Context: an optimization exercise on an open-source flow, tuned for small area and a short achievable clock period. The choices shown serve that exercise and are no tape-out recipe. RTL that was checked went through simulation tests only; none was proved equivalent to the original. Not every run is shown, and edits may drop behaviour that the tests do not exercise. No functional check of the RTL was part of runs 2 and 3. The clock cells of runs 6 to 8 come from the design's own scripts or RTL, not from TritonCTS. The flow treats the clock pin as an ideal source. Dropping or thinning the clock tree relies on that and would not hold on a real chip. Power and IR drop assume default switching activity.

File: flow/config.mk
export PLATFORM = sky130hd
export DESIGN_NAME = alu4_top
export DESIGN_NICKNAME = alu4_top
export VERILOG_FILES = /design/flow/design.v
export SDC_FILE = /design/flow/constraint.sdc
export NUM_CORES = 4
export LEC_CHECK = 0
export CAP_MARGIN = 20
export CORE_MARGIN = 2
export CORE_UTILIZATION = 20
export SLEW_MARGIN = 20
File: flow/constraint.sdc
create_clock -name core_clock -period 5.0 [get_ports {clk}]
set_input_delay 1.0000 -clock core_clock [delete_from_list [all_inputs] [get_ports {clk}]]
set_output_delay 1.0000 -clock core_clock [all_outputs]
set_load 0.01 [all_outputs]
File: flow/design.v
module alu4_top (
  input  wire        clk,
  input  wire [13:0] i,
  output wire [7:0]  o
);
  reg  [13:0] a_q;
  reg  [7:0]  y_q;
  wire [7:0]  y_c;
  alu4 u_alu4 (
    .i_0_(a_q[0]),
    .i_1_(a_q[1]),
    .i_2_(a_q[2]),
    .i_3_(a_q[3]),
    .i_4_(a_q[4]),
    .i_5_(a_q[5]),
    .i_6_(a_q[6]),
    .i_7_(a_q[7]),
    .i_8_(a_q[8]),
    .i_9_(a_q[9]),
    .i_10_(a_q[10]),
    .i_11_(a_q[11]),
    .i_12_(a_q[12]),
    .i_13_(a_q[13]),
    .o_0_(y_c[0]),
    .o_1_(y_c[1]),
    .o_2_(y_c[2]),
    .o_3_(y_c[3]),
    .o_4_(y_c[4]),
    .o_5_(y_c[5]),
    .o_6_(y_c[6]),
    .o_7_(y_c[7])
  );
  always @(posedge clk) begin
    a_q <= i;
    y_q <= y_c;
  end
  assign o = y_q;
endmodule

module alu4 (
	i_9_, i_10_, i_7_, i_8_, i_5_, i_6_, i_3_, i_13_, 
	i_4_, i_12_, i_1_, i_11_, i_2_, i_0_, o_1_, o_2_, o_0_, o_7_, 
	o_5_, o_6_, o_3_, o_4_);
input i_9_;
input i_10_;
input i_7_;
input i_8_;
input i_5_;
input i_6_;
input i_3_;
input i_13_;
input i_4_;
input i_12_;
input i_1_;
input i_11_;
input i_2_;
input i_0_;
output o_1_;
output o_2_;
output o_0_;
output o_7_;
output o_5_;
output o_6_;
output o_3_;
output o_4_;
wire n_n637;
wire n_n860;
wire n_n861;
wire wire8;
wire wire21;
wire wire23;
wire wire414;
wire n_n877;
wire n_n876;
wire n_n878;
wire n_n874;
wire wire18;
wire wire55;
wire wire126;
wire wire278;
wire wire283;
wire wire327;
wire wire343;
wire wire348;
wire wire386;
wire n_n1240;
wire n_n1241;
wire n_n1221;
wire n_n1236;
wire n_n1222;
wire n_n1121;
wire n_n1120;
wire n_n1108;
wire n_n1189;
wire n_n1187;
wire n_n658;
wire n_n741;
wire n_n566;
wire n_n764;
wire n_n701;
wire wire323;
wire wire325;
wire wire326;
wire n_n970;
wire n_n972;
wire n_n978;
wire n_n976;
wire n_n962;
wire n_n955;
wire n_n957;
wire n_n816;
wire n_n853;
wire n_n779;
wire n_n795;
wire wire17;
wire wire33;
wire wire35;
wire wire37;
wire wire68;
wire wire288;
wire wire313;
wire wire322;
wire wire336;
wire wire420;
wire n_n833;
wire n_n538;
wire n_n850;
wire n_n498;
wire n_n838;
wire n_n835;
wire n_n748;
wire n_n725;
wire wire341;
wire n_n665;
wire wire425;
wire wire337;
wire wire430;
wire n_n1245;
wire wire435;
wire wire434;
wire n_n716;
wire n_n849;
wire n_n36;
wire wire438;
wire n_n545;
wire n_n675;
wire wire29;
wire wire289;
wire wire443;
wire wire442;
wire n_n570;
wire n_n787;
wire n_n769;
wire n_n819;
wire n_n273;
wire wire381;
wire wire12;
wire wire377;
wire n_n847;
wire wire27;
wire n_n581;
wire wire264;
wire n_n638;
wire wire15;
wire n_n814;
wire n_n541;
wire wire28;
wire n_n746;
wire wire333;
wire n_n830;
wire n_n453;
wire n_n761;
wire n_n213;
wire n_n421;
wire n_n415;
wire wire344;
wire n_n369;
wire wire25;
wire n_n358;
wire wire14;
wire n_n412;
wire wire279;
wire n_n773;
wire n_n844;
wire wire13;
wire n_n639;
wire wire286;
wire n_n185;
wire n_n432;
wire n_n826;
wire n_n183;
wire wire96;
wire n_n818;
wire n_n153;
wire n_n316;
wire n_n197;
wire n_n843;
wire n_n699;
wire wire293;
wire n_n678;
wire n_n671;
wire wire26;
wire n_n176;
wire n_n712;
wire n_n751;
wire wire265;
wire n_n719;
wire wire31;
wire n_n687;
wire wire34;
wire n_n827;
wire n_n685;
wire wire309;
wire wire267;
wire n_n683;
wire n_n275;
wire n_n792;
wire n_n35;
wire wire69;
wire wire70;
wire wire106;
wire wire450;
wire n_n1261;
wire wire454;
wire wire453;
wire n_n1248;
wire n_n752;
wire wire307;
wire n_n635;
wire n_n592;
wire n_n832;
wire n_n852;
wire n_n1243;
wire n_n609;
wire wire465;
wire n_n598;
wire n_n575;
wire wire19;
wire wire9;
wire n_n672;
wire n_n810;
wire wire32;
wire wire370;
wire wire371;
wire wire295;
wire wire301;
wire wire346;
wire wire11;
wire n_n633;
wire n_n653;
wire n_n526;
wire n_n534;
wire n_n242;
wire n_n656;
wire n_n194;
wire n_n346;
wire n_n842;
wire wire281;
wire n_n791;
wire n_n755;
wire n_n846;
wire n_n1258;
wire n_n670;
wire wire113;
wire n_n756;
wire n_n550;
wire n_n732;
wire wire284;
wire wire483;
wire wire482;
wire wire118;
wire wire487;
wire wire486;
wire wire485;
wire n_n1126;
wire wire22;
wire wire38;
wire wire297;
wire n_n1127;
wire wire493;
wire wire491;
wire n_n1112;
wire wire268;
wire n_n274;
wire n_n837;
wire n_n240;
wire wire330;
wire n_n771;
wire n_n606;
wire n_n813;
wire wire290;
wire wire308;
wire wire318;
wire wire494;
wire wire360;
wire wire497;
wire n_n1250;
wire wire294;
wire wire296;
wire wire502;
wire wire501;
wire wire272;
wire wire298;
wire wire311;
wire wire363;
wire n_n1129;
wire wire104;
wire wire270;
wire wire379;
wire wire507;
wire n_n1123;
wire n_n623;
wire wire181;
wire wire364;
wire wire512;
wire wire516;
wire wire513;
wire wire300;
wire wire269;
wire n_n822;
wire n_n840;
wire n_n631;
wire n_n710;
wire n_n729;
wire wire519;
wire wire518;
wire wire517;
wire n_n1256;
wire n_n735;
wire wire523;
wire wire521;
wire n_n1231;
wire wire350;
wire wire529;
wire wire16;
wire wire533;
wire wire536;
wire wire277;
wire n_n597;
wire n_n651;
wire n_n1255;
wire wire405;
wire wire545;
wire wire544;
wire wire543;
wire n_n1253;
wire wire120;
wire n_n1229;
wire wire553;
wire wire552;
wire n_n1128;
wire wire30;
wire wire352;
wire wire557;
wire wire338;
wire wire560;
wire wire558;
wire n_n1000;
wire wire565;
wire wire564;
wire n_n503;
wire wire73;
wire wire121;
wire wire571;
wire n_n1233;
wire wire574;
wire n_n624;
wire wire20;
wire wire579;
wire wire578;
wire n_n619;
wire wire583;
wire wire581;
wire n_n1234;
wire wire591;
wire n_n851;
wire wire594;
wire wire593;
wire wire123;
wire wire276;
wire wire291;
wire wire354;
wire wire596;
wire n_n277;
wire wire115;
wire wire410;
wire wire604;
wire wire606;
wire n_n1264;
wire n_n1265;
wire wire292;
wire wire340;
wire wire359;
wire wire402;
wire wire612;
wire n_n1191;
wire n_n1185;
wire wire351;
wire wire369;
wire wire617;
wire wire616;
wire wire314;
wire wire365;
wire wire619;
wire n_n612;
wire wire275;
wire wire626;
wire wire628;
wire n_n768;
wire wire632;
wire wire639;
wire wire638;
wire wire637;
wire wire41;
wire wire382;
wire wire641;
wire wire324;
wire n_n910;
wire wire648;
wire wire299;
wire wire316;
wire wire376;
wire wire395;
wire wire36;
wire wire304;
wire wire384;
wire wire385;
wire wire347;
wire wire356;
wire wire655;
wire n_n991;
wire wire660;
wire n_n879;
wire wire287;
wire wire388;
wire n_n881;
wire wire668;
wire wire667;
wire wire666;
wire wire669;
wire wire671;
wire wire406;
wire wire676;
wire wire403;
wire wire334;
wire wire380;
wire wire686;
wire wire685;
wire n_n993;
wire n_n913;
wire wire696;
wire n_n906;
wire wire397;
wire wire701;
wire wire700;
wire wire321;
wire wire704;
wire wire703;
wire wire706;
wire wire705;
wire wire708;
wire n_n987;
wire wire366;
wire wire717;
wire wire716;
wire n_n965;
wire n_n981;
wire n_n984;
wire n_n983;
wire wire725;
wire wire724;
wire wire723;
wire wire374;
wire n_n986;
wire wire24;
wire wire735;
wire wire737;
wire wire736;
wire wire342;
wire wire738;
wire wire744;
wire wire747;
wire wire746;
wire wire751;
wire wire752;
wire wire263;
wire wire762;
wire wire761;
wire wire54;
wire wire10;
wire wire42;
wire wire51;
wire wire317;
wire wire319;
wire wire329;
wire wire335;
wire wire375;
wire wire393;
wire wire424;
wire wire423;
wire wire427;
wire wire426;
wire wire429;
wire wire428;
wire wire436;
wire wire440;
wire wire439;
wire wire447;
wire wire451;
wire wire452;
wire wire459;
wire wire469;
wire wire468;
wire wire479;
wire wire484;
wire wire503;
wire wire515;
wire wire520;
wire wire525;
wire wire524;
wire wire530;
wire wire531;
wire wire541;
wire wire546;
wire wire551;
wire wire562;
wire wire561;
wire wire569;
wire wire573;
wire wire572;
wire wire576;
wire wire584;
wire wire615;
wire wire622;
wire wire633;
wire wire636;
wire wire635;
wire wire644;
wire wire643;
wire wire646;
wire wire649;
wire wire653;
wire wire657;
wire wire673;
wire wire677;
wire wire680;
wire wire683;
wire wire684;
wire wire689;
wire wire698;
wire wire707;
wire wire712;
wire wire719;
wire wire718;
wire wire726;
wire wire728;
wire wire734;
wire wire741;
wire wire763;
wire wire40;
wire wire50;
wire wire52;
wire wire57;
wire wire59;
wire wire60;
wire wire62;
wire wire63;
wire wire64;
wire wire65;
wire wire80;
wire wire81;
wire wire82;
wire wire83;
wire wire84;
wire wire86;
wire wire89;
wire wire95;
wire wire97;
wire wire98;
wire wire103;
wire wire107;
wire wire112;
wire wire127;
wire wire128;
wire wire129;
wire wire130;
wire wire136;
wire wire139;
wire wire141;
wire wire142;
wire wire143;
wire wire144;
wire wire145;
wire wire150;
wire wire154;
wire wire156;
wire wire163;
wire wire166;
wire wire170;
wire wire171;
wire wire172;
wire wire176;
wire wire180;
wire wire182;
wire wire190;
wire wire192;
wire wire194;
wire wire198;
wire wire200;
wire wire201;
wire wire206;
wire wire207;
wire wire208;
wire wire212;
wire wire213;
wire wire215;
wire wire222;
wire wire223;
wire wire224;
wire wire225;
wire wire230;
wire wire231;
wire wire235;
wire wire236;
wire wire237;
wire wire238;
wire wire241;
wire wire245;
wire wire246;
wire wire247;
wire wire249;
wire wire252;
wire wire253;
wire wire255;
wire wire256;
wire wire258;
wire wire362;
wire wire373;
wire wire411;
wire wire768;
wire wire769;
wire wire772;
wire wire773;
wire wire777;
wire wire779;
wire wire784;
wire wire785;
wire wire788;
wire wire790;
wire wire791;
wire wire795;
wire wire798;
wire wire800;
wire wire801;
wire wire802;
wire wire808;
wire wire809;
wire wire814;
wire wire824;
wire wire825;
wire wire834;
wire wire835;
wire wire836;
wire wire837;
wire wire840;
wire wire841;
wire wire842;
wire wire843;
wire wire844;
wire wire845;
wire wire846;
wire wire850;
wire wire852;
wire wire853;
wire wire854;
wire wire855;
wire wire856;
wire wire857;
wire wire859;
wire wire863;
wire wire864;
wire wire879;
wire wire881;
wire wire882;
wire wire883;
wire wire884;
wire wire885;
wire wire887;
wire wire891;
wire wire895;
wire wire896;
wire wire901;
wire wire903;
wire wire905;
wire wire907;
wire wire909;
wire wire912;
wire wire917;
wire wire925;
wire wire927;
wire wire931;
wire wire932;
wire wire934;
wire wire937;
wire wire939;
wire wire947;
wire wire948;
wire wire949;
wire wire951;
wire wire954;
wire wire957;
wire wire958;
wire wire960;
wire wire961;
wire wire962;
wire wire970;
wire wire971;
wire wire972;
wire wire979;
wire wire981;
wire wire987;
wire wire988;
wire wire993;
wire wire995;
wire wire1003;
wire wire1005;
wire wire1009;
wire wire1011;
wire wire1012;
wire wire1017;
wire wire1019;
wire wire1021;
wire wire1023;
wire wire1024;
wire wire1026;
wire wire1027;
wire wire1030;
wire wire1033;
wire wire1040;
wire wire1041;
wire wire1042;
wire wire1043;
wire wire1044;
wire wire1047;
wire wire1064;
wire wire1067;
wire wire1074;
wire wire1076;
wire wire1082;
wire wire1083;
wire wire1087;
wire wire1089;
wire wire1092;
wire wire1093;
wire wire1094;
wire wire1096;
wire wire1097;
wire wire1103;
wire wire1108;
wire wire1109;
wire wire1110;
wire wire1115;
wire wire1116;
wire wire1117;
wire wire1119;
wire wire1121;
wire wire1122;
wire wire1123;
wire wire1130;
wire wire1132;
wire wire1133;
wire wire1134;
wire wire1135;
wire wire1139;
wire wire1143;
wire wire1152;
wire wire1154;
wire wire1156;
wire wire1160;
wire wire1162;
wire wire1165;
wire wire1166;
wire wire1168;
wire wire1169;
wire wire1171;
wire wire1173;
wire wire1175;
wire wire1180;
wire wire1181;
wire wire1182;
wire wire1183;
wire wire1186;
wire wire1194;
wire wire1195;
wire wire1196;
wire wire1198;
wire wire1199;
wire wire1200;
wire wire1202;
wire wire1203;
wire wire1204;
wire wire1213;
wire wire1214;
wire wire1215;
wire wire1216;
wire wire1217;
wire wire1218;
wire wire1221;
wire wire1228;
wire wire1229;
wire wire1230;
wire wire1234;
wire wire1235;
wire wire1239;
wire wire1245;
wire wire1246;
wire wire1247;
wire wire1248;
wire wire1249;
wire wire1250;
wire wire1252;
wire wire1255;
wire wire1263;
wire wire1266;
wire wire1267;
wire wire1272;
wire wire1274;
wire wire1277;
wire wire1279;
wire wire1283;
wire wire1290;
wire wire1293;
wire wire1294;
wire wire1295;
wire wire1296;
wire wire1297;
wire wire1298;
wire wire1299;
wire wire1300;
wire wire1301;
wire wire1302;
wire wire1307;
wire wire1308;
wire wire1314;
wire wire1315;
wire wire1316;
wire wire1317;
wire wire1321;
wire wire1324;
wire wire1326;
wire wire1327;
wire wire1328;
wire wire1329;
wire wire1331;
wire wire1332;
wire wire1333;
wire wire1334;
wire wire1336;
wire wire1337;
wire wire1338;
wire wire1339;
wire wire1340;
wire wire1341;
wire wire1343;
wire wire1344;
wire wire1346;
wire wire1348;
wire wire1350;
wire wire1351;
wire wire1352;
wire wire1353;
wire wire1354;
wire wire1355;
wire wire1361;
wire wire1362;
wire wire1363;
wire wire1366;
wire wire1372;
wire wire1373;
wire wire1375;
wire wire1376;
wire wire1377;
wire wire1383;
wire wire1385;
wire wire1388;
wire wire1390;
wire wire1391;
wire wire1392;
wire wire1393;
wire wire1394;
wire wire1396;
wire wire1397;
wire wire1400;
wire wire1402;
wire wire1403;
wire wire1406;
wire wire1408;
wire wire1409;
wire wire1410;
wire wire1412;
wire wire1414;
wire wire1416;
wire wire1418;
wire wire1419;
wire wire1423;
wire wire1425;
wire wire1432;
wire wire1433;
wire wire1436;
wire wire1437;
wire wire1438;
wire wire1440;
wire wire1441;
wire wire1444;
wire wire1446;
wire wire1447;
wire wire1450;
wire wire1453;
wire wire1454;
wire wire1462;
wire wire1463;
wire wire1464;
wire wire1466;
wire wire1472;
wire wire1474;
wire wire1480;
wire wire1481;
wire wire1488;
wire wire1490;
wire wire1493;
wire wire1500;
wire wire1501;
wire wire1502;
wire wire1503;
wire wire1504;
wire wire1506;
wire wire1511;
wire wire1517;
wire wire1524;
wire wire1525;
wire wire1526;
wire wire1527;
wire wire1528;
wire wire1529;
wire wire1530;
wire wire1534;
wire wire1535;
wire wire1537;
wire wire1538;
wire wire1539;
wire wire1542;
wire wire1543;
wire wire1547;
wire wire1552;
wire wire1553;
wire wire1554;
wire wire1555;
wire wire1558;
wire wire1562;
wire wire1563;
wire wire1564;
wire wire1565;
wire wire1569;
wire wire1571;
wire wire1572;
wire wire1574;
wire wire1575;
wire wire1582;
wire wire1583;
wire wire1584;
wire wire1585;
wire wire1587;
wire wire1588;
wire wire1596;
wire wire1603;
wire wire1605;
wire wire1609;
wire wire1610;
wire wire1611;
wire wire1612;
wire wire1613;
wire wire1614;
wire wire1620;
wire wire1624;
wire wire1629;
wire wire1630;
wire wire1634;
wire wire1635;
wire wire1637;
wire wire1639;
wire wire1640;
wire wire1643;
wire wire1644;
wire wire1647;
wire wire1648;
wire wire1652;
wire wire1656;
wire wire1661;
wire wire1663;
wire wire1669;
wire wire1672;
wire wire1673;
wire wire1675;
wire wire1679;
wire wire1681;
wire wire1684;
wire wire1685;
wire wire1686;
wire wire1689;
wire wire1691;
wire wire1692;
wire wire1694;
wire wire1699;
wire wire1702;
wire wire1703;
wire wire1704;
wire wire1705;
wire wire1708;
wire wire1709;
wire wire1712;
wire wire1713;
wire wire1720;
wire wire1721;
wire wire1722;
wire wire1723;
wire wire1724;
wire wire1725;
wire wire1726;
wire wire1729;
wire wire1732;
wire wire1740;
wire wire1741;
wire wire1744;
wire wire1746;
wire wire1748;
wire wire1750;
wire wire1756;
wire wire1763;
wire wire1764;
wire wire1765;
wire wire1766;
wire wire1767;
wire wire1768;
wire wire1770;
wire wire1776;
wire wire1778;
wire wire1779;
wire wire1780;
wire wire1781;
wire wire1789;
wire wire1792;
wire wire1794;
wire wire1796;
wire wire1797;
wire wire1798;
wire wire1799;
wire wire1803;
wire wire1804;
wire wire1805;
wire wire1806;
wire wire1808;
wire wire1810;
wire wire1814;
wire wire1816;
wire wire1817;
wire wire1820;
wire wire1821;
wire wire1823;
wire wire1825;
wire wire1829;
wire wire1832;
wire wire1833;
wire wire1838;
wire wire1839;
wire wire1841;
wire wire1844;
wire wire1845;
wire wire1848;
wire wire1849;
wire wire1850;
wire wire1852;
wire wire1853;
wire wire1856;
wire wire1857;
wire wire1861;
wire wire1863;
wire wire1867;
wire wire1869;
wire wire6473;
wire wire6474;
wire wire6475;
wire wire6478;
wire wire6479;
wire wire6485;
wire wire6488;
wire wire6491;
wire wire6493;
wire wire6494;
wire wire6495;
wire wire6496;
wire wire6499;
wire wire6500;
wire wire6501;
wire wire6504;
wire wire6506;
wire wire6507;
wire wire6509;
wire wire6510;
wire wire6512;
wire wire6515;
wire wire6516;
wire wire6517;
wire wire6520;
wire wire6522;
wire wire6523;
wire wire6524;
wire wire6526;
wire wire6527;
wire wire6528;
wire wire6530;
wire wire6536;
wire wire6537;
wire wire6538;
wire wire6549;
wire wire6550;
wire wire6551;
wire wire6553;
wire wire6554;
wire wire6555;
wire wire6557;
wire wire6558;
wire wire6559;
wire wire6561;
wire wire6562;
wire wire6563;
wire wire6567;
wire wire6573;
wire wire6575;
wire wire6577;
wire wire6578;
wire wire6579;
wire wire6582;
wire wire6584;
wire wire6585;
wire wire6587;
wire wire6588;
wire wire6589;
wire wire6591;
wire wire6593;
wire wire6594;
wire wire6595;
wire wire6598;
wire wire6600;
wire wire6603;
wire wire6604;
wire wire6605;
wire wire6615;
wire wire6616;
wire wire6618;
wire wire6620;
wire wire6621;
wire wire6622;
wire wire6623;
wire wire6624;
wire wire6627;
wire wire6628;
wire wire6629;
wire wire6630;
wire wire6631;
wire wire6632;
wire wire6633;
wire wire6636;
wire wire6637;
wire wire6638;
wire wire6640;
wire wire6642;
wire wire6643;
wire wire6644;
wire wire6645;
wire wire6647;
wire wire6651;
wire wire6653;
wire wire6654;
wire wire6658;
wire wire6660;
wire wire6661;
wire wire6665;
wire wire6667;
wire wire6669;
wire wire6670;
wire wire6672;
wire wire6673;
wire wire6674;
wire wire6675;
wire wire6678;
wire wire6683;
wire wire6686;
wire wire6687;
wire wire6688;
wire wire6693;
wire wire6694;
wire wire6698;
wire wire6702;
wire wire6704;
wire wire6708;
wire wire6709;
wire wire6712;
wire wire6713;
wire wire6714;
wire wire6715;
wire wire6719;
wire wire6725;
wire wire6730;
wire wire6731;
wire wire6735;
wire wire6737;
wire wire6745;
wire wire6748;
wire wire6749;
wire wire6750;
wire wire6752;
wire wire6755;
wire wire6756;
wire wire6757;
wire wire6759;
wire wire6762;
wire wire6763;
wire wire6764;
wire wire6766;
wire wire6770;
wire wire6771;
wire wire6772;
wire wire6773;
wire wire6775;
wire wire6776;
wire wire6777;
wire wire6780;
wire wire6782;
wire wire6785;
wire wire6787;
wire wire6788;
wire wire6789;
wire wire6791;
wire wire6794;
wire wire6799;
wire wire6803;
wire wire6805;
wire wire6806;
wire wire6807;
wire wire6811;
wire wire6812;
wire wire6814;
wire wire6816;
wire wire6819;
wire wire6820;
wire wire6821;
wire wire6823;
wire wire6824;
wire wire6825;
wire wire6827;
wire wire6828;
wire wire6831;
wire wire6834;
wire wire6835;
wire wire6837;
wire wire6838;
wire wire6840;
wire wire6842;
wire wire6843;
wire wire6846;
wire wire6848;
wire wire6850;
wire wire6852;
wire wire6853;
wire wire6854;
wire wire6857;
wire wire6858;
wire wire6860;
wire wire6864;
wire wire6865;
wire wire6868;
wire wire6869;
wire wire6870;
wire wire6871;
wire wire6872;
wire wire6873;
wire wire6875;
wire wire6876;
wire wire6879;
wire wire6884;
wire wire6885;
wire wire6886;
wire wire6887;
wire wire6888;
wire wire6890;
wire wire6893;
wire wire6894;
wire wire6896;
wire wire6897;
wire wire6899;
wire wire6900;
wire wire6901;
wire wire6902;
wire wire6904;
wire wire6905;
wire wire6906;
wire wire6908;
wire wire6911;
wire wire6913;
wire wire6914;
wire wire6915;
wire wire6916;
wire wire6918;
wire wire6919;
wire wire6920;
wire wire6921;
wire wire6922;
wire wire6923;
wire wire6924;
wire wire6925;
wire wire6926;
wire wire6929;
wire wire6930;
wire wire6931;
wire wire6934;
wire wire6937;
wire wire6938;
wire wire6941;
wire wire6942;
wire wire6943;
wire wire6944;
wire wire6945;
wire wire6946;
wire wire6949;
wire wire6950;
wire wire6952;
wire wire6954;
wire wire6955;
wire wire6956;
wire wire6958;
wire wire6959;
wire wire6961;
wire wire6963;
wire wire6964;
wire wire6965;
wire wire6966;
wire wire6967;
wire wire6968;
wire wire6969;
wire wire6970;
wire wire6972;
wire wire6973;
wire wire6975;
wire wire6976;
wire wire6978;
wire wire6979;
wire wire6982;
wire wire6983;
wire wire6984;
wire wire6985;
wire wire6987;
wire wire6991;
wire wire6992;
wire wire6994;
wire wire6995;
wire wire6996;
wire wire6997;
wire wire6999;
wire wire7001;
wire wire7003;
wire wire7004;
wire wire7005;
wire wire7007;
wire wire7008;
wire wire7009;
wire wire7010;
wire wire7011;
wire wire7013;
wire wire7015;
wire wire7017;
wire wire7018;
wire wire7019;
wire wire7021;
wire wire7022;
wire wire7023;
wire wire7024;
wire wire7027;
wire wire7028;
wire wire7029;
wire wire7030;
wire wire7032;
wire wire7033;
wire wire7035;
wire wire7037;
wire wire7038;
wire wire7039;
wire wire7040;
wire wire7041;
wire wire7042;
wire wire7043;
wire wire7045;
wire wire7046;
wire wire7047;
wire wire7050;
wire wire7051;
wire wire7054;
wire wire7057;
wire wire7058;
wire wire7059;
wire wire7060;
wire wire7062;
wire wire7063;
wire wire7065;
wire wire7066;
wire wire7067;
wire wire7068;
wire wire7070;
wire wire7071;
wire wire7074;
wire wire7076;
wire wire7077;
wire wire7078;
wire wire7079;
wire wire7080;
wire wire7082;
wire wire7083;
wire wire7084;
wire wire7085;
wire wire7086;
wire wire7087;
wire wire7088;
wire wire7091;
wire wire7092;
wire wire7093;
wire wire7094;
wire wire7100;
wire wire7102;
wire wire7104;
wire wire7105;
wire wire7107;
wire wire7108;
wire wire7109;
wire wire7110;
wire wire7111;
wire wire7113;
wire wire7114;
wire wire7115;
wire wire7117;
wire wire7118;
wire wire7119;
wire wire7121;
wire wire7122;
wire wire7126;
wire wire7127;
wire wire7128;
wire wire7129;
wire wire7130;
wire wire7132;
wire wire7133;
wire wire7134;
wire wire7136;
wire wire7138;
wire wire7140;
wire wire7144;
wire wire7146;
wire wire7149;
wire wire7151;
wire wire7155;
wire wire7157;
wire wire7161;
wire wire7163;
wire wire7164;
wire wire7165;
wire wire7167;
wire wire7168;
wire wire7174;
wire wire7175;
wire wire7177;
wire wire7178;
wire wire7181;
wire wire7182;
wire wire7183;
wire wire7184;
wire wire7185;
wire wire7188;
wire wire7190;
wire wire7191;
wire wire7194;
wire wire7196;
wire wire7199;
wire wire7200;
wire wire7202;
wire wire7203;
wire wire7205;
wire wire7208;
wire wire7211;
wire wire7214;
wire wire7215;
wire wire7218;
wire wire7219;
wire wire7222;
wire wire7223;
wire wire7226;
wire wire7227;
wire wire7228;
wire wire7229;
wire wire7231;
wire wire7232;
wire wire7233;
wire wire7234;
wire wire7235;
wire wire7237;
wire wire7239;
wire wire7241;
wire wire7244;
wire wire7246;
wire wire7248;
wire wire7249;
wire wire7250;
wire wire7251;
wire wire7253;
wire wire7254;
wire wire7255;
wire wire7257;
wire wire7260;
wire wire7261;
wire wire7262;
wire wire7263;
wire wire7264;
wire wire7266;
wire wire7267;
wire wire7268;
wire wire7269;
wire wire7271;
wire wire7272;
wire wire7273;
wire wire7275;
wire wire7277;
wire wire7278;
wire wire7279;
wire wire7280;
wire wire7282;
wire wire7286;
wire wire7287;
wire wire7288;
wire wire7289;
wire wire7292;
wire wire7293;
wire wire7294;
wire wire7295;
wire wire7296;
wire wire7297;
wire wire7300;
wire wire7302;
wire wire7303;
wire wire7304;
wire wire7307;
wire wire7308;
wire wire7309;
wire wire7310;
wire wire7311;
wire wire7312;
wire wire7313;
wire wire7314;
wire wire7317;
wire wire7318;
wire wire7319;
wire wire7321;
wire wire7322;
wire wire7324;
wire wire7325;
wire wire7326;
wire wire7327;
wire wire7329;
wire wire7335;
wire wire7336;
wire wire7337;
wire wire7338;
wire wire7339;
assign o_1_ = ( n_n860 ) | ( n_n861 ) | ( wire1852 ) | ( wire6485 ) ;
 assign o_2_ = ( n_n874 ) | ( wire1789 ) | ( wire6528 ) | ( wire6530 ) ;
 assign o_0_ = ( wire6536 ) | ( wire6537 ) | ( wire6538 ) ;
 assign o_7_ = ( n_n1221 ) | ( n_n1222 ) | ( wire6827 ) | ( wire6828 ) ;
 assign o_5_ = ( wire6937 ) | ( wire6938 ) | ( wire6949 ) | ( wire6950 ) ;
 assign o_6_ = ( n_n1185 ) | ( wire6975 ) | ( wire7001 ) ;
 assign o_3_ = ( n_n906 ) | ( wire7065 ) | ( wire7076 ) ;
 assign o_4_ = ( n_n955 ) | ( wire7337 ) | ( wire7338 ) | ( wire7339 ) ;
 assign n_n637 = ( i_13_  &  (~ i_11_) ) ;
 assign n_n860 = ( wire1867 ) | ( wire1869 ) | ( wire6474 ) | ( wire6475 ) ;
 assign n_n861 = ( wire1861 ) | ( wire6479 ) | ( (~ i_3_)  &  wire747 ) ;
 assign wire8 = ( i_9_  &  i_10_ ) ;
 assign wire21 = ( i_3_  &  (~ i_4_) ) ;
 assign wire23 = ( (~ i_8_)  &  (~ i_3_) ) ;
 assign wire414 = ( i_9_  &  i_10_ ) | ( i_9_  &  i_8_ ) | ( i_10_  &  (~ i_8_) ) ;
 assign n_n877 = ( wire1841 ) | ( wire6491 ) | ( (~ i_5_)  &  wire648 ) ;
 assign n_n876 = ( wire1832 ) | ( wire1833 ) | ( wire6495 ) | ( wire6496 ) ;
 assign n_n878 = ( wire1823 ) | ( wire1825 ) | ( wire6500 ) | ( wire6501 ) ;
 assign n_n874 = ( n_n879 ) | ( n_n881 ) | ( wire6520 ) ;
 assign wire18 = ( i_9_  &  i_8_ ) ;
 assign wire55 = ( i_3_ ) | ( i_2_ ) ;
 assign wire126 = ( i_10_  &  (~ i_8_)  &  i_3_ ) ;
 assign wire278 = ( i_10_  &  (~ i_8_) ) ;
 assign wire283 = ( i_9_  &  i_1_ ) ;
 assign wire327 = ( (~ i_6_)  &  i_3_  &  i_2_  &  i_0_ ) ;
 assign wire343 = ( i_9_  &  i_5_  &  i_0_ ) ;
 assign wire348 = ( i_10_  &  (~ i_5_)  &  i_0_ ) ;
 assign wire386 = ( i_9_  &  i_7_  &  i_2_ ) ;
 assign n_n1240 = ( wire6615 ) | ( wire6616 ) | ( wire284  &  wire483 ) ;
 assign n_n1241 = ( wire6627 ) | ( wire344  &  wire502  &  wire6594 ) ;
 assign n_n1221 = ( n_n1248 ) | ( n_n1229 ) | ( wire1547 ) | ( wire6704 ) ;
 assign n_n1236 = ( wire1535 ) | ( wire1537 ) | ( wire6715 ) ;
 assign n_n1222 = ( n_n1261 ) | ( n_n1231 ) | ( n_n1233 ) | ( wire6791 ) ;
 assign n_n1121 = ( wire1375 ) | ( wire1376 ) | ( wire6834 ) ;
 assign n_n1120 = ( wire1362 ) | ( wire1363 ) | ( wire1366 ) | ( wire6840 ) ;
 assign n_n1108 = ( wire1186 ) | ( wire1195 ) | ( wire6941 ) | ( wire6946 ) ;
 assign n_n1189 = ( wire6956 ) | ( wire14  &  wire6954 ) | ( wire14  &  wire6955 ) ;
 assign n_n1187 = ( wire1096 ) | ( wire1097 ) | ( wire6997 ) ;
 assign n_n658 = ( i_5_  &  i_6_  &  (~ i_3_) ) ;
 assign n_n741 = ( (~ i_9_)  &  (~ i_10_)  &  (~ i_11_) ) ;
 assign n_n566 = ( (~ i_9_)  &  (~ i_10_)  &  (~ i_12_) ) ;
 assign n_n764 = ( (~ i_9_)  &  i_7_  &  i_8_ ) ;
 assign n_n701 = ( (~ i_10_)  &  (~ i_12_)  &  (~ i_11_) ) ;
 assign wire323 = ( (~ i_5_)  &  (~ i_1_) ) ;
 assign wire325 = ( i_6_  &  (~ i_1_) ) ;
 assign wire326 = ( (~ i_6_)  &  (~ i_1_) ) ;
 assign n_n970 = ( wire947 ) | ( wire949 ) | ( wire7088 ) ;
 assign n_n972 = ( wire937 ) | ( i_0_  &  wire939 ) | ( i_0_  &  wire7093 ) ;
 assign n_n978 = ( wire925 ) | ( wire7102 ) | ( wire20  &  wire578 ) ;
 assign n_n976 = ( wire881 ) | ( wire882 ) | ( wire883 ) | ( wire884 ) ;
 assign n_n962 = ( n_n984 ) | ( n_n983 ) | ( wire7167 ) | ( wire7168 ) ;
 assign n_n955 = ( n_n965 ) | ( wire7232 ) | ( wire7233 ) | ( wire7244 ) ;
 assign n_n957 = ( wire40 ) | ( wire50 ) | ( wire52 ) | ( wire7329 ) ;
 assign n_n816 = ( (~ i_10_)  &  (~ i_13_)  &  i_11_ ) ;
 assign n_n853 = ( (~ i_13_)  &  i_12_  &  i_11_ ) ;
 assign n_n779 = ( i_4_  &  (~ i_1_)  &  (~ i_2_) ) ;
 assign n_n795 = ( (~ i_9_)  &  (~ i_7_)  &  (~ i_8_) ) ;
 assign wire17 = ( (~ i_13_)  &  i_4_  &  i_12_  &  i_11_ ) ;
 assign wire33 = ( i_1_  &  i_2_ ) ;
 assign wire35 = ( (~ i_5_)  &  i_4_ ) ;
 assign wire37 = ( (~ i_10_)  &  (~ i_13_)  &  i_4_  &  i_12_ ) ;
 assign wire68 = ( (~ i_10_)  &  (~ i_8_)  &  wire17  &  n_n835 ) ;
 assign wire288 = ( (~ i_8_)  &  (~ i_5_) ) ;
 assign wire313 = ( (~ i_10_)  &  (~ i_13_)  &  i_12_  &  i_11_ ) ;
 assign wire322 = ( (~ i_9_)  &  i_8_  &  i_5_  &  i_6_ ) ;
 assign wire336 = ( (~ i_10_)  &  (~ i_8_)  &  (~ i_6_)  &  (~ i_2_) ) ;
 assign wire420 = ( (~ i_6_)  &  (~ i_2_)  &  i_0_ ) | ( (~ i_1_)  &  (~ i_2_)  &  i_0_ ) ;
 assign n_n833 = ( i_1_  &  (~ i_2_)  &  i_0_ ) ;
 assign n_n538 = ( i_5_  &  i_3_  &  (~ i_4_) ) ;
 assign n_n850 = ( (~ i_7_)  &  (~ i_8_)  &  i_6_ ) ;
 assign n_n498 = ( i_10_  &  (~ i_13_)  &  i_12_  &  (~ i_11_) ) ;
 assign n_n838 = ( (~ i_1_)  &  (~ i_2_)  &  i_0_ ) ;
 assign n_n835 = ( (~ i_1_)  &  (~ i_2_)  &  (~ i_0_) ) ;
 assign n_n748 = ( (~ i_7_)  &  i_8_  &  i_6_ ) ;
 assign n_n725 = ( (~ i_10_)  &  (~ i_13_)  &  i_12_  &  (~ i_11_) ) ;
 assign wire341 = ( i_9_  &  (~ i_5_)  &  i_3_  &  (~ i_4_) ) ;
 assign n_n665 = ( i_13_  &  (~ i_12_) ) ;
 assign wire425 = ( wire1756 ) | ( wire6555 ) | ( i_7_  &  wire427 ) ;
 assign wire337 = ( i_9_  &  i_10_  &  wire6557 ) ;
 assign wire430 = ( wire1746 ) | ( n_n609  &  wire6561 ) | ( n_n609  &  wire6562 ) ;
 assign n_n1245 = ( wire1744 ) | ( i_13_  &  (~ i_12_)  &  wire430 ) ;
 assign wire435 = ( n_n619  &  wire376 ) | ( n_n623  &  wire436 ) ;
 assign wire434 = ( n_n833  &  n_n633 ) | ( n_n830  &  n_n631 ) ;
 assign n_n716 = ( (~ i_13_)  &  i_12_  &  (~ i_11_) ) ;
 assign n_n849 = ( (~ i_10_)  &  (~ i_13_)  &  i_12_ ) ;
 assign n_n36 = ( (~ i_8_)  &  i_11_ ) ;
 assign wire438 = ( n_n779  &  wire309 ) | ( n_n685  &  wire439 ) ;
 assign n_n545 = ( (~ i_13_)  &  (~ i_12_)  &  i_11_ ) ;
 assign n_n675 = ( (~ i_3_)  &  (~ i_1_)  &  (~ i_2_) ) ;
 assign wire29 = ( i_7_  &  (~ i_2_) ) ;
 assign wire289 = ( (~ i_8_)  &  i_6_ ) ;
 assign wire443 = ( n_n675  &  wire295 ) | ( n_n792  &  wire6837 ) ;
 assign wire442 = ( n_n779  &  wire289 ) | ( n_n685  &  wire269 ) ;
 assign n_n570 = ( (~ i_13_)  &  (~ i_12_) ) ;
 assign n_n787 = ( (~ i_13_)  &  i_11_ ) ;
 assign n_n769 = ( (~ i_9_)  &  i_8_  &  i_6_ ) ;
 assign n_n819 = ( (~ i_9_)  &  i_7_  &  i_6_ ) ;
 assign n_n273 = ( (~ i_3_)  &  i_1_  &  (~ i_2_) ) ;
 assign wire381 = ( (~ i_13_)  &  (~ i_12_)  &  (~ i_11_) ) ;
 assign wire12 = ( i_5_  &  i_6_ ) ;
 assign wire377 = ( (~ i_1_)  &  (~ i_0_) ) ;
 assign n_n847 = ( (~ i_1_)  &  i_2_  &  (~ i_0_) ) ;
 assign wire27 = ( (~ i_7_)  &  (~ i_8_) ) ;
 assign n_n581 = ( i_9_  &  (~ i_7_)  &  (~ i_8_) ) ;
 assign wire264 = ( i_1_  &  i_0_ ) ;
 assign n_n638 = ( i_9_  &  i_7_  &  i_8_ ) ;
 assign wire15 = ( i_3_  &  i_1_ ) ;
 assign n_n814 = ( i_3_  &  i_1_  &  i_2_ ) ;
 assign n_n541 = ( (~ i_5_)  &  i_3_  &  (~ i_4_) ) ;
 assign wire28 = ( (~ i_7_)  &  (~ i_6_) ) ;
 assign n_n746 = ( (~ i_7_)  &  i_8_  &  (~ i_6_) ) ;
 assign wire333 = ( i_1_  &  (~ i_0_) ) ;
 assign n_n830 = ( i_1_  &  (~ i_2_)  &  (~ i_0_) ) ;
 assign n_n453 = ( i_10_  &  (~ i_11_) ) ;
 assign n_n761 = ( (~ i_13_)  &  i_12_ ) ;
 assign n_n213 = ( i_10_  &  i_11_ ) ;
 assign n_n421 = ( i_9_  &  i_10_  &  i_11_ ) ;
 assign n_n415 = ( i_10_  &  i_12_  &  i_11_ ) ;
 assign wire344 = ( (~ i_9_)  &  (~ i_10_) ) ;
 assign n_n369 = ( i_3_  &  (~ i_4_)  &  i_1_ ) ;
 assign wire25 = ( i_9_  &  i_7_ ) ;
 assign n_n358 = ( i_9_  &  i_7_  &  i_6_ ) ;
 assign wire14 = ( (~ i_4_)  &  i_2_ ) ;
 assign n_n412 = ( i_3_  &  (~ i_4_)  &  i_2_ ) ;
 assign wire279 = ( (~ i_10_)  &  (~ i_6_) ) ;
 assign n_n773 = ( (~ i_10_)  &  (~ i_8_)  &  (~ i_6_) ) ;
 assign n_n844 = ( i_1_  &  i_2_  &  i_0_ ) ;
 assign wire13 = ( i_5_  &  (~ i_6_) ) ;
 assign n_n639 = ( i_5_  &  (~ i_6_)  &  i_3_ ) ;
 assign wire286 = ( i_7_  &  i_8_ ) ;
 assign n_n185 = ( i_7_  &  i_8_  &  (~ i_5_) ) ;
 assign n_n432 = ( i_9_  &  i_10_  &  i_12_ ) ;
 assign n_n826 = ( i_3_  &  i_1_  &  i_0_ ) ;
 assign n_n183 = ( i_9_  &  i_12_ ) ;
 assign wire96 = ( (~ i_3_) ) | ( (~ i_2_) ) ;
 assign n_n818 = ( i_3_  &  i_2_  &  i_0_ ) ;
 assign n_n153 = ( i_3_  &  (~ i_4_)  &  i_0_ ) ;
 assign n_n316 = ( i_12_  &  (~ i_11_) ) ;
 assign n_n197 = ( i_9_  &  i_11_ ) ;
 assign n_n843 = ( (~ i_7_)  &  (~ i_8_)  &  (~ i_6_) ) ;
 assign n_n699 = ( (~ i_10_)  &  (~ i_7_)  &  (~ i_6_) ) ;
 assign wire293 = ( (~ i_3_)  &  i_4_ ) ;
 assign n_n678 = ( (~ i_3_)  &  i_4_  &  (~ i_0_) ) ;
 assign n_n671 = ( (~ i_3_)  &  (~ i_2_)  &  (~ i_0_) ) ;
 assign wire26 = ( (~ i_5_)  &  i_6_ ) ;
 assign n_n176 = ( i_8_  &  (~ i_5_)  &  i_6_ ) ;
 assign n_n712 = ( i_5_  &  (~ i_3_)  &  i_4_ ) ;
 assign n_n751 = ( (~ i_9_)  &  (~ i_13_) ) ;
 assign wire265 = ( (~ i_1_)  &  (~ i_2_) ) ;
 assign n_n719 = ( (~ i_9_)  &  (~ i_13_)  &  (~ i_11_) ) ;
 assign wire31 = ( (~ i_3_)  &  (~ i_1_) ) ;
 assign n_n687 = ( (~ i_3_)  &  (~ i_1_)  &  i_0_ ) ;
 assign wire34 = ( i_7_  &  i_5_ ) ;
 assign n_n827 = ( (~ i_9_)  &  i_7_  &  i_5_ ) ;
 assign n_n685 = ( (~ i_3_)  &  i_4_  &  (~ i_1_) ) ;
 assign wire309 = ( (~ i_9_)  &  i_8_ ) ;
 assign wire267 = ( (~ i_9_)  &  i_7_ ) ;
 assign n_n683 = ( (~ i_3_)  &  (~ i_1_)  &  (~ i_0_) ) ;
 assign n_n275 = ( (~ i_9_)  &  i_7_  &  (~ i_8_) ) ;
 assign n_n792 = ( (~ i_10_)  &  (~ i_7_)  &  (~ i_8_) ) ;
 assign n_n35 = ( i_8_  &  i_12_ ) ;
 assign wire69 = ( (~ i_6_)  &  (~ i_0_)  &  wire17  &  n_n792 ) ;
 assign wire70 = ( (~ i_5_)  &  (~ i_6_)  &  n_n792  &  wire370 ) ;
 assign wire106 = ( n_n853  &  n_n792  &  n_n791 ) ;
 assign wire450 = ( n_n853  &  wire6735 ) | ( i_4_  &  wire323  &  n_n853 ) ;
 assign n_n1261 = ( wire1511 ) | ( wire6737 ) | ( n_n792  &  wire450 ) ;
 assign wire454 = ( wire1652 ) | ( n_n637  &  wire1656 ) | ( n_n637  &  wire6633 ) ;
 assign wire453 = ( i_0_  &  n_n639  &  wire265 ) | ( (~ i_0_)  &  wire265  &  n_n635 ) ;
 assign n_n1248 = ( wire1647 ) | ( wire1648 ) | ( n_n638  &  wire454 ) ;
 assign n_n752 = ( i_7_  &  i_8_  &  i_6_ ) ;
 assign wire307 = ( i_9_  &  i_5_  &  i_3_  &  (~ i_4_) ) ;
 assign n_n635 = ( (~ i_5_)  &  (~ i_6_)  &  i_3_ ) ;
 assign n_n592 = ( i_10_  &  (~ i_7_)  &  (~ i_8_) ) ;
 assign n_n832 = ( i_7_  &  (~ i_8_)  &  (~ i_6_) ) ;
 assign n_n852 = ( (~ i_1_)  &  i_2_  &  i_0_ ) ;
 assign n_n1243 = ( wire6587 ) | ( n_n665  &  wire1712 ) | ( n_n665  &  wire1713 ) ;
 assign n_n609 = ( i_10_  &  (~ i_8_)  &  (~ i_11_) ) ;
 assign wire465 = ( wire388 ) | ( wire42 ) | ( wire6591 ) ;
 assign n_n598 = ( (~ i_6_)  &  i_2_  &  i_0_ ) ;
 assign n_n575 = ( (~ i_10_)  &  (~ i_13_)  &  (~ i_12_) ) ;
 assign wire19 = ( i_8_  &  (~ i_3_) ) ;
 assign wire9 = ( (~ i_9_)  &  i_4_ ) ;
 assign n_n672 = ( (~ i_3_)  &  i_4_  &  (~ i_2_) ) ;
 assign n_n810 = ( (~ i_9_)  &  i_6_  &  i_4_ ) ;
 assign wire32 = ( (~ i_13_)  &  i_1_ ) ;
 assign wire370 = ( (~ i_13_)  &  i_4_  &  i_11_ ) ;
 assign wire371 = ( (~ i_13_)  &  i_4_  &  i_1_ ) ;
 assign wire295 = ( (~ i_13_)  &  i_4_  &  i_12_ ) ;
 assign wire301 = ( (~ i_13_)  &  (~ i_12_)  &  i_11_  &  (~ i_2_) ) ;
 assign wire346 = ( (~ i_9_)  &  (~ i_3_)  &  i_4_  &  (~ i_2_) ) ;
 assign wire11 = ( (~ i_5_)  &  (~ i_6_) ) ;
 assign n_n633 = ( i_5_  &  i_6_  &  i_3_ ) ;
 assign n_n653 = ( (~ i_5_)  &  (~ i_6_)  &  (~ i_3_) ) ;
 assign n_n526 = ( (~ i_12_)  &  (~ i_11_) ) ;
 assign n_n534 = ( i_3_  &  (~ i_1_)  &  i_2_ ) ;
 assign n_n242 = ( (~ i_10_)  &  (~ i_7_)  &  (~ i_11_) ) ;
 assign n_n656 = ( i_10_  &  (~ i_7_)  &  (~ i_11_) ) ;
 assign n_n194 = ( i_9_  &  i_7_  &  i_11_ ) ;
 assign n_n346 = ( (~ i_4_)  &  i_1_  &  i_2_ ) ;
 assign n_n842 = ( (~ i_10_)  &  (~ i_13_) ) ;
 assign wire281 = ( i_4_  &  (~ i_1_) ) ;
 assign n_n791 = ( i_4_  &  (~ i_1_)  &  (~ i_0_) ) ;
 assign n_n755 = ( (~ i_9_)  &  (~ i_13_)  &  i_11_ ) ;
 assign n_n846 = ( i_5_  &  i_3_  &  i_4_ ) ;
 assign n_n1258 = ( wire1503 ) | ( wire1504 ) | ( wire6745 ) ;
 assign n_n670 = ( (~ i_3_)  &  (~ i_2_)  &  i_0_ ) ;
 assign wire113 = ( wire17  &  wire6669 ) ;
 assign n_n756 = ( i_7_  &  i_8_  &  (~ i_6_) ) ;
 assign n_n550 = ( (~ i_9_)  &  (~ i_13_)  &  (~ i_12_) ) ;
 assign n_n732 = ( i_5_  &  (~ i_3_)  &  (~ i_4_) ) ;
 assign wire284 = ( (~ i_9_)  &  (~ i_13_)  &  (~ i_12_)  &  i_11_ ) ;
 assign wire483 = ( wire1679 ) | ( wire1681 ) | ( n_n748  &  wire484 ) ;
 assign wire482 = ( n_n752  &  n_n575 ) | ( n_n756  &  n_n729 ) ;
 assign wire118 = ( i_13_  &  (~ i_12_)  &  (~ i_11_) ) ;
 assign wire487 = ( i_9_  &  i_13_  &  (~ i_12_) ) | ( i_9_  &  i_13_  &  i_1_ ) ;
 assign wire486 = ( i_9_  &  i_10_  &  i_13_ ) | ( i_10_  &  (~ i_6_)  &  i_13_ ) ;
 assign wire485 = ( i_10_  &  (~ i_6_) ) | ( (~ i_6_)  &  (~ i_1_) ) ;
 assign n_n1126 = ( wire6871 ) | ( wire6872 ) | ( wire6873 ) ;
 assign wire22 = ( (~ i_4_)  &  i_1_ ) ;
 assign wire38 = ( i_9_ ) | ( (~ i_1_) ) ;
 assign wire297 = ( (~ i_4_)  &  (~ i_12_)  &  i_11_ ) ;
 assign n_n1127 = ( wire1293 ) | ( wire1294 ) | ( wire1295 ) | ( wire1296 ) ;
 assign wire493 = ( i_10_  &  (~ i_7_)  &  i_6_ ) | ( i_10_  &  (~ i_7_)  &  (~ i_11_) ) ;
 assign wire491 = ( n_n748  &  wire342 ) | ( n_n183  &  wire393 ) ;
 assign n_n1112 = ( n_n1126 ) | ( n_n1127 ) | ( wire1283 ) | ( wire6890 ) ;
 assign wire268 = ( i_7_  &  (~ i_6_) ) ;
 assign n_n274 = ( (~ i_13_)  &  (~ i_11_) ) ;
 assign n_n837 = ( i_7_  &  (~ i_8_)  &  i_6_ ) ;
 assign n_n240 = ( (~ i_10_)  &  (~ i_7_)  &  i_8_ ) ;
 assign wire330 = ( i_4_  &  (~ i_2_) ) ;
 assign n_n771 = ( i_4_  &  (~ i_2_)  &  (~ i_0_) ) ;
 assign n_n606 = ( (~ i_5_)  &  (~ i_6_)  &  (~ i_2_) ) ;
 assign n_n813 = ( (~ i_9_)  &  i_5_  &  i_4_ ) ;
 assign wire290 = ( (~ i_6_)  &  i_0_ ) ;
 assign wire308 = ( i_9_  &  i_13_  &  (~ i_12_) ) ;
 assign wire318 = ( (~ i_9_)  &  i_8_  &  i_4_ ) ;
 assign wire494 = ( wire33  &  n_n768 ) | ( n_n769  &  wire6748 ) ;
 assign wire360 = ( i_10_  &  (~ i_5_)  &  (~ i_11_) ) ;
 assign wire497 = ( wire1637 ) | ( n_n665  &  wire1643 ) | ( n_n665  &  wire6640 ) ;
 assign n_n1250 = ( wire1634 ) | ( wire1635 ) | ( (~ i_11_)  &  wire497 ) ;
 assign wire294 = ( (~ i_10_)  &  (~ i_13_)  &  (~ i_12_)  &  i_11_ ) ;
 assign wire296 = ( (~ i_4_)  &  i_1_  &  i_2_  &  i_0_ ) ;
 assign wire502 = ( wire1669 ) | ( wire6624 ) | ( (~ i_7_)  &  wire503 ) ;
 assign wire501 = ( (~ i_5_)  &  n_n847  &  wire277 ) | ( i_5_  &  n_n852  &  wire277 ) ;
 assign wire272 = ( i_3_  &  (~ i_4_)  &  i_1_  &  i_2_ ) ;
 assign wire298 = ( i_3_  &  (~ i_4_)  &  (~ i_1_)  &  i_2_ ) ;
 assign wire311 = ( i_10_  &  (~ i_6_) ) ;
 assign wire363 = ( i_10_  &  (~ i_6_)  &  (~ i_11_) ) ;
 assign n_n1129 = ( wire6896 ) | ( i_6_  &  wire1274 ) | ( i_6_  &  wire6893 ) ;
 assign wire104 = ( i_9_  &  i_10_  &  i_12_  &  i_11_ ) ;
 assign wire270 = ( i_9_  &  i_8_  &  i_12_ ) ;
 assign wire379 = ( i_3_  &  i_1_  &  i_11_ ) ;
 assign wire507 = ( i_10_  &  (~ i_8_)  &  i_6_ ) | ( i_10_  &  (~ i_8_)  &  (~ i_11_) ) ;
 assign n_n1123 = ( wire6905 ) | ( (~ i_6_)  &  wire1263 ) | ( (~ i_6_)  &  wire6902 ) ;
 assign n_n623 = ( i_9_  &  i_8_  &  (~ i_11_) ) ;
 assign wire181 = ( (~ i_6_) ) | ( (~ i_12_) ) ;
 assign wire364 = ( i_10_  &  (~ i_7_)  &  (~ i_8_)  &  (~ i_6_) ) ;
 assign wire512 = ( i_3_  &  (~ i_12_)  &  i_2_ ) | ( i_3_  &  i_1_  &  i_2_ ) ;
 assign wire516 = ( (~ i_6_)  &  (~ i_11_) ) | ( (~ i_12_)  &  (~ i_11_) ) ;
 assign wire513 = ( (~ i_12_)  &  i_2_ ) | ( i_1_  &  i_2_ ) ;
 assign wire300 = ( (~ i_1_)  &  i_0_ ) ;
 assign wire269 = ( (~ i_7_)  &  i_6_ ) ;
 assign n_n822 = ( (~ i_10_)  &  i_12_  &  i_11_ ) ;
 assign n_n840 = ( i_1_  &  i_2_  &  (~ i_0_) ) ;
 assign n_n631 = ( (~ i_5_)  &  i_6_  &  i_3_ ) ;
 assign n_n710 = ( (~ i_5_)  &  (~ i_3_)  &  i_4_ ) ;
 assign n_n729 = ( (~ i_10_)  &  (~ i_13_)  &  (~ i_11_) ) ;
 assign wire519 = ( wire1629 ) | ( wire1630 ) | ( n_n725  &  wire520 ) ;
 assign wire518 = ( n_n837  &  wire277 ) | ( wire22  &  wire6644 ) ;
 assign wire517 = ( n_n843  &  n_n735 ) | ( n_n795  &  wire6642 ) ;
 assign n_n1256 = ( wire1624 ) | ( wire6651 ) | ( n_n732  &  wire519 ) ;
 assign n_n735 = ( (~ i_5_)  &  (~ i_3_)  &  (~ i_4_) ) ;
 assign wire523 = ( n_n746  &  wire525 ) | ( n_n748  &  wire524 ) ;
 assign wire521 = ( (~ i_13_)  &  wire296 ) | ( n_n346  &  wire6756 ) ;
 assign n_n1231 = ( n_n1258 ) | ( wire1490 ) | ( wire6752 ) | ( wire6759 ) ;
 assign wire350 = ( i_7_  &  (~ i_5_)  &  (~ i_6_)  &  (~ i_2_) ) ;
 assign wire529 = ( (~ i_6_)  &  i_0_  &  n_n741 ) | ( i_6_  &  i_0_  &  n_n566 ) ;
 assign wire16 = ( (~ i_5_)  &  i_0_ ) ;
 assign wire533 = ( n_n746  &  n_n575 ) | ( n_n843  &  n_n729 ) ;
 assign wire536 = ( (~ i_8_)  &  (~ i_3_) ) | ( (~ i_7_)  &  (~ i_2_) ) ;
 assign wire277 = ( (~ i_3_)  &  (~ i_4_) ) ;
 assign n_n597 = ( i_10_  &  i_7_  &  (~ i_8_) ) ;
 assign n_n651 = ( i_10_  &  i_7_  &  i_8_ ) ;
 assign n_n1255 = ( wire1609 ) | ( wire1610 ) | ( wire6658 ) ;
 assign wire405 = ( (~ i_13_)  &  i_11_  &  n_n835  &  n_n710 ) ;
 assign wire545 = ( wire1603 ) | ( wire1605 ) | ( wire381  &  wire546 ) ;
 assign wire544 = ( n_n833  &  n_n712 ) | ( n_n830  &  n_n710 ) ;
 assign wire543 = ( n_n847  &  n_n712 ) | ( n_n852  &  n_n710 ) ;
 assign n_n1253 = ( wire6683 ) | ( n_n849  &  wire571 ) ;
 assign wire120 = ( n_n853  &  n_n699  &  n_n678 ) ;
 assign n_n1229 = ( n_n1253 ) | ( wire1584 ) | ( wire6678 ) | ( wire6694 ) ;
 assign wire553 = ( n_n35  &  wire393 ) | ( n_n756  &  wire6922 ) ;
 assign wire552 = ( n_n638  &  (~ wire181) ) | ( n_n619  &  wire6921 ) ;
 assign n_n1128 = ( wire1221 ) | ( wire6926 ) | ( (~ i_4_)  &  wire553 ) ;
 assign wire30 = ( (~ i_7_)  &  (~ i_5_) ) ;
 assign wire352 = ( (~ i_7_)  &  i_2_ ) ;
 assign wire557 = ( n_n844  &  wire30 ) | ( wire7249  &  wire7250 ) ;
 assign wire338 = ( i_10_  &  (~ i_5_)  &  i_12_  &  i_0_ ) ;
 assign wire560 = ( n_n840  &  wire562 ) | ( wire333  &  wire561 ) ;
 assign wire558 = ( i_10_  &  i_1_  &  (~ i_11_) ) | ( i_10_  &  i_1_  &  i_0_ ) ;
 assign n_n1000 = ( wire176 ) | ( wire7255 ) | ( (~ i_12_)  &  wire560 ) ;
 assign wire565 = ( wire375 ) | ( wire170 ) | ( wire171 ) | ( wire172 ) ;
 assign wire564 = ( n_n432  &  wire36 ) | ( wire26  &  wire7257 ) ;
 assign n_n503 = ( (~ i_9_)  &  (~ i_8_)  &  i_6_ ) ;
 assign wire73 = ( (~ i_10_)  &  (~ i_7_)  &  wire17  &  n_n683 ) ;
 assign wire121 = ( (~ i_13_)  &  i_12_  &  n_n835  &  n_n712 ) ;
 assign wire571 = ( n_n712  &  wire573 ) | ( n_n710  &  wire572 ) ;
 assign n_n1233 = ( n_n1264 ) | ( n_n1265 ) | ( wire6782 ) ;
 assign wire574 = ( n_n826  &  wire9 ) | ( (~ wire38)  &  n_n851 ) ;
 assign n_n624 = ( i_5_  &  i_6_  &  (~ i_2_) ) ;
 assign wire20 = ( i_5_  &  i_0_ ) ;
 assign wire579 = ( wire24 ) | ( wire931 ) | ( wire932 ) ;
 assign wire578 = ( n_n752  &  wire24 ) | ( n_n819  &  wire6848 ) ;
 assign n_n619 = ( i_9_  &  i_10_  &  i_8_ ) ;
 assign wire583 = ( wire1418 ) | ( wire1419 ) | ( n_n843  &  wire584 ) ;
 assign wire581 = ( wire1414 ) | ( n_n832  &  wire410 ) | ( n_n832  &  wire1416 ) ;
 assign n_n1234 = ( wire115 ) | ( wire1400 ) | ( wire1402 ) | ( wire6814 ) ;
 assign wire591 = ( i_9_  &  i_7_  &  i_6_ ) | ( i_7_  &  (~ i_5_)  &  i_6_ ) ;
 assign n_n851 = ( (~ i_5_)  &  i_3_  &  i_4_ ) ;
 assign wire594 = ( i_9_  &  i_7_ ) | ( i_7_  &  (~ i_2_) ) ;
 assign wire593 = ( i_9_  &  i_10_ ) | ( i_10_  &  (~ i_7_) ) ;
 assign wire123 = ( (~ i_7_)  &  (~ i_6_)  &  i_3_  &  i_0_ ) ;
 assign wire276 = ( i_5_  &  (~ i_12_) ) ;
 assign wire291 = ( i_3_  &  i_0_ ) ;
 assign wire354 = ( (~ i_7_)  &  (~ i_12_)  &  i_11_ ) ;
 assign wire596 = ( n_n818  &  wire7287 ) | ( n_n415  &  wire7288 ) ;
 assign n_n277 = ( (~ i_9_)  &  (~ i_7_)  &  (~ i_11_) ) ;
 assign wire115 = ( i_1_  &  i_2_  &  i_0_  &  wire6807 ) ;
 assign wire410 = ( (~ i_13_)  &  (~ i_12_)  &  n_n835  &  n_n541 ) ;
 assign wire604 = ( wire1214 ) | ( wire1215 ) | ( wire1216 ) | ( wire1217 ) ;
 assign wire606 = ( wire15  &  n_n827 ) | ( n_n819  &  wire291 ) ;
 assign n_n1264 = ( wire1462 ) | ( wire1463 ) | ( wire1466 ) | ( wire6766 ) ;
 assign n_n1265 = ( wire6773 ) | ( n_n849  &  wire1453 ) | ( n_n849  &  wire1454 ) ;
 assign wire292 = ( i_3_  &  i_1_  &  i_2_  &  i_0_ ) ;
 assign wire340 = ( (~ i_9_)  &  (~ i_10_)  &  (~ i_13_)  &  i_4_ ) ;
 assign wire359 = ( (~ i_5_)  &  i_3_  &  i_1_  &  i_2_ ) ;
 assign wire402 = ( (~ i_9_)  &  (~ i_13_)  &  n_n846  &  n_n822 ) ;
 assign wire612 = ( n_n818  &  n_n810 ) | ( n_n633  &  wire6777 ) ;
 assign n_n1191 = ( wire1132 ) | ( wire1134 ) | ( wire6978 ) | ( wire6979 ) ;
 assign n_n1185 = ( wire1154 ) | ( i_2_  &  wire6965 ) | ( i_2_  &  wire6966 ) ;
 assign wire351 = ( (~ i_9_)  &  i_7_  &  i_4_ ) ;
 assign wire369 = ( (~ i_10_)  &  (~ i_13_)  &  i_4_  &  i_11_ ) ;
 assign wire617 = ( n_n816  &  wire9 ) | ( wire19  &  wire294 ) ;
 assign wire616 = ( n_n761  &  wire351 ) | ( (~ i_11_)  &  n_n761  &  n_n275 ) ;
 assign wire314 = ( i_9_  &  i_10_  &  i_7_ ) ;
 assign wire365 = ( i_3_  &  (~ i_12_) ) ;
 assign wire619 = ( n_n35  &  n_n656 ) | ( wire275  &  wire356 ) ;
 assign n_n612 = ( i_5_  &  i_1_  &  i_2_ ) ;
 assign wire275 = ( (~ i_7_)  &  (~ i_2_) ) ;
 assign wire626 = ( i_10_  &  (~ i_7_)  &  (~ i_11_) ) | ( i_10_  &  (~ i_7_)  &  i_2_ ) ;
 assign wire628 = ( (~ i_8_)  &  wire37 ) | ( (~ i_8_)  &  (~ i_3_)  &  n_n716 ) ;
 assign n_n768 = ( (~ i_9_)  &  i_8_  &  i_5_ ) ;
 assign wire632 = ( n_n566  &  wire19 ) | ( n_n741  &  wire633 ) ;
 assign wire639 = ( wire7129 ) | ( i_5_  &  wire879 ) | ( i_5_  &  wire7128 ) ;
 assign wire638 = ( n_n545  &  wire377 ) | ( n_n755  &  wire7127 ) ;
 assign wire637 = ( n_n185  &  n_n683 ) | ( n_n752  &  wire7126 ) ;
 assign wire41 = ( (~ i_6_)  &  (~ i_3_)  &  (~ i_0_) ) | ( (~ i_3_)  &  (~ i_1_)  &  (~ i_0_) ) ;
 assign wire382 = ( (~ i_10_)  &  (~ i_7_)  &  (~ i_8_)  &  (~ i_11_) ) ;
 assign wire641 = ( (~ i_6_)  &  (~ i_0_)  &  n_n242 ) | ( i_6_  &  (~ i_0_)  &  n_n277 ) ;
 assign wire324 = ( (~ i_5_)  &  (~ i_3_)  &  (~ i_1_) ) ;
 assign n_n910 = ( wire1064 ) | ( wire7019 ) | ( wire382  &  wire324 ) ;
 assign wire648 = ( wire1848 ) | ( wire1849 ) | ( wire33  &  wire649 ) ;
 assign wire299 = ( i_12_  &  i_2_ ) ;
 assign wire316 = ( i_10_  &  (~ i_7_)  &  i_12_ ) ;
 assign wire376 = ( i_7_  &  i_5_  &  i_1_ ) ;
 assign wire395 = ( i_9_  &  i_5_  &  i_6_  &  i_12_ ) ;
 assign wire36 = ( i_6_  &  i_0_ ) ;
 assign wire304 = ( i_10_  &  (~ i_5_)  &  (~ i_6_)  &  i_11_ ) ;
 assign wire384 = ( (~ i_5_)  &  (~ i_6_)  &  i_3_  &  i_2_ ) ;
 assign wire385 = ( (~ i_5_)  &  (~ i_6_)  &  i_2_ ) ;
 assign wire347 = ( i_10_  &  (~ i_5_) ) ;
 assign wire356 = ( i_8_  &  i_12_  &  (~ i_11_) ) ;
 assign wire655 = ( wire777 ) | ( wire7185 ) | ( i_8_  &  wire657 ) ;
 assign n_n991 = ( wire772 ) | ( wire773 ) | ( (~ i_4_)  &  wire655 ) ;
 assign wire660 = ( i_9_  &  i_10_  &  i_11_ ) | ( i_9_  &  i_7_  &  i_11_ ) ;
 assign n_n879 = ( wire1814 ) | ( wire6506 ) | ( wire6507 ) ;
 assign wire287 = ( i_7_  &  i_3_  &  i_1_  &  i_0_ ) ;
 assign wire388 = ( (~ i_7_)  &  (~ i_6_)  &  i_0_ ) ;
 assign n_n881 = ( wire1805 ) | ( wire1806 ) | ( wire1808 ) | ( wire6512 ) ;
 assign wire668 = ( (~ i_5_)  &  (~ i_6_)  &  (~ i_3_) ) | ( (~ i_5_)  &  (~ i_3_)  &  (~ i_1_) ) ;
 assign wire667 = ( n_n779  &  wire288 ) | ( n_n685  &  wire30 ) ;
 assign wire666 = ( n_n699  &  n_n710 ) | ( n_n792  &  wire7066 ) ;
 assign wire669 = ( wire1074 ) | ( n_n658  &  n_n275 ) | ( n_n275  &  wire7013 ) ;
 assign wire671 = ( wire35  &  n_n675 ) | ( n_n672  &  wire11 ) ;
 assign wire406 = ( i_4_  &  (~ i_1_)  &  (~ i_2_)  &  n_n768 ) ;
 assign wire676 = ( wire279  &  n_n671 ) | ( n_n792  &  wire677 ) ;
 assign wire403 = ( (~ i_9_)  &  i_7_  &  i_5_  &  n_n685 ) ;
 assign wire334 = ( i_9_  &  i_12_  &  i_11_ ) ;
 assign wire380 = ( (~ i_11_)  &  (~ i_0_) ) ;
 assign wire686 = ( n_n432  &  n_n176 ) | ( wire12  &  wire270 ) ;
 assign wire685 = ( i_5_  &  wire292 ) | ( i_5_  &  (~ i_12_)  &  n_n814 ) ;
 assign n_n993 = ( wire373 ) | ( wire7191 ) | ( wire18  &  wire685 ) ;
 assign n_n913 = ( wire1011 ) | ( wire1012 ) | ( wire7046 ) | ( wire7047 ) ;
 assign wire696 = ( wire1003 ) | ( wire1005 ) | ( wire7050 ) | ( wire7051 ) ;
 assign n_n906 = ( n_n913 ) | ( wire7054 ) | ( (~ i_12_)  &  wire696 ) ;
 assign wire397 = ( i_9_  &  i_5_  &  (~ i_6_)  &  i_11_ ) ;
 assign wire701 = ( i_9_  &  i_7_  &  i_6_ ) | ( i_9_  &  i_7_  &  i_11_ ) ;
 assign wire700 = ( n_n432  &  n_n826 ) | ( wire380  &  wire7269 ) ;
 assign wire321 = ( i_5_  &  (~ i_0_) ) ;
 assign wire704 = ( i_5_  &  (~ i_6_)  &  i_3_ ) | ( i_5_  &  i_3_  &  i_1_ ) ;
 assign wire703 = ( n_n746  &  wire366 ) | ( n_n826  &  wire7275 ) ;
 assign wire706 = ( i_10_  &  (~ i_5_) ) | ( (~ i_5_)  &  (~ i_0_) ) ;
 assign wire705 = ( wire7294  &  wire7295 ) | ( wire707  &  wire7296 ) ;
 assign wire708 = ( n_n538  &  wire333 ) | ( n_n369  &  wire7178 ) ;
 assign n_n987 = ( wire784 ) | ( wire785 ) | ( wire354  &  wire708 ) ;
 assign wire366 = ( i_5_  &  i_3_  &  i_0_ ) ;
 assign wire717 = ( wire20  &  wire334 ) | ( n_n415  &  wire718 ) ;
 assign wire716 = ( n_n176  &  wire719 ) | ( wire270  &  wire7194 ) ;
 assign n_n965 = ( n_n991 ) | ( n_n993 ) | ( wire256 ) | ( wire7196 ) ;
 assign n_n981 = ( wire857 ) | ( wire7140 ) | ( i_5_  &  wire762 ) ;
 assign n_n984 = ( wire836 ) | ( wire837 ) | ( wire7155 ) ;
 assign n_n983 = ( wire73 ) | ( wire824 ) | ( wire825 ) | ( wire7161 ) ;
 assign wire725 = ( n_n773  &  n_n671 ) | ( n_n835  &  wire726 ) ;
 assign wire724 = ( wire37 ) | ( (~ i_3_)  &  n_n725 ) ;
 assign wire723 = ( wire37  &  n_n671 ) | ( n_n771  &  wire7165 ) ;
 assign wire374 = ( i_9_  &  (~ i_4_)  &  i_11_ ) ;
 assign n_n986 = ( wire246 ) | ( wire247 ) | ( wire249 ) | ( wire7205 ) ;
 assign wire24 = ( (~ i_9_)  &  (~ i_13_)  &  i_4_ ) ;
 assign wire735 = ( wire24 ) | ( wire808 ) | ( wire809 ) ;
 assign wire737 = ( wire395 ) | ( wire397 ) | ( i_6_  &  wire10 ) ;
 assign wire736 = ( wire230 ) | ( wire231 ) | ( wire263  &  wire7219 ) ;
 assign wire342 = ( i_9_  &  (~ i_12_)  &  i_11_ ) ;
 assign wire738 = ( n_n818  &  wire304 ) | ( n_n752  &  wire7226 ) ;
 assign wire744 = ( n_n581  &  wire290 ) | ( i_2_  &  wire288  &  wire290 ) ;
 assign wire747 = ( i_13_  &  (~ i_12_)  &  (~ i_11_) ) | ( (~ i_13_)  &  i_4_  &  i_12_  &  i_11_ ) ;
 assign wire746 = ( i_13_  &  (~ i_12_) ) | ( (~ i_13_)  &  i_4_  &  i_12_ ) ;
 assign wire751 = ( (~ i_5_)  &  i_6_  &  i_3_ ) | ( (~ i_5_)  &  i_3_  &  i_1_ ) ;
 assign wire752 = ( wire80 ) | ( wire81 ) | ( n_n840  &  wire54 ) ;
 assign wire263 = ( i_6_  &  (~ i_0_) ) ;
 assign wire762 = ( wire863 ) | ( wire864 ) | ( n_n716  &  wire763 ) ;
 assign wire761 = ( n_n678  &  wire7132 ) | ( n_n716  &  wire7133 ) ;
 assign wire54 = ( (~ i_5_)  &  (~ i_11_) ) | ( (~ i_12_)  &  (~ i_11_) ) ;
 assign wire10 = ( i_9_  &  i_10_  &  i_12_ ) | ( i_10_  &  (~ i_5_)  &  i_12_ ) ;
 assign wire42 = ( (~ i_5_)  &  i_1_  &  i_2_ ) | ( i_1_  &  i_2_  &  i_0_ ) ;
 assign wire51 = ( n_n769  &  n_n771 ) | ( n_n835  &  wire318 ) ;
 assign wire317 = ( i_8_  &  (~ i_5_)  &  (~ i_6_)  &  (~ i_3_) ) ;
 assign wire319 = ( (~ i_9_)  &  i_8_  &  (~ i_13_)  &  i_4_ ) ;
 assign wire329 = ( (~ i_10_)  &  (~ i_13_)  &  (~ i_12_)  &  (~ i_11_) ) ;
 assign wire335 = ( (~ i_9_)  &  (~ i_13_)  &  (~ i_12_)  &  (~ i_11_) ) ;
 assign wire375 = ( i_5_  &  i_6_  &  (~ i_12_) ) ;
 assign wire393 = ( i_10_  &  i_7_  &  (~ i_6_)  &  (~ i_11_) ) ;
 assign wire424 = ( n_n850  &  n_n751 ) | ( n_n570  &  n_n503 ) ;
 assign wire423 = ( wire329  &  wire6549 ) | ( n_n729  &  wire6550 ) ;
 assign wire427 = ( n_n623  &  wire429 ) | ( n_n619  &  wire428 ) ;
 assign wire426 = ( i_5_  &  i_1_  &  i_2_ ) | ( i_1_  &  i_2_  &  i_0_ ) ;
 assign wire429 = ( i_6_  &  (~ i_0_) ) | ( (~ i_1_)  &  (~ i_0_) ) ;
 assign wire428 = ( i_6_  &  i_0_ ) | ( i_1_  &  i_0_ ) ;
 assign wire436 = ( n_n835 ) | ( n_n624 ) | ( wire1740 ) | ( wire1741 ) ;
 assign wire440 = ( (~ i_9_)  &  i_7_  &  i_8_ ) | ( (~ i_10_)  &  (~ i_7_)  &  (~ i_8_) ) ;
 assign wire439 = ( (~ i_9_)  &  i_7_ ) | ( (~ i_10_)  &  (~ i_7_) ) ;
 assign wire447 = ( i_1_  &  wire335 ) | ( (~ i_13_)  &  i_1_  &  n_n277 ) ;
 assign wire451 = ( n_n816  &  wire264 ) | ( n_n822  &  wire452 ) ;
 assign wire452 = ( i_5_  &  (~ i_6_)  &  (~ i_13_) ) | ( i_5_  &  (~ i_13_)  &  i_1_ ) ;
 assign wire459 = ( wire279  &  wire301 ) | ( n_n852  &  wire329 ) ;
 assign wire469 = ( n_n658  &  n_n844 ) | ( n_n847  &  n_n653 ) ;
 assign wire468 = ( i_5_  &  (~ i_6_)  &  n_n838 ) | ( (~ i_5_)  &  i_6_  &  n_n830 ) ;
 assign wire479 = ( n_n852  &  n_n846 ) | ( n_n847  &  n_n851 ) ;
 assign wire484 = ( i_5_  &  n_n833  &  wire277 ) | ( (~ i_5_)  &  n_n830  &  wire277 ) ;
 assign wire503 = ( wire22  &  wire6622 ) | ( n_n735  &  wire6623 ) ;
 assign wire515 = ( i_6_  &  (~ i_12_) ) | ( (~ i_12_)  &  (~ i_11_) ) ;
 assign wire520 = ( i_6_  &  n_n847  &  wire27 ) | ( (~ i_6_)  &  wire27  &  n_n840 ) ;
 assign wire525 = ( i_0_  &  wire265  &  n_n846 ) | ( (~ i_0_)  &  wire265  &  n_n851 ) ;
 assign wire524 = ( n_n833  &  n_n846 ) | ( n_n830  &  n_n851 ) ;
 assign wire530 = ( wire23  &  n_n729 ) | ( n_n575  &  wire531 ) ;
 assign wire531 = ( i_7_ ) | ( i_8_  &  (~ i_3_) ) ;
 assign wire541 = ( (~ i_5_)  &  n_n833  &  wire277 ) | ( i_5_  &  n_n830  &  wire277 ) ;
 assign wire546 = ( i_5_  &  n_n819  &  wire277 ) | ( (~ i_5_)  &  n_n699  &  wire277 ) ;
 assign wire551 = ( (~ i_5_)  &  i_6_  &  n_n838 ) | ( i_5_  &  (~ i_6_)  &  n_n830 ) ;
 assign wire562 = ( i_10_  &  (~ i_7_)  &  i_5_ ) | ( i_10_  &  (~ i_7_)  &  (~ i_11_) ) ;
 assign wire561 = ( i_10_  &  i_5_  &  (~ i_6_) ) | ( i_10_  &  (~ i_6_)  &  (~ i_11_) ) ;
 assign wire569 = ( n_n795  &  n_n570 ) | ( n_n843  &  n_n751 ) ;
 assign wire573 = ( n_n830  &  n_n756 ) | ( n_n746  &  n_n840 ) ;
 assign wire572 = ( n_n838  &  n_n752 ) | ( n_n833  &  n_n756 ) ;
 assign wire576 = ( i_5_  &  (~ i_6_)  &  i_2_ ) | ( i_5_  &  i_1_  &  i_2_ ) ;
 assign wire584 = ( i_0_  &  wire33  &  n_n541 ) | ( (~ i_0_)  &  wire33  &  wire6803 ) ;
 assign wire615 = ( i_10_  &  i_7_  &  (~ i_8_) ) | ( i_10_  &  (~ i_8_)  &  (~ i_11_) ) ;
 assign wire622 = ( i_2_ ) | ( (~ i_12_)  &  (~ i_11_) ) ;
 assign wire633 = ( (~ i_8_)  &  (~ i_3_) ) | ( (~ i_7_)  &  (~ i_2_) ) ;
 assign wire636 = ( (~ i_10_)  &  (~ i_7_)  &  (~ i_11_) ) | ( (~ i_10_)  &  (~ i_12_)  &  (~ i_11_) ) ;
 assign wire635 = ( (~ i_10_)  &  (~ i_7_)  &  i_8_ ) | ( (~ i_10_)  &  (~ i_7_)  &  (~ i_11_) ) ;
 assign wire644 = ( (~ i_9_)  &  (~ i_8_)  &  i_6_ ) | ( (~ i_10_)  &  (~ i_8_)  &  (~ i_6_) ) ;
 assign wire643 = ( (~ i_7_) ) | ( (~ i_8_)  &  (~ i_3_) ) ;
 assign wire646 = ( i_6_  &  (~ i_3_)  &  (~ i_0_) ) | ( (~ i_3_)  &  (~ i_1_)  &  (~ i_0_) ) ;
 assign wire649 = ( (~ i_8_)  &  i_11_ ) | ( i_9_  &  i_7_  &  i_11_ ) ;
 assign wire653 = ( i_8_  &  i_12_ ) | ( i_10_  &  (~ i_7_)  &  i_12_ ) ;
 assign wire657 = ( i_0_  &  wire33  &  wire10 ) | ( (~ i_0_)  &  wire33  &  wire7184 ) ;
 assign wire673 = ( i_8_  &  (~ i_3_) ) | ( i_7_  &  (~ i_2_) ) ;
 assign wire677 = ( (~ i_5_)  &  (~ i_6_) ) | ( (~ i_6_)  &  (~ i_0_) ) ;
 assign wire680 = ( (~ i_9_)  &  i_7_  &  i_8_ ) | ( (~ i_10_)  &  (~ i_7_)  &  i_8_ ) ;
 assign wire683 = ( n_n814 ) | ( wire1794 ) | ( i_1_  &  wire684 ) ;
 assign wire684 = ( i_9_  &  i_7_  &  i_8_ ) | ( i_9_  &  i_7_  &  i_6_ ) ;
 assign wire689 = ( (~ i_5_)  &  i_0_  &  n_n432 ) | ( (~ i_5_)  &  (~ i_0_)  &  wire7190 ) ;
 assign wire698 = ( (~ i_5_)  &  (~ i_6_)  &  (~ i_3_) ) | ( (~ i_5_)  &  (~ i_3_)  &  (~ i_1_) ) ;
 assign wire707 = ( (~ i_5_)  &  i_0_ ) | ( i_5_  &  (~ i_12_)  &  (~ i_0_) ) ;
 assign wire712 = ( n_n541  &  wire333 ) | ( n_n369  &  wire347 ) ;
 assign wire719 = ( i_10_  &  i_12_  &  (~ i_11_) ) | ( i_10_  &  i_12_  &  i_0_ ) | ( i_12_  &  (~ i_11_)  &  (~ i_0_) ) ;
 assign wire718 = ( i_9_  &  i_0_ ) | ( (~ i_5_)  &  i_0_ ) ;
 assign wire726 = ( (~ i_7_) ) | ( (~ i_8_)  &  (~ i_3_) ) ;
 assign wire728 = ( (~ i_9_)  &  i_4_ ) | ( (~ i_8_)  &  i_4_ ) ;
 assign wire734 = ( n_n819  &  wire381 ) | ( n_n752  &  n_n550 ) ;
 assign wire741 = ( i_9_  &  i_7_  &  i_8_ ) | ( i_7_  &  i_8_  &  (~ i_5_) ) ;
 assign wire763 = ( n_n683  &  n_n792 ) | ( n_n699  &  wire7136 ) ;
 assign wire40 = ( (~ i_10_)  &  (~ i_13_)  &  n_n838  &  wire7322 ) ;
 assign wire50 = ( n_n687  &  wire57 ) | ( n_n687  &  n_n729  &  wire7325 ) ;
 assign wire52 = ( wire16  &  wire59 ) | ( wire16  &  wire60 ) | ( wire16  &  wire7327 ) ;
 assign wire57 = ( (~ i_7_)  &  (~ i_5_)  &  wire1202 ) | ( (~ i_7_)  &  (~ i_5_)  &  wire1203 ) ;
 assign wire59 = ( n_n699  &  wire62 ) | ( n_n699  &  wire63 ) ;
 assign wire60 = ( (~ i_1_)  &  wire329 ) ;
 assign wire62 = ( (~ i_3_)  &  (~ i_13_)  &  (~ i_12_)  &  (~ i_11_) ) ;
 assign wire63 = ( (~ i_13_)  &  (~ i_11_)  &  (~ i_2_) ) ;
 assign wire64 = ( wire82  &  wire7312 ) | ( wire83  &  wire7312 ) ;
 assign wire65 = ( wire338  &  wire7313 ) | ( wire84  &  wire7313 ) ;
 assign wire80 = ( i_5_  &  (~ i_12_)  &  i_1_  &  i_2_ ) ;
 assign wire81 = ( i_5_  &  i_1_  &  i_2_  &  i_0_ ) ;
 assign wire82 = ( i_7_  &  i_12_  &  i_2_ ) ;
 assign wire83 = ( i_8_  &  i_3_  &  i_12_ ) ;
 assign wire84 = ( (~ i_5_)  &  i_12_  &  (~ i_11_)  &  (~ i_0_) ) ;
 assign wire86 = ( i_12_  &  (~ i_11_)  &  n_n597  &  wire751 ) ;
 assign wire89 = ( wire126  &  wire95 ) | ( wire126  &  n_n526  &  n_n840 ) ;
 assign wire95 = ( (~ i_5_)  &  i_1_  &  i_2_  &  i_0_ ) ;
 assign wire97 = ( (~ i_12_)  &  i_2_  &  n_n639  &  wire7304 ) ;
 assign wire98 = ( i_3_  &  i_2_  &  i_0_  &  wire304 ) ;
 assign wire103 = ( i_9_  &  i_10_  &  i_13_  &  i_0_ ) ;
 assign wire107 = ( i_10_  &  (~ i_5_)  &  i_13_  &  i_0_ ) ;
 assign wire112 = ( i_9_  &  i_5_  &  i_13_  &  (~ i_12_) ) ;
 assign wire127 = ( i_5_  &  (~ i_12_)  &  n_n840  &  wire7280 ) ;
 assign wire128 = ( i_10_  &  i_11_  &  n_n826  &  wire7282 ) ;
 assign wire129 = ( n_n316  &  n_n631  &  wire314 ) | ( n_n316  &  n_n631  &  wire136 ) ;
 assign wire130 = ( i_9_  &  i_10_  &  n_n639  &  wire354 ) ;
 assign wire136 = ( i_10_  &  (~ i_8_)  &  i_2_ ) ;
 assign wire139 = ( n_n194  &  wire144 ) | ( n_n194  &  wire145 ) ;
 assign wire141 = ( i_9_  &  i_5_  &  i_13_  &  i_0_ ) ;
 assign wire142 = ( i_5_  &  i_13_  &  (~ i_12_)  &  (~ i_0_) ) ;
 assign wire143 = ( i_13_  &  (~ i_12_)  &  (~ i_11_)  &  (~ i_0_) ) ;
 assign wire144 = ( i_5_  &  (~ i_6_)  &  (~ i_12_)  &  i_2_ ) ;
 assign wire145 = ( i_5_  &  (~ i_6_)  &  i_2_  &  i_0_ ) ;
 assign wire150 = ( (~ i_12_)  &  i_11_  &  n_n639  &  wire7264 ) ;
 assign wire154 = ( wire270  &  wire156 ) | ( n_n826  &  wire34  &  wire270 ) ;
 assign wire156 = ( i_5_  &  i_3_  &  i_11_  &  i_0_ ) ;
 assign wire163 = ( i_9_  &  i_10_  &  i_1_  &  i_0_ ) ;
 assign wire166 = ( i_5_  &  (~ i_6_)  &  (~ i_12_)  &  i_2_ ) ;
 assign wire170 = ( (~ i_5_)  &  i_6_  &  (~ i_11_)  &  (~ i_0_) ) ;
 assign wire171 = ( i_6_  &  (~ i_12_)  &  (~ i_11_)  &  (~ i_0_) ) ;
 assign wire172 = ( i_5_  &  i_6_  &  i_0_ ) ;
 assign wire176 = ( n_n656  &  wire180 ) | ( n_n656  &  wire182 ) ;
 assign wire180 = ( (~ i_5_)  &  i_6_  &  i_12_  &  i_2_ ) ;
 assign wire182 = ( (~ i_5_)  &  i_1_  &  i_2_ ) ;
 assign wire190 = ( i_3_  &  i_0_  &  wire104 ) | ( i_2_  &  i_0_  &  wire104 ) ;
 assign wire192 = ( i_1_  &  wire194 ) | ( i_1_  &  wire1408 ) | ( i_1_  &  wire1409 ) ;
 assign wire194 = ( i_9_  &  i_10_  &  i_5_  &  (~ i_12_) ) ;
 assign wire198 = ( i_9_  &  wire7234  &  wire7235 ) | ( (~ i_0_)  &  wire7234  &  wire7235 ) ;
 assign wire200 = ( (~ i_8_)  &  i_5_  &  n_n598  &  wire374 ) ;
 assign wire201 = ( (~ i_4_)  &  i_1_  &  wire206 ) | ( (~ i_4_)  &  i_1_  &  wire207 ) ;
 assign wire206 = ( i_9_  &  (~ i_7_)  &  (~ i_8_)  &  wire7239 ) ;
 assign wire207 = ( wire27  &  wire208 ) | ( wire27  &  wire841 ) | ( wire27  &  wire842 ) ;
 assign wire208 = ( i_9_  &  i_5_  &  i_11_  &  i_0_ ) ;
 assign wire212 = ( (~ i_6_)  &  (~ i_0_)  &  n_n538  &  wire7223 ) ;
 assign wire213 = ( i_5_  &  (~ i_6_)  &  n_n412  &  wire342 ) ;
 assign wire215 = ( (~ i_4_)  &  i_1_  &  wire222 ) | ( (~ i_4_)  &  i_1_  &  wire7229 ) ;
 assign wire222 = ( i_12_  &  (~ i_11_)  &  wire223 ) | ( i_12_  &  (~ i_11_)  &  wire224 ) ;
 assign wire223 = ( i_10_  &  i_7_  &  i_8_  &  (~ i_5_) ) ;
 assign wire224 = ( i_7_  &  i_8_  &  (~ i_5_)  &  (~ i_0_) ) ;
 assign wire225 = ( (~ i_5_)  &  i_6_  &  n_n412  &  wire7215 ) ;
 assign wire230 = ( i_1_  &  (~ i_11_)  &  i_2_  &  (~ i_0_) ) ;
 assign wire231 = ( i_10_  &  i_1_  &  i_2_  &  i_0_ ) ;
 assign wire235 = ( i_7_  &  i_6_  &  n_n541  &  wire7208 ) ;
 assign wire236 = ( i_10_  &  i_12_  &  n_n153  &  wire591 ) ;
 assign wire237 = ( wire360  &  wire272 ) | ( wire272  &  wire241 ) ;
 assign wire238 = ( i_1_  &  i_2_  &  i_0_  &  wire307 ) ;
 assign wire241 = ( i_9_  &  i_5_  &  (~ i_12_) ) ;
 assign wire245 = ( wire307  &  wire7199 ) | ( wire253  &  wire7199 ) ;
 assign wire246 = ( wire304  &  wire7200 ) | ( wire397  &  wire7200 ) ;
 assign wire247 = ( (~ i_7_)  &  i_5_  &  n_n826  &  wire374 ) ;
 assign wire249 = ( (~ i_8_)  &  i_5_  &  wire252 ) | ( (~ i_8_)  &  i_5_  &  wire7203 ) ;
 assign wire252 = ( i_9_  &  i_11_  &  wire296 ) ;
 assign wire253 = ( i_5_  &  i_3_  &  (~ i_4_)  &  (~ i_0_) ) ;
 assign wire255 = ( i_9_  &  i_12_  &  n_n752  &  wire366 ) ;
 assign wire256 = ( (~ i_4_)  &  i_2_  &  wire716 ) ;
 assign wire258 = ( i_6_  &  i_0_  &  n_n432  &  wire6976 ) ;
 assign wire362 = ( (~ i_11_)  &  (~ i_0_)  &  n_n176  &  wire7188 ) ;
 assign wire373 = ( i_3_  &  wire411 ) | ( i_3_  &  n_n752  &  wire689 ) ;
 assign wire411 = ( n_n840  &  wire768 ) | ( n_n840  &  wire769 ) ;
 assign wire768 = ( i_9_  &  i_8_  &  (~ i_12_)  &  (~ i_11_) ) ;
 assign wire769 = ( i_9_  &  i_8_  &  (~ i_5_)  &  (~ i_11_) ) ;
 assign wire772 = ( i_10_  &  (~ i_5_)  &  n_n346  &  wire356 ) ;
 assign wire773 = ( wire296  &  wire7181 ) ;
 assign wire777 = ( n_n752  &  wire338 ) | ( n_n752  &  wire779 ) ;
 assign wire779 = ( i_9_  &  i_5_  &  i_12_  &  i_0_ ) ;
 assign wire784 = ( (~ i_4_)  &  wire788 ) | ( (~ i_4_)  &  wire287  &  wire10 ) ;
 assign wire785 = ( i_7_  &  wire795 ) | ( i_7_  &  n_n316  &  wire712 ) ;
 assign wire788 = ( n_n826  &  wire790 ) | ( n_n826  &  wire791 ) ;
 assign wire790 = ( i_9_  &  i_7_  &  i_5_  &  i_12_ ) ;
 assign wire791 = ( i_10_  &  (~ i_7_)  &  (~ i_5_)  &  i_11_ ) ;
 assign wire795 = ( i_3_  &  (~ i_4_)  &  i_0_  &  wire395 ) ;
 assign wire798 = ( i_7_  &  i_0_  &  n_n658  &  wire24 ) ;
 assign wire800 = ( (~ i_9_)  &  (~ i_13_)  &  (~ i_11_)  &  wire7175 ) ;
 assign wire801 = ( wire20  &  wire802 ) | ( (~ i_3_)  &  wire20  &  wire734 ) ;
 assign wire802 = ( (~ i_1_)  &  wire335 ) | ( (~ i_1_)  &  wire286  &  wire24 ) ;
 assign wire808 = ( (~ i_9_)  &  i_8_  &  (~ i_13_)  &  (~ i_12_) ) ;
 assign wire809 = ( (~ i_9_)  &  (~ i_8_)  &  (~ i_13_)  &  (~ i_11_) ) ;
 assign wire814 = ( n_n853  &  n_n819  &  n_n678 ) ;
 assign wire824 = ( n_n853  &  wire7157 ) | ( n_n764  &  n_n853  &  n_n791 ) ;
 assign wire825 = ( (~ i_10_)  &  (~ i_6_)  &  wire17  &  n_n671 ) ;
 assign wire834 = ( i_5_  &  (~ i_6_)  &  n_n581  &  wire297 ) ;
 assign wire835 = ( i_6_  &  (~ i_0_)  &  n_n764  &  wire17 ) ;
 assign wire836 = ( n_n853  &  wire51 ) | ( n_n853  &  n_n671  &  n_n810 ) ;
 assign wire837 = ( n_n843  &  wire840 ) | ( n_n843  &  wire20  &  wire374 ) ;
 assign wire840 = ( (~ i_4_)  &  wire841 ) | ( (~ i_4_)  &  wire842 ) ;
 assign wire841 = ( i_5_  &  (~ i_12_)  &  i_11_  &  (~ i_0_) ) ;
 assign wire842 = ( i_10_  &  (~ i_5_)  &  i_11_  &  i_0_ ) ;
 assign wire843 = ( (~ i_5_)  &  (~ i_0_)  &  n_n819  &  wire301 ) ;
 assign wire844 = ( n_n671  &  n_n176  &  wire284 ) ;
 assign wire845 = ( n_n755  &  wire850 ) | ( n_n755  &  wire852 ) | ( n_n755  &  wire7146 ) ;
 assign wire846 = ( i_7_  &  n_n545  &  wire7138 ) ;
 assign wire850 = ( wire35  &  wire853 ) | ( wire35  &  wire854 ) | ( wire35  &  wire855 ) ;
 assign wire852 = ( i_7_  &  i_8_  &  (~ i_5_)  &  n_n791 ) ;
 assign wire853 = ( i_8_  &  (~ i_1_)  &  (~ i_2_)  &  (~ i_0_) ) ;
 assign wire854 = ( i_7_  &  i_8_  &  i_6_  &  (~ i_0_) ) ;
 assign wire855 = ( i_7_  &  (~ i_3_)  &  (~ i_1_)  &  (~ i_0_) ) ;
 assign wire856 = ( (~ i_7_)  &  i_5_  &  wire37  &  n_n683 ) ;
 assign wire857 = ( i_5_  &  (~ i_6_)  &  wire761 ) ;
 assign wire859 = ( i_8_  &  (~ i_3_)  &  n_n545  &  wire7138 ) ;
 assign wire863 = ( wire37  &  wire7134 ) ;
 assign wire864 = ( (~ i_7_)  &  (~ i_8_)  &  n_n849  &  n_n791 ) ;
 assign wire879 = ( i_8_  &  (~ i_3_)  &  n_n550 ) ;
 assign wire881 = ( n_n719  &  n_n837  &  wire7119 ) ;
 assign wire882 = ( (~ i_9_)  &  (~ i_13_)  &  (~ i_12_)  &  wire7121 ) ;
 assign wire883 = ( n_n716  &  wire885 ) | ( n_n716  &  n_n675  &  wire7015 ) ;
 assign wire884 = ( n_n761  &  wire406 ) | ( n_n761  &  wire887 ) | ( n_n761  &  wire7122 ) ;
 assign wire885 = ( i_5_  &  (~ i_3_)  &  (~ i_2_)  &  n_n503 ) ;
 assign wire887 = ( i_5_  &  i_6_  &  wire346 ) | ( i_5_  &  i_6_  &  wire891 ) ;
 assign wire891 = ( (~ i_9_)  &  i_7_  &  i_8_  &  i_4_ ) ;
 assign wire895 = ( (~ i_5_)  &  wire901 ) | ( (~ i_5_)  &  n_n816  &  wire9 ) ;
 assign wire896 = ( (~ i_10_)  &  wire903 ) | ( (~ i_10_)  &  wire301  &  wire317 ) ;
 assign wire901 = ( (~ i_9_)  &  (~ i_10_)  &  wire673  &  wire6594 ) ;
 assign wire903 = ( n_n545  &  wire350 ) | ( n_n545  &  wire905 ) ;
 assign wire905 = ( i_7_  &  (~ i_5_)  &  (~ i_1_)  &  (~ i_2_) ) ;
 assign wire907 = ( (~ i_10_)  &  (~ i_5_)  &  n_n675  &  wire7109 ) ;
 assign wire909 = ( n_n761  &  wire912 ) | ( n_n761  &  wire7110 ) | ( n_n761  &  wire7111 ) ;
 assign wire912 = ( i_4_  &  (~ i_2_)  &  wire322 ) ;
 assign wire917 = ( n_n545  &  n_n240  &  wire668 ) ;
 assign wire925 = ( (~ i_7_)  &  i_5_  &  n_n838  &  wire7094 ) ;
 assign wire927 = ( wire319  &  wire7100 ) | ( wire335  &  wire7100 ) | ( wire934  &  wire7100 ) ;
 assign wire931 = ( (~ i_9_)  &  i_8_  &  (~ i_13_)  &  (~ i_12_) ) ;
 assign wire932 = ( (~ i_9_)  &  (~ i_8_)  &  (~ i_13_)  &  (~ i_11_) ) ;
 assign wire934 = ( (~ i_9_)  &  (~ i_7_)  &  (~ i_13_)  &  (~ i_11_) ) ;
 assign wire937 = ( i_5_  &  n_n741  &  n_n761  &  wire536 ) ;
 assign wire939 = ( (~ i_13_)  &  wire7091 ) | ( (~ i_13_)  &  n_n741  &  wire275 ) ;
 assign wire947 = ( wire954  &  wire7085 ) | ( wire7084  &  wire7085 ) ;
 assign wire948 = ( (~ i_5_)  &  (~ i_6_)  &  n_n670  &  wire7086 ) ;
 assign wire949 = ( n_n575  &  wire951 ) | ( n_n575  &  n_n606  &  wire7087 ) ;
 assign wire951 = ( i_8_  &  (~ i_5_)  &  (~ i_6_)  &  n_n670 ) ;
 assign wire954 = ( i_0_  &  wire957 ) | ( i_0_  &  wire958 ) ;
 assign wire957 = ( (~ i_8_)  &  (~ i_5_)  &  (~ i_6_)  &  (~ i_2_) ) ;
 assign wire958 = ( (~ i_7_)  &  (~ i_5_)  &  (~ i_6_)  &  (~ i_3_) ) ;
 assign wire960 = ( wire350  &  wire7078 ) ;
 assign wire961 = ( n_n838  &  wire7080 ) | ( (~ i_5_)  &  n_n838  &  wire530 ) ;
 assign wire962 = ( (~ i_9_)  &  (~ i_13_)  &  n_n701  &  wire300 ) ;
 assign wire970 = ( (~ i_10_)  &  (~ i_5_)  &  n_n675  &  wire7067 ) ;
 assign wire971 = ( (~ i_9_)  &  i_7_  &  i_8_  &  wire7068 ) ;
 assign wire972 = ( (~ i_9_)  &  wire979 ) | ( (~ i_9_)  &  n_n526  &  n_n624 ) ;
 assign wire979 = ( (~ i_1_)  &  n_n701 ) | ( (~ i_1_)  &  wire375 ) | ( (~ i_1_)  &  wire981 ) ;
 assign wire981 = ( i_5_  &  (~ i_12_)  &  (~ i_11_) ) ;
 assign wire987 = ( n_n653  &  wire382 ) | ( n_n653  &  wire995 ) ;
 assign wire988 = ( (~ i_5_)  &  (~ i_11_)  &  (~ i_0_) ) | ( (~ i_12_)  &  (~ i_11_)  &  (~ i_0_) ) ;
 assign wire993 = ( (~ i_9_)  &  (~ i_3_) ) | ( (~ i_9_)  &  (~ i_2_) ) ;
 assign wire995 = ( (~ i_10_)  &  (~ i_7_)  &  (~ i_12_)  &  (~ i_11_) ) ;
 assign wire1003 = ( i_6_  &  (~ i_1_)  &  (~ i_0_) ) | ( i_6_  &  (~ i_0_)  &  wire1009 ) ;
 assign wire1005 = ( (~ i_10_)  &  i_8_  &  (~ i_6_)  &  n_n671 ) ;
 assign wire1009 = ( (~ i_9_)  &  i_7_  &  i_8_  &  (~ i_3_) ) ;
 assign wire1011 = ( (~ i_11_)  &  wire1017 ) | ( (~ i_11_)  &  n_n658  &  n_n275 ) ;
 assign wire1012 = ( (~ i_12_)  &  wire1019 ) | ( (~ i_12_)  &  wire265  &  n_n827 ) ;
 assign wire1017 = ( i_5_  &  (~ i_3_)  &  (~ i_2_)  &  n_n503 ) ;
 assign wire1019 = ( (~ i_10_)  &  wire350 ) | ( (~ i_10_)  &  wire1021 ) ;
 assign wire1021 = ( i_7_  &  (~ i_5_)  &  (~ i_1_)  &  (~ i_2_) ) ;
 assign wire1023 = ( n_n764  &  wire1026 ) | ( n_n764  &  wire1027 ) ;
 assign wire1024 = ( (~ i_12_)  &  wire1030 ) | ( (~ i_12_)  &  wire7042 ) | ( (~ i_12_)  &  wire7043 ) ;
 assign wire1026 = ( i_5_  &  i_6_  &  i_4_ ) | ( i_6_  &  i_4_  &  (~ i_0_) ) ;
 assign wire1027 = ( i_5_  &  (~ i_3_)  &  (~ i_12_)  &  (~ i_1_) ) ;
 assign wire1030 = ( (~ i_10_)  &  i_8_  &  (~ i_5_)  &  n_n675 ) ;
 assign wire1033 = ( (~ i_12_)  &  wire1040 ) | ( (~ i_12_)  &  wire1041 ) | ( (~ i_12_)  &  wire7035 ) ;
 assign wire1040 = ( (~ i_6_)  &  (~ i_0_)  &  wire1043 ) | ( (~ i_6_)  &  (~ i_0_)  &  wire1044 ) ;
 assign wire1041 = ( (~ i_3_)  &  (~ i_1_)  &  (~ i_0_)  &  wire680 ) ;
 assign wire1042 = ( i_7_  &  (~ i_1_)  &  (~ i_2_)  &  (~ i_0_) ) ;
 assign wire1043 = ( (~ i_10_)  &  i_7_  &  (~ i_2_) ) ;
 assign wire1044 = ( (~ i_10_)  &  (~ i_7_)  &  i_8_  &  (~ i_3_) ) ;
 assign wire1047 = ( (~ i_9_)  &  (~ i_10_)  &  i_4_ ) ;
 assign wire1064 = ( (~ i_11_)  &  wire7017 ) | ( (~ i_11_)  &  wire7018 ) ;
 assign wire1067 = ( (~ i_10_)  &  (~ i_5_)  &  (~ i_6_)  &  (~ i_1_) ) ;
 assign wire1074 = ( (~ i_9_)  &  i_5_  &  (~ i_6_)  &  (~ i_1_) ) ;
 assign wire1076 = ( (~ i_11_)  &  wire7009 ) | ( (~ i_11_)  &  n_n671  &  wire644 ) ;
 assign wire1082 = ( (~ i_6_)  &  (~ i_1_)  &  (~ i_0_) ) ;
 assign wire1083 = ( (~ i_10_)  &  wire1089 ) | ( (~ i_10_)  &  wire7004 ) | ( (~ i_10_)  &  wire7005 ) ;
 assign wire1087 = ( (~ i_5_)  &  i_6_  &  (~ i_12_)  &  (~ i_1_) ) ;
 assign wire1089 = ( (~ i_8_)  &  wire1092 ) | ( (~ i_8_)  &  wire1093 ) ;
 assign wire1092 = ( i_4_  &  (~ i_1_)  &  (~ i_2_)  &  (~ i_0_) ) ;
 assign wire1093 = ( (~ i_5_)  &  i_4_  &  (~ i_1_)  &  (~ i_2_) ) ;
 assign wire1094 = ( (~ i_9_)  &  i_7_  &  i_8_  &  wire6994 ) ;
 assign wire1096 = ( (~ i_7_)  &  wire6996 ) | ( (~ i_7_)  &  wire19  &  wire301 ) ;
 assign wire1097 = ( i_7_  &  wire1103 ) | ( i_7_  &  n_n761  &  n_n672 ) ;
 assign wire1103 = ( i_2_  &  wire319 ) | ( (~ i_3_)  &  i_2_  &  wire335 ) ;
 assign wire1108 = ( wire14  &  wire1115 ) | ( wire14  &  wire1116 ) | ( wire14  &  wire1117 ) ;
 assign wire1109 = ( i_3_  &  wire1119 ) | ( i_3_  &  wire8  &  wire622 ) ;
 assign wire1110 = ( i_3_  &  (~ i_12_)  &  wire314 ) ;
 assign wire1115 = ( i_10_  &  (~ i_7_)  &  i_8_  &  i_12_ ) ;
 assign wire1116 = ( i_9_  &  i_10_  &  (~ i_8_)  &  i_11_ ) ;
 assign wire1117 = ( i_9_  &  i_7_  &  i_8_  &  i_12_ ) ;
 assign wire1119 = ( i_9_  &  i_10_  &  (~ i_7_)  &  (~ i_11_) ) ;
 assign wire1121 = ( i_3_  &  wire1130 ) | ( i_3_  &  wire6983 ) ;
 assign wire1122 = ( i_9_  &  i_10_  &  i_13_  &  i_2_ ) ;
 assign wire1123 = ( (~ i_7_)  &  i_13_  &  (~ i_11_)  &  (~ i_2_) ) ;
 assign wire1130 = ( i_9_  &  i_7_  &  i_8_  &  (~ i_12_) ) ;
 assign wire1132 = ( (~ i_2_)  &  wire118 ) | ( (~ i_2_)  &  wire365  &  wire615 ) ;
 assign wire1133 = ( i_9_  &  i_7_  &  i_13_  &  i_2_ ) ;
 assign wire1134 = ( i_3_  &  i_2_  &  n_n592 ) ;
 assign wire1135 = ( i_7_  &  i_13_  &  (~ i_12_)  &  (~ i_2_) ) ;
 assign wire1139 = ( wire1152  &  wire6967 ) | ( wire23  &  n_n719  &  wire6967 ) ;
 assign wire1143 = ( (~ i_7_)  &  (~ i_8_)  &  wire369 ) ;
 assign wire1152 = ( (~ i_9_)  &  (~ i_3_)  &  (~ i_13_)  &  i_4_ ) ;
 assign wire1154 = ( (~ i_10_)  &  (~ i_13_)  &  i_11_  &  wire6963 ) ;
 assign wire1156 = ( (~ i_13_)  &  wire1160 ) | ( (~ i_13_)  &  n_n566  &  wire19 ) ;
 assign wire1160 = ( (~ i_10_)  &  (~ i_7_)  &  (~ i_8_)  &  i_4_ ) ;
 assign wire1162 = ( (~ i_7_)  &  wire329 ) ;
 assign wire1165 = ( (~ i_8_)  &  (~ i_3_)  &  (~ i_13_)  &  n_n741 ) ;
 assign wire1166 = ( (~ i_9_)  &  (~ i_3_)  &  (~ i_13_)  &  n_n701 ) ;
 assign wire1168 = ( n_n853  &  n_n672 ) | ( n_n853  &  wire1171 ) ;
 assign wire1169 = ( wire21  &  wire1173 ) | ( wire21  &  wire1175 ) | ( wire21  &  wire6959 ) ;
 assign wire1171 = ( (~ i_9_)  &  i_8_  &  i_4_  &  (~ i_2_) ) ;
 assign wire1173 = ( i_9_  &  i_7_  &  (~ i_12_) ) | ( i_7_  &  (~ i_12_)  &  (~ i_2_) ) ;
 assign wire1175 = ( (~ i_12_)  &  (~ i_11_)  &  (~ i_2_) ) ;
 assign wire1180 = ( i_9_  &  i_7_  &  i_12_  &  i_11_ ) ;
 assign wire1181 = ( i_10_  &  (~ i_7_)  &  (~ i_8_)  &  i_11_ ) ;
 assign wire1182 = ( i_9_  &  i_7_  &  (~ i_8_)  &  i_11_ ) ;
 assign wire1183 = ( i_10_  &  (~ i_7_)  &  i_12_  &  i_11_ ) ;
 assign wire1186 = ( (~ i_6_)  &  wire6945 ) | ( (~ i_6_)  &  wire636  &  wire6943 ) ;
 assign wire1194 = ( (~ i_13_)  &  (~ i_11_)  &  n_n273  &  n_n773 ) ;
 assign wire1195 = ( (~ i_6_)  &  wire1198 ) | ( (~ i_6_)  &  wire1199 ) ;
 assign wire1196 = ( wire336  &  wire371 ) | ( wire371  &  wire1348 ) ;
 assign wire1198 = ( n_n792  &  wire371 ) | ( n_n792  &  wire1200 ) ;
 assign wire1199 = ( n_n273  &  wire1202 ) | ( n_n273  &  wire1203 ) ;
 assign wire1200 = ( (~ i_3_)  &  (~ i_13_)  &  i_1_  &  (~ i_11_) ) ;
 assign wire1202 = ( (~ i_10_)  &  i_8_  &  (~ i_13_)  &  (~ i_12_) ) ;
 assign wire1203 = ( (~ i_10_)  &  (~ i_13_)  &  i_4_ ) ;
 assign wire1204 = ( (~ i_6_)  &  (~ i_11_)  &  wire298 ) ;
 assign wire1213 = ( i_12_  &  wire393 ) ;
 assign wire1214 = ( i_9_  &  (~ i_7_)  &  i_6_  &  i_11_ ) ;
 assign wire1215 = ( i_10_  &  i_7_  &  (~ i_6_)  &  i_12_ ) ;
 assign wire1216 = ( i_10_  &  (~ i_7_)  &  (~ i_6_)  &  i_11_ ) ;
 assign wire1217 = ( i_9_  &  i_7_  &  i_6_  &  i_12_ ) ;
 assign wire1218 = ( i_9_  &  i_8_  &  i_12_  &  wire6920 ) ;
 assign wire1221 = ( (~ i_6_)  &  wire1228 ) | ( (~ i_6_)  &  wire6925 ) ;
 assign wire1228 = ( (~ i_4_)  &  i_2_  &  wire1229 ) | ( (~ i_4_)  &  i_2_  &  wire1230 ) ;
 assign wire1229 = ( i_8_  &  i_12_  &  (~ i_1_)  &  (~ i_11_) ) ;
 assign wire1230 = ( i_10_  &  i_8_  &  i_12_  &  (~ i_11_) ) ;
 assign wire1234 = ( i_2_  &  wire1239 ) | ( i_2_  &  wire8  &  wire515 ) ;
 assign wire1235 = ( i_9_  &  i_10_  &  i_1_  &  i_2_ ) ;
 assign wire1239 = ( i_9_  &  i_10_  &  (~ i_6_)  &  (~ i_11_) ) ;
 assign wire1245 = ( (~ i_6_)  &  n_n534  &  n_n623 ) | ( (~ i_12_)  &  n_n534  &  n_n623 ) ;
 assign wire1246 = ( n_n421  &  wire1249 ) | ( n_n421  &  wire1250 ) ;
 assign wire1247 = ( n_n638  &  wire1252 ) | ( n_n638  &  n_n316  &  wire6908 ) ;
 assign wire1248 = ( i_3_  &  i_1_  &  i_11_  &  wire364 ) ;
 assign wire1249 = ( (~ i_7_)  &  i_6_  &  i_3_  &  (~ i_12_) ) ;
 assign wire1250 = ( (~ i_7_)  &  i_3_  &  i_1_ ) ;
 assign wire1252 = ( i_6_  &  i_3_  &  i_12_  &  i_1_ ) ;
 assign wire1255 = ( (~ i_12_)  &  i_11_  &  n_n592  &  wire6897 ) ;
 assign wire1263 = ( (~ i_8_)  &  wire1266 ) | ( (~ i_8_)  &  wire15  &  n_n415 ) ;
 assign wire1266 = ( i_10_  &  i_3_  &  i_1_  &  i_2_ ) ;
 assign wire1267 = ( (~ i_4_)  &  i_1_  &  wire104 ) | ( (~ i_4_)  &  i_1_  &  wire1272 ) ;
 assign wire1272 = ( i_10_  &  (~ i_6_)  &  i_12_  &  i_11_ ) ;
 assign wire1274 = ( i_9_  &  wire272 ) | ( i_9_  &  wire1277 ) ;
 assign wire1277 = ( i_3_  &  (~ i_4_)  &  (~ i_12_)  &  i_2_ ) ;
 assign wire1279 = ( (~ i_12_)  &  (~ i_1_)  &  i_2_  &  wire493 ) ;
 assign wire1283 = ( i_3_  &  i_1_  &  wire1290 ) | ( i_3_  &  i_1_  &  wire6887 ) ;
 assign wire1290 = ( i_9_  &  i_10_  &  i_7_  &  i_12_ ) ;
 assign wire1293 = ( wire6875  &  wire6876 ) ;
 assign wire1294 = ( wire364  &  wire6879 ) | ( wire1301  &  wire6879 ) | ( wire1302  &  wire6879 ) ;
 assign wire1295 = ( wire297  &  wire1297 ) | ( wire297  &  wire1298 ) ;
 assign wire1296 = ( n_n346  &  wire1299 ) | ( n_n346  &  wire1300 ) ;
 assign wire1297 = ( (~ i_7_)  &  (~ i_8_)  &  i_6_  &  (~ i_1_) ) ;
 assign wire1298 = ( i_9_  &  (~ i_7_)  &  (~ i_8_)  &  i_6_ ) ;
 assign wire1299 = ( i_10_  &  (~ i_8_)  &  (~ i_6_)  &  i_11_ ) ;
 assign wire1300 = ( i_9_  &  (~ i_8_)  &  i_6_  &  i_11_ ) ;
 assign wire1301 = ( i_9_  &  i_10_  &  (~ i_7_)  &  (~ i_8_) ) ;
 assign wire1302 = ( i_9_  &  (~ i_7_)  &  (~ i_8_)  &  i_6_ ) ;
 assign wire1307 = ( i_6_  &  i_13_  &  (~ i_12_)  &  (~ i_1_) ) ;
 assign wire1308 = ( i_13_  &  (~ i_12_)  &  (~ i_1_)  &  (~ i_11_) ) ;
 assign wire1314 = ( (~ i_10_)  &  (~ i_3_)  &  n_n545  &  n_n746 ) ;
 assign wire1315 = ( i_6_  &  (~ i_13_)  &  i_12_  &  wire346 ) ;
 assign wire1316 = ( wire301  &  wire6864 ) ;
 assign wire1317 = ( wire295  &  wire1321 ) | ( wire295  &  wire1338 ) | ( wire295  &  wire1339 ) ;
 assign wire1321 = ( (~ i_9_)  &  i_7_  &  i_8_  &  i_6_ ) ;
 assign wire1324 = ( (~ i_9_)  &  (~ i_10_)  &  wire19  &  wire6594 ) ;
 assign wire1326 = ( n_n273  &  wire1331 ) | ( n_n273  &  n_n274  &  n_n503 ) ;
 assign wire1327 = ( i_6_  &  wire1332 ) | ( i_6_  &  wire1333 ) ;
 assign wire1328 = ( (~ i_3_)  &  (~ i_2_)  &  n_n716  &  n_n503 ) ;
 assign wire1329 = ( wire371  &  wire1338 ) | ( wire371  &  wire1339 ) ;
 assign wire1331 = ( (~ i_9_)  &  i_6_  &  (~ i_13_)  &  i_4_ ) ;
 assign wire1332 = ( n_n764  &  wire371 ) | ( n_n764  &  wire1334 ) ;
 assign wire1333 = ( n_n716  &  wire1336 ) | ( n_n716  &  wire1337 ) ;
 assign wire1334 = ( (~ i_3_)  &  (~ i_13_)  &  (~ i_12_)  &  i_1_ ) ;
 assign wire1336 = ( (~ i_9_)  &  (~ i_7_)  &  (~ i_2_) ) ;
 assign wire1337 = ( (~ i_9_)  &  i_7_  &  (~ i_8_)  &  (~ i_3_) ) ;
 assign wire1338 = ( (~ i_9_)  &  i_7_  &  i_6_  &  (~ i_3_) ) ;
 assign wire1339 = ( (~ i_9_)  &  i_8_  &  i_6_  &  (~ i_2_) ) ;
 assign wire1340 = ( (~ i_9_)  &  (~ i_13_)  &  n_n701  &  wire6852 ) ;
 assign wire1341 = ( (~ i_13_)  &  i_12_  &  n_n741  &  wire6853 ) ;
 assign wire1343 = ( wire336  &  wire370 ) | ( wire370  &  wire1346 ) | ( wire370  &  wire1348 ) ;
 assign wire1344 = ( i_7_  &  (~ i_2_)  &  n_n566  &  wire32 ) ;
 assign wire1346 = ( (~ i_10_)  &  (~ i_7_)  &  (~ i_8_)  &  (~ i_6_) ) ;
 assign wire1348 = ( (~ i_10_)  &  (~ i_7_)  &  (~ i_6_)  &  (~ i_3_) ) ;
 assign wire1350 = ( wire1361  &  wire6843 ) | ( wire6842  &  wire6843 ) ;
 assign wire1351 = ( (~ i_3_)  &  i_1_  &  n_n819  &  wire381 ) ;
 assign wire1352 = ( (~ i_13_)  &  (~ i_12_)  &  n_n769  &  n_n273 ) ;
 assign wire1353 = ( i_6_  &  wire1355 ) | ( i_6_  &  (~ i_2_)  &  wire447 ) ;
 assign wire1354 = ( i_1_  &  n_n819  &  wire6848 ) ;
 assign wire1355 = ( (~ i_9_)  &  i_7_  &  (~ i_8_)  &  wire6846 ) ;
 assign wire1361 = ( (~ i_3_)  &  i_4_  &  (~ i_1_)  &  (~ i_2_) ) ;
 assign wire1362 = ( (~ i_13_)  &  (~ i_12_)  &  i_11_  &  wire6835 ) ;
 assign wire1363 = ( (~ i_8_)  &  i_6_  &  n_n716  &  n_n675 ) ;
 assign wire1366 = ( (~ i_6_)  &  wire1372 ) | ( (~ i_6_)  &  n_n675  &  wire6838 ) ;
 assign wire1372 = ( n_n764  &  wire1373 ) | ( n_n764  &  n_n545  &  wire31 ) ;
 assign wire1373 = ( (~ i_13_)  &  i_4_  &  (~ i_1_)  &  i_11_ ) ;
 assign wire1375 = ( wire1383  &  wire6831 ) | ( wire31  &  n_n792  &  wire6831 ) ;
 assign wire1376 = ( (~ i_8_)  &  i_11_  &  n_n779  &  n_n849 ) ;
 assign wire1377 = ( wire17  &  n_n675 ) | ( (~ i_1_)  &  wire17  &  wire440 ) ;
 assign wire1383 = ( (~ i_7_)  &  (~ i_1_)  &  (~ i_2_) ) ;
 assign wire1385 = ( i_9_  &  i_10_  &  wire6820 ) | ( i_9_  &  i_10_  &  wire6821 ) ;
 assign wire1388 = ( n_n665  &  wire287 ) | ( n_n665  &  wire1393 ) | ( n_n665  &  wire1394 ) ;
 assign wire1390 = ( i_13_  &  wire292 ) ;
 assign wire1391 = ( (~ i_5_)  &  i_3_  &  (~ i_4_)  &  wire6816 ) ;
 assign wire1392 = ( (~ i_6_)  &  n_n538  &  n_n716 ) ;
 assign wire1393 = ( i_5_  &  i_6_  &  i_3_  &  i_2_ ) ;
 assign wire1394 = ( i_5_  &  i_3_  &  i_1_  &  i_2_ ) ;
 assign wire1396 = ( (~ i_7_)  &  n_n826 ) | ( (~ i_7_)  &  n_n635 ) ;
 assign wire1397 = ( (~ i_7_)  &  (~ i_5_)  &  i_3_  &  i_1_ ) ;
 assign wire1400 = ( n_n498  &  n_n835  &  wire307  &  wire269 ) ;
 assign wire1402 = ( i_9_  &  i_10_  &  wire1406 ) | ( i_9_  &  i_10_  &  wire6812 ) ;
 assign wire1403 = ( wire272  &  wire1408 ) | ( wire272  &  wire1409 ) ;
 assign wire1406 = ( i_13_  &  (~ i_11_)  &  wire327 ) | ( i_13_  &  (~ i_11_)  &  wire384 ) ;
 assign wire1408 = ( i_9_  &  i_10_  &  (~ i_5_)  &  (~ i_11_) ) ;
 assign wire1409 = ( i_9_  &  i_10_  &  (~ i_12_)  &  (~ i_11_) ) ;
 assign wire1410 = ( n_n592  &  wire272  &  wire6794 ) ;
 assign wire1412 = ( i_10_  &  wire583 ) ;
 assign wire1414 = ( n_n541  &  n_n830  &  n_n550  &  n_n837 ) ;
 assign wire1416 = ( n_n538  &  n_n838  &  n_n550 ) ;
 assign wire1418 = ( n_n538  &  n_n850  &  n_n716  &  wire6799 ) ;
 assign wire1419 = ( n_n833  &  n_n538  &  n_n550  &  n_n837 ) ;
 assign wire1423 = ( n_n795  &  n_n822  &  wire6785 ) ;
 assign wire1425 = ( (~ i_8_)  &  wire1432 ) | ( (~ i_8_)  &  wire1433 ) ;
 assign wire1432 = ( n_n822  &  wire24  &  wire576 ) ;
 assign wire1433 = ( n_n816  &  wire9  &  wire42 ) | ( n_n816  &  wire9  &  wire6788 ) ;
 assign wire1436 = ( n_n751  &  n_n846  &  n_n822  &  wire6775 ) ;
 assign wire1437 = ( (~ i_9_)  &  i_4_  &  wire313  &  wire6776 ) ;
 assign wire1438 = ( (~ i_7_)  &  (~ i_6_)  &  wire402 ) | ( (~ i_7_)  &  (~ i_6_)  &  wire1444 ) ;
 assign wire1440 = ( (~ i_9_)  &  i_4_  &  n_n816  &  wire359 ) ;
 assign wire1441 = ( wire292  &  wire340 ) ;
 assign wire1444 = ( n_n816  &  wire1446 ) | ( n_n816  &  wire1447 ) ;
 assign wire1446 = ( (~ i_9_)  &  i_3_  &  i_4_  &  i_0_ ) ;
 assign wire1447 = ( (~ i_9_)  &  (~ i_5_)  &  i_3_  &  i_4_ ) ;
 assign wire1450 = ( n_n844  &  n_n843  &  n_n842  &  n_n851 ) ;
 assign wire1453 = ( n_n851  &  wire6770 ) | ( n_n833  &  n_n832  &  n_n851 ) ;
 assign wire1454 = ( n_n846  &  wire6771 ) | ( n_n846  &  wire6772 ) ;
 assign wire1462 = ( (~ i_9_)  &  i_4_  &  wire313  &  wire6762 ) ;
 assign wire1463 = ( n_n822  &  wire24  &  wire6763 ) ;
 assign wire1464 = ( wire327  &  n_n816  &  wire9 ) | ( n_n816  &  wire9  &  wire384 ) ;
 assign wire1466 = ( n_n849  &  wire6764 ) | ( n_n849  &  wire9  &  wire287 ) ;
 assign wire1472 = ( n_n850  &  n_n725  &  n_n852  &  n_n735 ) ;
 assign wire1474 = ( (~ i_8_)  &  (~ i_3_)  &  n_n741  &  wire521 ) ;
 assign wire1480 = ( (~ i_8_)  &  i_6_  &  (~ i_3_)  &  i_0_ ) ;
 assign wire1481 = ( (~ i_8_)  &  i_5_  &  i_6_  &  (~ i_3_) ) ;
 assign wire1488 = ( n_n849  &  n_n844  &  wire318 ) ;
 assign wire1490 = ( n_n764  &  wire1493 ) | ( n_n764  &  wire6749 ) | ( n_n764  &  wire6750 ) ;
 assign wire1493 = ( i_5_  &  (~ i_1_)  &  wire17 ) | ( i_5_  &  i_1_  &  wire37 ) ;
 assign wire1500 = ( n_n844  &  n_n751  &  n_n752  &  n_n846 ) ;
 assign wire1501 = ( (~ i_2_)  &  wire17  &  wire322 ) ;
 assign wire1502 = ( i_1_  &  i_0_  &  n_n764  &  wire37 ) ;
 assign wire1503 = ( n_n755  &  wire1506 ) | ( n_n755  &  n_n756  &  wire479 ) ;
 assign wire1504 = ( n_n853  &  wire51 ) | ( n_n853  &  n_n779  &  n_n768 ) ;
 assign wire1506 = ( n_n752  &  n_n840  &  n_n851 ) ;
 assign wire1511 = ( n_n795  &  wire1517 ) | ( i_4_  &  n_n795  &  wire451 ) ;
 assign wire1517 = ( (~ i_6_)  &  i_0_  &  wire369 ) ;
 assign wire1524 = ( n_n816  &  n_n795  &  wire6719 ) ;
 assign wire1525 = ( (~ i_8_)  &  wire420  &  n_n822  &  wire24 ) ;
 assign wire1526 = ( (~ i_5_)  &  wire17  &  wire336 ) ;
 assign wire1527 = ( i_2_  &  wire37  &  wire322 ) ;
 assign wire1528 = ( (~ i_8_)  &  (~ i_5_)  &  n_n779  &  wire313 ) ;
 assign wire1529 = ( (~ i_9_)  &  i_4_  &  wire313  &  wire6725 ) ;
 assign wire1530 = ( n_n853  &  n_n773  &  n_n771 ) ;
 assign wire1534 = ( n_n795  &  n_n498  &  wire13  &  wire298 ) ;
 assign wire1535 = ( wire1543  &  wire6709 ) | ( n_n453  &  wire569  &  wire6709 ) ;
 assign wire1537 = ( i_13_  &  (~ i_12_)  &  wire1542 ) | ( i_13_  &  (~ i_12_)  &  wire6714 ) ;
 assign wire1538 = ( n_n850  &  n_n570  &  n_n541  &  n_n213 ) ;
 assign wire1539 = ( n_n538  &  n_n498  &  n_n843 ) ;
 assign wire1542 = ( i_5_  &  i_6_  &  i_3_  &  wire314 ) ;
 assign wire1543 = ( (~ i_9_)  &  (~ i_13_)  &  (~ i_12_)  &  wire6708 ) ;
 assign wire1547 = ( i_13_  &  (~ i_12_)  &  wire1555 ) | ( i_13_  &  (~ i_12_)  &  wire6702 ) ;
 assign wire1552 = ( i_7_  &  i_8_  &  n_n658  &  n_n835 ) ;
 assign wire1553 = ( n_n833  &  n_n653  &  n_n651 ) ;
 assign wire1554 = ( n_n656  &  wire41 ) | ( n_n656  &  wire6698 ) ;
 assign wire1555 = ( (~ i_3_)  &  wire1558 ) | ( (~ i_3_)  &  n_n651  &  wire551 ) ;
 assign wire1558 = ( i_10_  &  i_5_  &  n_n746  &  n_n840 ) ;
 assign wire1562 = ( (~ i_9_)  &  i_7_  &  wire313  &  n_n685 ) ;
 assign wire1563 = ( n_n822  &  wire24  &  wire6686 ) ;
 assign wire1564 = ( n_n853  &  wire403 ) | ( n_n853  &  wire6687 ) | ( n_n853  &  wire6688 ) ;
 assign wire1565 = ( (~ i_10_)  &  (~ i_5_)  &  wire17  &  n_n675 ) ;
 assign wire1569 = ( n_n822  &  wire24  &  wire1574 ) | ( n_n822  &  wire24  &  wire1575 ) ;
 assign wire1571 = ( (~ i_7_)  &  (~ i_5_)  &  wire313  &  n_n685 ) ;
 assign wire1572 = ( n_n835  &  n_n761  &  n_n712  &  n_n752 ) ;
 assign wire1574 = ( (~ i_7_)  &  (~ i_6_)  &  (~ i_3_)  &  i_0_ ) ;
 assign wire1575 = ( (~ i_7_)  &  (~ i_3_)  &  (~ i_1_)  &  i_0_ ) ;
 assign wire1582 = ( wire1587  &  wire6670 ) | ( wire1588  &  wire6670 ) ;
 assign wire1583 = ( n_n822  &  wire24  &  wire6672 ) ;
 assign wire1584 = ( n_n853  &  wire6674 ) | ( n_n853  &  wire6675 ) ;
 assign wire1585 = ( (~ i_10_)  &  (~ i_6_)  &  wire17  &  n_n671 ) ;
 assign wire1587 = ( (~ i_5_)  &  (~ i_6_)  &  (~ i_3_)  &  (~ i_2_) ) ;
 assign wire1588 = ( (~ i_6_)  &  (~ i_3_)  &  (~ i_2_)  &  (~ i_0_) ) ;
 assign wire1596 = ( n_n835  &  n_n787  &  n_n843  &  n_n710 ) ;
 assign wire1603 = ( n_n849  &  n_n746  &  n_n710 ) ;
 assign wire1605 = ( (~ i_9_)  &  (~ i_13_)  &  n_n701  &  wire277 ) ;
 assign wire1609 = ( n_n837  &  wire1612 ) | ( n_n837  &  wire1613 ) ;
 assign wire1610 = ( n_n832  &  wire1614 ) | ( n_n725  &  n_n832  &  wire541 ) ;
 assign wire1611 = ( n_n835  &  n_n716  &  n_n732  &  n_n837 ) ;
 assign wire1612 = ( n_n838  &  n_n725  &  n_n735 ) ;
 assign wire1613 = ( n_n755  &  n_n840  &  n_n710 ) ;
 assign wire1614 = ( n_n847  &  n_n755  &  n_n710 ) ;
 assign wire1620 = ( (~ i_1_)  &  (~ i_2_)  &  i_0_  &  n_n843 ) ;
 assign wire1624 = ( (~ i_9_)  &  n_n716  &  n_n732  &  n_n837 ) ;
 assign wire1629 = ( (~ i_13_)  &  i_12_  &  n_n741  &  wire6647 ) ;
 assign wire1630 = ( n_n844  &  n_n719  &  n_n837 ) ;
 assign wire1634 = ( i_13_  &  (~ i_12_)  &  n_n675  &  wire360 ) ;
 assign wire1635 = ( i_13_  &  (~ i_12_)  &  (~ i_11_)  &  wire6636 ) ;
 assign wire1637 = ( wire308  &  wire1639 ) | ( wire308  &  wire1640 ) ;
 assign wire1639 = ( i_6_  &  (~ i_3_)  &  (~ i_2_)  &  (~ i_0_) ) ;
 assign wire1640 = ( i_5_  &  i_6_  &  (~ i_3_)  &  (~ i_2_) ) ;
 assign wire1643 = ( n_n658  &  wire25 ) | ( wire25  &  n_n683 ) | ( wire25  &  wire1644 ) ;
 assign wire1644 = ( i_5_  &  (~ i_3_)  &  (~ i_1_) ) ;
 assign wire1647 = ( wire6630  &  wire6631 ) | ( n_n844  &  wire317  &  wire6631 ) ;
 assign wire1648 = ( i_9_  &  i_8_  &  wire453  &  wire6563 ) ;
 assign wire1652 = ( i_5_  &  i_6_  &  i_3_  &  wire6632 ) ;
 assign wire1656 = ( (~ i_1_)  &  i_2_  &  (~ i_0_)  &  n_n635 ) ;
 assign wire1661 = ( (~ i_13_)  &  n_n566  &  wire19  &  wire296 ) ;
 assign wire1663 = ( n_n746  &  wire294  &  n_n735 ) ;
 assign wire1669 = ( (~ i_4_)  &  i_2_  &  wire317 ) ;
 assign wire1672 = ( n_n716  &  n_n847  &  wire307  &  n_n756 ) ;
 assign wire1673 = ( n_n844  &  n_n752  &  n_n550  &  n_n732 ) ;
 assign wire1675 = ( n_n835  &  n_n545  &  n_n746  &  n_n735 ) ;
 assign wire1679 = ( n_n838  &  n_n746  &  n_n732 ) ;
 assign wire1681 = ( n_n752  &  n_n840  &  n_n735 ) ;
 assign wire1684 = ( wire344  &  n_n598  &  wire6594  &  wire6595 ) ;
 assign wire1685 = ( n_n746  &  n_n844  &  n_n575  &  n_n735 ) ;
 assign wire1686 = ( i_13_  &  (~ i_11_)  &  wire1692 ) | ( i_13_  &  (~ i_11_)  &  wire6603 ) ;
 assign wire1689 = ( n_n358  &  n_n840  &  wire6598 ) ;
 assign wire1691 = ( (~ i_7_)  &  (~ i_8_)  &  n_n835  &  n_n653 ) ;
 assign wire1692 = ( n_n581  &  wire1694 ) | ( (~ i_3_)  &  n_n581  &  wire468 ) ;
 assign wire1694 = ( i_5_  &  i_6_  &  (~ i_3_)  &  n_n833 ) ;
 assign wire1699 = ( wire1704  &  wire6588 ) | ( wire1705  &  wire6588 ) ;
 assign wire1702 = ( i_10_  &  (~ i_8_)  &  (~ i_11_)  &  wire6589 ) ;
 assign wire1703 = ( n_n830  &  n_n639  &  n_n597 ) ;
 assign wire1704 = ( i_13_  &  (~ i_12_)  &  (~ i_1_)  &  (~ i_0_) ) ;
 assign wire1705 = ( (~ i_5_)  &  (~ i_6_)  &  i_13_ ) ;
 assign wire1708 = ( n_n832  &  n_n852  &  wire6578  &  wire6579 ) ;
 assign wire1709 = ( n_n635  &  n_n592  &  wire6582 ) ;
 assign wire1712 = ( n_n597  &  wire6584 ) | ( n_n833  &  n_n635  &  n_n597 ) ;
 assign wire1713 = ( n_n592  &  wire6585 ) | ( n_n847  &  n_n592  &  n_n633 ) ;
 assign wire1720 = ( (~ i_11_)  &  wire341  &  n_n752  &  n_n840 ) ;
 assign wire1721 = ( n_n844  &  n_n752  &  wire307 ) ;
 assign wire1722 = ( i_9_  &  i_11_  &  wire1724 ) | ( i_9_  &  i_11_  &  wire1725 ) ;
 assign wire1723 = ( n_n638  &  wire6575 ) | ( n_n638  &  n_n541  &  wire459 ) ;
 assign wire1724 = ( n_n570  &  n_n847  &  n_n541  &  n_n752 ) ;
 assign wire1725 = ( n_n835  &  n_n570  &  n_n541  &  n_n756 ) ;
 assign wire1726 = ( (~ i_5_)  &  i_6_  &  wire294  &  wire298 ) ;
 assign wire1729 = ( i_6_  &  n_n840  &  wire6573 ) ;
 assign wire1732 = ( i_9_  &  i_8_  &  wire434  &  wire6563 ) ;
 assign wire1740 = ( i_5_  &  (~ i_1_)  &  (~ i_2_) ) ;
 assign wire1741 = ( i_6_  &  (~ i_2_)  &  (~ i_0_) ) ;
 assign wire1744 = ( i_9_  &  i_10_  &  wire6557  &  wire6558 ) ;
 assign wire1746 = ( i_5_  &  i_6_  &  wire6559 ) | ( i_6_  &  i_0_  &  wire6559 ) ;
 assign wire1748 = ( (~ i_6_)  &  (~ i_2_)  &  (~ i_0_) ) ;
 assign wire1750 = ( (~ i_7_)  &  (~ i_6_)  &  (~ i_0_) ) ;
 assign wire1756 = ( i_9_  &  i_10_  &  i_8_  &  wire426 ) ;
 assign wire1763 = ( n_n838  &  n_n748  &  n_n725  &  wire341 ) ;
 assign wire1764 = ( n_n538  &  n_n850  &  n_n498  &  n_n835 ) ;
 assign wire1765 = ( i_9_  &  wire1767 ) | ( i_9_  &  wire1768 ) ;
 assign wire1766 = ( n_n833  &  wire6551 ) | ( n_n833  &  n_n541  &  wire423 ) ;
 assign wire1767 = ( n_n538  &  n_n725  &  n_n746  &  n_n830 ) ;
 assign wire1768 = ( n_n538  &  n_n835  &  n_n748  &  n_n716 ) ;
 assign wire1770 = ( wire341  &  n_n575  &  n_n756 ) ;
 assign wire1776 = ( i_9_  &  i_10_  &  i_1_ ) | ( i_10_  &  (~ i_6_)  &  i_1_ ) ;
 assign wire1778 = ( i_10_  &  (~ i_7_)  &  i_2_ ) ;
 assign wire1779 = ( i_9_  &  i_6_  &  i_1_ ) ;
 assign wire1780 = ( i_9_  &  i_10_  &  i_3_ ) | ( i_9_  &  i_10_  &  i_2_ ) ;
 assign wire1781 = ( i_9_  &  i_8_  &  i_3_ ) ;
 assign wire1789 = ( i_5_  &  wire1792 ) | ( i_5_  &  i_12_  &  wire683 ) ;
 assign wire1792 = ( i_9_  &  i_10_  &  i_12_  &  i_1_ ) ;
 assign wire1794 = ( i_9_  &  i_7_  &  i_6_  &  i_2_ ) ;
 assign wire1796 = ( (~ i_7_)  &  wire1803 ) | ( (~ i_7_)  &  wire1804 ) ;
 assign wire1797 = ( n_n844  &  wire6515 ) | ( n_n844  &  wire6516 ) ;
 assign wire1798 = ( i_10_  &  (~ i_6_)  &  i_1_  &  i_0_ ) ;
 assign wire1799 = ( i_8_  &  i_12_  &  i_11_  &  wire6509 ) ;
 assign wire1803 = ( (~ i_8_)  &  i_1_  &  i_11_  &  i_0_ ) ;
 assign wire1804 = ( i_3_  &  i_1_  &  i_11_  &  i_0_ ) ;
 assign wire1805 = ( n_n598  &  wire1810 ) | ( n_n598  &  wire6510 ) ;
 assign wire1806 = ( i_12_  &  i_11_ ) | ( i_11_  &  wire327 ) | ( i_11_  &  wire123 ) ;
 assign wire1808 = ( i_12_  &  wire287 ) ;
 assign wire1810 = ( i_10_  &  (~ i_7_)  &  i_11_ ) ;
 assign wire1814 = ( (~ i_7_)  &  wire1820 ) | ( (~ i_7_)  &  wire1821 ) ;
 assign wire1816 = ( i_9_  &  i_6_  &  i_1_  &  i_0_ ) ;
 assign wire1817 = ( i_9_  &  i_10_  &  i_0_ ) ;
 assign wire1820 = ( (~ i_8_)  &  (~ i_5_)  &  (~ i_6_)  &  i_11_ ) ;
 assign wire1821 = ( (~ i_5_)  &  (~ i_6_)  &  i_3_  &  i_11_ ) ;
 assign wire1823 = ( wire36  &  wire1829 ) | ( i_2_  &  wire36  &  wire653 ) ;
 assign wire1825 = ( i_11_  &  wire384 ) ;
 assign wire1829 = ( i_7_  &  i_8_  &  i_12_ ) | ( i_7_  &  i_3_  &  i_12_ ) ;
 assign wire1832 = ( wire316  &  wire6494 ) | ( wire6493  &  wire6494 ) ;
 assign wire1833 = ( i_7_  &  wire1838 ) | ( i_7_  &  wire1839 ) ;
 assign wire1838 = ( i_8_  &  i_5_  &  i_6_  &  i_12_ ) ;
 assign wire1839 = ( i_5_  &  i_6_  &  i_3_  &  i_12_ ) ;
 assign wire1841 = ( wire379  &  wire30 ) | ( wire30  &  wire1844 ) | ( wire30  &  wire1845 ) ;
 assign wire1844 = ( i_10_  &  i_1_  &  i_11_  &  i_2_ ) ;
 assign wire1845 = ( (~ i_8_)  &  i_1_  &  i_11_ ) ;
 assign wire1848 = ( i_9_  &  i_10_  &  i_1_  &  i_11_ ) ;
 assign wire1849 = ( i_3_  &  i_1_  &  i_11_  &  i_2_ ) ;
 assign wire1850 = ( i_9_  &  i_10_  &  i_3_  &  i_13_ ) ;
 assign wire1852 = ( (~ i_4_)  &  n_n609 ) | ( (~ i_4_)  &  wire1856 ) | ( (~ i_4_)  &  wire1857 ) ;
 assign wire1853 = ( (~ i_8_)  &  (~ i_3_)  &  i_13_  &  (~ i_11_) ) ;
 assign wire1856 = ( i_9_  &  i_8_  &  (~ i_12_) ) | ( i_8_  &  (~ i_3_)  &  (~ i_12_) ) ;
 assign wire1857 = ( i_9_  &  i_10_  &  (~ i_12_)  &  (~ i_11_) ) ;
 assign wire1861 = ( i_13_  &  wire1863 ) | ( i_13_  &  wire6478 ) ;
 assign wire1863 = ( i_9_  &  i_8_  &  i_3_ ) ;
 assign wire1867 = ( i_3_  &  wire319 ) | ( i_3_  &  n_n842  &  wire728 ) ;
 assign wire1869 = ( (~ i_8_)  &  wire369 ) ;
 assign wire6473 = ( (~ i_8_)  &  (~ i_11_) ) | ( (~ i_12_)  &  (~ i_11_) ) ;
 assign wire6474 = ( wire23  &  wire370 ) | ( wire277  &  wire6473 ) ;
 assign wire6475 = ( wire313  &  wire9 ) | ( i_8_  &  n_n761  &  wire9 ) ;
 assign wire6478 = ( i_10_  &  (~ i_8_)  &  i_3_ ) | ( i_10_  &  (~ i_8_)  &  (~ i_11_) ) ;
 assign wire6479 = ( n_n453  &  wire308 ) | ( wire19  &  wire746 ) ;
 assign wire6485 = ( wire1850 ) | ( wire1853 ) | ( wire21  &  wire414 ) ;
 assign wire6488 = ( i_9_  &  i_1_  &  i_11_ ) ;
 assign wire6491 = ( n_n35  &  n_n612 ) | ( wire26  &  wire6488 ) ;
 assign wire6493 = ( i_8_  &  i_12_ ) | ( i_9_  &  i_10_  &  i_12_ ) ;
 assign wire6494 = ( i_5_  &  i_6_  &  i_2_ ) ;
 assign wire6495 = ( i_1_  &  wire395 ) | ( i_1_  &  wire34  &  n_n35 ) ;
 assign wire6496 = ( n_n633  &  wire299 ) | ( n_n612  &  wire316 ) ;
 assign wire6499 = ( i_12_  &  i_2_  &  i_0_ ) ;
 assign wire6500 = ( n_n36  &  wire385 ) | ( n_n358  &  wire6499 ) ;
 assign wire6501 = ( n_n818  &  (~ wire181) ) | ( i_1_  &  wire304 ) ;
 assign wire6504 = ( i_9_  &  i_5_  &  i_0_ ) | ( i_10_  &  (~ i_5_)  &  i_0_ ) ;
 assign wire6506 = ( wire6504 ) | ( (~ i_7_)  &  i_2_  &  wire304 ) ;
 assign wire6507 = ( wire1816 ) | ( wire1817 ) | ( wire385  &  wire660 ) ;
 assign wire6509 = ( i_7_  &  i_1_  &  i_0_ ) ;
 assign wire6510 = ( (~ i_8_)  &  i_11_ ) | ( i_9_  &  i_7_  &  i_11_ ) ;
 assign wire6512 = ( n_n36  &  wire388 ) | ( n_n35  &  wire6509 ) ;
 assign wire6515 = ( i_10_  &  (~ i_7_) ) | ( (~ i_8_)  &  i_11_ ) ;
 assign wire6516 = ( i_9_  &  i_7_ ) | ( i_8_  &  i_12_ ) ;
 assign wire6517 = ( wire292 ) | ( wire1798 ) ;
 assign wire6520 = ( wire1796 ) | ( wire1797 ) | ( wire1799 ) | ( wire6517 ) ;
 assign wire6522 = ( i_7_  &  i_5_  &  i_3_  &  i_1_ ) ;
 assign wire6523 = ( i_5_  &  (~ i_6_)  &  i_1_ ) ;
 assign wire6524 = ( i_9_  &  i_7_  &  i_12_ ) ;
 assign wire6526 = ( i_12_  &  wire6522 ) | ( i_10_  &  i_12_  &  wire6523 ) ;
 assign wire6527 = ( wire376  &  wire334 ) | ( n_n612  &  wire6524 ) ;
 assign wire6528 = ( wire6527 ) | ( wire6526 ) ;
 assign wire6530 = ( n_n877 ) | ( n_n876 ) | ( n_n878 ) ;
 assign wire6536 = ( wire126 ) | ( wire343 ) | ( wire1776 ) ;
 assign wire6537 = ( wire348 ) | ( wire386 ) | ( wire1778 ) | ( wire1779 ) ;
 assign wire6538 = ( wire1780 ) | ( wire1781 ) | ( wire278  &  wire327 ) ;
 assign wire6549 = ( i_9_  &  i_8_  &  (~ i_6_) ) ;
 assign wire6550 = ( i_9_  &  (~ i_7_)  &  i_8_  &  (~ i_6_) ) ;
 assign wire6551 = ( wire1770 ) | ( n_n538  &  n_n453  &  wire424 ) ;
 assign wire6553 = ( wire1763 ) | ( wire1764 ) | ( wire1765 ) ;
 assign wire6554 = ( i_7_  &  i_5_  &  (~ i_1_) ) ;
 assign wire6555 = ( wire12  &  n_n638 ) | ( n_n623  &  wire6554 ) ;
 assign wire6557 = ( (~ i_8_)  &  i_13_  &  (~ i_11_) ) ;
 assign wire6558 = ( (~ i_7_)  &  (~ i_5_)  &  i_1_ ) | ( (~ i_7_)  &  i_1_  &  i_0_ ) ;
 assign wire6559 = ( i_9_  &  i_10_  &  i_8_  &  i_2_ ) ;
 assign wire6561 = ( wire1748 ) | ( (~ i_5_)  &  (~ i_1_)  &  (~ i_2_) ) ;
 assign wire6562 = ( n_n835 ) | ( n_n606 ) | ( wire1750 ) ;
 assign wire6563 = ( (~ i_7_)  &  i_13_  &  (~ i_11_) ) ;
 assign wire6567 = ( wire1732 ) | ( n_n665  &  wire425 ) | ( n_n665  &  wire435 ) ;
 assign wire6573 = ( i_3_  &  (~ i_4_)  &  (~ i_12_)  &  (~ i_11_) ) ;
 assign wire6575 = ( wire1726 ) | ( wire1729 ) | ( wire272  &  wire375 ) ;
 assign wire6577 = ( wire1720 ) | ( wire1721 ) | ( wire1722 ) ;
 assign wire6578 = ( i_5_  &  i_9_ ) ;
 assign wire6579 = ( (~ i_3_)  &  i_13_  &  (~ i_11_) ) ;
 assign wire6582 = ( i_13_  &  i_1_  &  i_2_  &  i_0_ ) ;
 assign wire6584 = ( (~ i_0_)  &  wire265  &  n_n633 ) | ( i_0_  &  wire265  &  n_n631 ) ;
 assign wire6585 = ( n_n639  &  n_n840 ) | ( n_n852  &  n_n631 ) ;
 assign wire6587 = ( wire1708 ) | ( wire1709 ) | ( n_n453  &  wire308 ) ;
 assign wire6588 = ( i_10_  &  (~ i_7_)  &  (~ i_8_)  &  (~ i_11_) ) ;
 assign wire6589 = ( (~ i_7_)  &  (~ i_5_)  &  (~ i_1_) ) ;
 assign wire6591 = ( (~ i_5_)  &  (~ i_6_)  &  i_2_ ) | ( (~ i_6_)  &  i_2_  &  i_0_ ) ;
 assign wire6593 = ( wire1699 ) | ( n_n665  &  wire1702 ) | ( n_n665  &  wire1703 ) ;
 assign wire6594 = ( (~ i_13_)  &  (~ i_12_)  &  i_11_ ) ;
 assign wire6595 = ( i_8_  &  (~ i_3_)  &  (~ i_4_) ) ;
 assign wire6598 = ( (~ i_8_)  &  (~ i_5_)  &  (~ i_3_) ) ;
 assign wire6600 = ( i_9_  &  i_7_  &  (~ i_8_) ) ;
 assign wire6603 = ( wire1689 ) | ( wire1691 ) | ( wire469  &  wire6600 ) ;
 assign wire6604 = ( wire1685 ) | ( wire1684 ) ;
 assign wire6605 = ( wire6593 ) | ( wire6604 ) | ( wire337  &  wire465 ) ;
 assign wire6615 = ( wire1675 ) | ( wire1673 ) ;
 assign wire6616 = ( wire1672 ) | ( wire341  &  n_n852  &  wire482 ) ;
 assign wire6618 = ( i_7_  &  i_8_  &  (~ i_6_)  &  wire284 ) ;
 assign wire6620 = ( (~ i_3_)  &  (~ i_4_)  &  i_0_ ) ;
 assign wire6621 = ( i_8_  &  (~ i_5_)  &  (~ i_3_) ) ;
 assign wire6622 = ( i_8_  &  (~ i_3_)  &  i_0_ ) ;
 assign wire6623 = ( i_1_  &  i_8_ ) ;
 assign wire6624 = ( n_n746  &  wire6620 ) | ( n_n346  &  wire6621 ) ;
 assign wire6627 = ( wire1661 ) | ( wire1663 ) | ( wire501  &  wire6618 ) ;
 assign wire6628 = ( i_8_  &  (~ i_5_)  &  i_6_  &  (~ i_3_) ) ;
 assign wire6629 = ( i_8_  &  i_5_  &  i_6_  &  (~ i_3_) ) ;
 assign wire6630 = ( n_n852  &  wire6628 ) | ( n_n847  &  wire6629 ) ;
 assign wire6631 = ( i_10_  &  (~ i_7_)  &  i_13_  &  (~ i_12_) ) ;
 assign wire6632 = ( i_13_  &  i_1_  &  i_2_  &  i_0_ ) ;
 assign wire6633 = ( n_n639  &  n_n852 ) | ( n_n840  &  n_n631 ) ;
 assign wire6636 = ( (~ i_3_)  &  (~ i_1_)  &  (~ i_2_)  &  (~ i_0_) ) ;
 assign wire6637 = ( i_5_  &  i_9_ ) ;
 assign wire6638 = ( (~ i_0_)  &  (~ i_3_) ) ;
 assign wire6640 = ( n_n675  &  wire6637 ) | ( n_n358  &  wire6638 ) ;
 assign wire6642 = ( (~ i_6_)  &  (~ i_3_)  &  (~ i_4_) ) ;
 assign wire6643 = ( (~ i_10_)  &  (~ i_13_)  &  (~ i_11_)  &  n_n844 ) ;
 assign wire6644 = ( i_7_  &  (~ i_8_)  &  (~ i_3_) ) ;
 assign wire6645 = ( (~ i_13_)  &  i_12_  &  i_0_  &  n_n741 ) ;
 assign wire6647 = ( i_7_  &  (~ i_8_)  &  i_1_ ) ;
 assign wire6651 = ( wire517  &  wire6643 ) | ( wire518  &  wire6645 ) ;
 assign wire6653 = ( n_n832  &  n_n852 ) | ( n_n844  &  n_n837 ) ;
 assign wire6654 = ( (~ i_9_)  &  (~ i_13_)  &  i_11_  &  n_n712 ) ;
 assign wire6658 = ( wire1611 ) | ( wire1620  &  wire6654 ) | ( wire6653  &  wire6654 ) ;
 assign wire6660 = ( (~ i_10_)  &  (~ i_13_)  &  i_12_  &  n_n748 ) ;
 assign wire6661 = ( (~ i_9_)  &  (~ i_13_)  &  i_11_  &  n_n850 ) ;
 assign wire6665 = ( wire543  &  wire6660 ) | ( wire544  &  wire6661 ) ;
 assign wire6667 = ( wire1596 ) | ( wire6665 ) | ( n_n844  &  wire545 ) ;
 assign wire6669 = ( (~ i_3_)  &  (~ i_1_)  &  (~ i_2_)  &  (~ i_0_) ) ;
 assign wire6670 = ( i_10_  &  i_13_  &  (~ i_12_)  &  (~ i_11_) ) ;
 assign wire6672 = ( (~ i_6_)  &  (~ i_3_)  &  (~ i_2_)  &  i_0_ ) ;
 assign wire6673 = ( (~ i_10_)  &  (~ i_5_)  &  (~ i_6_) ) ;
 assign wire6674 = ( n_n671  &  n_n810 ) | ( n_n675  &  n_n813 ) ;
 assign wire6675 = ( n_n672  &  wire6673 ) | ( (~ i_9_)  &  wire12  &  n_n672 ) ;
 assign wire6678 = ( wire113 ) | ( wire1582 ) | ( wire1583 ) | ( wire1585 ) ;
 assign wire6683 = ( wire73 ) | ( wire1569 ) | ( wire1571 ) | ( wire1572 ) ;
 assign wire6686 = ( (~ i_3_)  &  (~ i_1_)  &  (~ i_2_)  &  i_0_ ) ;
 assign wire6687 = ( n_n819  &  n_n678 ) | ( n_n819  &  n_n712 ) ;
 assign wire6688 = ( n_n699  &  n_n710 ) | ( n_n683  &  wire351 ) ;
 assign wire6693 = ( wire120 ) | ( wire1562 ) | ( wire1563 ) | ( wire1565 ) ;
 assign wire6694 = ( wire1564 ) | ( wire6693 ) ;
 assign wire6698 = ( (~ i_5_)  &  (~ i_6_)  &  (~ i_3_) ) | ( (~ i_5_)  &  (~ i_3_)  &  (~ i_1_) ) ;
 assign wire6702 = ( wire1552 ) | ( wire1553 ) | ( wire1554 ) ;
 assign wire6704 = ( n_n1250 ) | ( n_n1256 ) | ( n_n1255 ) | ( wire6667 ) ;
 assign wire6708 = ( i_10_  &  (~ i_7_)  &  (~ i_8_)  &  i_6_ ) ;
 assign wire6709 = ( (~ i_1_)  &  i_2_  &  i_0_  &  n_n538 ) ;
 assign wire6712 = ( i_10_  &  i_3_  &  i_0_ ) ;
 assign wire6713 = ( i_9_  &  i_10_  &  i_3_  &  i_1_ ) ;
 assign wire6714 = ( n_n358  &  wire6712 ) | ( wire34  &  wire6713 ) ;
 assign wire6715 = ( wire1534 ) | ( n_n847  &  wire1538 ) | ( n_n847  &  wire1539 ) ;
 assign wire6719 = ( (~ i_5_)  &  i_4_  &  i_1_ ) ;
 assign wire6725 = ( i_8_  &  i_1_  &  i_2_ ) ;
 assign wire6730 = ( wire68 ) | ( wire1524 ) | ( wire1528 ) | ( wire1530 ) ;
 assign wire6731 = ( wire1525 ) | ( wire1526 ) | ( wire1527 ) | ( wire1529 ) ;
 assign wire6735 = ( (~ i_9_)  &  i_4_  &  i_1_ ) ;
 assign wire6737 = ( wire69 ) | ( wire70 ) | ( wire106 ) ;
 assign wire6745 = ( wire1500 ) | ( wire1501 ) | ( wire1502 ) ;
 assign wire6748 = ( i_0_  &  i_2_ ) ;
 assign wire6749 = ( wire12  &  wire295 ) | ( n_n853  &  n_n791 ) ;
 assign wire6750 = ( i_6_  &  (~ i_0_)  &  wire17 ) | ( i_6_  &  i_0_  &  wire37 ) ;
 assign wire6752 = ( wire1488 ) | ( wire37  &  wire494 ) ;
 assign wire6755 = ( (~ i_13_)  &  i_12_  &  n_n741  &  wire14 ) ;
 assign wire6756 = ( i_5_  &  (~ i_13_)  &  i_12_ ) ;
 assign wire6757 = ( wire1472 ) | ( wire1480  &  wire6755 ) | ( wire1481  &  wire6755 ) ;
 assign wire6759 = ( wire1474 ) | ( wire6757 ) | ( n_n755  &  wire523 ) ;
 assign wire6762 = ( i_7_  &  i_6_  &  i_3_ ) ;
 assign wire6763 = ( i_5_  &  (~ i_6_)  &  i_3_  &  i_2_ ) ;
 assign wire6764 = ( n_n819  &  n_n846 ) | ( n_n814  &  n_n813 ) ;
 assign wire6766 = ( wire1464 ) | ( wire37  &  wire606 ) ;
 assign wire6770 = ( n_n850  &  n_n852 ) | ( n_n838  &  n_n837 ) ;
 assign wire6771 = ( n_n835  &  n_n837 ) | ( n_n843  &  n_n840 ) ;
 assign wire6772 = ( n_n850  &  n_n847 ) | ( n_n830  &  n_n832 ) ;
 assign wire6773 = ( wire1450 ) | ( (~ i_9_)  &  i_4_  &  wire313 ) ;
 assign wire6775 = ( i_1_  &  (~ i_7_) ) ;
 assign wire6776 = ( i_6_  &  i_3_  &  i_2_ ) ;
 assign wire6777 = ( (~ i_9_)  &  i_4_  &  i_2_ ) ;
 assign wire6780 = ( wire1440 ) | ( wire1441 ) | ( n_n849  &  wire612 ) ;
 assign wire6782 = ( wire1436 ) | ( wire1437 ) | ( wire1438 ) | ( wire6780 ) ;
 assign wire6785 = ( (~ i_13_)  &  i_4_  &  (~ i_1_)  &  i_0_ ) ;
 assign wire6787 = ( (~ i_10_)  &  (~ i_7_)  &  (~ i_13_)  &  i_11_ ) ;
 assign wire6788 = ( (~ i_5_)  &  (~ i_6_)  &  i_2_ ) | ( (~ i_6_)  &  i_2_  &  i_0_ ) ;
 assign wire6789 = ( wire1423 ) | ( wire574  &  wire6787 ) ;
 assign wire6791 = ( wire1425 ) | ( wire6730 ) | ( wire6731 ) | ( wire6789 ) ;
 assign wire6794 = ( (~ i_5_)  &  (~ i_6_)  &  (~ i_11_) ) ;
 assign wire6799 = ( (~ i_2_)  &  (~ i_9_) ) ;
 assign wire6803 = ( i_5_  &  i_3_  &  (~ i_4_)  &  (~ i_12_) ) ;
 assign wire6805 = ( wire1410 ) | ( wire364  &  n_n840  &  wire6573 ) ;
 assign wire6806 = ( wire6805 ) | ( i_10_  &  i_11_  &  wire581 ) ;
 assign wire6807 = ( i_9_  &  i_10_  &  i_3_  &  (~ i_4_) ) ;
 assign wire6811 = ( i_6_  &  i_13_  &  (~ i_12_) ) ;
 assign wire6812 = ( wire272  &  wire276 ) | ( n_n818  &  wire6811 ) ;
 assign wire6814 = ( wire1403 ) | ( n_n421  &  wire268  &  wire410 ) ;
 assign wire6816 = ( i_6_  &  (~ i_13_)  &  (~ i_12_)  &  i_11_ ) ;
 assign wire6819 = ( wire123 ) | ( wire359 ) | ( wire1397 ) ;
 assign wire6820 = ( wire1390 ) | ( n_n847  &  wire1391 ) | ( n_n847  &  wire1392 ) ;
 assign wire6821 = ( wire1388 ) | ( n_n637  &  wire1396 ) | ( n_n637  &  wire6819 ) ;
 assign wire6823 = ( wire1723 ) | ( wire1766 ) | ( wire6553 ) | ( wire6577 ) ;
 assign wire6824 = ( n_n1240 ) | ( n_n1241 ) | ( n_n1236 ) ;
 assign wire6825 = ( n_n1245 ) | ( wire1412 ) | ( wire6567 ) | ( wire6806 ) ;
 assign wire6827 = ( n_n1243 ) | ( wire1686 ) | ( wire6605 ) | ( wire6824 ) ;
 assign wire6828 = ( n_n1234 ) | ( wire1385 ) | ( wire6823 ) | ( wire6825 ) ;
 assign wire6831 = ( i_6_  &  (~ i_13_)  &  i_12_  &  (~ i_11_) ) ;
 assign wire6834 = ( wire1377 ) | ( n_n853  &  wire438 ) ;
 assign wire6835 = ( i_7_  &  (~ i_6_)  &  (~ i_1_)  &  (~ i_2_) ) ;
 assign wire6837 = ( (~ i_13_)  &  i_4_  &  i_12_  &  (~ i_1_) ) ;
 assign wire6838 = ( i_8_  &  (~ i_13_)  &  (~ i_12_)  &  i_11_ ) ;
 assign wire6840 = ( i_6_  &  wire443 ) | ( n_n849  &  wire442 ) ;
 assign wire6842 = ( n_n779  &  wire309 ) | ( n_n685  &  wire267 ) ;
 assign wire6843 = ( (~ i_6_)  &  (~ i_13_)  &  i_11_ ) ;
 assign wire6846 = ( (~ i_3_)  &  (~ i_13_)  &  i_1_  &  (~ i_11_) ) ;
 assign wire6848 = ( (~ i_13_)  &  (~ i_12_)  &  (~ i_2_) ) ;
 assign wire6850 = ( wire1351 ) | ( wire1352 ) | ( wire1354 ) ;
 assign wire6852 = ( (~ i_3_)  &  i_1_ ) | ( i_1_  &  (~ i_2_) ) ;
 assign wire6853 = ( (~ i_8_)  &  i_6_  &  (~ i_3_) ) ;
 assign wire6854 = ( (~ i_10_)  &  (~ i_6_)  &  (~ i_13_)  &  i_11_ ) ;
 assign wire6857 = ( wire1340 ) | ( wire1344 ) | ( n_n849  &  n_n810 ) ;
 assign wire6858 = ( wire1341 ) | ( wire1343 ) | ( n_n672  &  wire6854 ) ;
 assign wire6860 = ( wire1326 ) | ( wire1328 ) | ( wire1329 ) ;
 assign wire6864 = ( (~ i_10_)  &  i_8_  &  (~ i_6_)  &  (~ i_3_) ) ;
 assign wire6865 = ( n_n816  &  wire9 ) | ( wire29  &  wire294 ) ;
 assign wire6868 = ( wire1317 ) | ( (~ i_6_)  &  wire1324 ) | ( (~ i_6_)  &  wire6865 ) ;
 assign wire6869 = ( wire1314 ) | ( wire1315 ) | ( wire1316 ) | ( wire6868 ) ;
 assign wire6870 = ( wire1327 ) | ( wire6857 ) | ( wire6858 ) | ( wire6860 ) ;
 assign wire6871 = ( wire1307 ) | ( i_10_  &  (~ i_11_)  &  wire308 ) ;
 assign wire6872 = ( wire1308 ) | ( i_13_  &  (~ i_11_)  &  wire485 ) ;
 assign wire6873 = ( i_6_  &  wire487 ) | ( i_1_  &  wire486 ) ;
 assign wire6875 = ( (~ i_8_)  &  i_6_  &  (~ i_4_)  &  i_2_ ) ;
 assign wire6876 = ( i_9_  &  (~ i_12_)  &  i_11_ ) | ( (~ i_12_)  &  (~ i_1_)  &  i_11_ ) ;
 assign wire6879 = ( (~ i_4_)  &  i_1_  &  i_11_ ) ;
 assign wire6884 = ( i_10_  &  i_1_  &  i_2_ ) ;
 assign wire6885 = ( i_2_  &  (~ i_6_) ) ;
 assign wire6886 = ( i_10_  &  (~ i_6_)  &  i_12_ ) ;
 assign wire6887 = ( n_n748  &  n_n197 ) | ( n_n638  &  wire6886 ) ;
 assign wire6888 = ( wire28  &  wire6884 ) | ( n_n656  &  wire6885 ) ;
 assign wire6890 = ( wire1279 ) | ( wire6888 ) | ( i_3_  &  wire491 ) ;
 assign wire6893 = ( (~ i_12_)  &  wire298 ) | ( wire22  &  wire334 ) ;
 assign wire6894 = ( wire272  &  wire311 ) | ( n_n412  &  wire363 ) ;
 assign wire6896 = ( wire1267 ) | ( wire6894 ) | ( n_n526  &  wire298 ) ;
 assign wire6897 = ( i_6_  &  i_3_  &  (~ i_1_) ) ;
 assign wire6899 = ( i_3_  &  (~ i_12_)  &  (~ i_1_)  &  i_2_ ) ;
 assign wire6900 = ( i_9_  &  i_8_  &  i_6_  &  i_12_ ) ;
 assign wire6901 = ( i_3_  &  i_12_  &  i_1_ ) ;
 assign wire6902 = ( (~ wire96)  &  n_n609 ) | ( n_n597  &  wire6901 ) ;
 assign wire6904 = ( wire15  &  wire104 ) | ( i_11_  &  wire15  &  wire6900 ) ;
 assign wire6905 = ( wire1255 ) | ( wire6904 ) | ( wire507  &  wire6899 ) ;
 assign wire6906 = ( i_9_  &  i_8_  &  i_6_ ) ;
 assign wire6908 = ( (~ i_6_)  &  i_3_  &  (~ i_1_) ) ;
 assign wire6911 = ( wire1245 ) | ( wire1247 ) | ( wire512  &  wire6906 ) ;
 assign wire6913 = ( i_7_  &  (~ i_6_)  &  i_3_  &  i_12_ ) ;
 assign wire6914 = ( i_9_  &  i_7_  &  (~ i_1_)  &  i_2_ ) ;
 assign wire6915 = ( wire1235 ) | ( n_n609  &  wire6913 ) ;
 assign wire6916 = ( n_n358  &  wire513 ) | ( wire516  &  wire6914 ) ;
 assign wire6918 = ( wire1234 ) | ( wire6915 ) | ( wire6916 ) ;
 assign wire6919 = ( wire1246 ) | ( wire1248 ) | ( wire6911 ) | ( wire6918 ) ;
 assign wire6920 = ( i_6_  &  (~ i_4_)  &  i_1_  &  i_2_ ) ;
 assign wire6921 = ( i_12_  &  i_7_ ) ;
 assign wire6922 = ( i_12_  &  (~ i_1_)  &  (~ i_11_) ) ;
 assign wire6923 = ( (~ i_4_)  &  i_12_  &  i_1_ ) ;
 assign wire6924 = ( i_10_  &  i_8_  &  i_12_ ) ;
 assign wire6925 = ( n_n651  &  wire6923 ) | ( n_n346  &  wire6924 ) ;
 assign wire6926 = ( wire1218 ) | ( (~ i_4_)  &  i_1_  &  wire552 ) ;
 assign wire6929 = ( i_9_  &  (~ i_12_)  &  i_11_ ) | ( (~ i_12_)  &  (~ i_1_)  &  i_11_ ) ;
 assign wire6930 = ( i_12_  &  (~ i_1_)  &  (~ i_11_) ) ;
 assign wire6931 = ( (~ i_7_)  &  i_6_  &  wire6929 ) | ( i_7_  &  (~ i_6_)  &  wire6930 ) ;
 assign wire6934 = ( wire1204 ) | ( wire21  &  wire1213 ) | ( wire21  &  wire6931 ) ;
 assign wire6937 = ( n_n1112 ) | ( wire6934 ) | ( n_n369  &  wire604 ) ;
 assign wire6938 = ( n_n1129 ) | ( n_n1123 ) | ( n_n1128 ) | ( wire6919 ) ;
 assign wire6941 = ( wire1194 ) | ( wire1196 ) | ( wire313  &  wire9 ) ;
 assign wire6942 = ( (~ i_3_)  &  (~ i_13_)  &  (~ i_12_)  &  i_1_ ) ;
 assign wire6943 = ( (~ i_13_)  &  i_1_  &  (~ i_2_) ) ;
 assign wire6944 = ( i_7_  &  i_1_  &  (~ i_2_) ) ;
 assign wire6945 = ( wire635  &  wire6942 ) | ( n_n575  &  wire6944 ) ;
 assign wire6946 = ( i_1_  &  wire340 ) | ( (~ i_13_)  &  i_1_  &  wire632 ) ;
 assign wire6949 = ( n_n1108 ) | ( wire1350 ) | ( wire1353 ) | ( wire6850 ) ;
 assign wire6950 = ( n_n1121 ) | ( n_n1120 ) | ( wire6869 ) | ( wire6870 ) ;
 assign wire6952 = ( (~ i_8_)  &  (~ i_4_)  &  (~ i_12_)  &  i_11_ ) ;
 assign wire6954 = ( wire1182 ) | ( wire1180 ) ;
 assign wire6955 = ( wire104 ) | ( wire1181 ) | ( wire1183 ) ;
 assign wire6956 = ( n_n412  &  wire593 ) | ( wire594  &  wire6952 ) ;
 assign wire6958 = ( (~ i_8_)  &  (~ i_13_)  &  i_4_  &  (~ i_2_) ) ;
 assign wire6959 = ( i_10_  &  (~ i_7_)  &  (~ i_11_) ) | ( (~ i_7_)  &  (~ i_11_)  &  (~ i_2_) ) ;
 assign wire6961 = ( wire25  &  n_n412 ) | ( n_n822  &  wire6958 ) ;
 assign wire6963 = ( (~ i_7_)  &  (~ i_3_)  &  i_4_ ) ;
 assign wire6964 = ( n_n792  &  n_n274 ) | ( n_n570  &  n_n240 ) ;
 assign wire6965 = ( wire340 ) | ( wire1165 ) | ( wire1166 ) ;
 assign wire6966 = ( wire1156 ) | ( (~ i_3_)  &  wire1162 ) | ( (~ i_3_)  &  wire6964 ) ;
 assign wire6967 = ( i_2_  &  i_7_ ) ;
 assign wire6968 = ( (~ i_10_)  &  (~ i_3_)  &  (~ i_13_)  &  i_4_ ) ;
 assign wire6969 = ( n_n849  &  wire351 ) | ( wire352  &  wire6968 ) ;
 assign wire6970 = ( wire313  &  wire9 ) | ( n_n764  &  wire295 ) ;
 assign wire6972 = ( wire1139 ) | ( (~ i_3_)  &  wire616 ) ;
 assign wire6973 = ( wire6970 ) | ( (~ i_7_)  &  wire617 ) ;
 assign wire6975 = ( wire1143 ) | ( wire6969 ) | ( wire6972 ) | ( wire6973 ) ;
 assign wire6976 = ( i_8_  &  (~ i_4_)  &  i_2_ ) ;
 assign wire6978 = ( wire1135 ) | ( n_n432  &  wire6976 ) ;
 assign wire6979 = ( wire1133 ) | ( (~ i_8_)  &  i_3_  &  n_n656 ) ;
 assign wire6982 = ( i_9_  &  i_8_  &  (~ i_2_) ) ;
 assign wire6983 = ( n_n623  &  wire275 ) | ( n_n526  &  wire6982 ) ;
 assign wire6984 = ( wire1123 ) | ( i_10_  &  (~ i_11_)  &  wire308 ) ;
 assign wire6985 = ( wire1122 ) | ( i_3_  &  i_2_  &  n_n638 ) ;
 assign wire6987 = ( wire6984 ) | ( wire6985 ) | ( i_13_  &  wire626 ) ;
 assign wire6991 = ( n_n1191 ) | ( wire1110 ) | ( (~ i_4_)  &  wire619 ) ;
 assign wire6992 = ( wire1108 ) | ( wire1109 ) | ( wire1121 ) | ( wire6987 ) ;
 assign wire6994 = ( (~ i_3_)  &  (~ i_13_)  &  (~ i_12_)  &  i_2_ ) ;
 assign wire6995 = ( i_8_  &  i_4_  &  (~ i_2_) ) ;
 assign wire6996 = ( n_n787  &  n_n672 ) | ( n_n755  &  wire6995 ) ;
 assign wire6997 = ( wire1094 ) | ( i_7_  &  (~ i_2_)  &  wire628 ) ;
 assign wire6999 = ( n_n1189 ) | ( wire1168 ) | ( wire1169 ) | ( wire6961 ) ;
 assign wire7001 = ( n_n1187 ) | ( wire6991 ) | ( wire6992 ) | ( wire6999 ) ;
 assign wire7003 = ( i_4_  &  (~ i_7_) ) ;
 assign wire7004 = ( wire1087 ) | ( (~ i_7_)  &  (~ i_5_)  &  n_n685 ) ;
 assign wire7005 = ( wire35  &  n_n675 ) | ( n_n683  &  wire7003 ) ;
 assign wire7007 = ( n_n835  &  wire293 ) | ( n_n675  &  n_n813 ) ;
 assign wire7008 = ( wire7007 ) | ( n_n792  &  n_n791 ) ;
 assign wire7009 = ( wire1082 ) | ( n_n835  &  wire643 ) ;
 assign wire7010 = ( wire41  &  wire382 ) | ( (~ i_2_)  &  wire641 ) ;
 assign wire7011 = ( i_5_  &  (~ i_1_)  &  (~ i_2_) ) ;
 assign wire7013 = ( i_5_  &  (~ i_3_)  &  (~ i_1_) ) ;
 assign wire7015 = ( (~ i_9_)  &  (~ i_8_)  &  i_5_ ) ;
 assign wire7017 = ( wire1067 ) | ( n_n675  &  wire7015 ) ;
 assign wire7018 = ( wire1074 ) | ( n_n275  &  wire646 ) | ( n_n275  &  wire7013 ) ;
 assign wire7019 = ( (~ i_5_)  &  wire265  &  n_n242 ) | ( i_5_  &  wire265  &  n_n277 ) ;
 assign wire7021 = ( n_n819  &  n_n678 ) | ( n_n671  &  n_n810 ) ;
 assign wire7022 = ( n_n819  &  n_n712 ) | ( n_n779  &  n_n768 ) ;
 assign wire7023 = ( n_n769  &  n_n771 ) | ( n_n835  &  wire318 ) ;
 assign wire7024 = ( wire12  &  wire346 ) | ( n_n764  &  n_n791 ) ;
 assign wire7027 = ( wire7021 ) | ( wire7024 ) | ( wire322  &  wire330 ) ;
 assign wire7028 = ( wire1047 ) | ( n_n773  &  n_n771 ) ;
 assign wire7029 = ( n_n699  &  n_n710 ) | ( n_n672  &  wire6673 ) ;
 assign wire7030 = ( wire35  &  wire336 ) | ( n_n699  &  n_n678 ) ;
 assign wire7032 = ( wire7030 ) | ( i_4_  &  wire676 ) ;
 assign wire7033 = ( i_5_  &  i_4_  &  (~ i_1_) ) ;
 assign wire7035 = ( wire1042 ) | ( (~ i_2_)  &  (~ i_0_)  &  n_n819 ) ;
 assign wire7037 = ( n_n683  &  wire351 ) | ( n_n764  &  wire7033 ) ;
 assign wire7038 = ( wire7037 ) | ( n_n827  &  n_n685 ) ;
 assign wire7039 = ( wire7022 ) | ( wire7023 ) | ( wire7027 ) | ( wire7038 ) ;
 assign wire7040 = ( wire1033 ) | ( wire7028 ) | ( wire7029 ) | ( wire7032 ) ;
 assign wire7041 = ( (~ i_2_)  &  (~ i_10_) ) ;
 assign wire7042 = ( wire267  &  n_n624 ) | ( n_n675  &  n_n768 ) ;
 assign wire7043 = ( (~ wire55)  &  wire322 ) | ( wire317  &  wire7041 ) ;
 assign wire7045 = ( wire1023 ) | ( i_7_  &  (~ i_2_)  &  n_n566 ) ;
 assign wire7046 = ( n_n741  &  wire275 ) | ( (~ i_8_)  &  (~ i_3_)  &  n_n741 ) ;
 assign wire7047 = ( n_n242  &  n_n606 ) | ( n_n624  &  n_n277 ) ;
 assign wire7050 = ( wire321 ) | ( i_8_  &  (~ i_3_)  &  n_n835 ) ;
 assign wire7051 = ( n_n769  &  n_n671 ) | ( n_n240  &  wire698 ) ;
 assign wire7054 = ( wire1024 ) | ( wire7045 ) | ( n_n566  &  wire19 ) ;
 assign wire7057 = ( (~ i_5_)  &  (~ i_3_)  &  (~ i_11_)  &  (~ i_2_) ) ;
 assign wire7058 = ( (~ i_9_)  &  i_7_  &  (~ i_12_)  &  (~ i_11_) ) ;
 assign wire7059 = ( n_n773  &  wire7057 ) | ( n_n658  &  wire7058 ) ;
 assign wire7060 = ( wire988 ) | ( n_n701  &  n_n606 ) | ( n_n701  &  wire993 ) ;
 assign wire7062 = ( wire987 ) | ( wire7059 ) | ( wire7060 ) ;
 assign wire7063 = ( wire1076 ) | ( wire7010 ) | ( wire7062 ) ;
 assign wire7065 = ( n_n910 ) | ( wire7039 ) | ( wire7040 ) | ( wire7063 ) ;
 assign wire7066 = ( (~ i_5_)  &  i_4_  &  (~ i_1_) ) ;
 assign wire7067 = ( (~ i_11_)  &  (~ i_8_) ) ;
 assign wire7068 = ( i_5_  &  i_6_  &  (~ i_3_)  &  (~ i_12_) ) ;
 assign wire7070 = ( n_n741  &  wire326 ) | ( n_n792  &  wire7066 ) ;
 assign wire7071 = ( n_n701  &  wire323 ) | ( n_n566  &  wire325 ) ;
 assign wire7074 = ( wire970 ) | ( wire971 ) | ( wire7070 ) | ( wire7071 ) ;
 assign wire7076 = ( wire972 ) | ( wire1083 ) | ( wire7008 ) | ( wire7074 ) ;
 assign wire7077 = ( (~ i_1_)  &  (~ i_13_) ) ;
 assign wire7078 = ( (~ i_10_)  &  (~ i_13_)  &  (~ i_12_)  &  i_0_ ) ;
 assign wire7079 = ( (~ i_10_)  &  (~ i_13_)  &  (~ i_11_) ) ;
 assign wire7080 = ( n_n842  &  n_n710 ) | ( wire30  &  wire7079 ) ;
 assign wire7082 = ( wire960 ) | ( wire962 ) | ( wire529  &  wire7077 ) ;
 assign wire7083 = ( (~ i_5_)  &  (~ i_3_)  &  i_0_ ) ;
 assign wire7084 = ( wire11  &  n_n670 ) | ( n_n843  &  wire16 ) ;
 assign wire7085 = ( (~ i_10_)  &  (~ i_13_)  &  i_4_ ) ;
 assign wire7086 = ( (~ i_10_)  &  (~ i_8_)  &  (~ i_13_)  &  (~ i_11_) ) ;
 assign wire7087 = ( i_0_  &  (~ i_11_) ) ;
 assign wire7088 = ( wire948 ) | ( wire533  &  wire7083 ) ;
 assign wire7091 = ( n_n566  &  wire19 ) | ( i_7_  &  (~ i_2_)  &  n_n566 ) ;
 assign wire7092 = ( wire340 ) | ( (~ i_2_)  &  n_n701  &  n_n751 ) ;
 assign wire7093 = ( wire1165 ) | ( wire1166 ) | ( wire7092 ) ;
 assign wire7094 = ( (~ i_9_)  &  (~ i_13_)  &  (~ i_11_) ) ;
 assign wire7100 = ( i_5_  &  i_6_  &  (~ i_2_)  &  i_0_ ) ;
 assign wire7102 = ( wire927 ) | ( wire12  &  n_n670  &  wire579 ) ;
 assign wire7104 = ( (~ i_5_)  &  i_6_  &  (~ i_1_) ) ;
 assign wire7105 = ( n_n849  &  n_n813 ) | ( wire294  &  wire7104 ) ;
 assign wire7107 = ( wire7105 ) | ( (~ i_13_)  &  i_11_  &  wire666 ) ;
 assign wire7108 = ( wire70 ) | ( wire917 ) | ( n_n816  &  wire667 ) ;
 assign wire7109 = ( i_8_  &  (~ i_13_)  &  (~ i_12_)  &  i_11_ ) ;
 assign wire7110 = ( n_n819  &  n_n712 ) | ( n_n764  &  wire7033 ) ;
 assign wire7111 = ( n_n827  &  n_n685 ) | ( n_n624  &  n_n277 ) ;
 assign wire7113 = ( wire907 ) | ( n_n716  &  wire669 ) ;
 assign wire7114 = ( (~ i_5_)  &  (~ i_13_)  &  i_4_  &  i_11_ ) ;
 assign wire7115 = ( n_n816  &  wire671 ) | ( wire336  &  wire7114 ) ;
 assign wire7117 = ( wire896 ) | ( wire7107 ) | ( wire7108 ) ;
 assign wire7118 = ( wire895 ) | ( wire909 ) | ( wire7113 ) | ( wire7115 ) ;
 assign wire7119 = ( i_5_  &  (~ i_3_)  &  i_0_ ) ;
 assign wire7121 = ( i_5_  &  i_6_  &  (~ i_1_)  &  i_0_ ) ;
 assign wire7122 = ( n_n675  &  n_n813 ) | ( n_n277  &  wire7011 ) ;
 assign wire7126 = ( (~ i_5_)  &  (~ i_3_)  &  (~ i_0_) ) ;
 assign wire7127 = ( i_7_  &  (~ i_3_)  &  i_4_  &  (~ i_0_) ) ;
 assign wire7128 = ( wire319 ) | ( (~ i_8_)  &  (~ i_3_)  &  n_n719 ) ;
 assign wire7129 = ( n_n712  &  n_n751 ) | ( n_n570  &  n_n827 ) ;
 assign wire7130 = ( wire26  &  wire638 ) | ( wire284  &  wire637 ) ;
 assign wire7132 = ( (~ i_10_)  &  (~ i_7_)  &  (~ i_13_)  &  i_12_ ) ;
 assign wire7133 = ( (~ i_0_)  &  (~ i_1_) ) ;
 assign wire7134 = ( (~ i_8_)  &  (~ i_1_)  &  (~ i_2_)  &  (~ i_0_) ) ;
 assign wire7136 = ( (~ i_0_)  &  (~ i_2_) ) ;
 assign wire7138 = ( (~ i_5_)  &  (~ i_1_)  &  (~ i_2_)  &  (~ i_0_) ) ;
 assign wire7140 = ( wire405 ) | ( wire856 ) | ( wire859 ) ;
 assign wire7144 = ( (~ i_5_)  &  i_6_  &  i_4_ ) ;
 assign wire7146 = ( n_n176  &  n_n771 ) | ( n_n671  &  wire7144 ) ;
 assign wire7149 = ( wire843 ) | ( wire844 ) | ( wire846 ) ;
 assign wire7151 = ( wire845 ) | ( wire7130 ) | ( n_n838  &  wire639 ) ;
 assign wire7155 = ( wire834 ) | ( wire835 ) | ( wire17  &  wire6669 ) ;
 assign wire7157 = ( n_n773  &  n_n771 ) | ( n_n683  &  wire351 ) ;
 assign wire7161 = ( wire68 ) | ( wire69 ) | ( wire106 ) | ( wire120 ) ;
 assign wire7163 = ( i_5_  &  (~ i_0_)  &  n_n843 ) ;
 assign wire7164 = ( i_5_  &  (~ i_13_)  &  i_12_  &  (~ i_11_) ) ;
 assign wire7165 = ( (~ i_10_)  &  (~ i_8_)  &  (~ i_13_)  &  i_12_ ) ;
 assign wire7167 = ( wire121 ) | ( wire814 ) | ( wire725  &  wire7164 ) ;
 assign wire7168 = ( wire13  &  wire723 ) | ( wire724  &  wire7163 ) ;
 assign wire7174 = ( i_7_  &  i_5_  &  n_n687 ) ;
 assign wire7175 = ( i_5_  &  (~ i_6_)  &  (~ i_1_)  &  i_0_ ) ;
 assign wire7177 = ( wire798 ) | ( wire800 ) | ( wire735  &  wire7174 ) ;
 assign wire7178 = ( i_5_  &  i_9_ ) ;
 assign wire7181 = ( i_9_  &  i_8_  &  i_5_  &  i_12_ ) ;
 assign wire7182 = ( i_10_  &  i_6_  &  i_12_  &  i_0_ ) ;
 assign wire7183 = ( (~ i_5_)  &  i_6_  &  i_12_  &  (~ i_11_) ) ;
 assign wire7184 = ( (~ i_5_)  &  i_12_  &  (~ i_11_) ) ;
 assign wire7185 = ( n_n638  &  wire7182 ) | ( n_n651  &  wire7183 ) ;
 assign wire7188 = ( i_9_  &  i_3_  &  i_12_  &  i_2_ ) ;
 assign wire7190 = ( i_9_  &  i_12_  &  (~ i_11_) ) ;
 assign wire7191 = ( wire362 ) | ( n_n818  &  wire686 ) ;
 assign wire7194 = ( i_5_  &  i_6_  &  i_0_ ) ;
 assign wire7196 = ( wire255 ) | ( wire258 ) | ( (~ i_4_)  &  wire717 ) ;
 assign wire7199 = ( (~ i_7_)  &  (~ i_6_)  &  (~ i_12_)  &  i_11_ ) ;
 assign wire7200 = ( (~ i_7_)  &  i_3_  &  (~ i_4_)  &  i_0_ ) ;
 assign wire7202 = ( i_10_  &  (~ i_8_)  &  (~ i_5_)  &  i_11_ ) ;
 assign wire7203 = ( wire297  &  n_n840 ) | ( n_n346  &  wire342 ) ;
 assign wire7205 = ( wire245 ) | ( wire296  &  wire7202 ) ;
 assign wire7208 = ( i_10_  &  i_12_  &  (~ i_11_) ) | ( i_12_  &  (~ i_11_)  &  (~ i_0_) ) ;
 assign wire7211 = ( n_n840  &  wire6573 ) | ( n_n840  &  wire6803 ) ;
 assign wire7214 = ( wire235 ) | ( wire236 ) | ( wire7211 ) ;
 assign wire7215 = ( i_10_  &  i_12_  &  (~ i_11_) ) ;
 assign wire7218 = ( i_3_  &  (~ i_4_)  &  i_2_  &  i_0_ ) ;
 assign wire7219 = ( i_12_  &  (~ i_11_)  &  i_2_ ) ;
 assign wire7222 = ( wire115 ) | ( wire225 ) | ( wire737  &  wire7218 ) ;
 assign wire7223 = ( (~ i_12_)  &  i_11_  &  i_2_ ) ;
 assign wire7226 = ( (~ i_5_)  &  i_12_  &  (~ i_11_)  &  (~ i_0_) ) ;
 assign wire7227 = ( i_10_  &  i_12_  &  i_0_ ) ;
 assign wire7228 = ( i_7_  &  i_5_  &  i_0_ ) ;
 assign wire7229 = ( wire741  &  wire7227 ) | ( wire270  &  wire7228 ) ;
 assign wire7231 = ( wire212 ) | ( wire213 ) | ( (~ i_4_)  &  wire738 ) ;
 assign wire7232 = ( wire237 ) | ( wire238 ) | ( wire7214 ) | ( wire7231 ) ;
 assign wire7233 = ( wire215 ) | ( wire7222 ) | ( n_n541  &  wire736 ) ;
 assign wire7234 = ( (~ i_8_)  &  (~ i_4_)  &  i_2_ ) ;
 assign wire7235 = ( i_5_  &  (~ i_6_)  &  (~ i_12_)  &  i_11_ ) ;
 assign wire7237 = ( i_10_  &  (~ i_4_)  &  i_11_ ) ;
 assign wire7239 = ( i_5_  &  (~ i_12_)  &  i_11_ ) ;
 assign wire7241 = ( wire198 ) | ( wire200 ) | ( wire744  &  wire7237 ) ;
 assign wire7244 = ( n_n987 ) | ( n_n986 ) | ( wire201 ) | ( wire7241 ) ;
 assign wire7246 = ( (~ i_7_)  &  (~ i_5_)  &  i_2_  &  i_0_ ) ;
 assign wire7248 = ( i_10_  &  (~ i_7_)  &  (~ i_5_)  &  i_11_ ) ;
 assign wire7249 = ( (~ i_12_)  &  i_11_  &  (~ i_0_) ) ;
 assign wire7250 = ( (~ i_7_)  &  i_5_  &  (~ i_6_)  &  i_2_ ) ;
 assign wire7251 = ( n_n415  &  wire7246 ) | ( n_n598  &  wire7248 ) ;
 assign wire7253 = ( wire190 ) | ( wire7251 ) | ( i_10_  &  wire557 ) ;
 assign wire7254 = ( (~ i_7_)  &  i_6_  &  i_2_ ) ;
 assign wire7255 = ( wire11  &  wire558 ) | ( wire338  &  wire7254 ) ;
 assign wire7257 = ( i_9_  &  i_10_  &  i_12_  &  (~ i_11_) ) ;
 assign wire7260 = ( wire163 ) | ( n_n421  &  n_n598 ) | ( n_n421  &  wire166 ) ;
 assign wire7261 = ( wire283  &  wire565 ) | ( i_2_  &  wire564 ) ;
 assign wire7262 = ( wire7261 ) | ( wire7260 ) ;
 assign wire7263 = ( n_n1000 ) | ( wire192 ) | ( wire7253 ) ;
 assign wire7264 = ( i_9_  &  i_8_  &  i_2_ ) ;
 assign wire7266 = ( i_5_  &  i_12_  &  i_2_  &  i_0_ ) ;
 assign wire7267 = ( i_8_  &  i_3_  &  i_2_  &  i_0_ ) ;
 assign wire7268 = ( i_9_  &  i_10_  &  i_8_  &  (~ i_5_) ) ;
 assign wire7269 = ( i_9_  &  i_3_  &  i_12_  &  i_1_ ) ;
 assign wire7271 = ( wire397  &  wire7267 ) | ( wire292  &  wire7268 ) ;
 assign wire7272 = ( wire154 ) | ( n_n185  &  wire700 ) ;
 assign wire7273 = ( wire150 ) | ( wire7271 ) | ( wire701  &  wire7266 ) ;
 assign wire7275 = ( (~ i_7_)  &  i_8_  &  i_5_ ) ;
 assign wire7277 = ( wire143 ) | ( wire18  &  wire354  &  wire704 ) ;
 assign wire7278 = ( wire139 ) | ( wire141 ) | ( wire142 ) ;
 assign wire7279 = ( wire7277 ) | ( i_9_  &  i_11_  &  wire703 ) ;
 assign wire7280 = ( i_10_  &  (~ i_8_)  &  i_3_ ) ;
 assign wire7282 = ( (~ i_7_)  &  (~ i_8_)  &  (~ i_5_) ) ;
 assign wire7286 = ( i_10_  &  i_3_  &  i_12_  &  i_0_ ) ;
 assign wire7287 = ( i_10_  &  (~ i_5_)  &  i_6_  &  i_12_ ) ;
 assign wire7288 = ( (~ i_5_)  &  i_3_  &  i_0_ ) ;
 assign wire7289 = ( n_n421  &  wire123 ) | ( n_n358  &  wire7286 ) ;
 assign wire7292 = ( wire7289 ) | ( (~ i_8_)  &  wire596 ) ;
 assign wire7293 = ( wire127 ) | ( wire128 ) | ( wire129 ) | ( wire130 ) ;
 assign wire7294 = ( (~ i_7_)  &  (~ i_8_)  &  (~ i_0_) ) ;
 assign wire7295 = ( i_5_  &  i_3_  &  (~ i_12_)  &  i_1_ ) ;
 assign wire7296 = ( (~ i_7_)  &  (~ i_8_)  &  (~ i_6_)  &  i_3_ ) ;
 assign wire7297 = ( n_n453  &  wire308 ) | ( n_n637  &  wire706 ) ;
 assign wire7300 = ( wire103 ) | ( wire107 ) | ( wire112 ) | ( wire7297 ) ;
 assign wire7302 = ( i_7_  &  (~ i_8_)  &  i_6_  &  i_3_ ) ;
 assign wire7303 = ( i_10_  &  (~ i_8_)  &  (~ i_5_)  &  i_12_ ) ;
 assign wire7304 = ( i_10_  &  i_11_  &  (~ i_0_) ) ;
 assign wire7307 = ( n_n609  &  wire359 ) | ( wire287  &  wire7303 ) ;
 assign wire7308 = ( wire86 ) | ( wire89 ) | ( wire338  &  wire7302 ) ;
 assign wire7309 = ( wire7307 ) | ( (~ i_8_)  &  wire97 ) | ( (~ i_8_)  &  wire98 ) ;
 assign wire7310 = ( wire7292 ) | ( wire7293 ) | ( wire7308 ) ;
 assign wire7311 = ( wire7300 ) | ( wire7309 ) | ( n_n213  &  wire705 ) ;
 assign wire7312 = ( i_9_  &  i_10_  &  i_11_  &  i_0_ ) ;
 assign wire7313 = ( i_9_  &  i_7_  &  i_6_  &  i_2_ ) ;
 assign wire7314 = ( (~ i_5_)  &  i_1_  &  i_2_  &  i_0_ ) ;
 assign wire7317 = ( wire64 ) | ( wire65 ) | ( wire314  &  wire7314 ) ;
 assign wire7318 = ( wire7317 ) | ( i_9_  &  i_7_  &  wire752 ) ;
 assign wire7319 = ( wire7272 ) | ( wire7273 ) | ( wire7278 ) | ( wire7279 ) ;
 assign wire7321 = ( wire7262 ) | ( wire7263 ) | ( wire7310 ) | ( wire7311 ) ;
 assign wire7322 = ( (~ i_8_)  &  (~ i_5_)  &  i_4_ ) ;
 assign wire7324 = ( (~ i_5_)  &  (~ i_6_)  &  (~ i_1_)  &  i_0_ ) ;
 assign wire7325 = ( (~ i_7_)  &  (~ i_8_)  &  (~ i_5_) ) ;
 assign wire7326 = ( (~ i_10_)  &  (~ i_7_)  &  (~ i_8_)  &  (~ i_13_) ) ;
 assign wire7327 = ( wire325  &  n_n575 ) | ( wire281  &  wire7326 ) ;
 assign wire7329 = ( wire313  &  wire9 ) | ( n_n729  &  wire7324 ) ;
 assign wire7335 = ( n_n970 ) | ( n_n957 ) | ( wire961 ) | ( wire7082 ) ;
 assign wire7336 = ( n_n978 ) | ( n_n976 ) | ( wire7117 ) | ( wire7118 ) ;
 assign wire7337 = ( n_n972 ) | ( n_n962 ) | ( wire801 ) | ( wire7177 ) ;
 assign wire7338 = ( n_n981 ) | ( wire7149 ) | ( wire7151 ) | ( wire7335 ) ;
 assign wire7339 = ( wire7318 ) | ( wire7319 ) | ( wire7321 ) | ( wire7336 ) ;
endmodule
File: flow/run.sh
#!/bin/bash
# synth_recipe.tcl (not shown) runs the flow's synth.tcl, then flattens the netlist and writes it again
# the make line also repeats each setting of config.mk as NAME=value (left out here)
make -C /OpenROAD-flow-scripts/flow DESIGN_CONFIG=/design/flow/config.mk WORK_HOME=/design/flow/orfs CLKGATE_MAP_FILE= SYNTH_SCRIPT=/design/flow/synth_recipe.tcl finish
Figure 1. Signal wires by layer (run 1).
Bar = 50 µm.
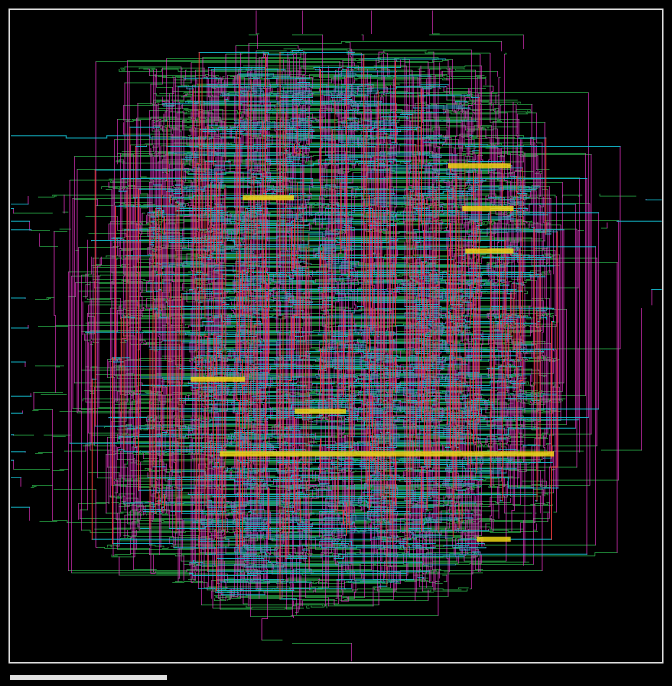
metal 1: drawn in green, wire length 30.2 mm. metal 2: drawn in magenta, wire length 32.1 mm. metal 4: drawn in red, wire length 8,670 µm. metal 3: drawn in cyan, wire length 13,200 µm. metal 5: drawn in yellow, wire length 206 µm.

Figure 2. Signal wires on met3 (run 1).
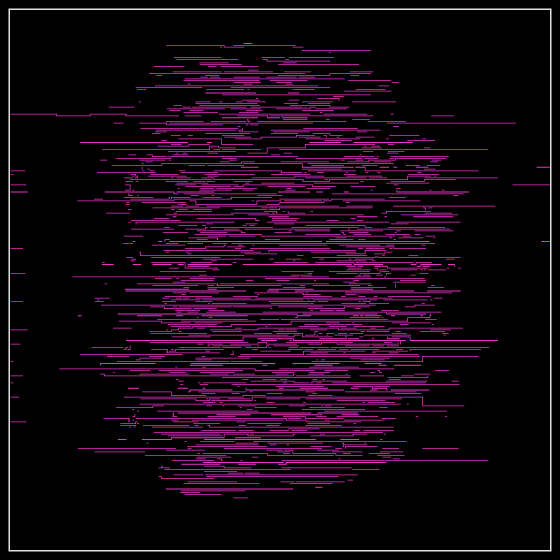
The wires run mostly horizontal. The layer holds 16% of the routed length. The layer carries 13,200 µm of wire. The longest straight run is 105 µm.

==> run notes, run 1 <==
Register Area 470 µm²; Post-synth ARST share 0; Highest Signal Layer met5; area post-placement 9210 µm²; Worst slew margin 0.207; Combinational Power Share 0.627; hold wc startpoint a_q[8]; Setup WS pre-CTS 1.40 ns; R2R depth 10; Worst EP arrival 4.34 ns; Ports 23; Hold/Removal Path Class register to register; DR WL/cell between 40 and 50 µm; met1 Resource Use GR 0.443; Synth Area in Simple Gates 0.422; invs w/o clock 15; antenna cells 10; cell area after layout 9380 µm²; status finished clean; RD Place Congestion roughly 1.2; synth warn 1; kind of critical path register to register; reg-to-reg critical path startpoint a_q[2]; Final #Nets 1,272; synth top area cells dfxtp_1 (5.3%), a21oi_1 (4.9%), buf_2 (4.7%), nand4_1 (4.5%), nand2_1 (4.5%); Stages on worst setup path 10; CTS buffer count 3; setup repair bufs after CTS 0; WL met3 13,200 µm; max cap viols 0; Yosys top cell area share 0.0531; RSZ-0062 raised after global routing no; insertion delay to the later sink of the worst-skew pair 0.31 ns; Top Consumer combinational cells; Worst R2R End y_q[4]; Tap Cells 532; commonest non-fill, non-tap cell in the layout buf_4; Multi-input gate area 6870 µm²; total track usage 0.377; Vias 13,900; post-synthesis mux area share 0.00498; setup TNS 0 ns; first-pass GRT wire length roughly 110,000 µm; crit end category register; Leakage 2.79 nW; largest family of logic cells by synthesized area simple AND/OR/NAND/NOR gates; Post-CTS Resized 0; fraction of area in multi-input gates 0.733; Psw approximately 0.00088 W; max reg flops 14; placed insts 1,783; sequential power share 0.184; Port Buffers 22; Core Region between 40,000 and 50,000 µm²; vias in the first global route 13,000; worst ir drop on vdd 0.109 mV; Seq/total area 0.0502; Sw Share 0.596; Synth Instances 1,286; clock power share 0.189; Compound-Gate Fraction of Synth Area 0.381; post-layout util 0.229; Initial Utilization 0.203; Hold EP y_q[4]; Largest regs a_q x14, y_q x8; average size of a mapped cell 6.45 µm²; Post-synth top cells nand2_1 (99), nor2_1 (85), a21oi_1 (82); DRT iter0 DRCs 2,799; clock buf count 3; hpwl dp 58,500 µm; most common cell in the synthesized netlist nand2_1; sequential cells 22; Synth Flop Type dfxtp_1
Figure 3. Track usage over the die (run 1).
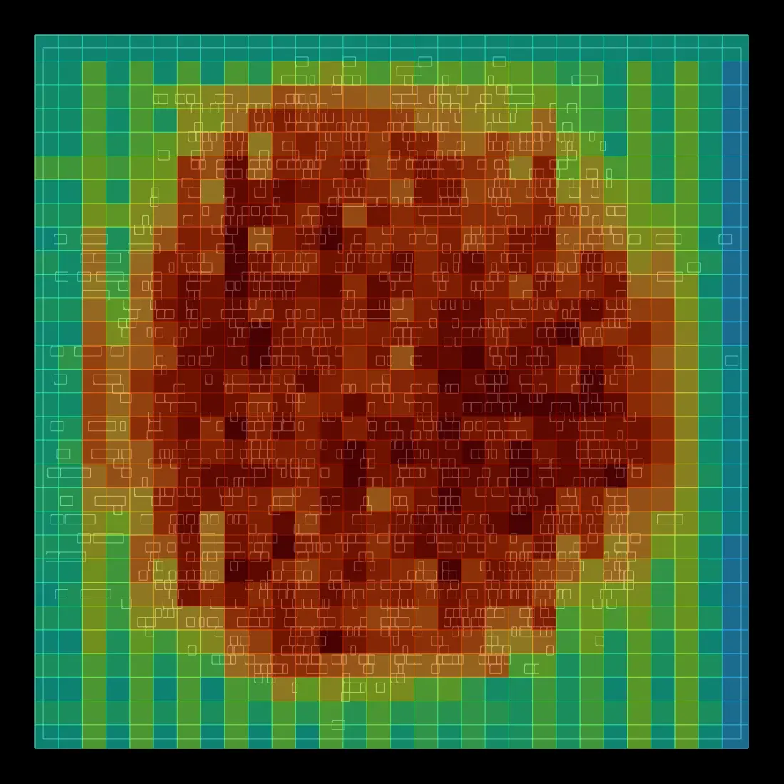
met2 Use GR: 0.515
met3 Track Usage GR: 0.195

Figure 4. Sequential cells coloured by netlist name (run 1).
Other cells in grey.
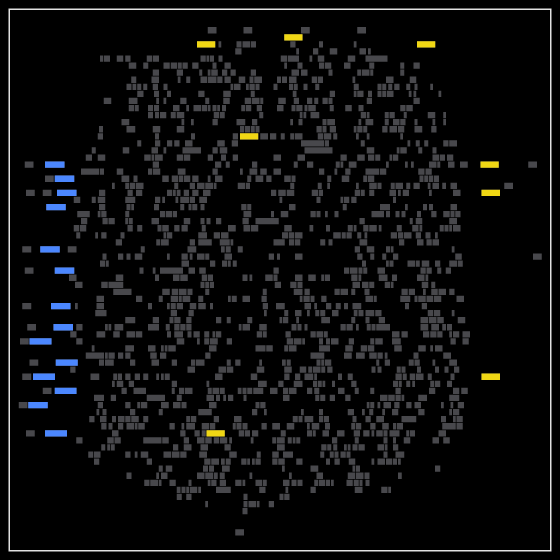
`y_q`: drawn in yellow, placed flops 8. `a_q`: drawn in blue, placed flops 14.

==> run 2: a larger rewrite; changed files in full <==
==> flow/design.v <==
module alu4_top (
  input  wire        clk,
  input  wire [13:0] i,
  output wire [7:0]  o
);
  reg  [13:0] a_q;
  reg  [7:0]  y_q;
  wire [7:0]  y_c;
  alu4 u_alu4 (
    .i_0_(a_q[0]),
    .i_1_(a_q[1]),
    .i_2_(a_q[2]),
    .i_3_(a_q[3]),
    .i_4_(a_q[4]),
    .i_5_(a_q[5]),
    .i_6_(a_q[6]),
    .i_7_(a_q[7]),
    .i_8_(a_q[8]),
    .i_9_(a_q[9]),
    .i_10_(a_q[10]),
    .i_11_(a_q[11]),
    .i_12_(a_q[12]),
    .i_13_(a_q[13]),
    .o_0_(y_c[0]),
    .o_1_(y_c[1]),
    .o_2_(y_c[2]),
    .o_3_(y_c[3]),
    .o_4_(y_c[4]),
    .o_5_(y_c[5]),
    .o_6_(y_c[6]),
    .o_7_(y_c[7])
  );
  always @(posedge clk) begin
    a_q <= i;
    y_q <= y_c;
  end
  assign o = y_q;
endmodule

module alu4 ( 
    i_9_, i_10_, i_7_, i_8_, i_5_, i_6_, i_3_, i_13_, i_4_, i_12_, i_1_, i_11_,
    i_2_, i_0_,
    o_1_, o_2_, o_0_, o_7_, o_5_, o_6_, o_3_, o_4_  );
  input  i_9_, i_10_, i_7_, i_8_, i_5_, i_6_, i_3_, i_13_, i_4_, i_12_,
    i_1_, i_11_, i_2_, i_0_;
  output o_1_, o_2_, o_0_, o_7_, o_5_, o_6_, o_3_, o_4_;
  wire new_n23, new_n24, new_n25, new_n26, new_n27, new_n28, new_n29,
    new_n30, new_n31, new_n32, new_n33, new_n34, new_n36, new_n37, new_n38,
    new_n39, new_n40, new_n41, new_n42, new_n43, new_n44, new_n45, new_n46,
    new_n47, new_n48, new_n49, new_n50, new_n51, new_n52, new_n53, new_n54,
    new_n55, new_n56, new_n57, new_n58, new_n59, new_n60, new_n61, new_n62,
    new_n63, new_n64, new_n66, new_n68, new_n69, new_n70, new_n71, new_n72,
    new_n73, new_n74, new_n75, new_n76, new_n77, new_n78, new_n79, new_n80,
    new_n82, new_n84, new_n86, new_n87, new_n89;
  assign new_n23 = ~i_9_ & i_8_;
  assign new_n24 = ~i_10_ & ~i_8_;
  assign new_n25 = i_3_ & ~new_n24;
  assign new_n26 = ~new_n23 & new_n25;
  assign new_n27 = i_8_ & i_12_;
  assign new_n28 = ~i_8_ & i_11_;
  assign new_n29 = ~i_3_ & ~new_n28;
  assign new_n30 = ~new_n27 & new_n29;
  assign new_n31 = ~new_n26 & ~new_n30;
  assign new_n32 = ~i_13_ & i_4_;
  assign new_n33 = ~new_n31 & new_n32;
  assign new_n34 = new_n31 & ~new_n32;
  assign o_1_ = ~new_n33 & ~new_n34;
  assign new_n36 = ~i_9_ & i_5_;
  assign new_n37 = ~i_10_ & ~i_5_;
  assign new_n38 = i_0_ & ~new_n37;
  assign new_n39 = ~new_n36 & new_n38;
  assign new_n40 = ~i_9_ & i_6_;
  assign new_n41 = ~i_10_ & ~i_6_;
  assign new_n42 = i_1_ & ~new_n41;
  assign new_n43 = ~new_n40 & new_n42;
  assign new_n44 = ~new_n39 & ~new_n43;
  assign new_n45 = ~i_9_ & i_7_;
  assign new_n46 = ~i_10_ & ~i_7_;
  assign new_n47 = i_2_ & ~new_n46;
  assign new_n48 = ~new_n45 & new_n47;
  assign new_n49 = new_n30 & ~new_n48;
  assign new_n50 = i_7_ & i_12_;
  assign new_n51 = ~i_7_ & i_11_;
  assign new_n52 = ~i_2_ & ~new_n51;
  assign new_n53 = ~new_n50 & new_n52;
  assign new_n54 = i_6_ & i_12_;
  assign new_n55 = ~i_6_ & i_11_;
  assign new_n56 = ~i_1_ & ~new_n55;
  assign new_n57 = ~new_n54 & new_n56;
  assign new_n58 = ~new_n53 & ~new_n57;
  assign new_n59 = ~new_n49 & new_n58;
  assign new_n60 = new_n44 & ~new_n59;
  assign new_n61 = i_5_ & i_12_;
  assign new_n62 = ~i_5_ & i_11_;
  assign new_n63 = ~i_0_ & ~new_n62;
  assign new_n64 = ~new_n61 & new_n63;
  assign o_2_ = ~new_n60 & ~new_n64;
  assign new_n66 = ~new_n26 & ~new_n48;
  assign o_0_ = ~new_n44 | ~new_n66;
  assign new_n68 = ~new_n39 & ~new_n64;
  assign new_n69 = ~new_n43 & ~new_n57;
  assign new_n70 = ~new_n48 & ~new_n53;
  assign new_n71 = ~i_13_ & ~new_n26;
  assign new_n72 = ~new_n34 & new_n71;
  assign new_n73 = new_n70 & ~new_n72;
  assign new_n74 = ~i_13_ & ~new_n48;
  assign new_n75 = ~new_n73 & new_n74;
  assign new_n76 = new_n69 & ~new_n75;
  assign new_n77 = ~i_13_ & ~new_n43;
  assign new_n78 = ~new_n76 & new_n77;
  assign new_n79 = new_n68 & ~new_n78;
  assign new_n80 = ~new_n68 & new_n78;
  assign o_4_ = ~new_n79 & ~new_n80;
  assign new_n82 = ~new_n69 & new_n75;
  assign o_5_ = ~new_n76 & ~new_n82;
  assign new_n84 = ~new_n70 & new_n72;
  assign o_6_ = ~new_n73 & ~new_n84;
  assign new_n86 = o_1_ & o_6_;
  assign new_n87 = o_5_ & new_n86;
  assign o_7_ = o_4_ & new_n87;
  assign new_n89 = i_4_ & ~o_0_;
  assign o_3_ = ~o_2_ | new_n89;
endmodule
Figure 5. Track usage over the die (run 2).
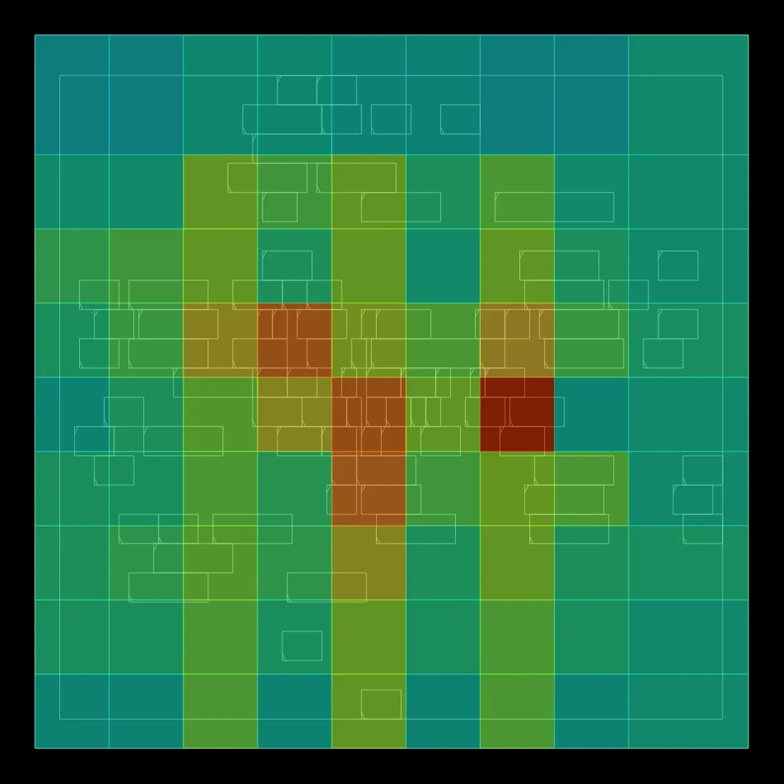
total track usage: 0.0718
met2 Use GR: 0.114
met1 Resource Use GR: 0.0840
post-layout util: 0.306
met3 Track Usage GR: 0.0409

Figure 6. Sequential cells coloured by netlist name (run 2).
Other cells in grey.
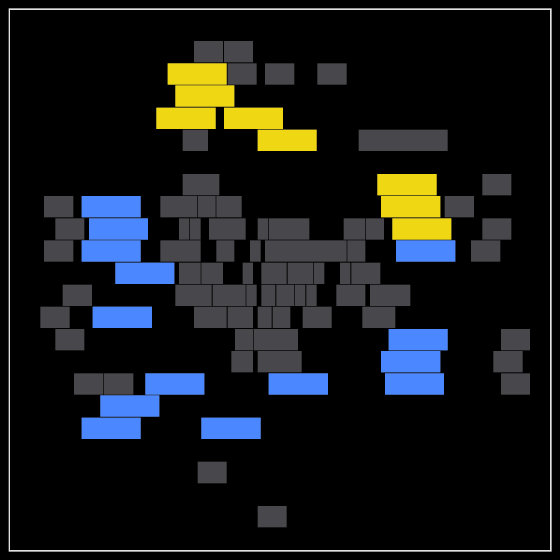
`y_q`: drawn in yellow, placed flops 8, where north. `a_q`: drawn in blue, placed flops 14.

Figure 7. Signal wires by layer (run 2).
Bar = 20 µm.
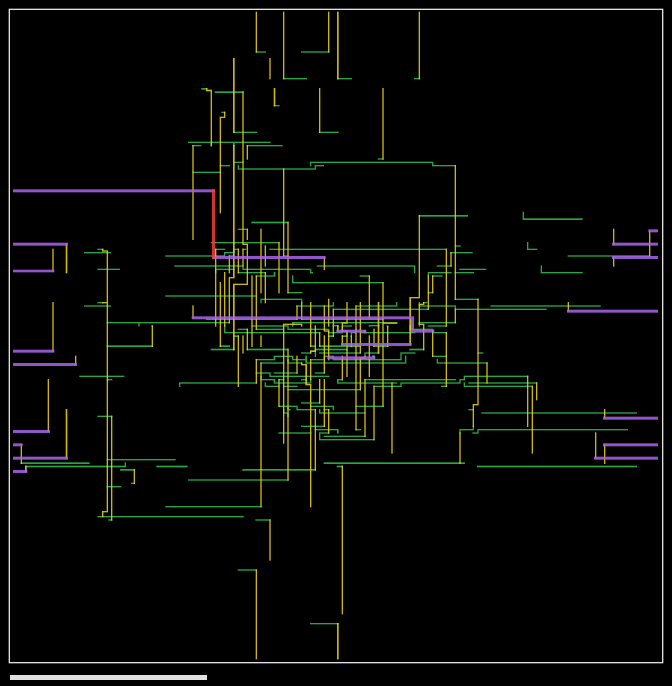
metal 2: drawn in yellow, wire length 601 µm. metal 4: drawn in red, wire length 6.80 µm. metal 1: drawn in green, wire length 678 µm. metal 3: drawn in purple, wire length 137 µm.
DR WL/cell: 10.4 µm
Routed WL: 1420 µm
Vias: 536

Figure 8. Signal wires on met3 (run 2).
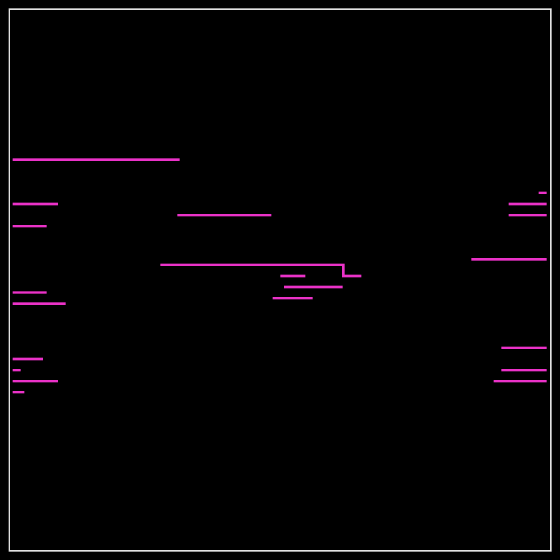
The longest straight run is 22.3 µm. The wires run mostly horizontal. The layer holds 9.6% of the routed length.

==> run 2 against run 1 <==
Net effect: via count down 96%; maximum frequency up 71%; still clean on timing, DRC and antenna; critical path type unchanged; sequential share of layout area up 34 points; highest routed layer is now met4; area after synthesis down 91%; synthesized cell count down 95%.
==> run notes, run 2 <==
area post-placement 1060 µm²; Synth Area in Simple Gates 0.122; sequential share of the synthesized area 0.567; invs w/o clock 2; CTS buffer count 3; first-pass GRT wire length 2310 µm; Clock Skews 0.00681 ns; vias in the first global route 536; Combinational Power Share 0.150; H-tree depth 1; status finished clean; clock power share 0.378; reg-to-reg critical path startpoint a_q[12]; Psw between 0.00008 and 0.00009 W; Initial Utilization 0.211; WL met3 136 µm; post-synthesis mux area share 0.121; worst ir drop on vdd ~0.19 mV; kind of critical path register to register; Stages on worst setup path 12; Highest Signal Layer met4; clock-cell share of area 0.0632; initial antenna violation count 0; sequential cells 22; synth top area cells dfxtp_1 (57%), ha_1 (4.8%), mux2_2 (4.3%), mux2i_1 (3.9%), mux2_4 (3.9%); clock buf count 3; Synth Instances 63; Final ANT Viol Nets 0; row cnt 22; RD Place Congestion 0.817; Seq/total area 0.390; syn nets 81; Register Area 440 µm²; Worst EP arrival 2.64 ns; CP Launch Type register; hpwl dp 1110 µm; Post-CTS Resized 0; average size of a mapped cell 12.3 µm²; Hold/Removal Path Class register to register; sequential power share 0.471; Non-CTS buffers 22; setup repair bufs after CTS 0; fillcell total 390; Leakage 0.444 nW; DRT iter0 DRCs 17; placed insts 133; final hold vios 0; Post-synth top cells dfxtp_1 (22), nand2_1 (4), nor2_1 (4); Finished Layout Cells 137; Synth Flop Type dfxtp_1; Tap Cells 48; largest family of logic cells by synthesized area simple AND/OR/NAND/NOR gates; hold wc startpoint a_q[4]; Yosys top cell area share 0.567; Seq cells post-synth 22; Sw Share 0.202; max cap viols 0; final worst slack 2.57 ns; most common cell in the synthesized netlist dfxtp_1; R2R depth 12; Setup WS pre-CTS 2.56 ns; Hold EP y_q[3]; RSZ-0062 raised after global routing no; cell area after layout 1130 µm²; insertion delay to the later sink of the worst-skew pair 0.26 ns; setup TNS 0 ns; fraction of area in multi-input gates 0.292; Post-synth ARST share 0; Core Region roughly 3700 µm²; crit end category register; Ports 23; Worst R2R End y_q[7]; Worst slew margin 0.760; Multi-input gate area 329 µm²; Synth Cell Area 777 µm²; Port Buffers 22; Compound-Gate Fraction of Synth Area 0.121; cells along the critical path and2_1 -> nor3_1 -> nor2_1 -> ha_1 -> or3_1 -> ha_1 -> nor2_1 -> nand2_1 -> ha_1 -> a211oi_2 -> xnor2_1 -> and4_1; Final #Nets about 110; Largest regs a_q x14, y_q x8; max reg flops 14; antenna cells 0; synth warn 1; Top Consumer sequential cells
--- run 3 (diff from run 2) ---
==> flow/design.v (replaced) <==
module alu4_top (
  input  wire        clk,
  input  wire [13:0] i,
  output wire [7:0]  o
);
  reg  [13:0] a_q;
  reg  [7:0]  y_q;
  wire [7:0]  y_c;
  alu4 u_alu4 (
    .i_0_(a_q[0]),
    .i_1_(a_q[1]),
    .i_2_(a_q[2]),
    .i_3_(a_q[3]),
    .i_4_(a_q[4]),
    .i_5_(a_q[5]),
    .i_6_(a_q[6]),
    .i_7_(a_q[7]),
    .i_8_(a_q[8]),
    .i_9_(a_q[9]),
    .i_10_(a_q[10]),
    .i_11_(a_q[11]),
    .i_12_(a_q[12]),
    .i_13_(a_q[13]),
    .o_0_(y_c[0]),
    .o_1_(y_c[1]),
    .o_2_(y_c[2]),
    .o_3_(y_c[3]),
    .o_4_(y_c[4]),
    .o_5_(y_c[5]),
    .o_6_(y_c[6]),
    .o_7_(y_c[7])
  );
  always @(posedge clk) begin
    a_q <= i;
    y_q <= y_c;
  end
  assign o = y_q;
endmodule

module alu4 (
	i_9_, i_10_, i_7_, i_8_, i_5_, i_6_, i_3_, i_13_,
	i_4_, i_12_, i_1_, i_11_, i_2_, i_0_, o_1_, o_2_, o_0_, o_7_,
	o_5_, o_6_, o_3_, o_4_);
input i_9_;
input i_10_;
input i_7_;
input i_8_;
input i_5_;
input i_6_;
input i_3_;
input i_13_;
input i_4_;
input i_12_;
input i_1_;
input i_11_;
input i_2_;
input i_0_;
output o_1_;
output o_2_;
output o_0_;
output o_7_;
output o_5_;
output o_6_;
output o_3_;
output o_4_;
wire [3:0] a = {i_3_, i_2_, i_1_, i_0_};
wire [3:0] b = {i_8_, i_7_, i_6_, i_5_};
wire m = i_13_;
wire cn = i_4_;
wire [3:0] g, p, h;
genvar k;
generate
  for (k = 0; k < 4; k = k + 1) begin : gp
    assign g[k] = a[k] & (b[k] ? i_9_ : i_10_);
    assign p[k] = a[k] | (b[k] ? i_12_ : i_11_);
    assign h[k] = p[k] & ~g[k];
  end
endgenerate
wire c3 = ~cn;
wire c2 = g[3] | (p[3] & c3);
wire c1 = g[2] | (p[2] & g[3]) | (p[2] & p[3] & c3);
wire c0 = g[1] | (p[1] & g[2]) | (p[1] & p[2] & g[3]) | (p[1] & p[2] & p[3] & c3);
wire co = g[0] | (p[0] & g[1]) | (p[0] & p[1] & g[2]) | (p[0] & p[1] & p[2] & g[3])
        | (p[0] & p[1] & p[2] & p[3] & c3);
wire f3 = ~(h[3] ^ (~m & ~c3));
wire f2 = ~(h[2] ^ (~m & ~c2));
wire f1 = ~(h[1] ^ (~m & ~c1));
wire f0 = ~(h[0] ^ (~m & ~c0));
assign o_1_ = f3;
assign o_6_ = f2;
assign o_5_ = f1;
assign o_4_ = f0;
assign o_7_ = f0 & f1 & f2 & f3;
assign o_0_ = g[0] | g[1] | g[2] | g[3];
assign o_2_ = p[0] & (g[0] | g[1] | (p[1] & p[2] & (p[3] | g[2])));
assign o_3_ = ~co;
endmodule
==> flow/flow/run.sh (new file) <==
#!/bin/bash
# Standard ORFS layout, with port buffers of a chosen cell.
export BUFFER_PORTS_ARGS="-buffer_cell sky130_fd_sc_hd__buf_1"
bash standard.sh > standard.log 2>&1
==> flow/standard.sh (new file) <==
#!/bin/bash
# synth_recipe.tcl (not shown) runs the flow's synth.tcl, then flattens the netlist and writes it again
# the make line also repeats each setting of config.mk as NAME=value (left out here)
make -C /OpenROAD-flow-scripts/flow DESIGN_CONFIG=/design/flow/config.mk WORK_HOME=/design/flow/orfs CLKGATE_MAP_FILE= SYNTH_SCRIPT=/design/flow/synth_recipe.tcl "${@:-finish}"
removed: flow/run.sh
Figure 9. Signal wires on met3 (run 3).
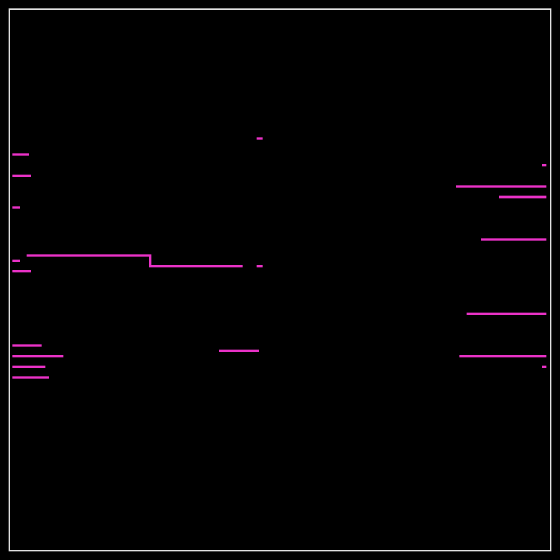
The longest straight run is 15.6 µm. The wires run mostly horizontal. The layer holds 7.0% of the routed length. 17 nets have wire on it.

Figure 10. Track usage over the die (run 3).
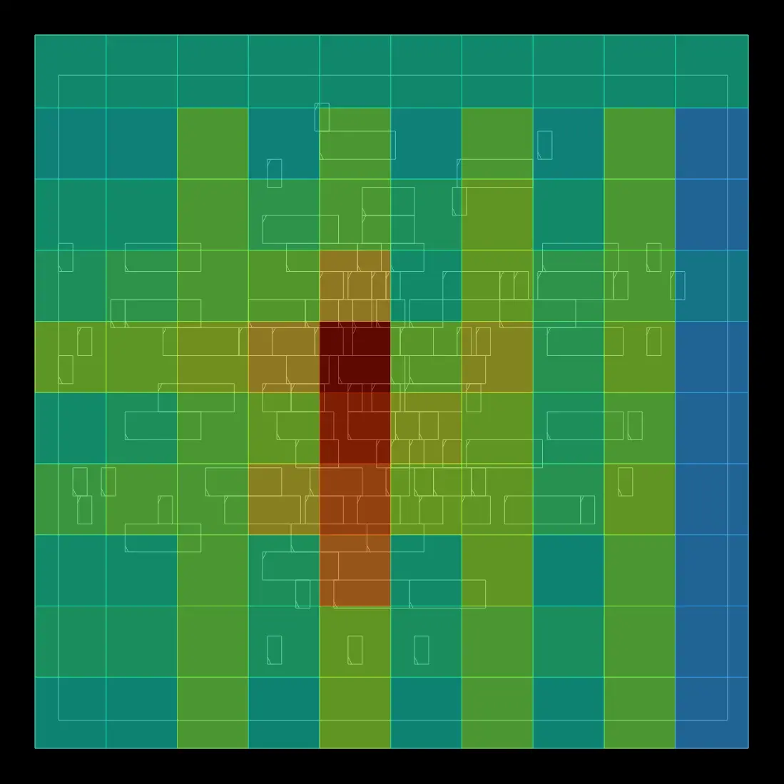
met2 Use GR: 0.100
total track usage: 0.0677
post-layout util: 0.259
met3 Track Usage GR: 0.0276
met1 Resource Use GR: 0.0821

Figure 11. Signal wires by layer (run 3).
Bar = 20 µm.
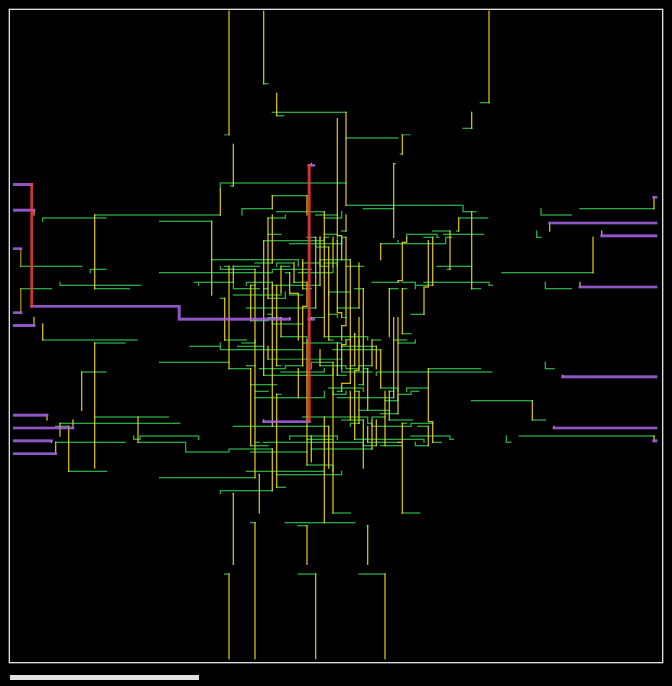
metal 3: drawn in purple, wire length 106 µm. metal 2: drawn in yellow, wire length 640 µm. metal 1: drawn in green, wire length 718 µm. metal 4: drawn in red, wire length 40.1 µm.

Figure 12. Power grid (run 3).
Pins as bars on the die edge.
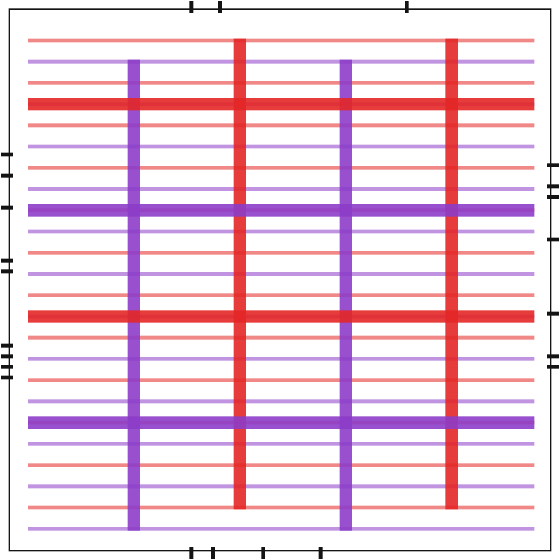
VDD: drawn in red. VSS: drawn in purple.
4 straps on met4. 4 straps on met5. 24 met1 rails follow the rows. The core has 23 rows. 23 signal pins sit on the boundary.

==> run 3 against run 2 <==
Net effect: count of clock-buffer cells in the layout up 1; routed wire length up 5.8%; sequential power about the same; non-clock buffer count unchanged; first-iteration DRC count down 65%; sequential share of layout area up 2.9 points; via count up 9.3%; still clean on timing, DRC and antenna; largest cell class unchanged; combinational power down 12%; final area down 7.0%; critical path depth down 11; highest routed layer unchanged; critical path type is now register to output port.
==> run notes, run 3 <==
area post-placement 995 µm²; WL met3 105 µm; Synth Flop Type dfxtp_1; Psw 0.0000946 W; Synth Area in Simple Gates 0.138; Core Region 4060 µm²; RSZ-0062 raised after global routing no; Initial Utilization 0.209; row cnt 23; Leakage 0.423 nW; sequential share of the synthesized area 0.518; Stages on worst setup path 1; Multi-input gate area 394 µm²; cell area after layout around 1000 µm²; fraction of area in multi-input gates 0.375; H-tree depth 1; setup repair bufs after CTS 0; antenna cells 0; Post-synth top cells dfxtp_1 (22), nor2_1 (6); setup TNS 0 ns; hpwl dp 1170 µm; Final ANT Viol Nets 0; Sw Share 0.247; Hold EP y_q[2]; clock buf count 4; final worst slack between 3 and 4 ns; Ports 23; CP Launch Type register; initial antenna violation count 0; clock power share 0.331; Worst slew margin 0.706; status finished clean; syn nets ~90; RD Place Congestion 0.843; Seq/total area 0.420; hold wc startpoint a_q[0]; CTS buffer count 3; Register Area 440 µm²; Seq cells post-synth 22; Non-CTS buffers 22; Setup WS pre-CTS 3.37 ns; post-synthesis mux area share 0.130; sequential power share 0.522; Post-synth ARST share 0; Yosys top cell area share 0.518; fillcell total 438
--- run 4 (changed files replaced; the others as in run 3) ---
==> flow/design.v <==
module alu4_top (
  input  wire        clk,
  input  wire [13:0] i,
  output wire [7:0]  o
);
  reg  [13:0] a_q;
  reg  [7:0]  y_q;
  wire [7:0]  y_c;
  alu4 u_alu4 (
    .i_0_(a_q[0]),
    .i_1_(a_q[1]),
    .i_2_(a_q[2]),
    .i_3_(a_q[3]),
    .i_4_(a_q[4]),
    .i_5_(a_q[5]),
    .i_6_(a_q[6]),
    .i_7_(a_q[7]),
    .i_8_(a_q[8]),
    .i_9_(a_q[9]),
    .i_10_(a_q[10]),
    .i_11_(a_q[11]),
    .i_12_(a_q[12]),
    .i_13_(a_q[13]),
    .o_0_(y_c[0]),
    .o_1_(y_c[1]),
    .o_2_(y_c[2]),
    .o_3_(y_c[3]),
    .o_4_(y_c[4]),
    .o_5_(y_c[5]),
    .o_6_(y_c[6]),
    .o_7_(y_c[7])
  );
  always @(posedge clk) begin
    a_q <= i;
    y_q <= y_c;
  end
  assign o = y_q;
endmodule

module alu4 (
	i_9_, i_10_, i_7_, i_8_, i_5_, i_6_, i_3_, i_13_,
	i_4_, i_12_, i_1_, i_11_, i_2_, i_0_, o_1_, o_2_, o_0_, o_7_,
	o_5_, o_6_, o_3_, o_4_);
input i_9_;
input i_10_;
input i_7_;
input i_8_;
input i_5_;
input i_6_;
input i_3_;
input i_13_;
input i_4_;
input i_12_;
input i_1_;
input i_11_;
input i_2_;
input i_0_;
output o_1_;
output o_2_;
output o_0_;
output o_7_;
output o_5_;
output o_6_;
output o_3_;
output o_4_;
wire new_n23;
wire new_n24;
wire new_n25;
wire new_n26;
wire new_n27;
wire new_n28;
wire new_n29;
wire new_n30;
wire new_n32;
wire new_n33;
wire new_n34;
wire new_n35;
wire new_n36;
wire new_n37;
wire new_n38;
wire new_n39;
wire new_n40;
wire new_n41;
wire new_n42;
wire new_n43;
wire new_n45;
wire new_n47;
wire new_n48;
wire new_n49;
wire new_n50;
wire new_n51;
wire new_n52;
wire new_n53;
wire new_n54;
wire new_n55;
wire new_n56;
wire new_n57;
wire new_n58;
wire new_n59;
wire new_n60;
  g_inv g00 (.A(i_8_), .Y(new_n23));
  g_o221a g01 (.A1(i_10_), .A2(i_8_), .B1(i_9_), .B2(new_n23), .C1(i_3_), .X(new_n24));
  g_a221oi g02 (.A1(new_n23), .A2(i_11_), .B1(i_8_), .B2(i_12_), .C1(i_3_), .Y(new_n25));
  g_nor2 g03 (.A(new_n24), .B(new_n25), .Y(new_n26));
  g_inv g04 (.A(i_4_), .Y(new_n27));
  g_or2 g05 (.A(i_13_), .B(new_n27), .X(new_n28));
  g_nand2 g06 (.A(new_n26), .B(new_n28), .Y(new_n29));
  g_o21ai g07 (.A1(new_n26), .A2(new_n28), .B1(new_n29), .Y(new_n30));
  g_inv g08 (.A(new_n30), .Y(o_1_));
  g_inv g09 (.A(i_5_), .Y(new_n32));
  g_a221oi g10 (.A1(new_n32), .A2(i_11_), .B1(i_5_), .B2(i_12_), .C1(i_0_), .Y(new_n33));
  g_o221a g11 (.A1(i_10_), .A2(i_5_), .B1(i_9_), .B2(new_n32), .C1(i_0_), .X(new_n34));
  g_inv g12 (.A(i_6_), .Y(new_n35));
  g_o221a g13 (.A1(i_10_), .A2(i_6_), .B1(i_9_), .B2(new_n35), .C1(i_1_), .X(new_n36));
  g_or2 g14 (.A(new_n34), .B(new_n36), .X(new_n37));
  g_inv g15 (.A(i_7_), .Y(new_n38));
  g_o221ai g16 (.A1(i_10_), .A2(i_7_), .B1(i_9_), .B2(new_n38), .C1(i_2_), .Y(new_n39));
  g_a221oi g17 (.A1(new_n38), .A2(i_11_), .B1(i_7_), .B2(i_12_), .C1(i_2_), .Y(new_n40));
  g_a221oi g18 (.A1(new_n35), .A2(i_11_), .B1(i_6_), .B2(i_12_), .C1(i_1_), .Y(new_n41));
  g_a211oi g19 (.A1(new_n25), .A2(new_n39), .B1(new_n40), .C1(new_n41), .Y(new_n42));
  g_nor2 g20 (.A(new_n37), .B(new_n42), .Y(new_n43));
  g_nor2 g21 (.A(new_n33), .B(new_n43), .Y(o_2_));
  g_inv g22 (.A(new_n39), .Y(new_n45));
  g_or3 g23 (.A(new_n37), .B(new_n45), .C(new_n24), .X(o_0_));
  g_nor2 g24 (.A(new_n45), .B(new_n40), .Y(new_n47));
  g_nor2 g25 (.A(i_13_), .B(new_n24), .Y(new_n48));
  g_nand2 g26 (.A(new_n29), .B(new_n48), .Y(new_n49));
  g_nand2 g27 (.A(new_n47), .B(new_n49), .Y(new_n50));
  g_o21ai g28 (.A1(new_n47), .A2(new_n49), .B1(new_n50), .Y(new_n51));
  g_nor2 g29 (.A(new_n36), .B(new_n41), .Y(new_n52));
  g_nor2 g30 (.A(i_13_), .B(new_n45), .Y(new_n53));
  g_nand2 g31 (.A(new_n50), .B(new_n53), .Y(new_n54));
  g_nand2 g32 (.A(new_n52), .B(new_n54), .Y(new_n55));
  g_o21ai g33 (.A1(new_n52), .A2(new_n54), .B1(new_n55), .Y(new_n56));
  g_nor2 g34 (.A(new_n33), .B(new_n34), .Y(new_n57));
  g_nor2 g35 (.A(i_13_), .B(new_n36), .Y(new_n58));
  g_nand2 g36 (.A(new_n55), .B(new_n58), .Y(new_n59));
  g_nor2 g37 (.A(new_n57), .B(new_n59), .Y(new_n60));
  g_a21oi g38 (.A1(new_n57), .A2(new_n59), .B1(new_n60), .Y(o_4_));
  g_nor4b g39 (.A(new_n30), .B(new_n51), .C(new_n56), .D_N(o_4_), .Y(o_7_));
  g_inv g40 (.A(new_n56), .Y(o_5_));
  g_inv g41 (.A(new_n51), .Y(o_6_));
  g_o21ai g42 (.A1(new_n27), .A2(o_0_), .B1(o_2_), .Y(o_3_));
endmodule
module g_a211oi (A1, A2, B1, C1, Y);
  input A1;
  input A2;
  input B1;
  input C1;
  output Y;
  assign Y = (~A1&~B1&~C1) | (~A2&~B1&~C1);
endmodule
module g_a21oi (A1, A2, B1, Y);
  input A1;
  input A2;
  input B1;
  output Y;
  assign Y = (~A1&~B1) | (~A2&~B1);
endmodule
module g_a221oi (A1, A2, B1, B2, C1, Y);
  input A1;
  input A2;
  input B1;
  input B2;
  input C1;
  output Y;
  assign Y = (~A1&~B1&~C1) | (~A1&~B2&~C1) | (~A2&~B1&~C1) | (~A2&~B2&~C1);
endmodule
module g_inv (A, Y);
  input A;
  output Y;
  assign Y = (~A);
endmodule
module g_nand2 (A, B, Y);
  input A;
  input B;
  output Y;
  assign Y = (~A) | (~B);
endmodule
module g_nor2 (A, B, Y);
  input A;
  input B;
  output Y;
  assign Y = (~A&~B);
endmodule
module g_nor4b (A, B, C, D_N, Y);
  input A;
  input B;
  input C;
  input D_N;
  output Y;
  assign Y = (~A&~B&~C&D_N);
endmodule
module g_o21ai (A1, A2, B1, Y);
  input A1;
  input A2;
  input B1;
  output Y;
  assign Y = (~A1&~A2) | (~B1);
endmodule
module g_o221a (A1, A2, B1, B2, C1, X);
  input A1;
  input A2;
  input B1;
  input B2;
  input C1;
  output X;
  assign X = (A1&B1&C1) | (A2&B1&C1) | (A1&B2&C1) | (A2&B2&C1);
endmodule
module g_o221ai (A1, A2, B1, B2, C1, Y);
  input A1;
  input A2;
  input B1;
  input B2;
  input C1;
  output Y;
  assign Y = (~B1&~B2) | (~A1&~A2) | (~C1);
endmodule
module g_or2 (A, B, X);
  input A;
  input B;
  output X;
  assign X = (A) | (B);
endmodule
module g_or3 (A, B, C, X);
  input A;
  input B;
  input C;
  output X;
  assign X = (A) | (B) | (C);
endmodule
==> flow/config.mk <==
export PLATFORM = sky130hd
export DESIGN_NAME = alu4_top
export DESIGN_NICKNAME = alu4_top
export VERILOG_FILES = /design/flow/design.v
export SDC_FILE = /design/flow/constraint.sdc
export NUM_CORES = 4
export LEC_CHECK = 0
export CAP_MARGIN = 20
export CORE_MARGIN = 2
export CORE_UTILIZATION = 40
export CTS_BUF_LIST = sky130_fd_sc_hd__clkbuf_16
export CTS_CLUSTER_DIAMETER = 200
export CTS_CLUSTER_SIZE = 30
export SLEW_MARGIN = 20
export SYNTH_HIERARCHICAL = 1
export SYNTH_MINIMUM_KEEP_SIZE = 0
Figure 13. Track usage over the die (run 4).
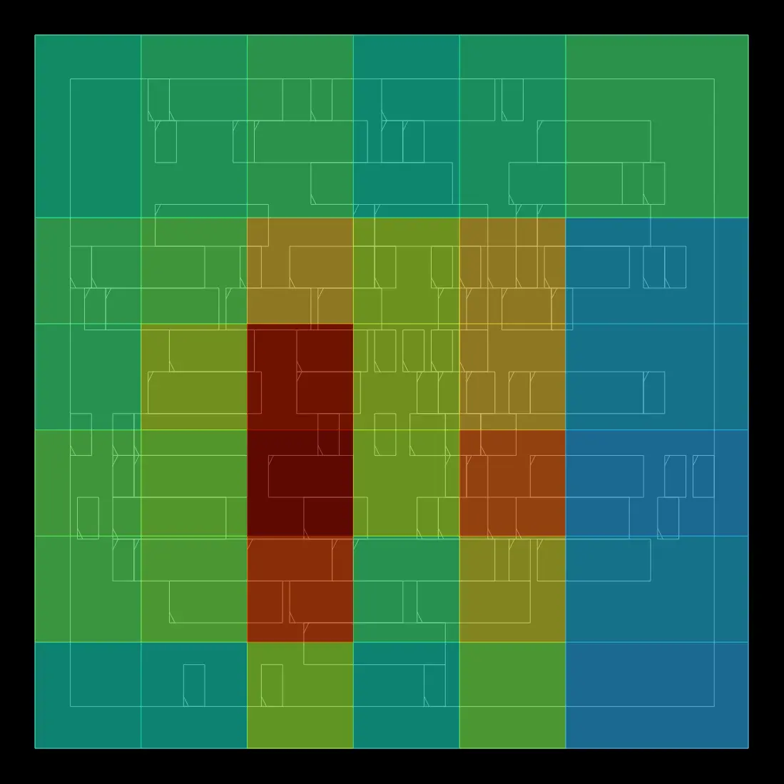
met2 Use GR: 0.183
post-layout util: 0.533
met3 Track Usage GR: 0.0471
total track usage: 0.127
met1 Resource Use GR: 0.134

Figure 14. Sequential cells coloured by netlist name (run 4).
Other cells in grey.
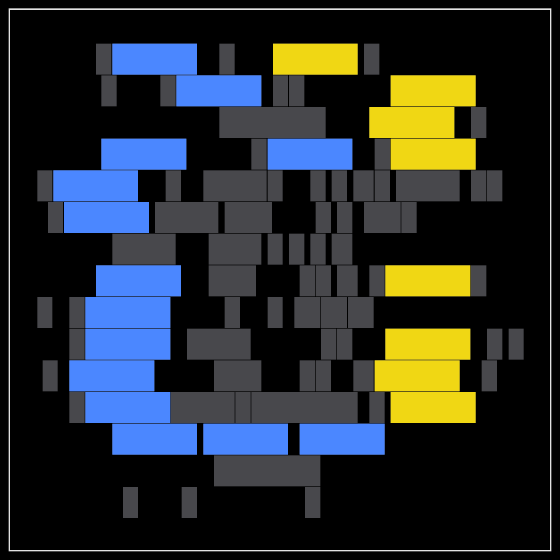
`a_q`: drawn in blue, placed flops 14. `y_q`: drawn in yellow, placed flops 8.

Figure 15. Signal wires on met3 (run 4).
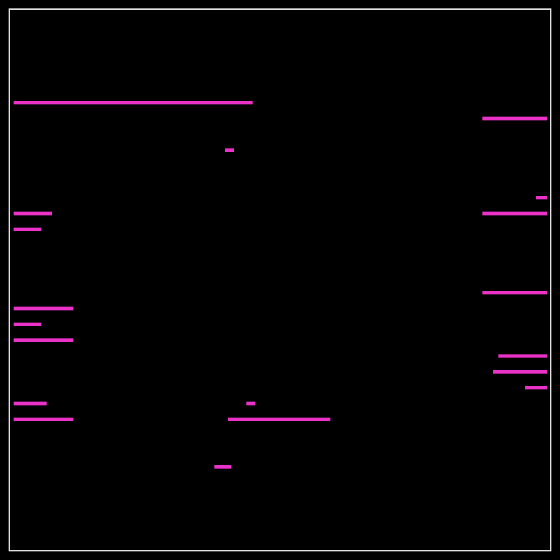
The layer carries 80.8 µm of wire. The longest straight run is 20.2 µm. The wires run mostly horizontal. The layer holds 7.7% of the routed length.

Figure 16. Signal wires by layer (run 4).
Bar = 10 µm.
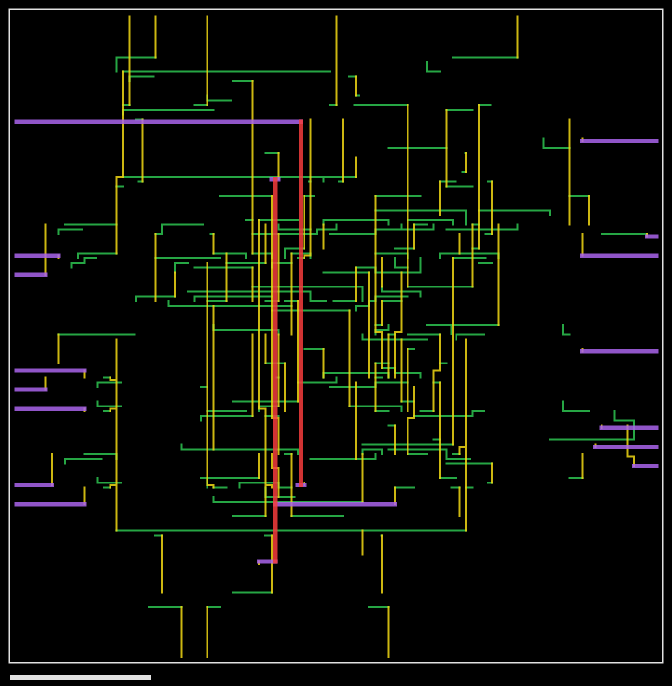
metal 3: drawn in purple, wire length 80.8 µm. metal 1: drawn in green, wire length 468 µm. metal 4: drawn in red, wire length 53.0 µm. metal 2: drawn in yellow, wire length 445 µm.

==> run 4 against run 3 <==
Net effect: combinational power fell by 29%; total power increased by 4.0%; die area is 55% lower; critical endpoint is now y_q[7].
==> run notes, run 4 <==
setup repair bufs after CTS 0; Psw 0.0000842 W; fraction of area in multi-input gates 0.268; Hold EP y_q[3]; cells along the critical path inv_1 -> a221oi_2 -> nor2_1 -> nand2_1 -> nand2_1 -> nand2_1 -> nand2_1 -> nand2_1 -> nand2_1 -> nor2_1 -> a21oi_2 -> nor4b_2; Largest regs a_q x14, y_q x8; synth top area cells dfxtp_1 (61%), a221oi_2 (8.4%), nor2_1 (5.2%), inv_1 (4.7%), o221a_1 (4.7%); status finished clean; clock buf count 3; sequential cells 22; Highest Signal Layer met4; CP Launch Type register; Top Consumer sequential cells; DR WL/cell 9.03 µm; Core Region 1710 µm²; Register Area about 440 µm²; Synth Flop Type dfxtp_1; clock power share 0.403; largest family of logic cells by synthesized area compound AO/OA/AOI/OAI gates; CTS buffer count 3; reg-to-reg critical path startpoint a_q[8]; Routed WL 1050 µm; fillcell total 166; Initial Utilization 0.421; post-synthesis mux area share 0; Synth Instances 65; RSZ-0062 raised after global routing no; cell area after layout approximately 910 µm²; Synth Area in Simple Gates 0.131; Synth Cell Area 718 µm²; Sw Share 0.212; Post-synth ARST share 0; average size of a mapped cell 11.0 µm²; Seq/total area 0.484; Clock Skews 0.00164 ns; Compound-Gate Fraction of Synth Area 0.209; Finished Layout Cells 116; Final #Nets ~110; most common cell in the synthesized netlist dfxtp_1; vias in the first global route 451; area post-placement ~830 µm²; Worst slew margin 0.814; worst ir drop on vdd 0.232 mV; first-pass GRT wire length between 1500 and 2000 µm; Vias 503; Worst EP arrival 1.89 ns; Post-CTS Resized 0; WL met3 80 µm; Worst R2R End y_q[7]; Setup WS pre-CTS 3.24 ns; setup TNS 0 ns; Ports 23; final slew viol count 0; R2R depth 12; Seq cells post-synth 22; sequential share of the synthesized area 0.613; RD Place Congestion 0.766; final worst slack between 3 and 4 ns; Combinational Power Share 0.100; DRT iter0 DRCs 9; Post-synth top cells dfxtp_1 (22), nor2_1 (10), inv_1 (9); placed insts 112; max reg flops 14; synth warn 7; Yosys top cell area share 0.613; insertion delay to the later sink of the worst-skew pair approximately 0.25 ns; clock-cell share of area 0.0865; Tap Cells 25; H-tree depth 1; Stages on worst setup path 12; Multi-input gate area 244 µm²; invs w/o clock 9; Final ANT Viol Nets 0; Port Buffers 22; hold wc startpoint a_q[4]; Largest Register a_q; row cnt 15; antenna cells 0; Hold/Removal Path Class register to register
--- run 5 (diff from run 4) ---
--- a/flow/config.mk
+++ b/flow/config.mk
@@ -9,6 +9,3 @@
 export CORE_MARGIN = 2
-export CORE_UTILIZATION = 40
-export CTS_BUF_LIST = sky130_fd_sc_hd__clkbuf_16
-export CTS_CLUSTER_DIAMETER = 200
-export CTS_CLUSTER_SIZE = 30
+export CORE_UTILIZATION = 20
 export SLEW_MARGIN = 20
Figure 17. Track usage over the die (run 5).
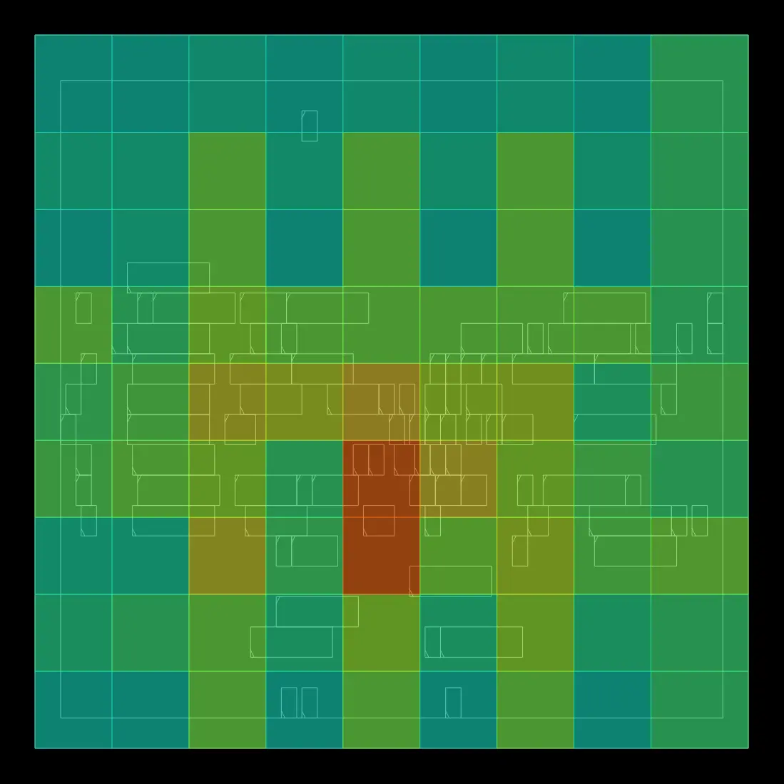
total track usage: 0.0637
met2 Use GR: 0.0924

Figure 18. Sequential cells coloured by netlist name (run 5).
Other cells in grey.
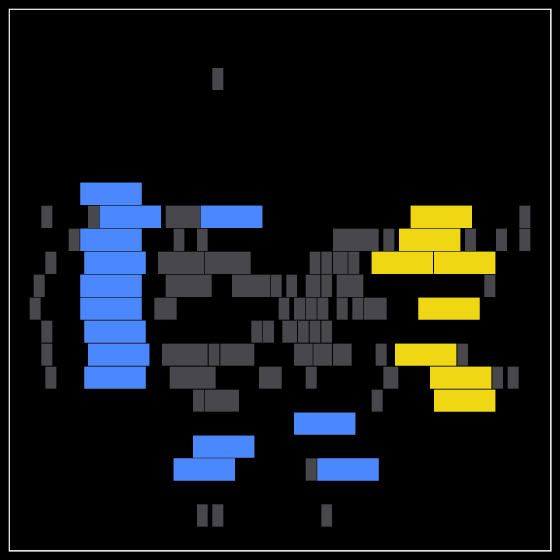
`a_q`: drawn in blue, placed flops 14. `y_q`: drawn in yellow, placed flops 8, where east.
P_seq: 0.000197 W
Seq/total area: 0.500
post-layout util: 0.260

Figure 19. Power grid (run 5).
Pins as bars on the die edge.
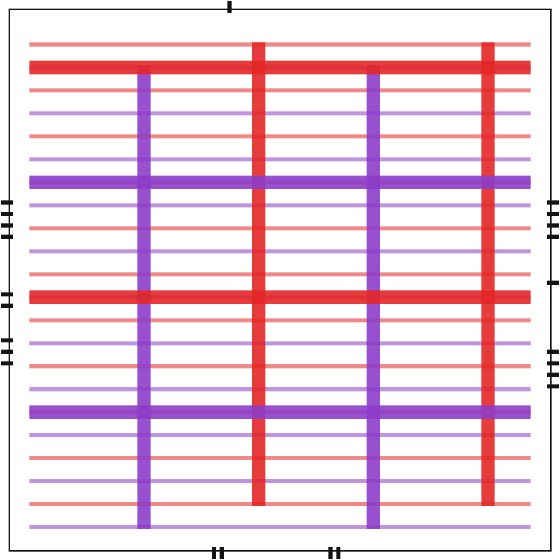
VSS: drawn in purple. VDD: drawn in red.
22 met1 rails follow the rows. The core has 21 rows. 4 straps on met4. 23 signal pins sit on the boundary.
worst ir drop on vdd: 0.143 mV
Die W: 63.9 µm
floorplan die height: 63.9 µm
Core Region: 3390 µm²

Figure 20. Signal wires on met3 (run 5).
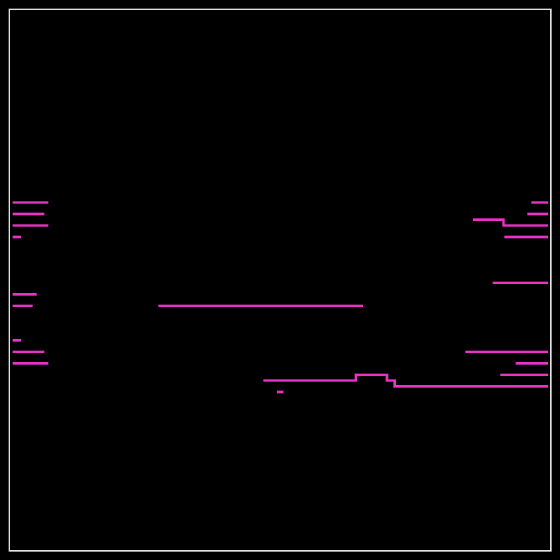
The wires run mostly horizontal. The layer carries 127 µm of wire.

==> run 5 against run 4 <==
Net effect: still clean; utilization is 27 points lower; register-to-register slack worse by 0.02 ns; clock power is 54% lower; critical path depth stayed put; highest routed layer unchanged.
==> run notes, run 5 <==
Top delay family on crit path simple AND/OR/NAND/NOR gates; sequential cells 22; Synth Area in Simple Gates 0.131; invs w/o clock 9; max cap viols 0; crit path to y_q[7]; Largest Register a_q; comb_multi_in 34; Register Area 440 µm²; sequential power share 0.632; clock-cell share of area 0.0256; Hold/Removal Path Class register to register; first-pass GRT wire length 1970 µm; RSZ-0062 raised after global routing no; overall power just over 0.0003 W; Post-CTS Resized 0; R2R depth 12; Final setup violation count 0; Synth Instances 65; clock buf count 3; reg-to-reg critical path startpoint a_q[8]; crit end category register; fillcell total 373; met1 wire length 560 µm; Final #Nets 107; Post-synth ARST share 0; placed insts 133; syn nets 80; Largest regs a_q x14, y_q x8; Worst R2R End y_q[7]; Setup WS pre-CTS approximately 3.2 ns; Psw 0.0000771 W; Routed WL 1210 µm; hold wc startpoint a_q[4]; Final ANT Viol Nets 0; row cnt 21; Initial Utilization 0.212; post-synthesis mux area share 0; clock power share 0.237; Netlist cell types 13; antenna cells 0; sequential share of the synthesized area 0.613; fraction of synthesized cell area in xor and xnor cells 0; Bufs and invs on worst path 1; average size of a mapped cell approximately 11 µm²; most common cell in the synthesized netlist dfxtp_1; Hold EP y_q[3]; initial antenna violation count 0; Top Consumer sequential cells; pwr dens 354 nW/µm²; Vias 517; Highest Signal Layer met4; Ports 23; Leakage 0.352 nW; synth warn 7; CTS buffer count 3; fraction of area in multi-input gates 0.277; max reg flops 14; Sw Share 0.247; Stages on worst setup path 12; vias in the first global route 470; area post-placement 858 µm²; H-tree depth 1; cell area after layout 881 µm²; setup repair bufs after CTS 0; Tap Cells between 40 and 50; Multi-input gate area between 200 and 250 µm²; largest family of logic cells by synthesized area compound AO/OA/AOI/OAI gates; setup TNS 0 ns; met1 Resource Use GR 0.0745; RD Place Congestion 0.712; Post-synth top cells dfxtp_1 (22), nor2_1 (10), inv_1 (9); Seq cells post-synth 22; Synth Cell Area 718 µm²; met3 Track Usage GR 0.0458; CP Launch Type register; Worst EP arrival 1.98 ns; synth top area cells dfxtp_1 (61%), a221oi_2 (8.4%), nor2_1 (5.2%), inv_1 (4.7%), o221a_1 (4.7%); Compound-Gate Fraction of Synth Area 0.209; DRT iter0 DRCs 7; cells along the critical path inv_1 -> a221oi_2 -> nor2_1 -> nand2_1 -> nand2_1 -> nand2_1 -> nand2_1 -> nand2_1 -> nand2_1 -> nor2_1 -> a21oi_2 -> nor4b_2; Post-CTS Hold Fix Bufs 0; final slew viol count 0; root buf cell clkbuf_4; DR WL/cell 8.88 µm; final worst slack approximately 3.2 ns; insertion delay to the later sink of the worst-skew pair 0.30 ns; final hold vios 0; Port Buffers 22; Yosys top cell area share 0.613; number of synthesized flops with an enable pin 0; Clock Skews 0.0113 ns; Worst slew margin 0.803; hpwl dp 1000 µm; CTS tree done; vias per inst approximately 3.8; kind of critical path register to register; WL met3 126 µm; Synth Flop Type dfxtp_1; Non-CTS buffers 22; Combinational Power Share 0.131; status finished clean; Finished Layout Cells between 100 and 150
--- run 6 (diff from run 5) ---
==> flow/flow/run.sh (replaced) <==
#!/bin/bash
# Standard ORFS layout with buf_1 port buffers, except clock tree synthesis:
# the clock reaches all registers through a single clock buffer (clk_tree.tcl).
set -e
export BUFFER_PORTS_ARGS="-buffer_cell sky130_fd_sc_hd__buf_1"
bash standard.sh place > standard_place.log 2>&1
RES=$(pwd)/orfs/results/$FLOW_PLATFORM/alu4_top/base
export RES
openroad -no_init -exit flow/clk_tree.tcl > clk_tree.log 2>&1
bash standard.sh > standard_finish.log 2>&1
==> flow/flow/clk_tree.tcl (new file) <==
# Clock tree: one clkbuf_16 between the clock port and every register clock pin,
# placed at the centre of the registers, then legalised.
set plat $::env(FLOW_HOME)/platforms/$::env(FLOW_PLATFORM)
read_liberty $plat/lib/sky130_fd_sc_hd__tt_025C_1v80.lib
read_db $::env(RES)/3_place.odb
read_sdc $::env(RES)/3_place.sdc
set block [ord::get_db_block]
set clknet [$block findNet clk]
set master [[ord::get_db] findMaster sky130_fd_sc_hd__clkbuf_16]
set buf [odb::dbInst_create $block $master clkbuf_root]
set leaf [odb::dbNet_create $block clknet_root]
$leaf setSigType CLOCK
$clknet setSigType CLOCK
set sx 0; set sy 0; set n 0
foreach it [$clknet getITerms] {
  set inst [$it getInst]
  set loc [$inst getLocation]
  set sx [expr {$sx + [lindex $loc 0]}]; set sy [expr {$sy + [lindex $loc 1]}]; incr n
  set mt [$it getMTerm]
  $it disconnect
  $it connect $leaf
}
puts "moved $n clock sinks to clknet_root"
[$buf findITerm A] connect $clknet
[$buf findITerm X] connect $leaf
$buf setLocation [expr {$sx / $n}] [expr {$sy / $n}]
$buf setPlacementStatus PLACED
global_connect
set_propagated_clock [all_clocks]
detailed_placement
check_placement -verbose
source $plat/setRC.tcl
estimate_parasitics -placement
report_clock_skew
report_checks -path_delay min_max
write_db $::env(RES)/4_1_cts.odb
write_sdc -no_timestamp $::env(RES)/4_cts.sdc
Figure 21. Signal wires on met3 (run 6).
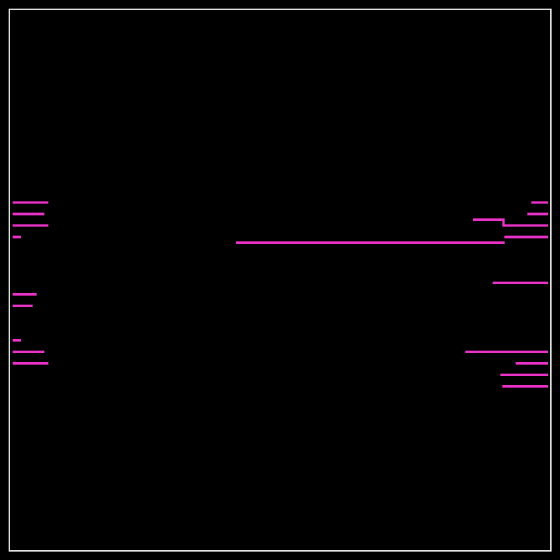
The layer carries 104 µm of wire. The layer holds 8.8% of the routed length. The longest straight run is 31.5 µm. The wires run mostly horizontal.
Routed WL: 1180 µm
Vias: 503
met3 Track Usage GR: 0.0123

Figure 22. Track usage over the die (run 6).
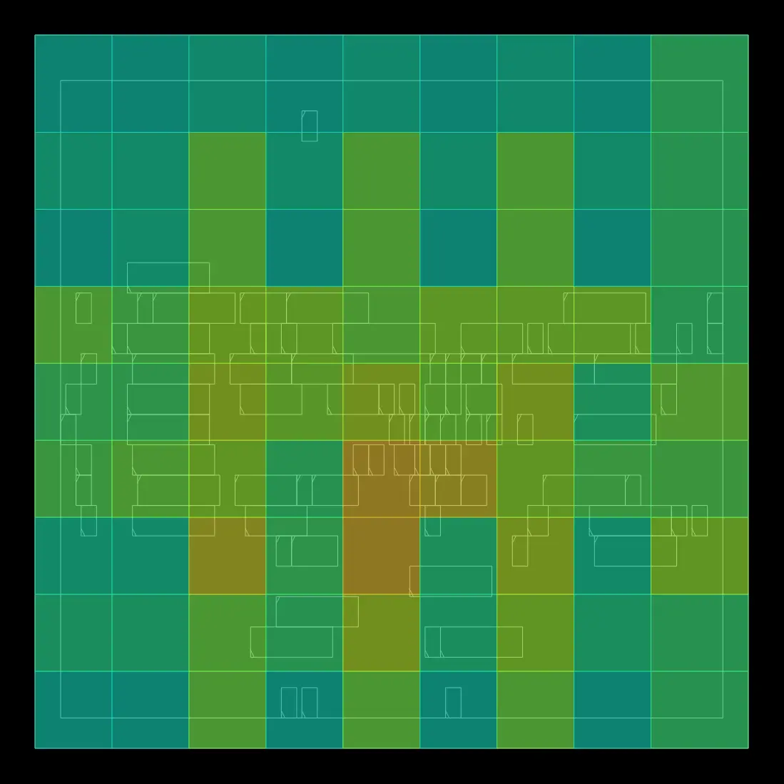
met2 Use GR: 0.0898
Most Crowded Layer GR: met2
total track usage: 0.0551
post-layout util: 0.261

Figure 23. Signal wires by layer (run 6).
Bar = 20 µm.
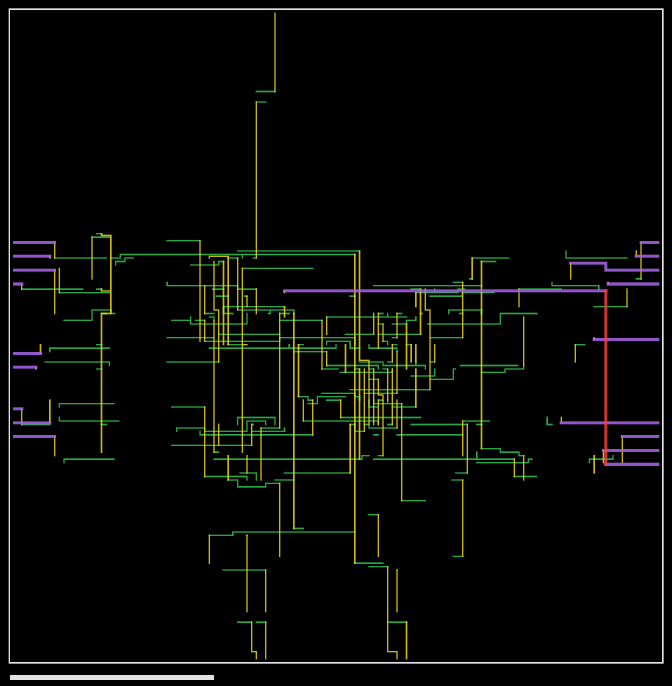
metal 3: drawn in purple, wire length 104 µm. metal 4: drawn in red, wire length 17.0 µm. metal 1: drawn in green, wire length 562 µm. metal 2: drawn in yellow, wire length 494 µm.
DR WL/cell: 8.78 µm

Figure 24. Sequential cells coloured by netlist name (run 6).
Other cells in grey.
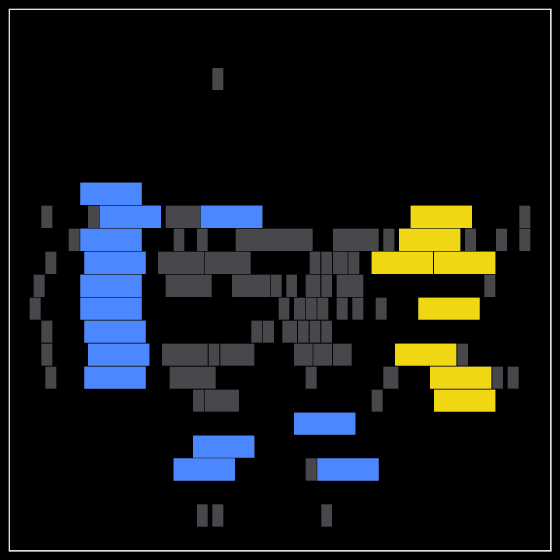
`a_q`: drawn in blue, placed flops 14. `y_q`: drawn in yellow, placed flops 8, where east.
Register Area: 440 µm²
Seq/total area: 0.499

==> run 6 against run 5 <==
Net effect: flip-flop and latch count unchanged; largest power group unchanged; critical endpoint unchanged; largest cell class unchanged; total power increased by 0.65%; cell count decreased by 1.5%; synthesized cell count unchanged.
==> run notes, run 6 <==
met1 Resource Use GR 0.0756; Bufs and invs on worst path 1; Top Consumer sequential cells; Yosys top cell area share 0.613; CP Launch Point a_q[8]; WL met3 103 µm; Stages on worst setup path 12; met1 wire length around 560 µm; insertion delay to the later sink of the worst-skew pair 0.14 ns; cells along the critical path inv_1 -> a221oi_2 -> nor2_1 -> nand2_1 -> nand2_1 -> nand2_1 -> nand2_1 -> nand2_1 -> nand2_1 -> nor2_1 -> a21oi_2 -> nor4b_2; RSZ-0062 raised after global routing no; max cap viols 0; worst hold slack 0.462 ns; fraction of area in multi-input gates 0.276; Synth Flop Type dfxtp_1; Clock Skews between 0.001 and 0.0015 ns; CP Launch Type register; hold wc startpoint a_q[4]; Combinational Power Share 0.129; sequential cells 22; Leakage 0.350 nW; initial antenna violation count 0; setup TNS 0 ns; overall power 0.000314 W; sequential share of the synthesized area 0.613; DRT iter0 DRCs 8; synth warn 7; first-pass GRT wire length 1930 µm; reg-to-reg critical path startpoint a_q[8]; final hold vios 0; Port Buffers 22; pwr dens roughly 360 nW/µm²; Final #Nets 105; post-synthesis mux area share 0; clock power share 0.243; syn nets 80; Largest Register a_q; vias per inst ~3.8; crit path to y_q[7]; hpwl dp 1000 µm; final slew viol count 0; average size of a mapped cell 11.0 µm²; Worst R2R End y_q[7]; synth top area cells dfxtp_1 (61%), a221oi_2 (8.4%), nor2_1 (5.2%), inv_1 (4.7%), o221a_1 (4.7%); commonest cells after routing, fill and taps aside dfxtp_1 (22), buf_1 (22), nor2_1 (10); Final setup violation count 0; Synth Area in Simple Gates 0.131; Tap Cells 46; Core Region 3390 µm²; antenna cells 0; Setup WS pre-CTS 3.25 ns; P_seq 0.000197 W; final worst slack 3.21 ns; R2R depth 12; cell area after layout 883 µm²; RD Place Congestion 0.712; Netlist cell types 13; invs w/o clock 9; Post-synth ARST share 0; floorplan die height 63.9 µm; Die W roughly 64 µm; Psw between 0.00007 and 0.00008 W; Initial Utilization 0.212; kind of critical path register to register; comb_multi_in 34; crit end category register; Worst EP arrival roughly 1.8 ns; Finished Layout Cells 134; Synth Instances 65; Final ANT Viol Nets 0; fillcell total 376; Worst slew margin 0.803; area post-placement 858 µm²; Hold EP y_q[3]; Hold/Removal Path Class register to register; fraction of synthesized cell area in xor and xnor cells 0; placed insts 133; Highest Signal Layer met4; row cnt 21; largest family of logic cells by synthesized area compound AO/OA/AOI/OAI gates; Compound-Gate Fraction of Synth Area 0.209; Post-synth top cells dfxtp_1 (22), nor2_1 (10), inv_1 (9); worst ir drop on vdd 0.155 mV; Ports 23; vias in the first global route 454; most common cell in the synthesized netlist dfxtp_1; met2 routed WL 493 µm; status finished clean; sequential power share 0.628
--- run 7 (diff from run 6) ---
--- a/flow/config.mk
+++ b/flow/config.mk
@@ -10,2 +10,3 @@
 export CORE_UTILIZATION = 20
+export SETUP_SLACK_MARGIN = 3.3
 export SLEW_MARGIN = 20
Figure 25. Sequential cells coloured by netlist name (run 7).
Other cells in grey.
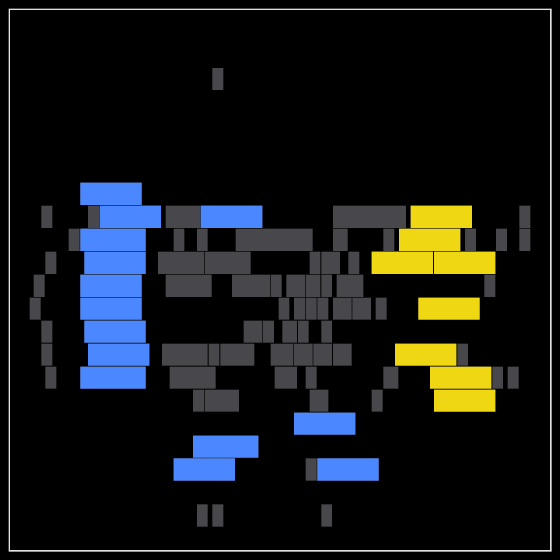
`a_q`: drawn in blue, placed flops 14. `y_q`: drawn in yellow, placed flops 8, where east.

Figure 26. Track usage over the die (run 7).
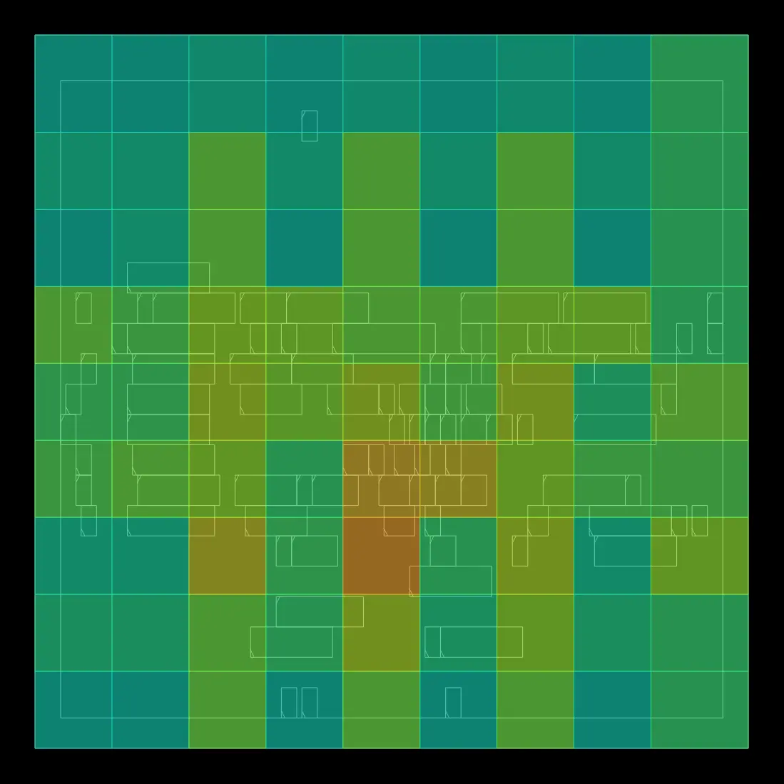
post-layout util: 0.273
met1 Resource Use GR: 0.0756
DR WL/cell: 8.80 µm

Figure 27. Signal wires on met3 (run 7).
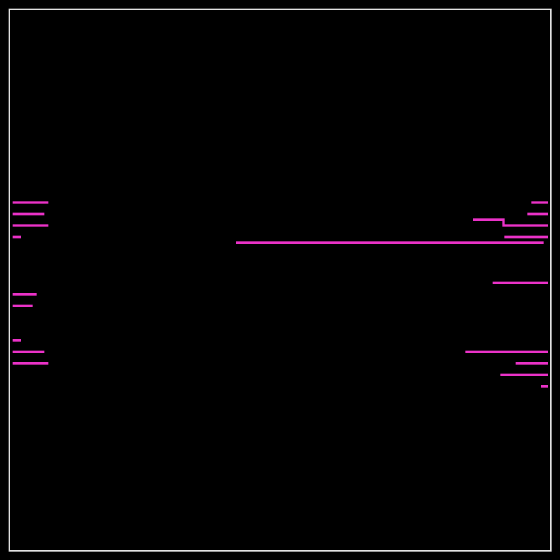
18 nets have wire on it. The longest straight run is 36.1 µm. The layer holds 8.7% of the routed length.

Figure 28. Signal wires by layer (run 7).
Bar = 20 µm.
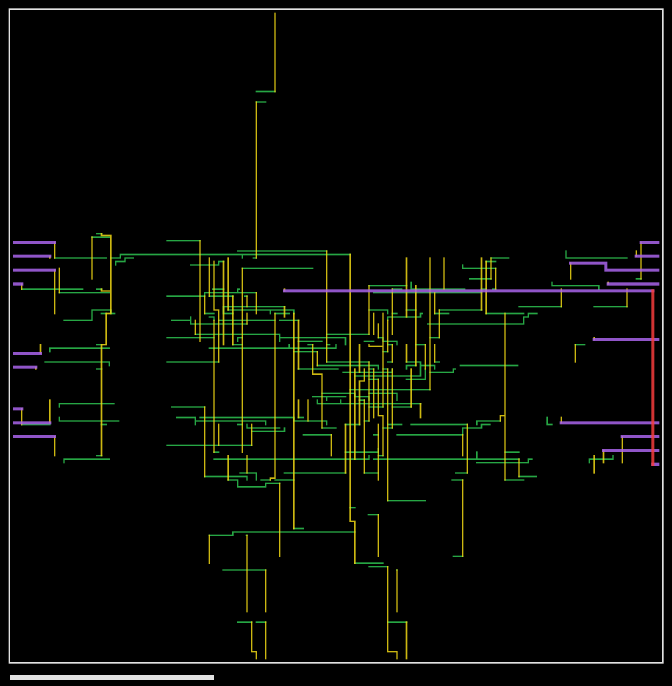
metal 3: drawn in purple, wire length 104 µm. metal 1: drawn in green, wire length 552 µm. metal 2: drawn in yellow, wire length 524 µm. metal 4: drawn in red, wire length 17.0 µm.

==> run 7 against run 6 <==
Net effect: still clean on timing, DRC and antenna; synthesized cell count did not move; maximum frequency increased by 9.1%; combinational power rose by 15%; sequential share of layout area down 1.9 points; final area up 4.8%; register-to-register slack better by 0.15 ns; setup slack better by 0.15 ns; clock power is essentially flat; first-iteration DRC count fell by 38%; clock skew about the same; critical path type unchanged; largest power group unchanged.
==> run notes, run 7 <==
status finished clean; Bufs and invs on worst path 1; CP Launch Type register; sequential power share 0.617; Worst slew margin 0.791; sequential cells 22; invs w/o clock 9; DRT iter0 DRCs 5; syn nets 80; Psw between 0.00007 and 0.00008 W; max reg flops 14; Post-synth top cells dfxtp_1 (22), nor2_1 (10), inv_1 (9); row cnt 21; Most Crowded Layer GR met2; area post-placement 858 µm²; Worst EP arrival 1.71 ns; synth top area cells dfxtp_1 (61%), a221oi_2 (8.4%), nor2_1 (5.2%), inv_1 (4.7%), o221a_1 (4.7%); Synth Flop Type dfxtp_1; cells along the critical path inv_2 -> o221a_1 -> nor2_2 -> nand2_1 -> nand2_1 -> nand2_1 -> nand2_1 -> nand2_2 -> nand2_2 -> nor2_2 -> a21oi_2 -> nor4b_4; final hold vios 0; Netlist cell types 13; Stages on worst setup path 12; antenna cells 0; Register Area 444 µm²; Synth Instances 65; RD Place Congestion 0.712; Multi-input gate area between 200 and 300 µm²; setup TNS 0 ns; Synth Area in Simple Gates 0.131; R2R depth 12; Core Region approximately 3400 µm²; number of synthesized flops with an enable pin 0; RSZ-0062 raised after global routing yes; Top Consumer sequential cells; floorplan die height 63.9 µm; kind of critical path register to register; met3 Track Usage GR 0.0123; Yosys top cell area share 0.613; clock power share 0.237; Clock Skews 0.00136 ns; post-synthesis mux area share 0; synth warn 7; met2 routed WL between 500 and 600 µm; sequential share of the synthesized area 0.613; Seq/total area 0.480; worst hold slack ~0.46 ns; reg-to-reg critical path startpoint a_q[8]; met2 Use GR 0.0898; initial antenna violation count 0; Top delay family on crit path simple AND/OR/NAND/NOR gates
--- run 8 (diff from run 7) ---
--- a/flow/config.mk
+++ b/flow/config.mk
@@ -10,3 +10,3 @@
 export CORE_UTILIZATION = 20
-export SETUP_SLACK_MARGIN = 3.3
+export SETUP_SLACK_MARGIN = 3.45
 export SLEW_MARGIN = 20
Figure 29. Signal wires by layer (run 8).
Bar = 20 µm.
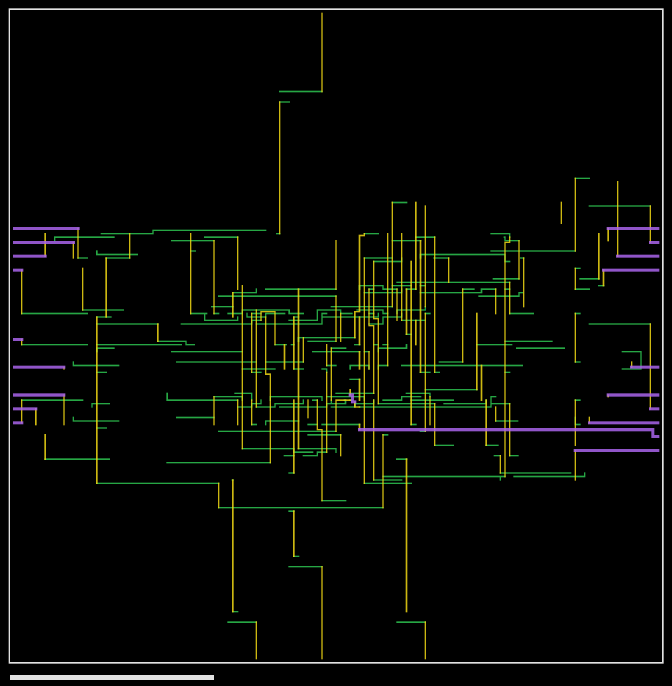
metal 1: drawn in green, wire length 610 µm. metal 2: drawn in yellow, wire length 607 µm. metal 3: drawn in purple, wire length 97.7 µm.

Figure 30. Signal wires on met3 (run 8).
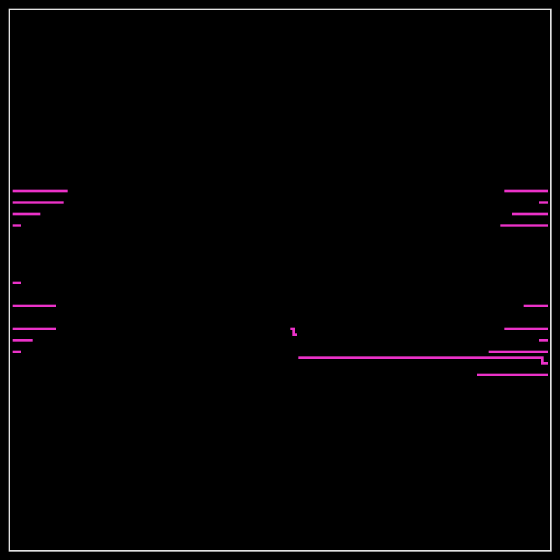
20 nets have wire on it. The layer carries 97.7 µm of wire.
Routed WL: 1310 µm
Vias: 529

Figure 31. Power grid (run 8).
Pins as bars on the die edge.
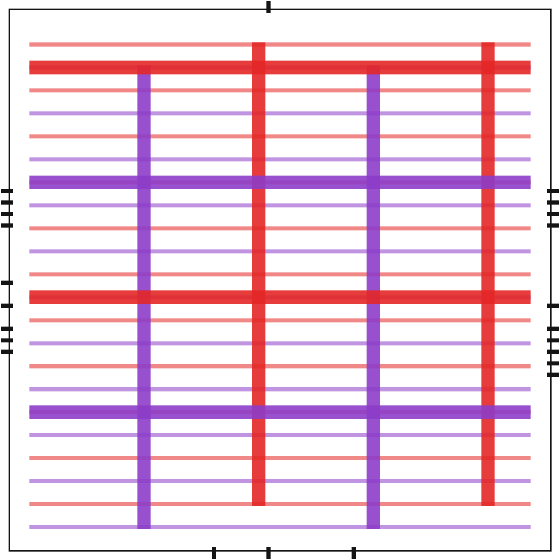
VDD: drawn in red. VSS: drawn in purple.
22 met1 rails follow the rows. The core has 21 rows.

Figure 32. Track usage over the die (run 8).
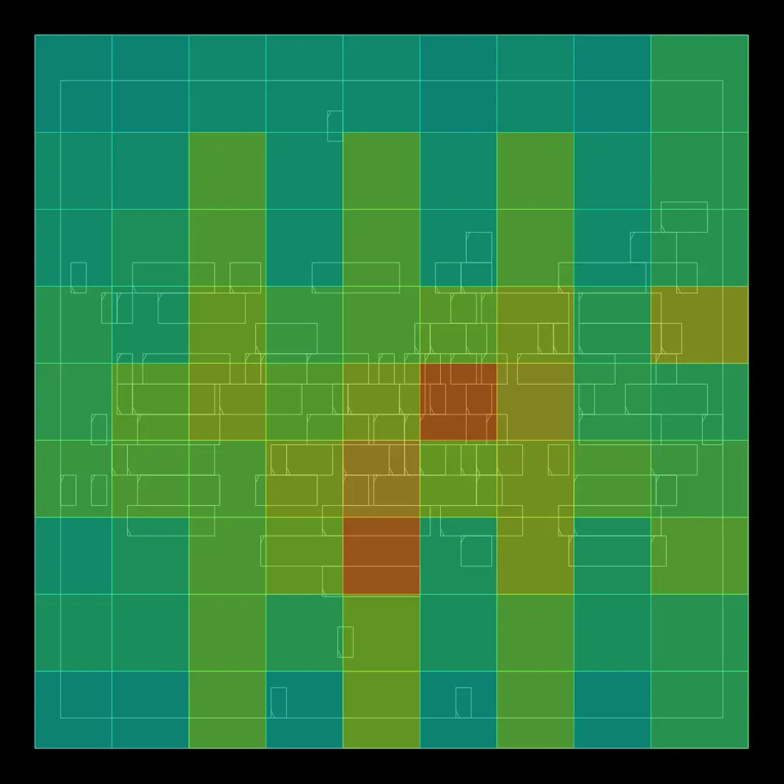
DR WL/cell: 9.52 µm
met3 Track Usage GR: 0.00704

==> run 8 against run 7 <==
Net effect: first-iteration DRC count grew to 2.8 times the previous value; synthesized cell count is the same; final area grew 8.4%; clock skew grew 0.00051 ns; critical path depth shrank 1; sequential share of layout area shrank 2.7 points; via count grew 1.5%; global-route usage is essentially flat; routed wire length grew 9.8%; cell count grew 1.5%; worst hold slack lost 0.00056 ns; die area is the same; largest power group unchanged.
==> run notes, run 8 <==
Bufs and invs on worst path 2; sequential cells 22; Clock Skews about 0.0019 ns; Seq/total area 0.453; fillcell total between 300 and 400; setup TNS 0 ns; Core Region ~3400 µm²; Seq cells post-synth 22; Tap Cells 46; Leakage 0.408 nW; Largest regs a_q x14, y_q x8; Multi-input gate area 289 µm²; Post-synth top cells dfxtp_1 (22), nor2_1 (10), inv_1 (9); hold wc startpoint a_q[4]; Top delay family on crit path simple AND/OR/NAND/NOR gates; P_seq 0.000200 W; final hold vios 0; Hold/Removal Path Class register to register; Largest cell class flip-flops and latches; CP Launch Type register; Hold EP y_q[3]; syn nets 80; commonest non-fill, non-tap cell in the layout buf_1; antenna cells 0; met1 wire length 609 µm; Psw 0.0000759 W; Final setup violation count 0; Post-synth ARST share 0; Compound-Gate Fraction of Synth Area 0.209; overall power 0.000332 W; vias per inst 3.83; post-layout util 0.296; insertion delay to the later sink of the worst-skew pair 0.14 ns; cell area after layout 1000 µm²; Highest Signal Layer met3; Most Crowded Layer GR met2; sequential power share 0.602; Yosys top cell area share 0.613; Worst EP arrival between 1.5 and 2 ns; comb_multi_in 34; first-pass GRT wire length 1970 µm; Largest Register a_q; minimum clock period 1.68 ns; initial antenna violation count 0; final worst slack 3.32 ns; Initial Utilization 0.212; crit path to y_q[7]; clock power share 0.225; Synth Cell Area 718 µm²; CP Launch Point a_q[8]; DRT iter0 DRCs 14; Top Consumer sequential cells; commonest cells after routing, fill and taps aside buf_1 (14), dfxtp_1 (13), inv_1 (8), dfxtp_2 (8), nor2_1 (7); Port Buffers 22; worst hold slack 0.461 ns; Slew @ Worst Pin 0.323 ns; met2 routed WL 607 µm; status finished clean; Stages on worst setup path 11; Combinational Power Share 0.173; largest family of logic cells by synthesized area compound AO/OA/AOI/OAI gates; RD Place Congestion 0.750; average size of a mapped cell 11.0 µm²; fraction of area in multi-input gates 0.288; post-synthesis mux area share 0; Die W 63.9 µm; number of synthesized flops with an enable pin 0; Synth Area in Simple Gates 0.131; placed insts 133; hpwl dp 964 µm; met2 Use GR 0.0885; Final #Nets 109; drt pass-1 iters 4; kind of critical path register to register; Synth Flop Type dfxtp_1; max reg flops 14; Worst R2R End y_q[7]; Worst slew margin 0.784; vias in the first global route 449; most common cell in the synthesized netlist dfxtp_1; invs w/o clock 9; synth warn 7; Netlist cell types 13; reg-to-reg critical path startpoint a_q[8]; Register Area 454 µm²; worst ir drop on vdd roughly 0.14 mV; R2R depth 11; RSZ-0062 raised after global routing yes; synth top area cells dfxtp_1 (61%), a221oi_2 (8.4%), nor2_1 (5.2%), inv_1 (4.7%), o221a_1 (4.7%); total track usage 0.0553; fraction of synthesized cell area in xor and xnor cells 0; Final ANT Viol Nets 0; sequential share of the synthesized area 0.613; area post-placement between 800 and 900 µm²; Ports 23; synthesized-area fraction occupied by adder cells 0

==> gallery <==
Power grid.
Pins as bars on the die edge.
image #1
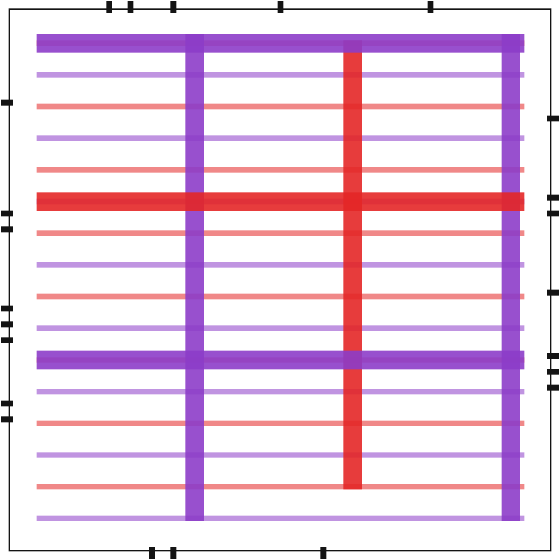
image #2
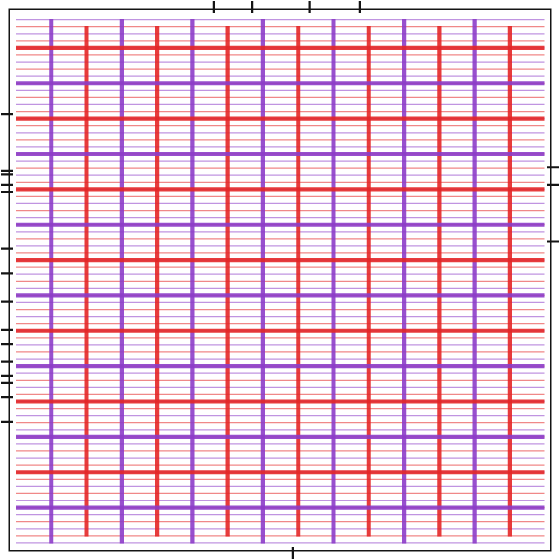
image #1 -> run 4
image #2 -> run 1

Key to image #1:
VSS: drawn in purple. VDD: drawn in red.
23 signal pins sit on the boundary. 3 straps on met5. 3 straps on met4. 16 met1 rails follow the rows. The core has 15 rows.

## re-timing with driven ports
The results above use ideal ports. As a check the final layouts listed here were re-extracted and re-timed, cells and wires unchanged. Step 1, drivers: a clkbuf_16 drives clk and a buf_2 each remaining input, both assumed. Step 2 also shifts input and output timing later by t, the mid clock arrival at the registers, as if the neighbouring blocks saw the same clock. Slacks: no drivers / after step 1 / after step 2; pairs: no drivers / after step 1.
run	t (ns)	setup slack, ns	worst setup path after step 2	worst data-port slew with drivers (ns)
run 1	0.345	0.846 / 0.846 / 0.846	register to register	0.03
run 2	0.280	2.569 / 2.569 / 2.569	register to register	0.03
run 3	0.283	3.270 / 3.247 / 3.335	register to register	0.03
run 4	0.277	3.237 / 3.237 / 3.237	register to register	0.03
run 5	0.316	3.215 / 3.206 / 3.215	register to register	0.03
run 6	0.173	3.208 / 3.208 / 3.208	register to register	0.03
run 7	0.173	3.357 / 3.357 / 3.357	register to register	0.03
run 8	0.169	3.319 / 3.319 / 3.319	register to register	0.03
After both steps setup and hold are still met in every run listed.
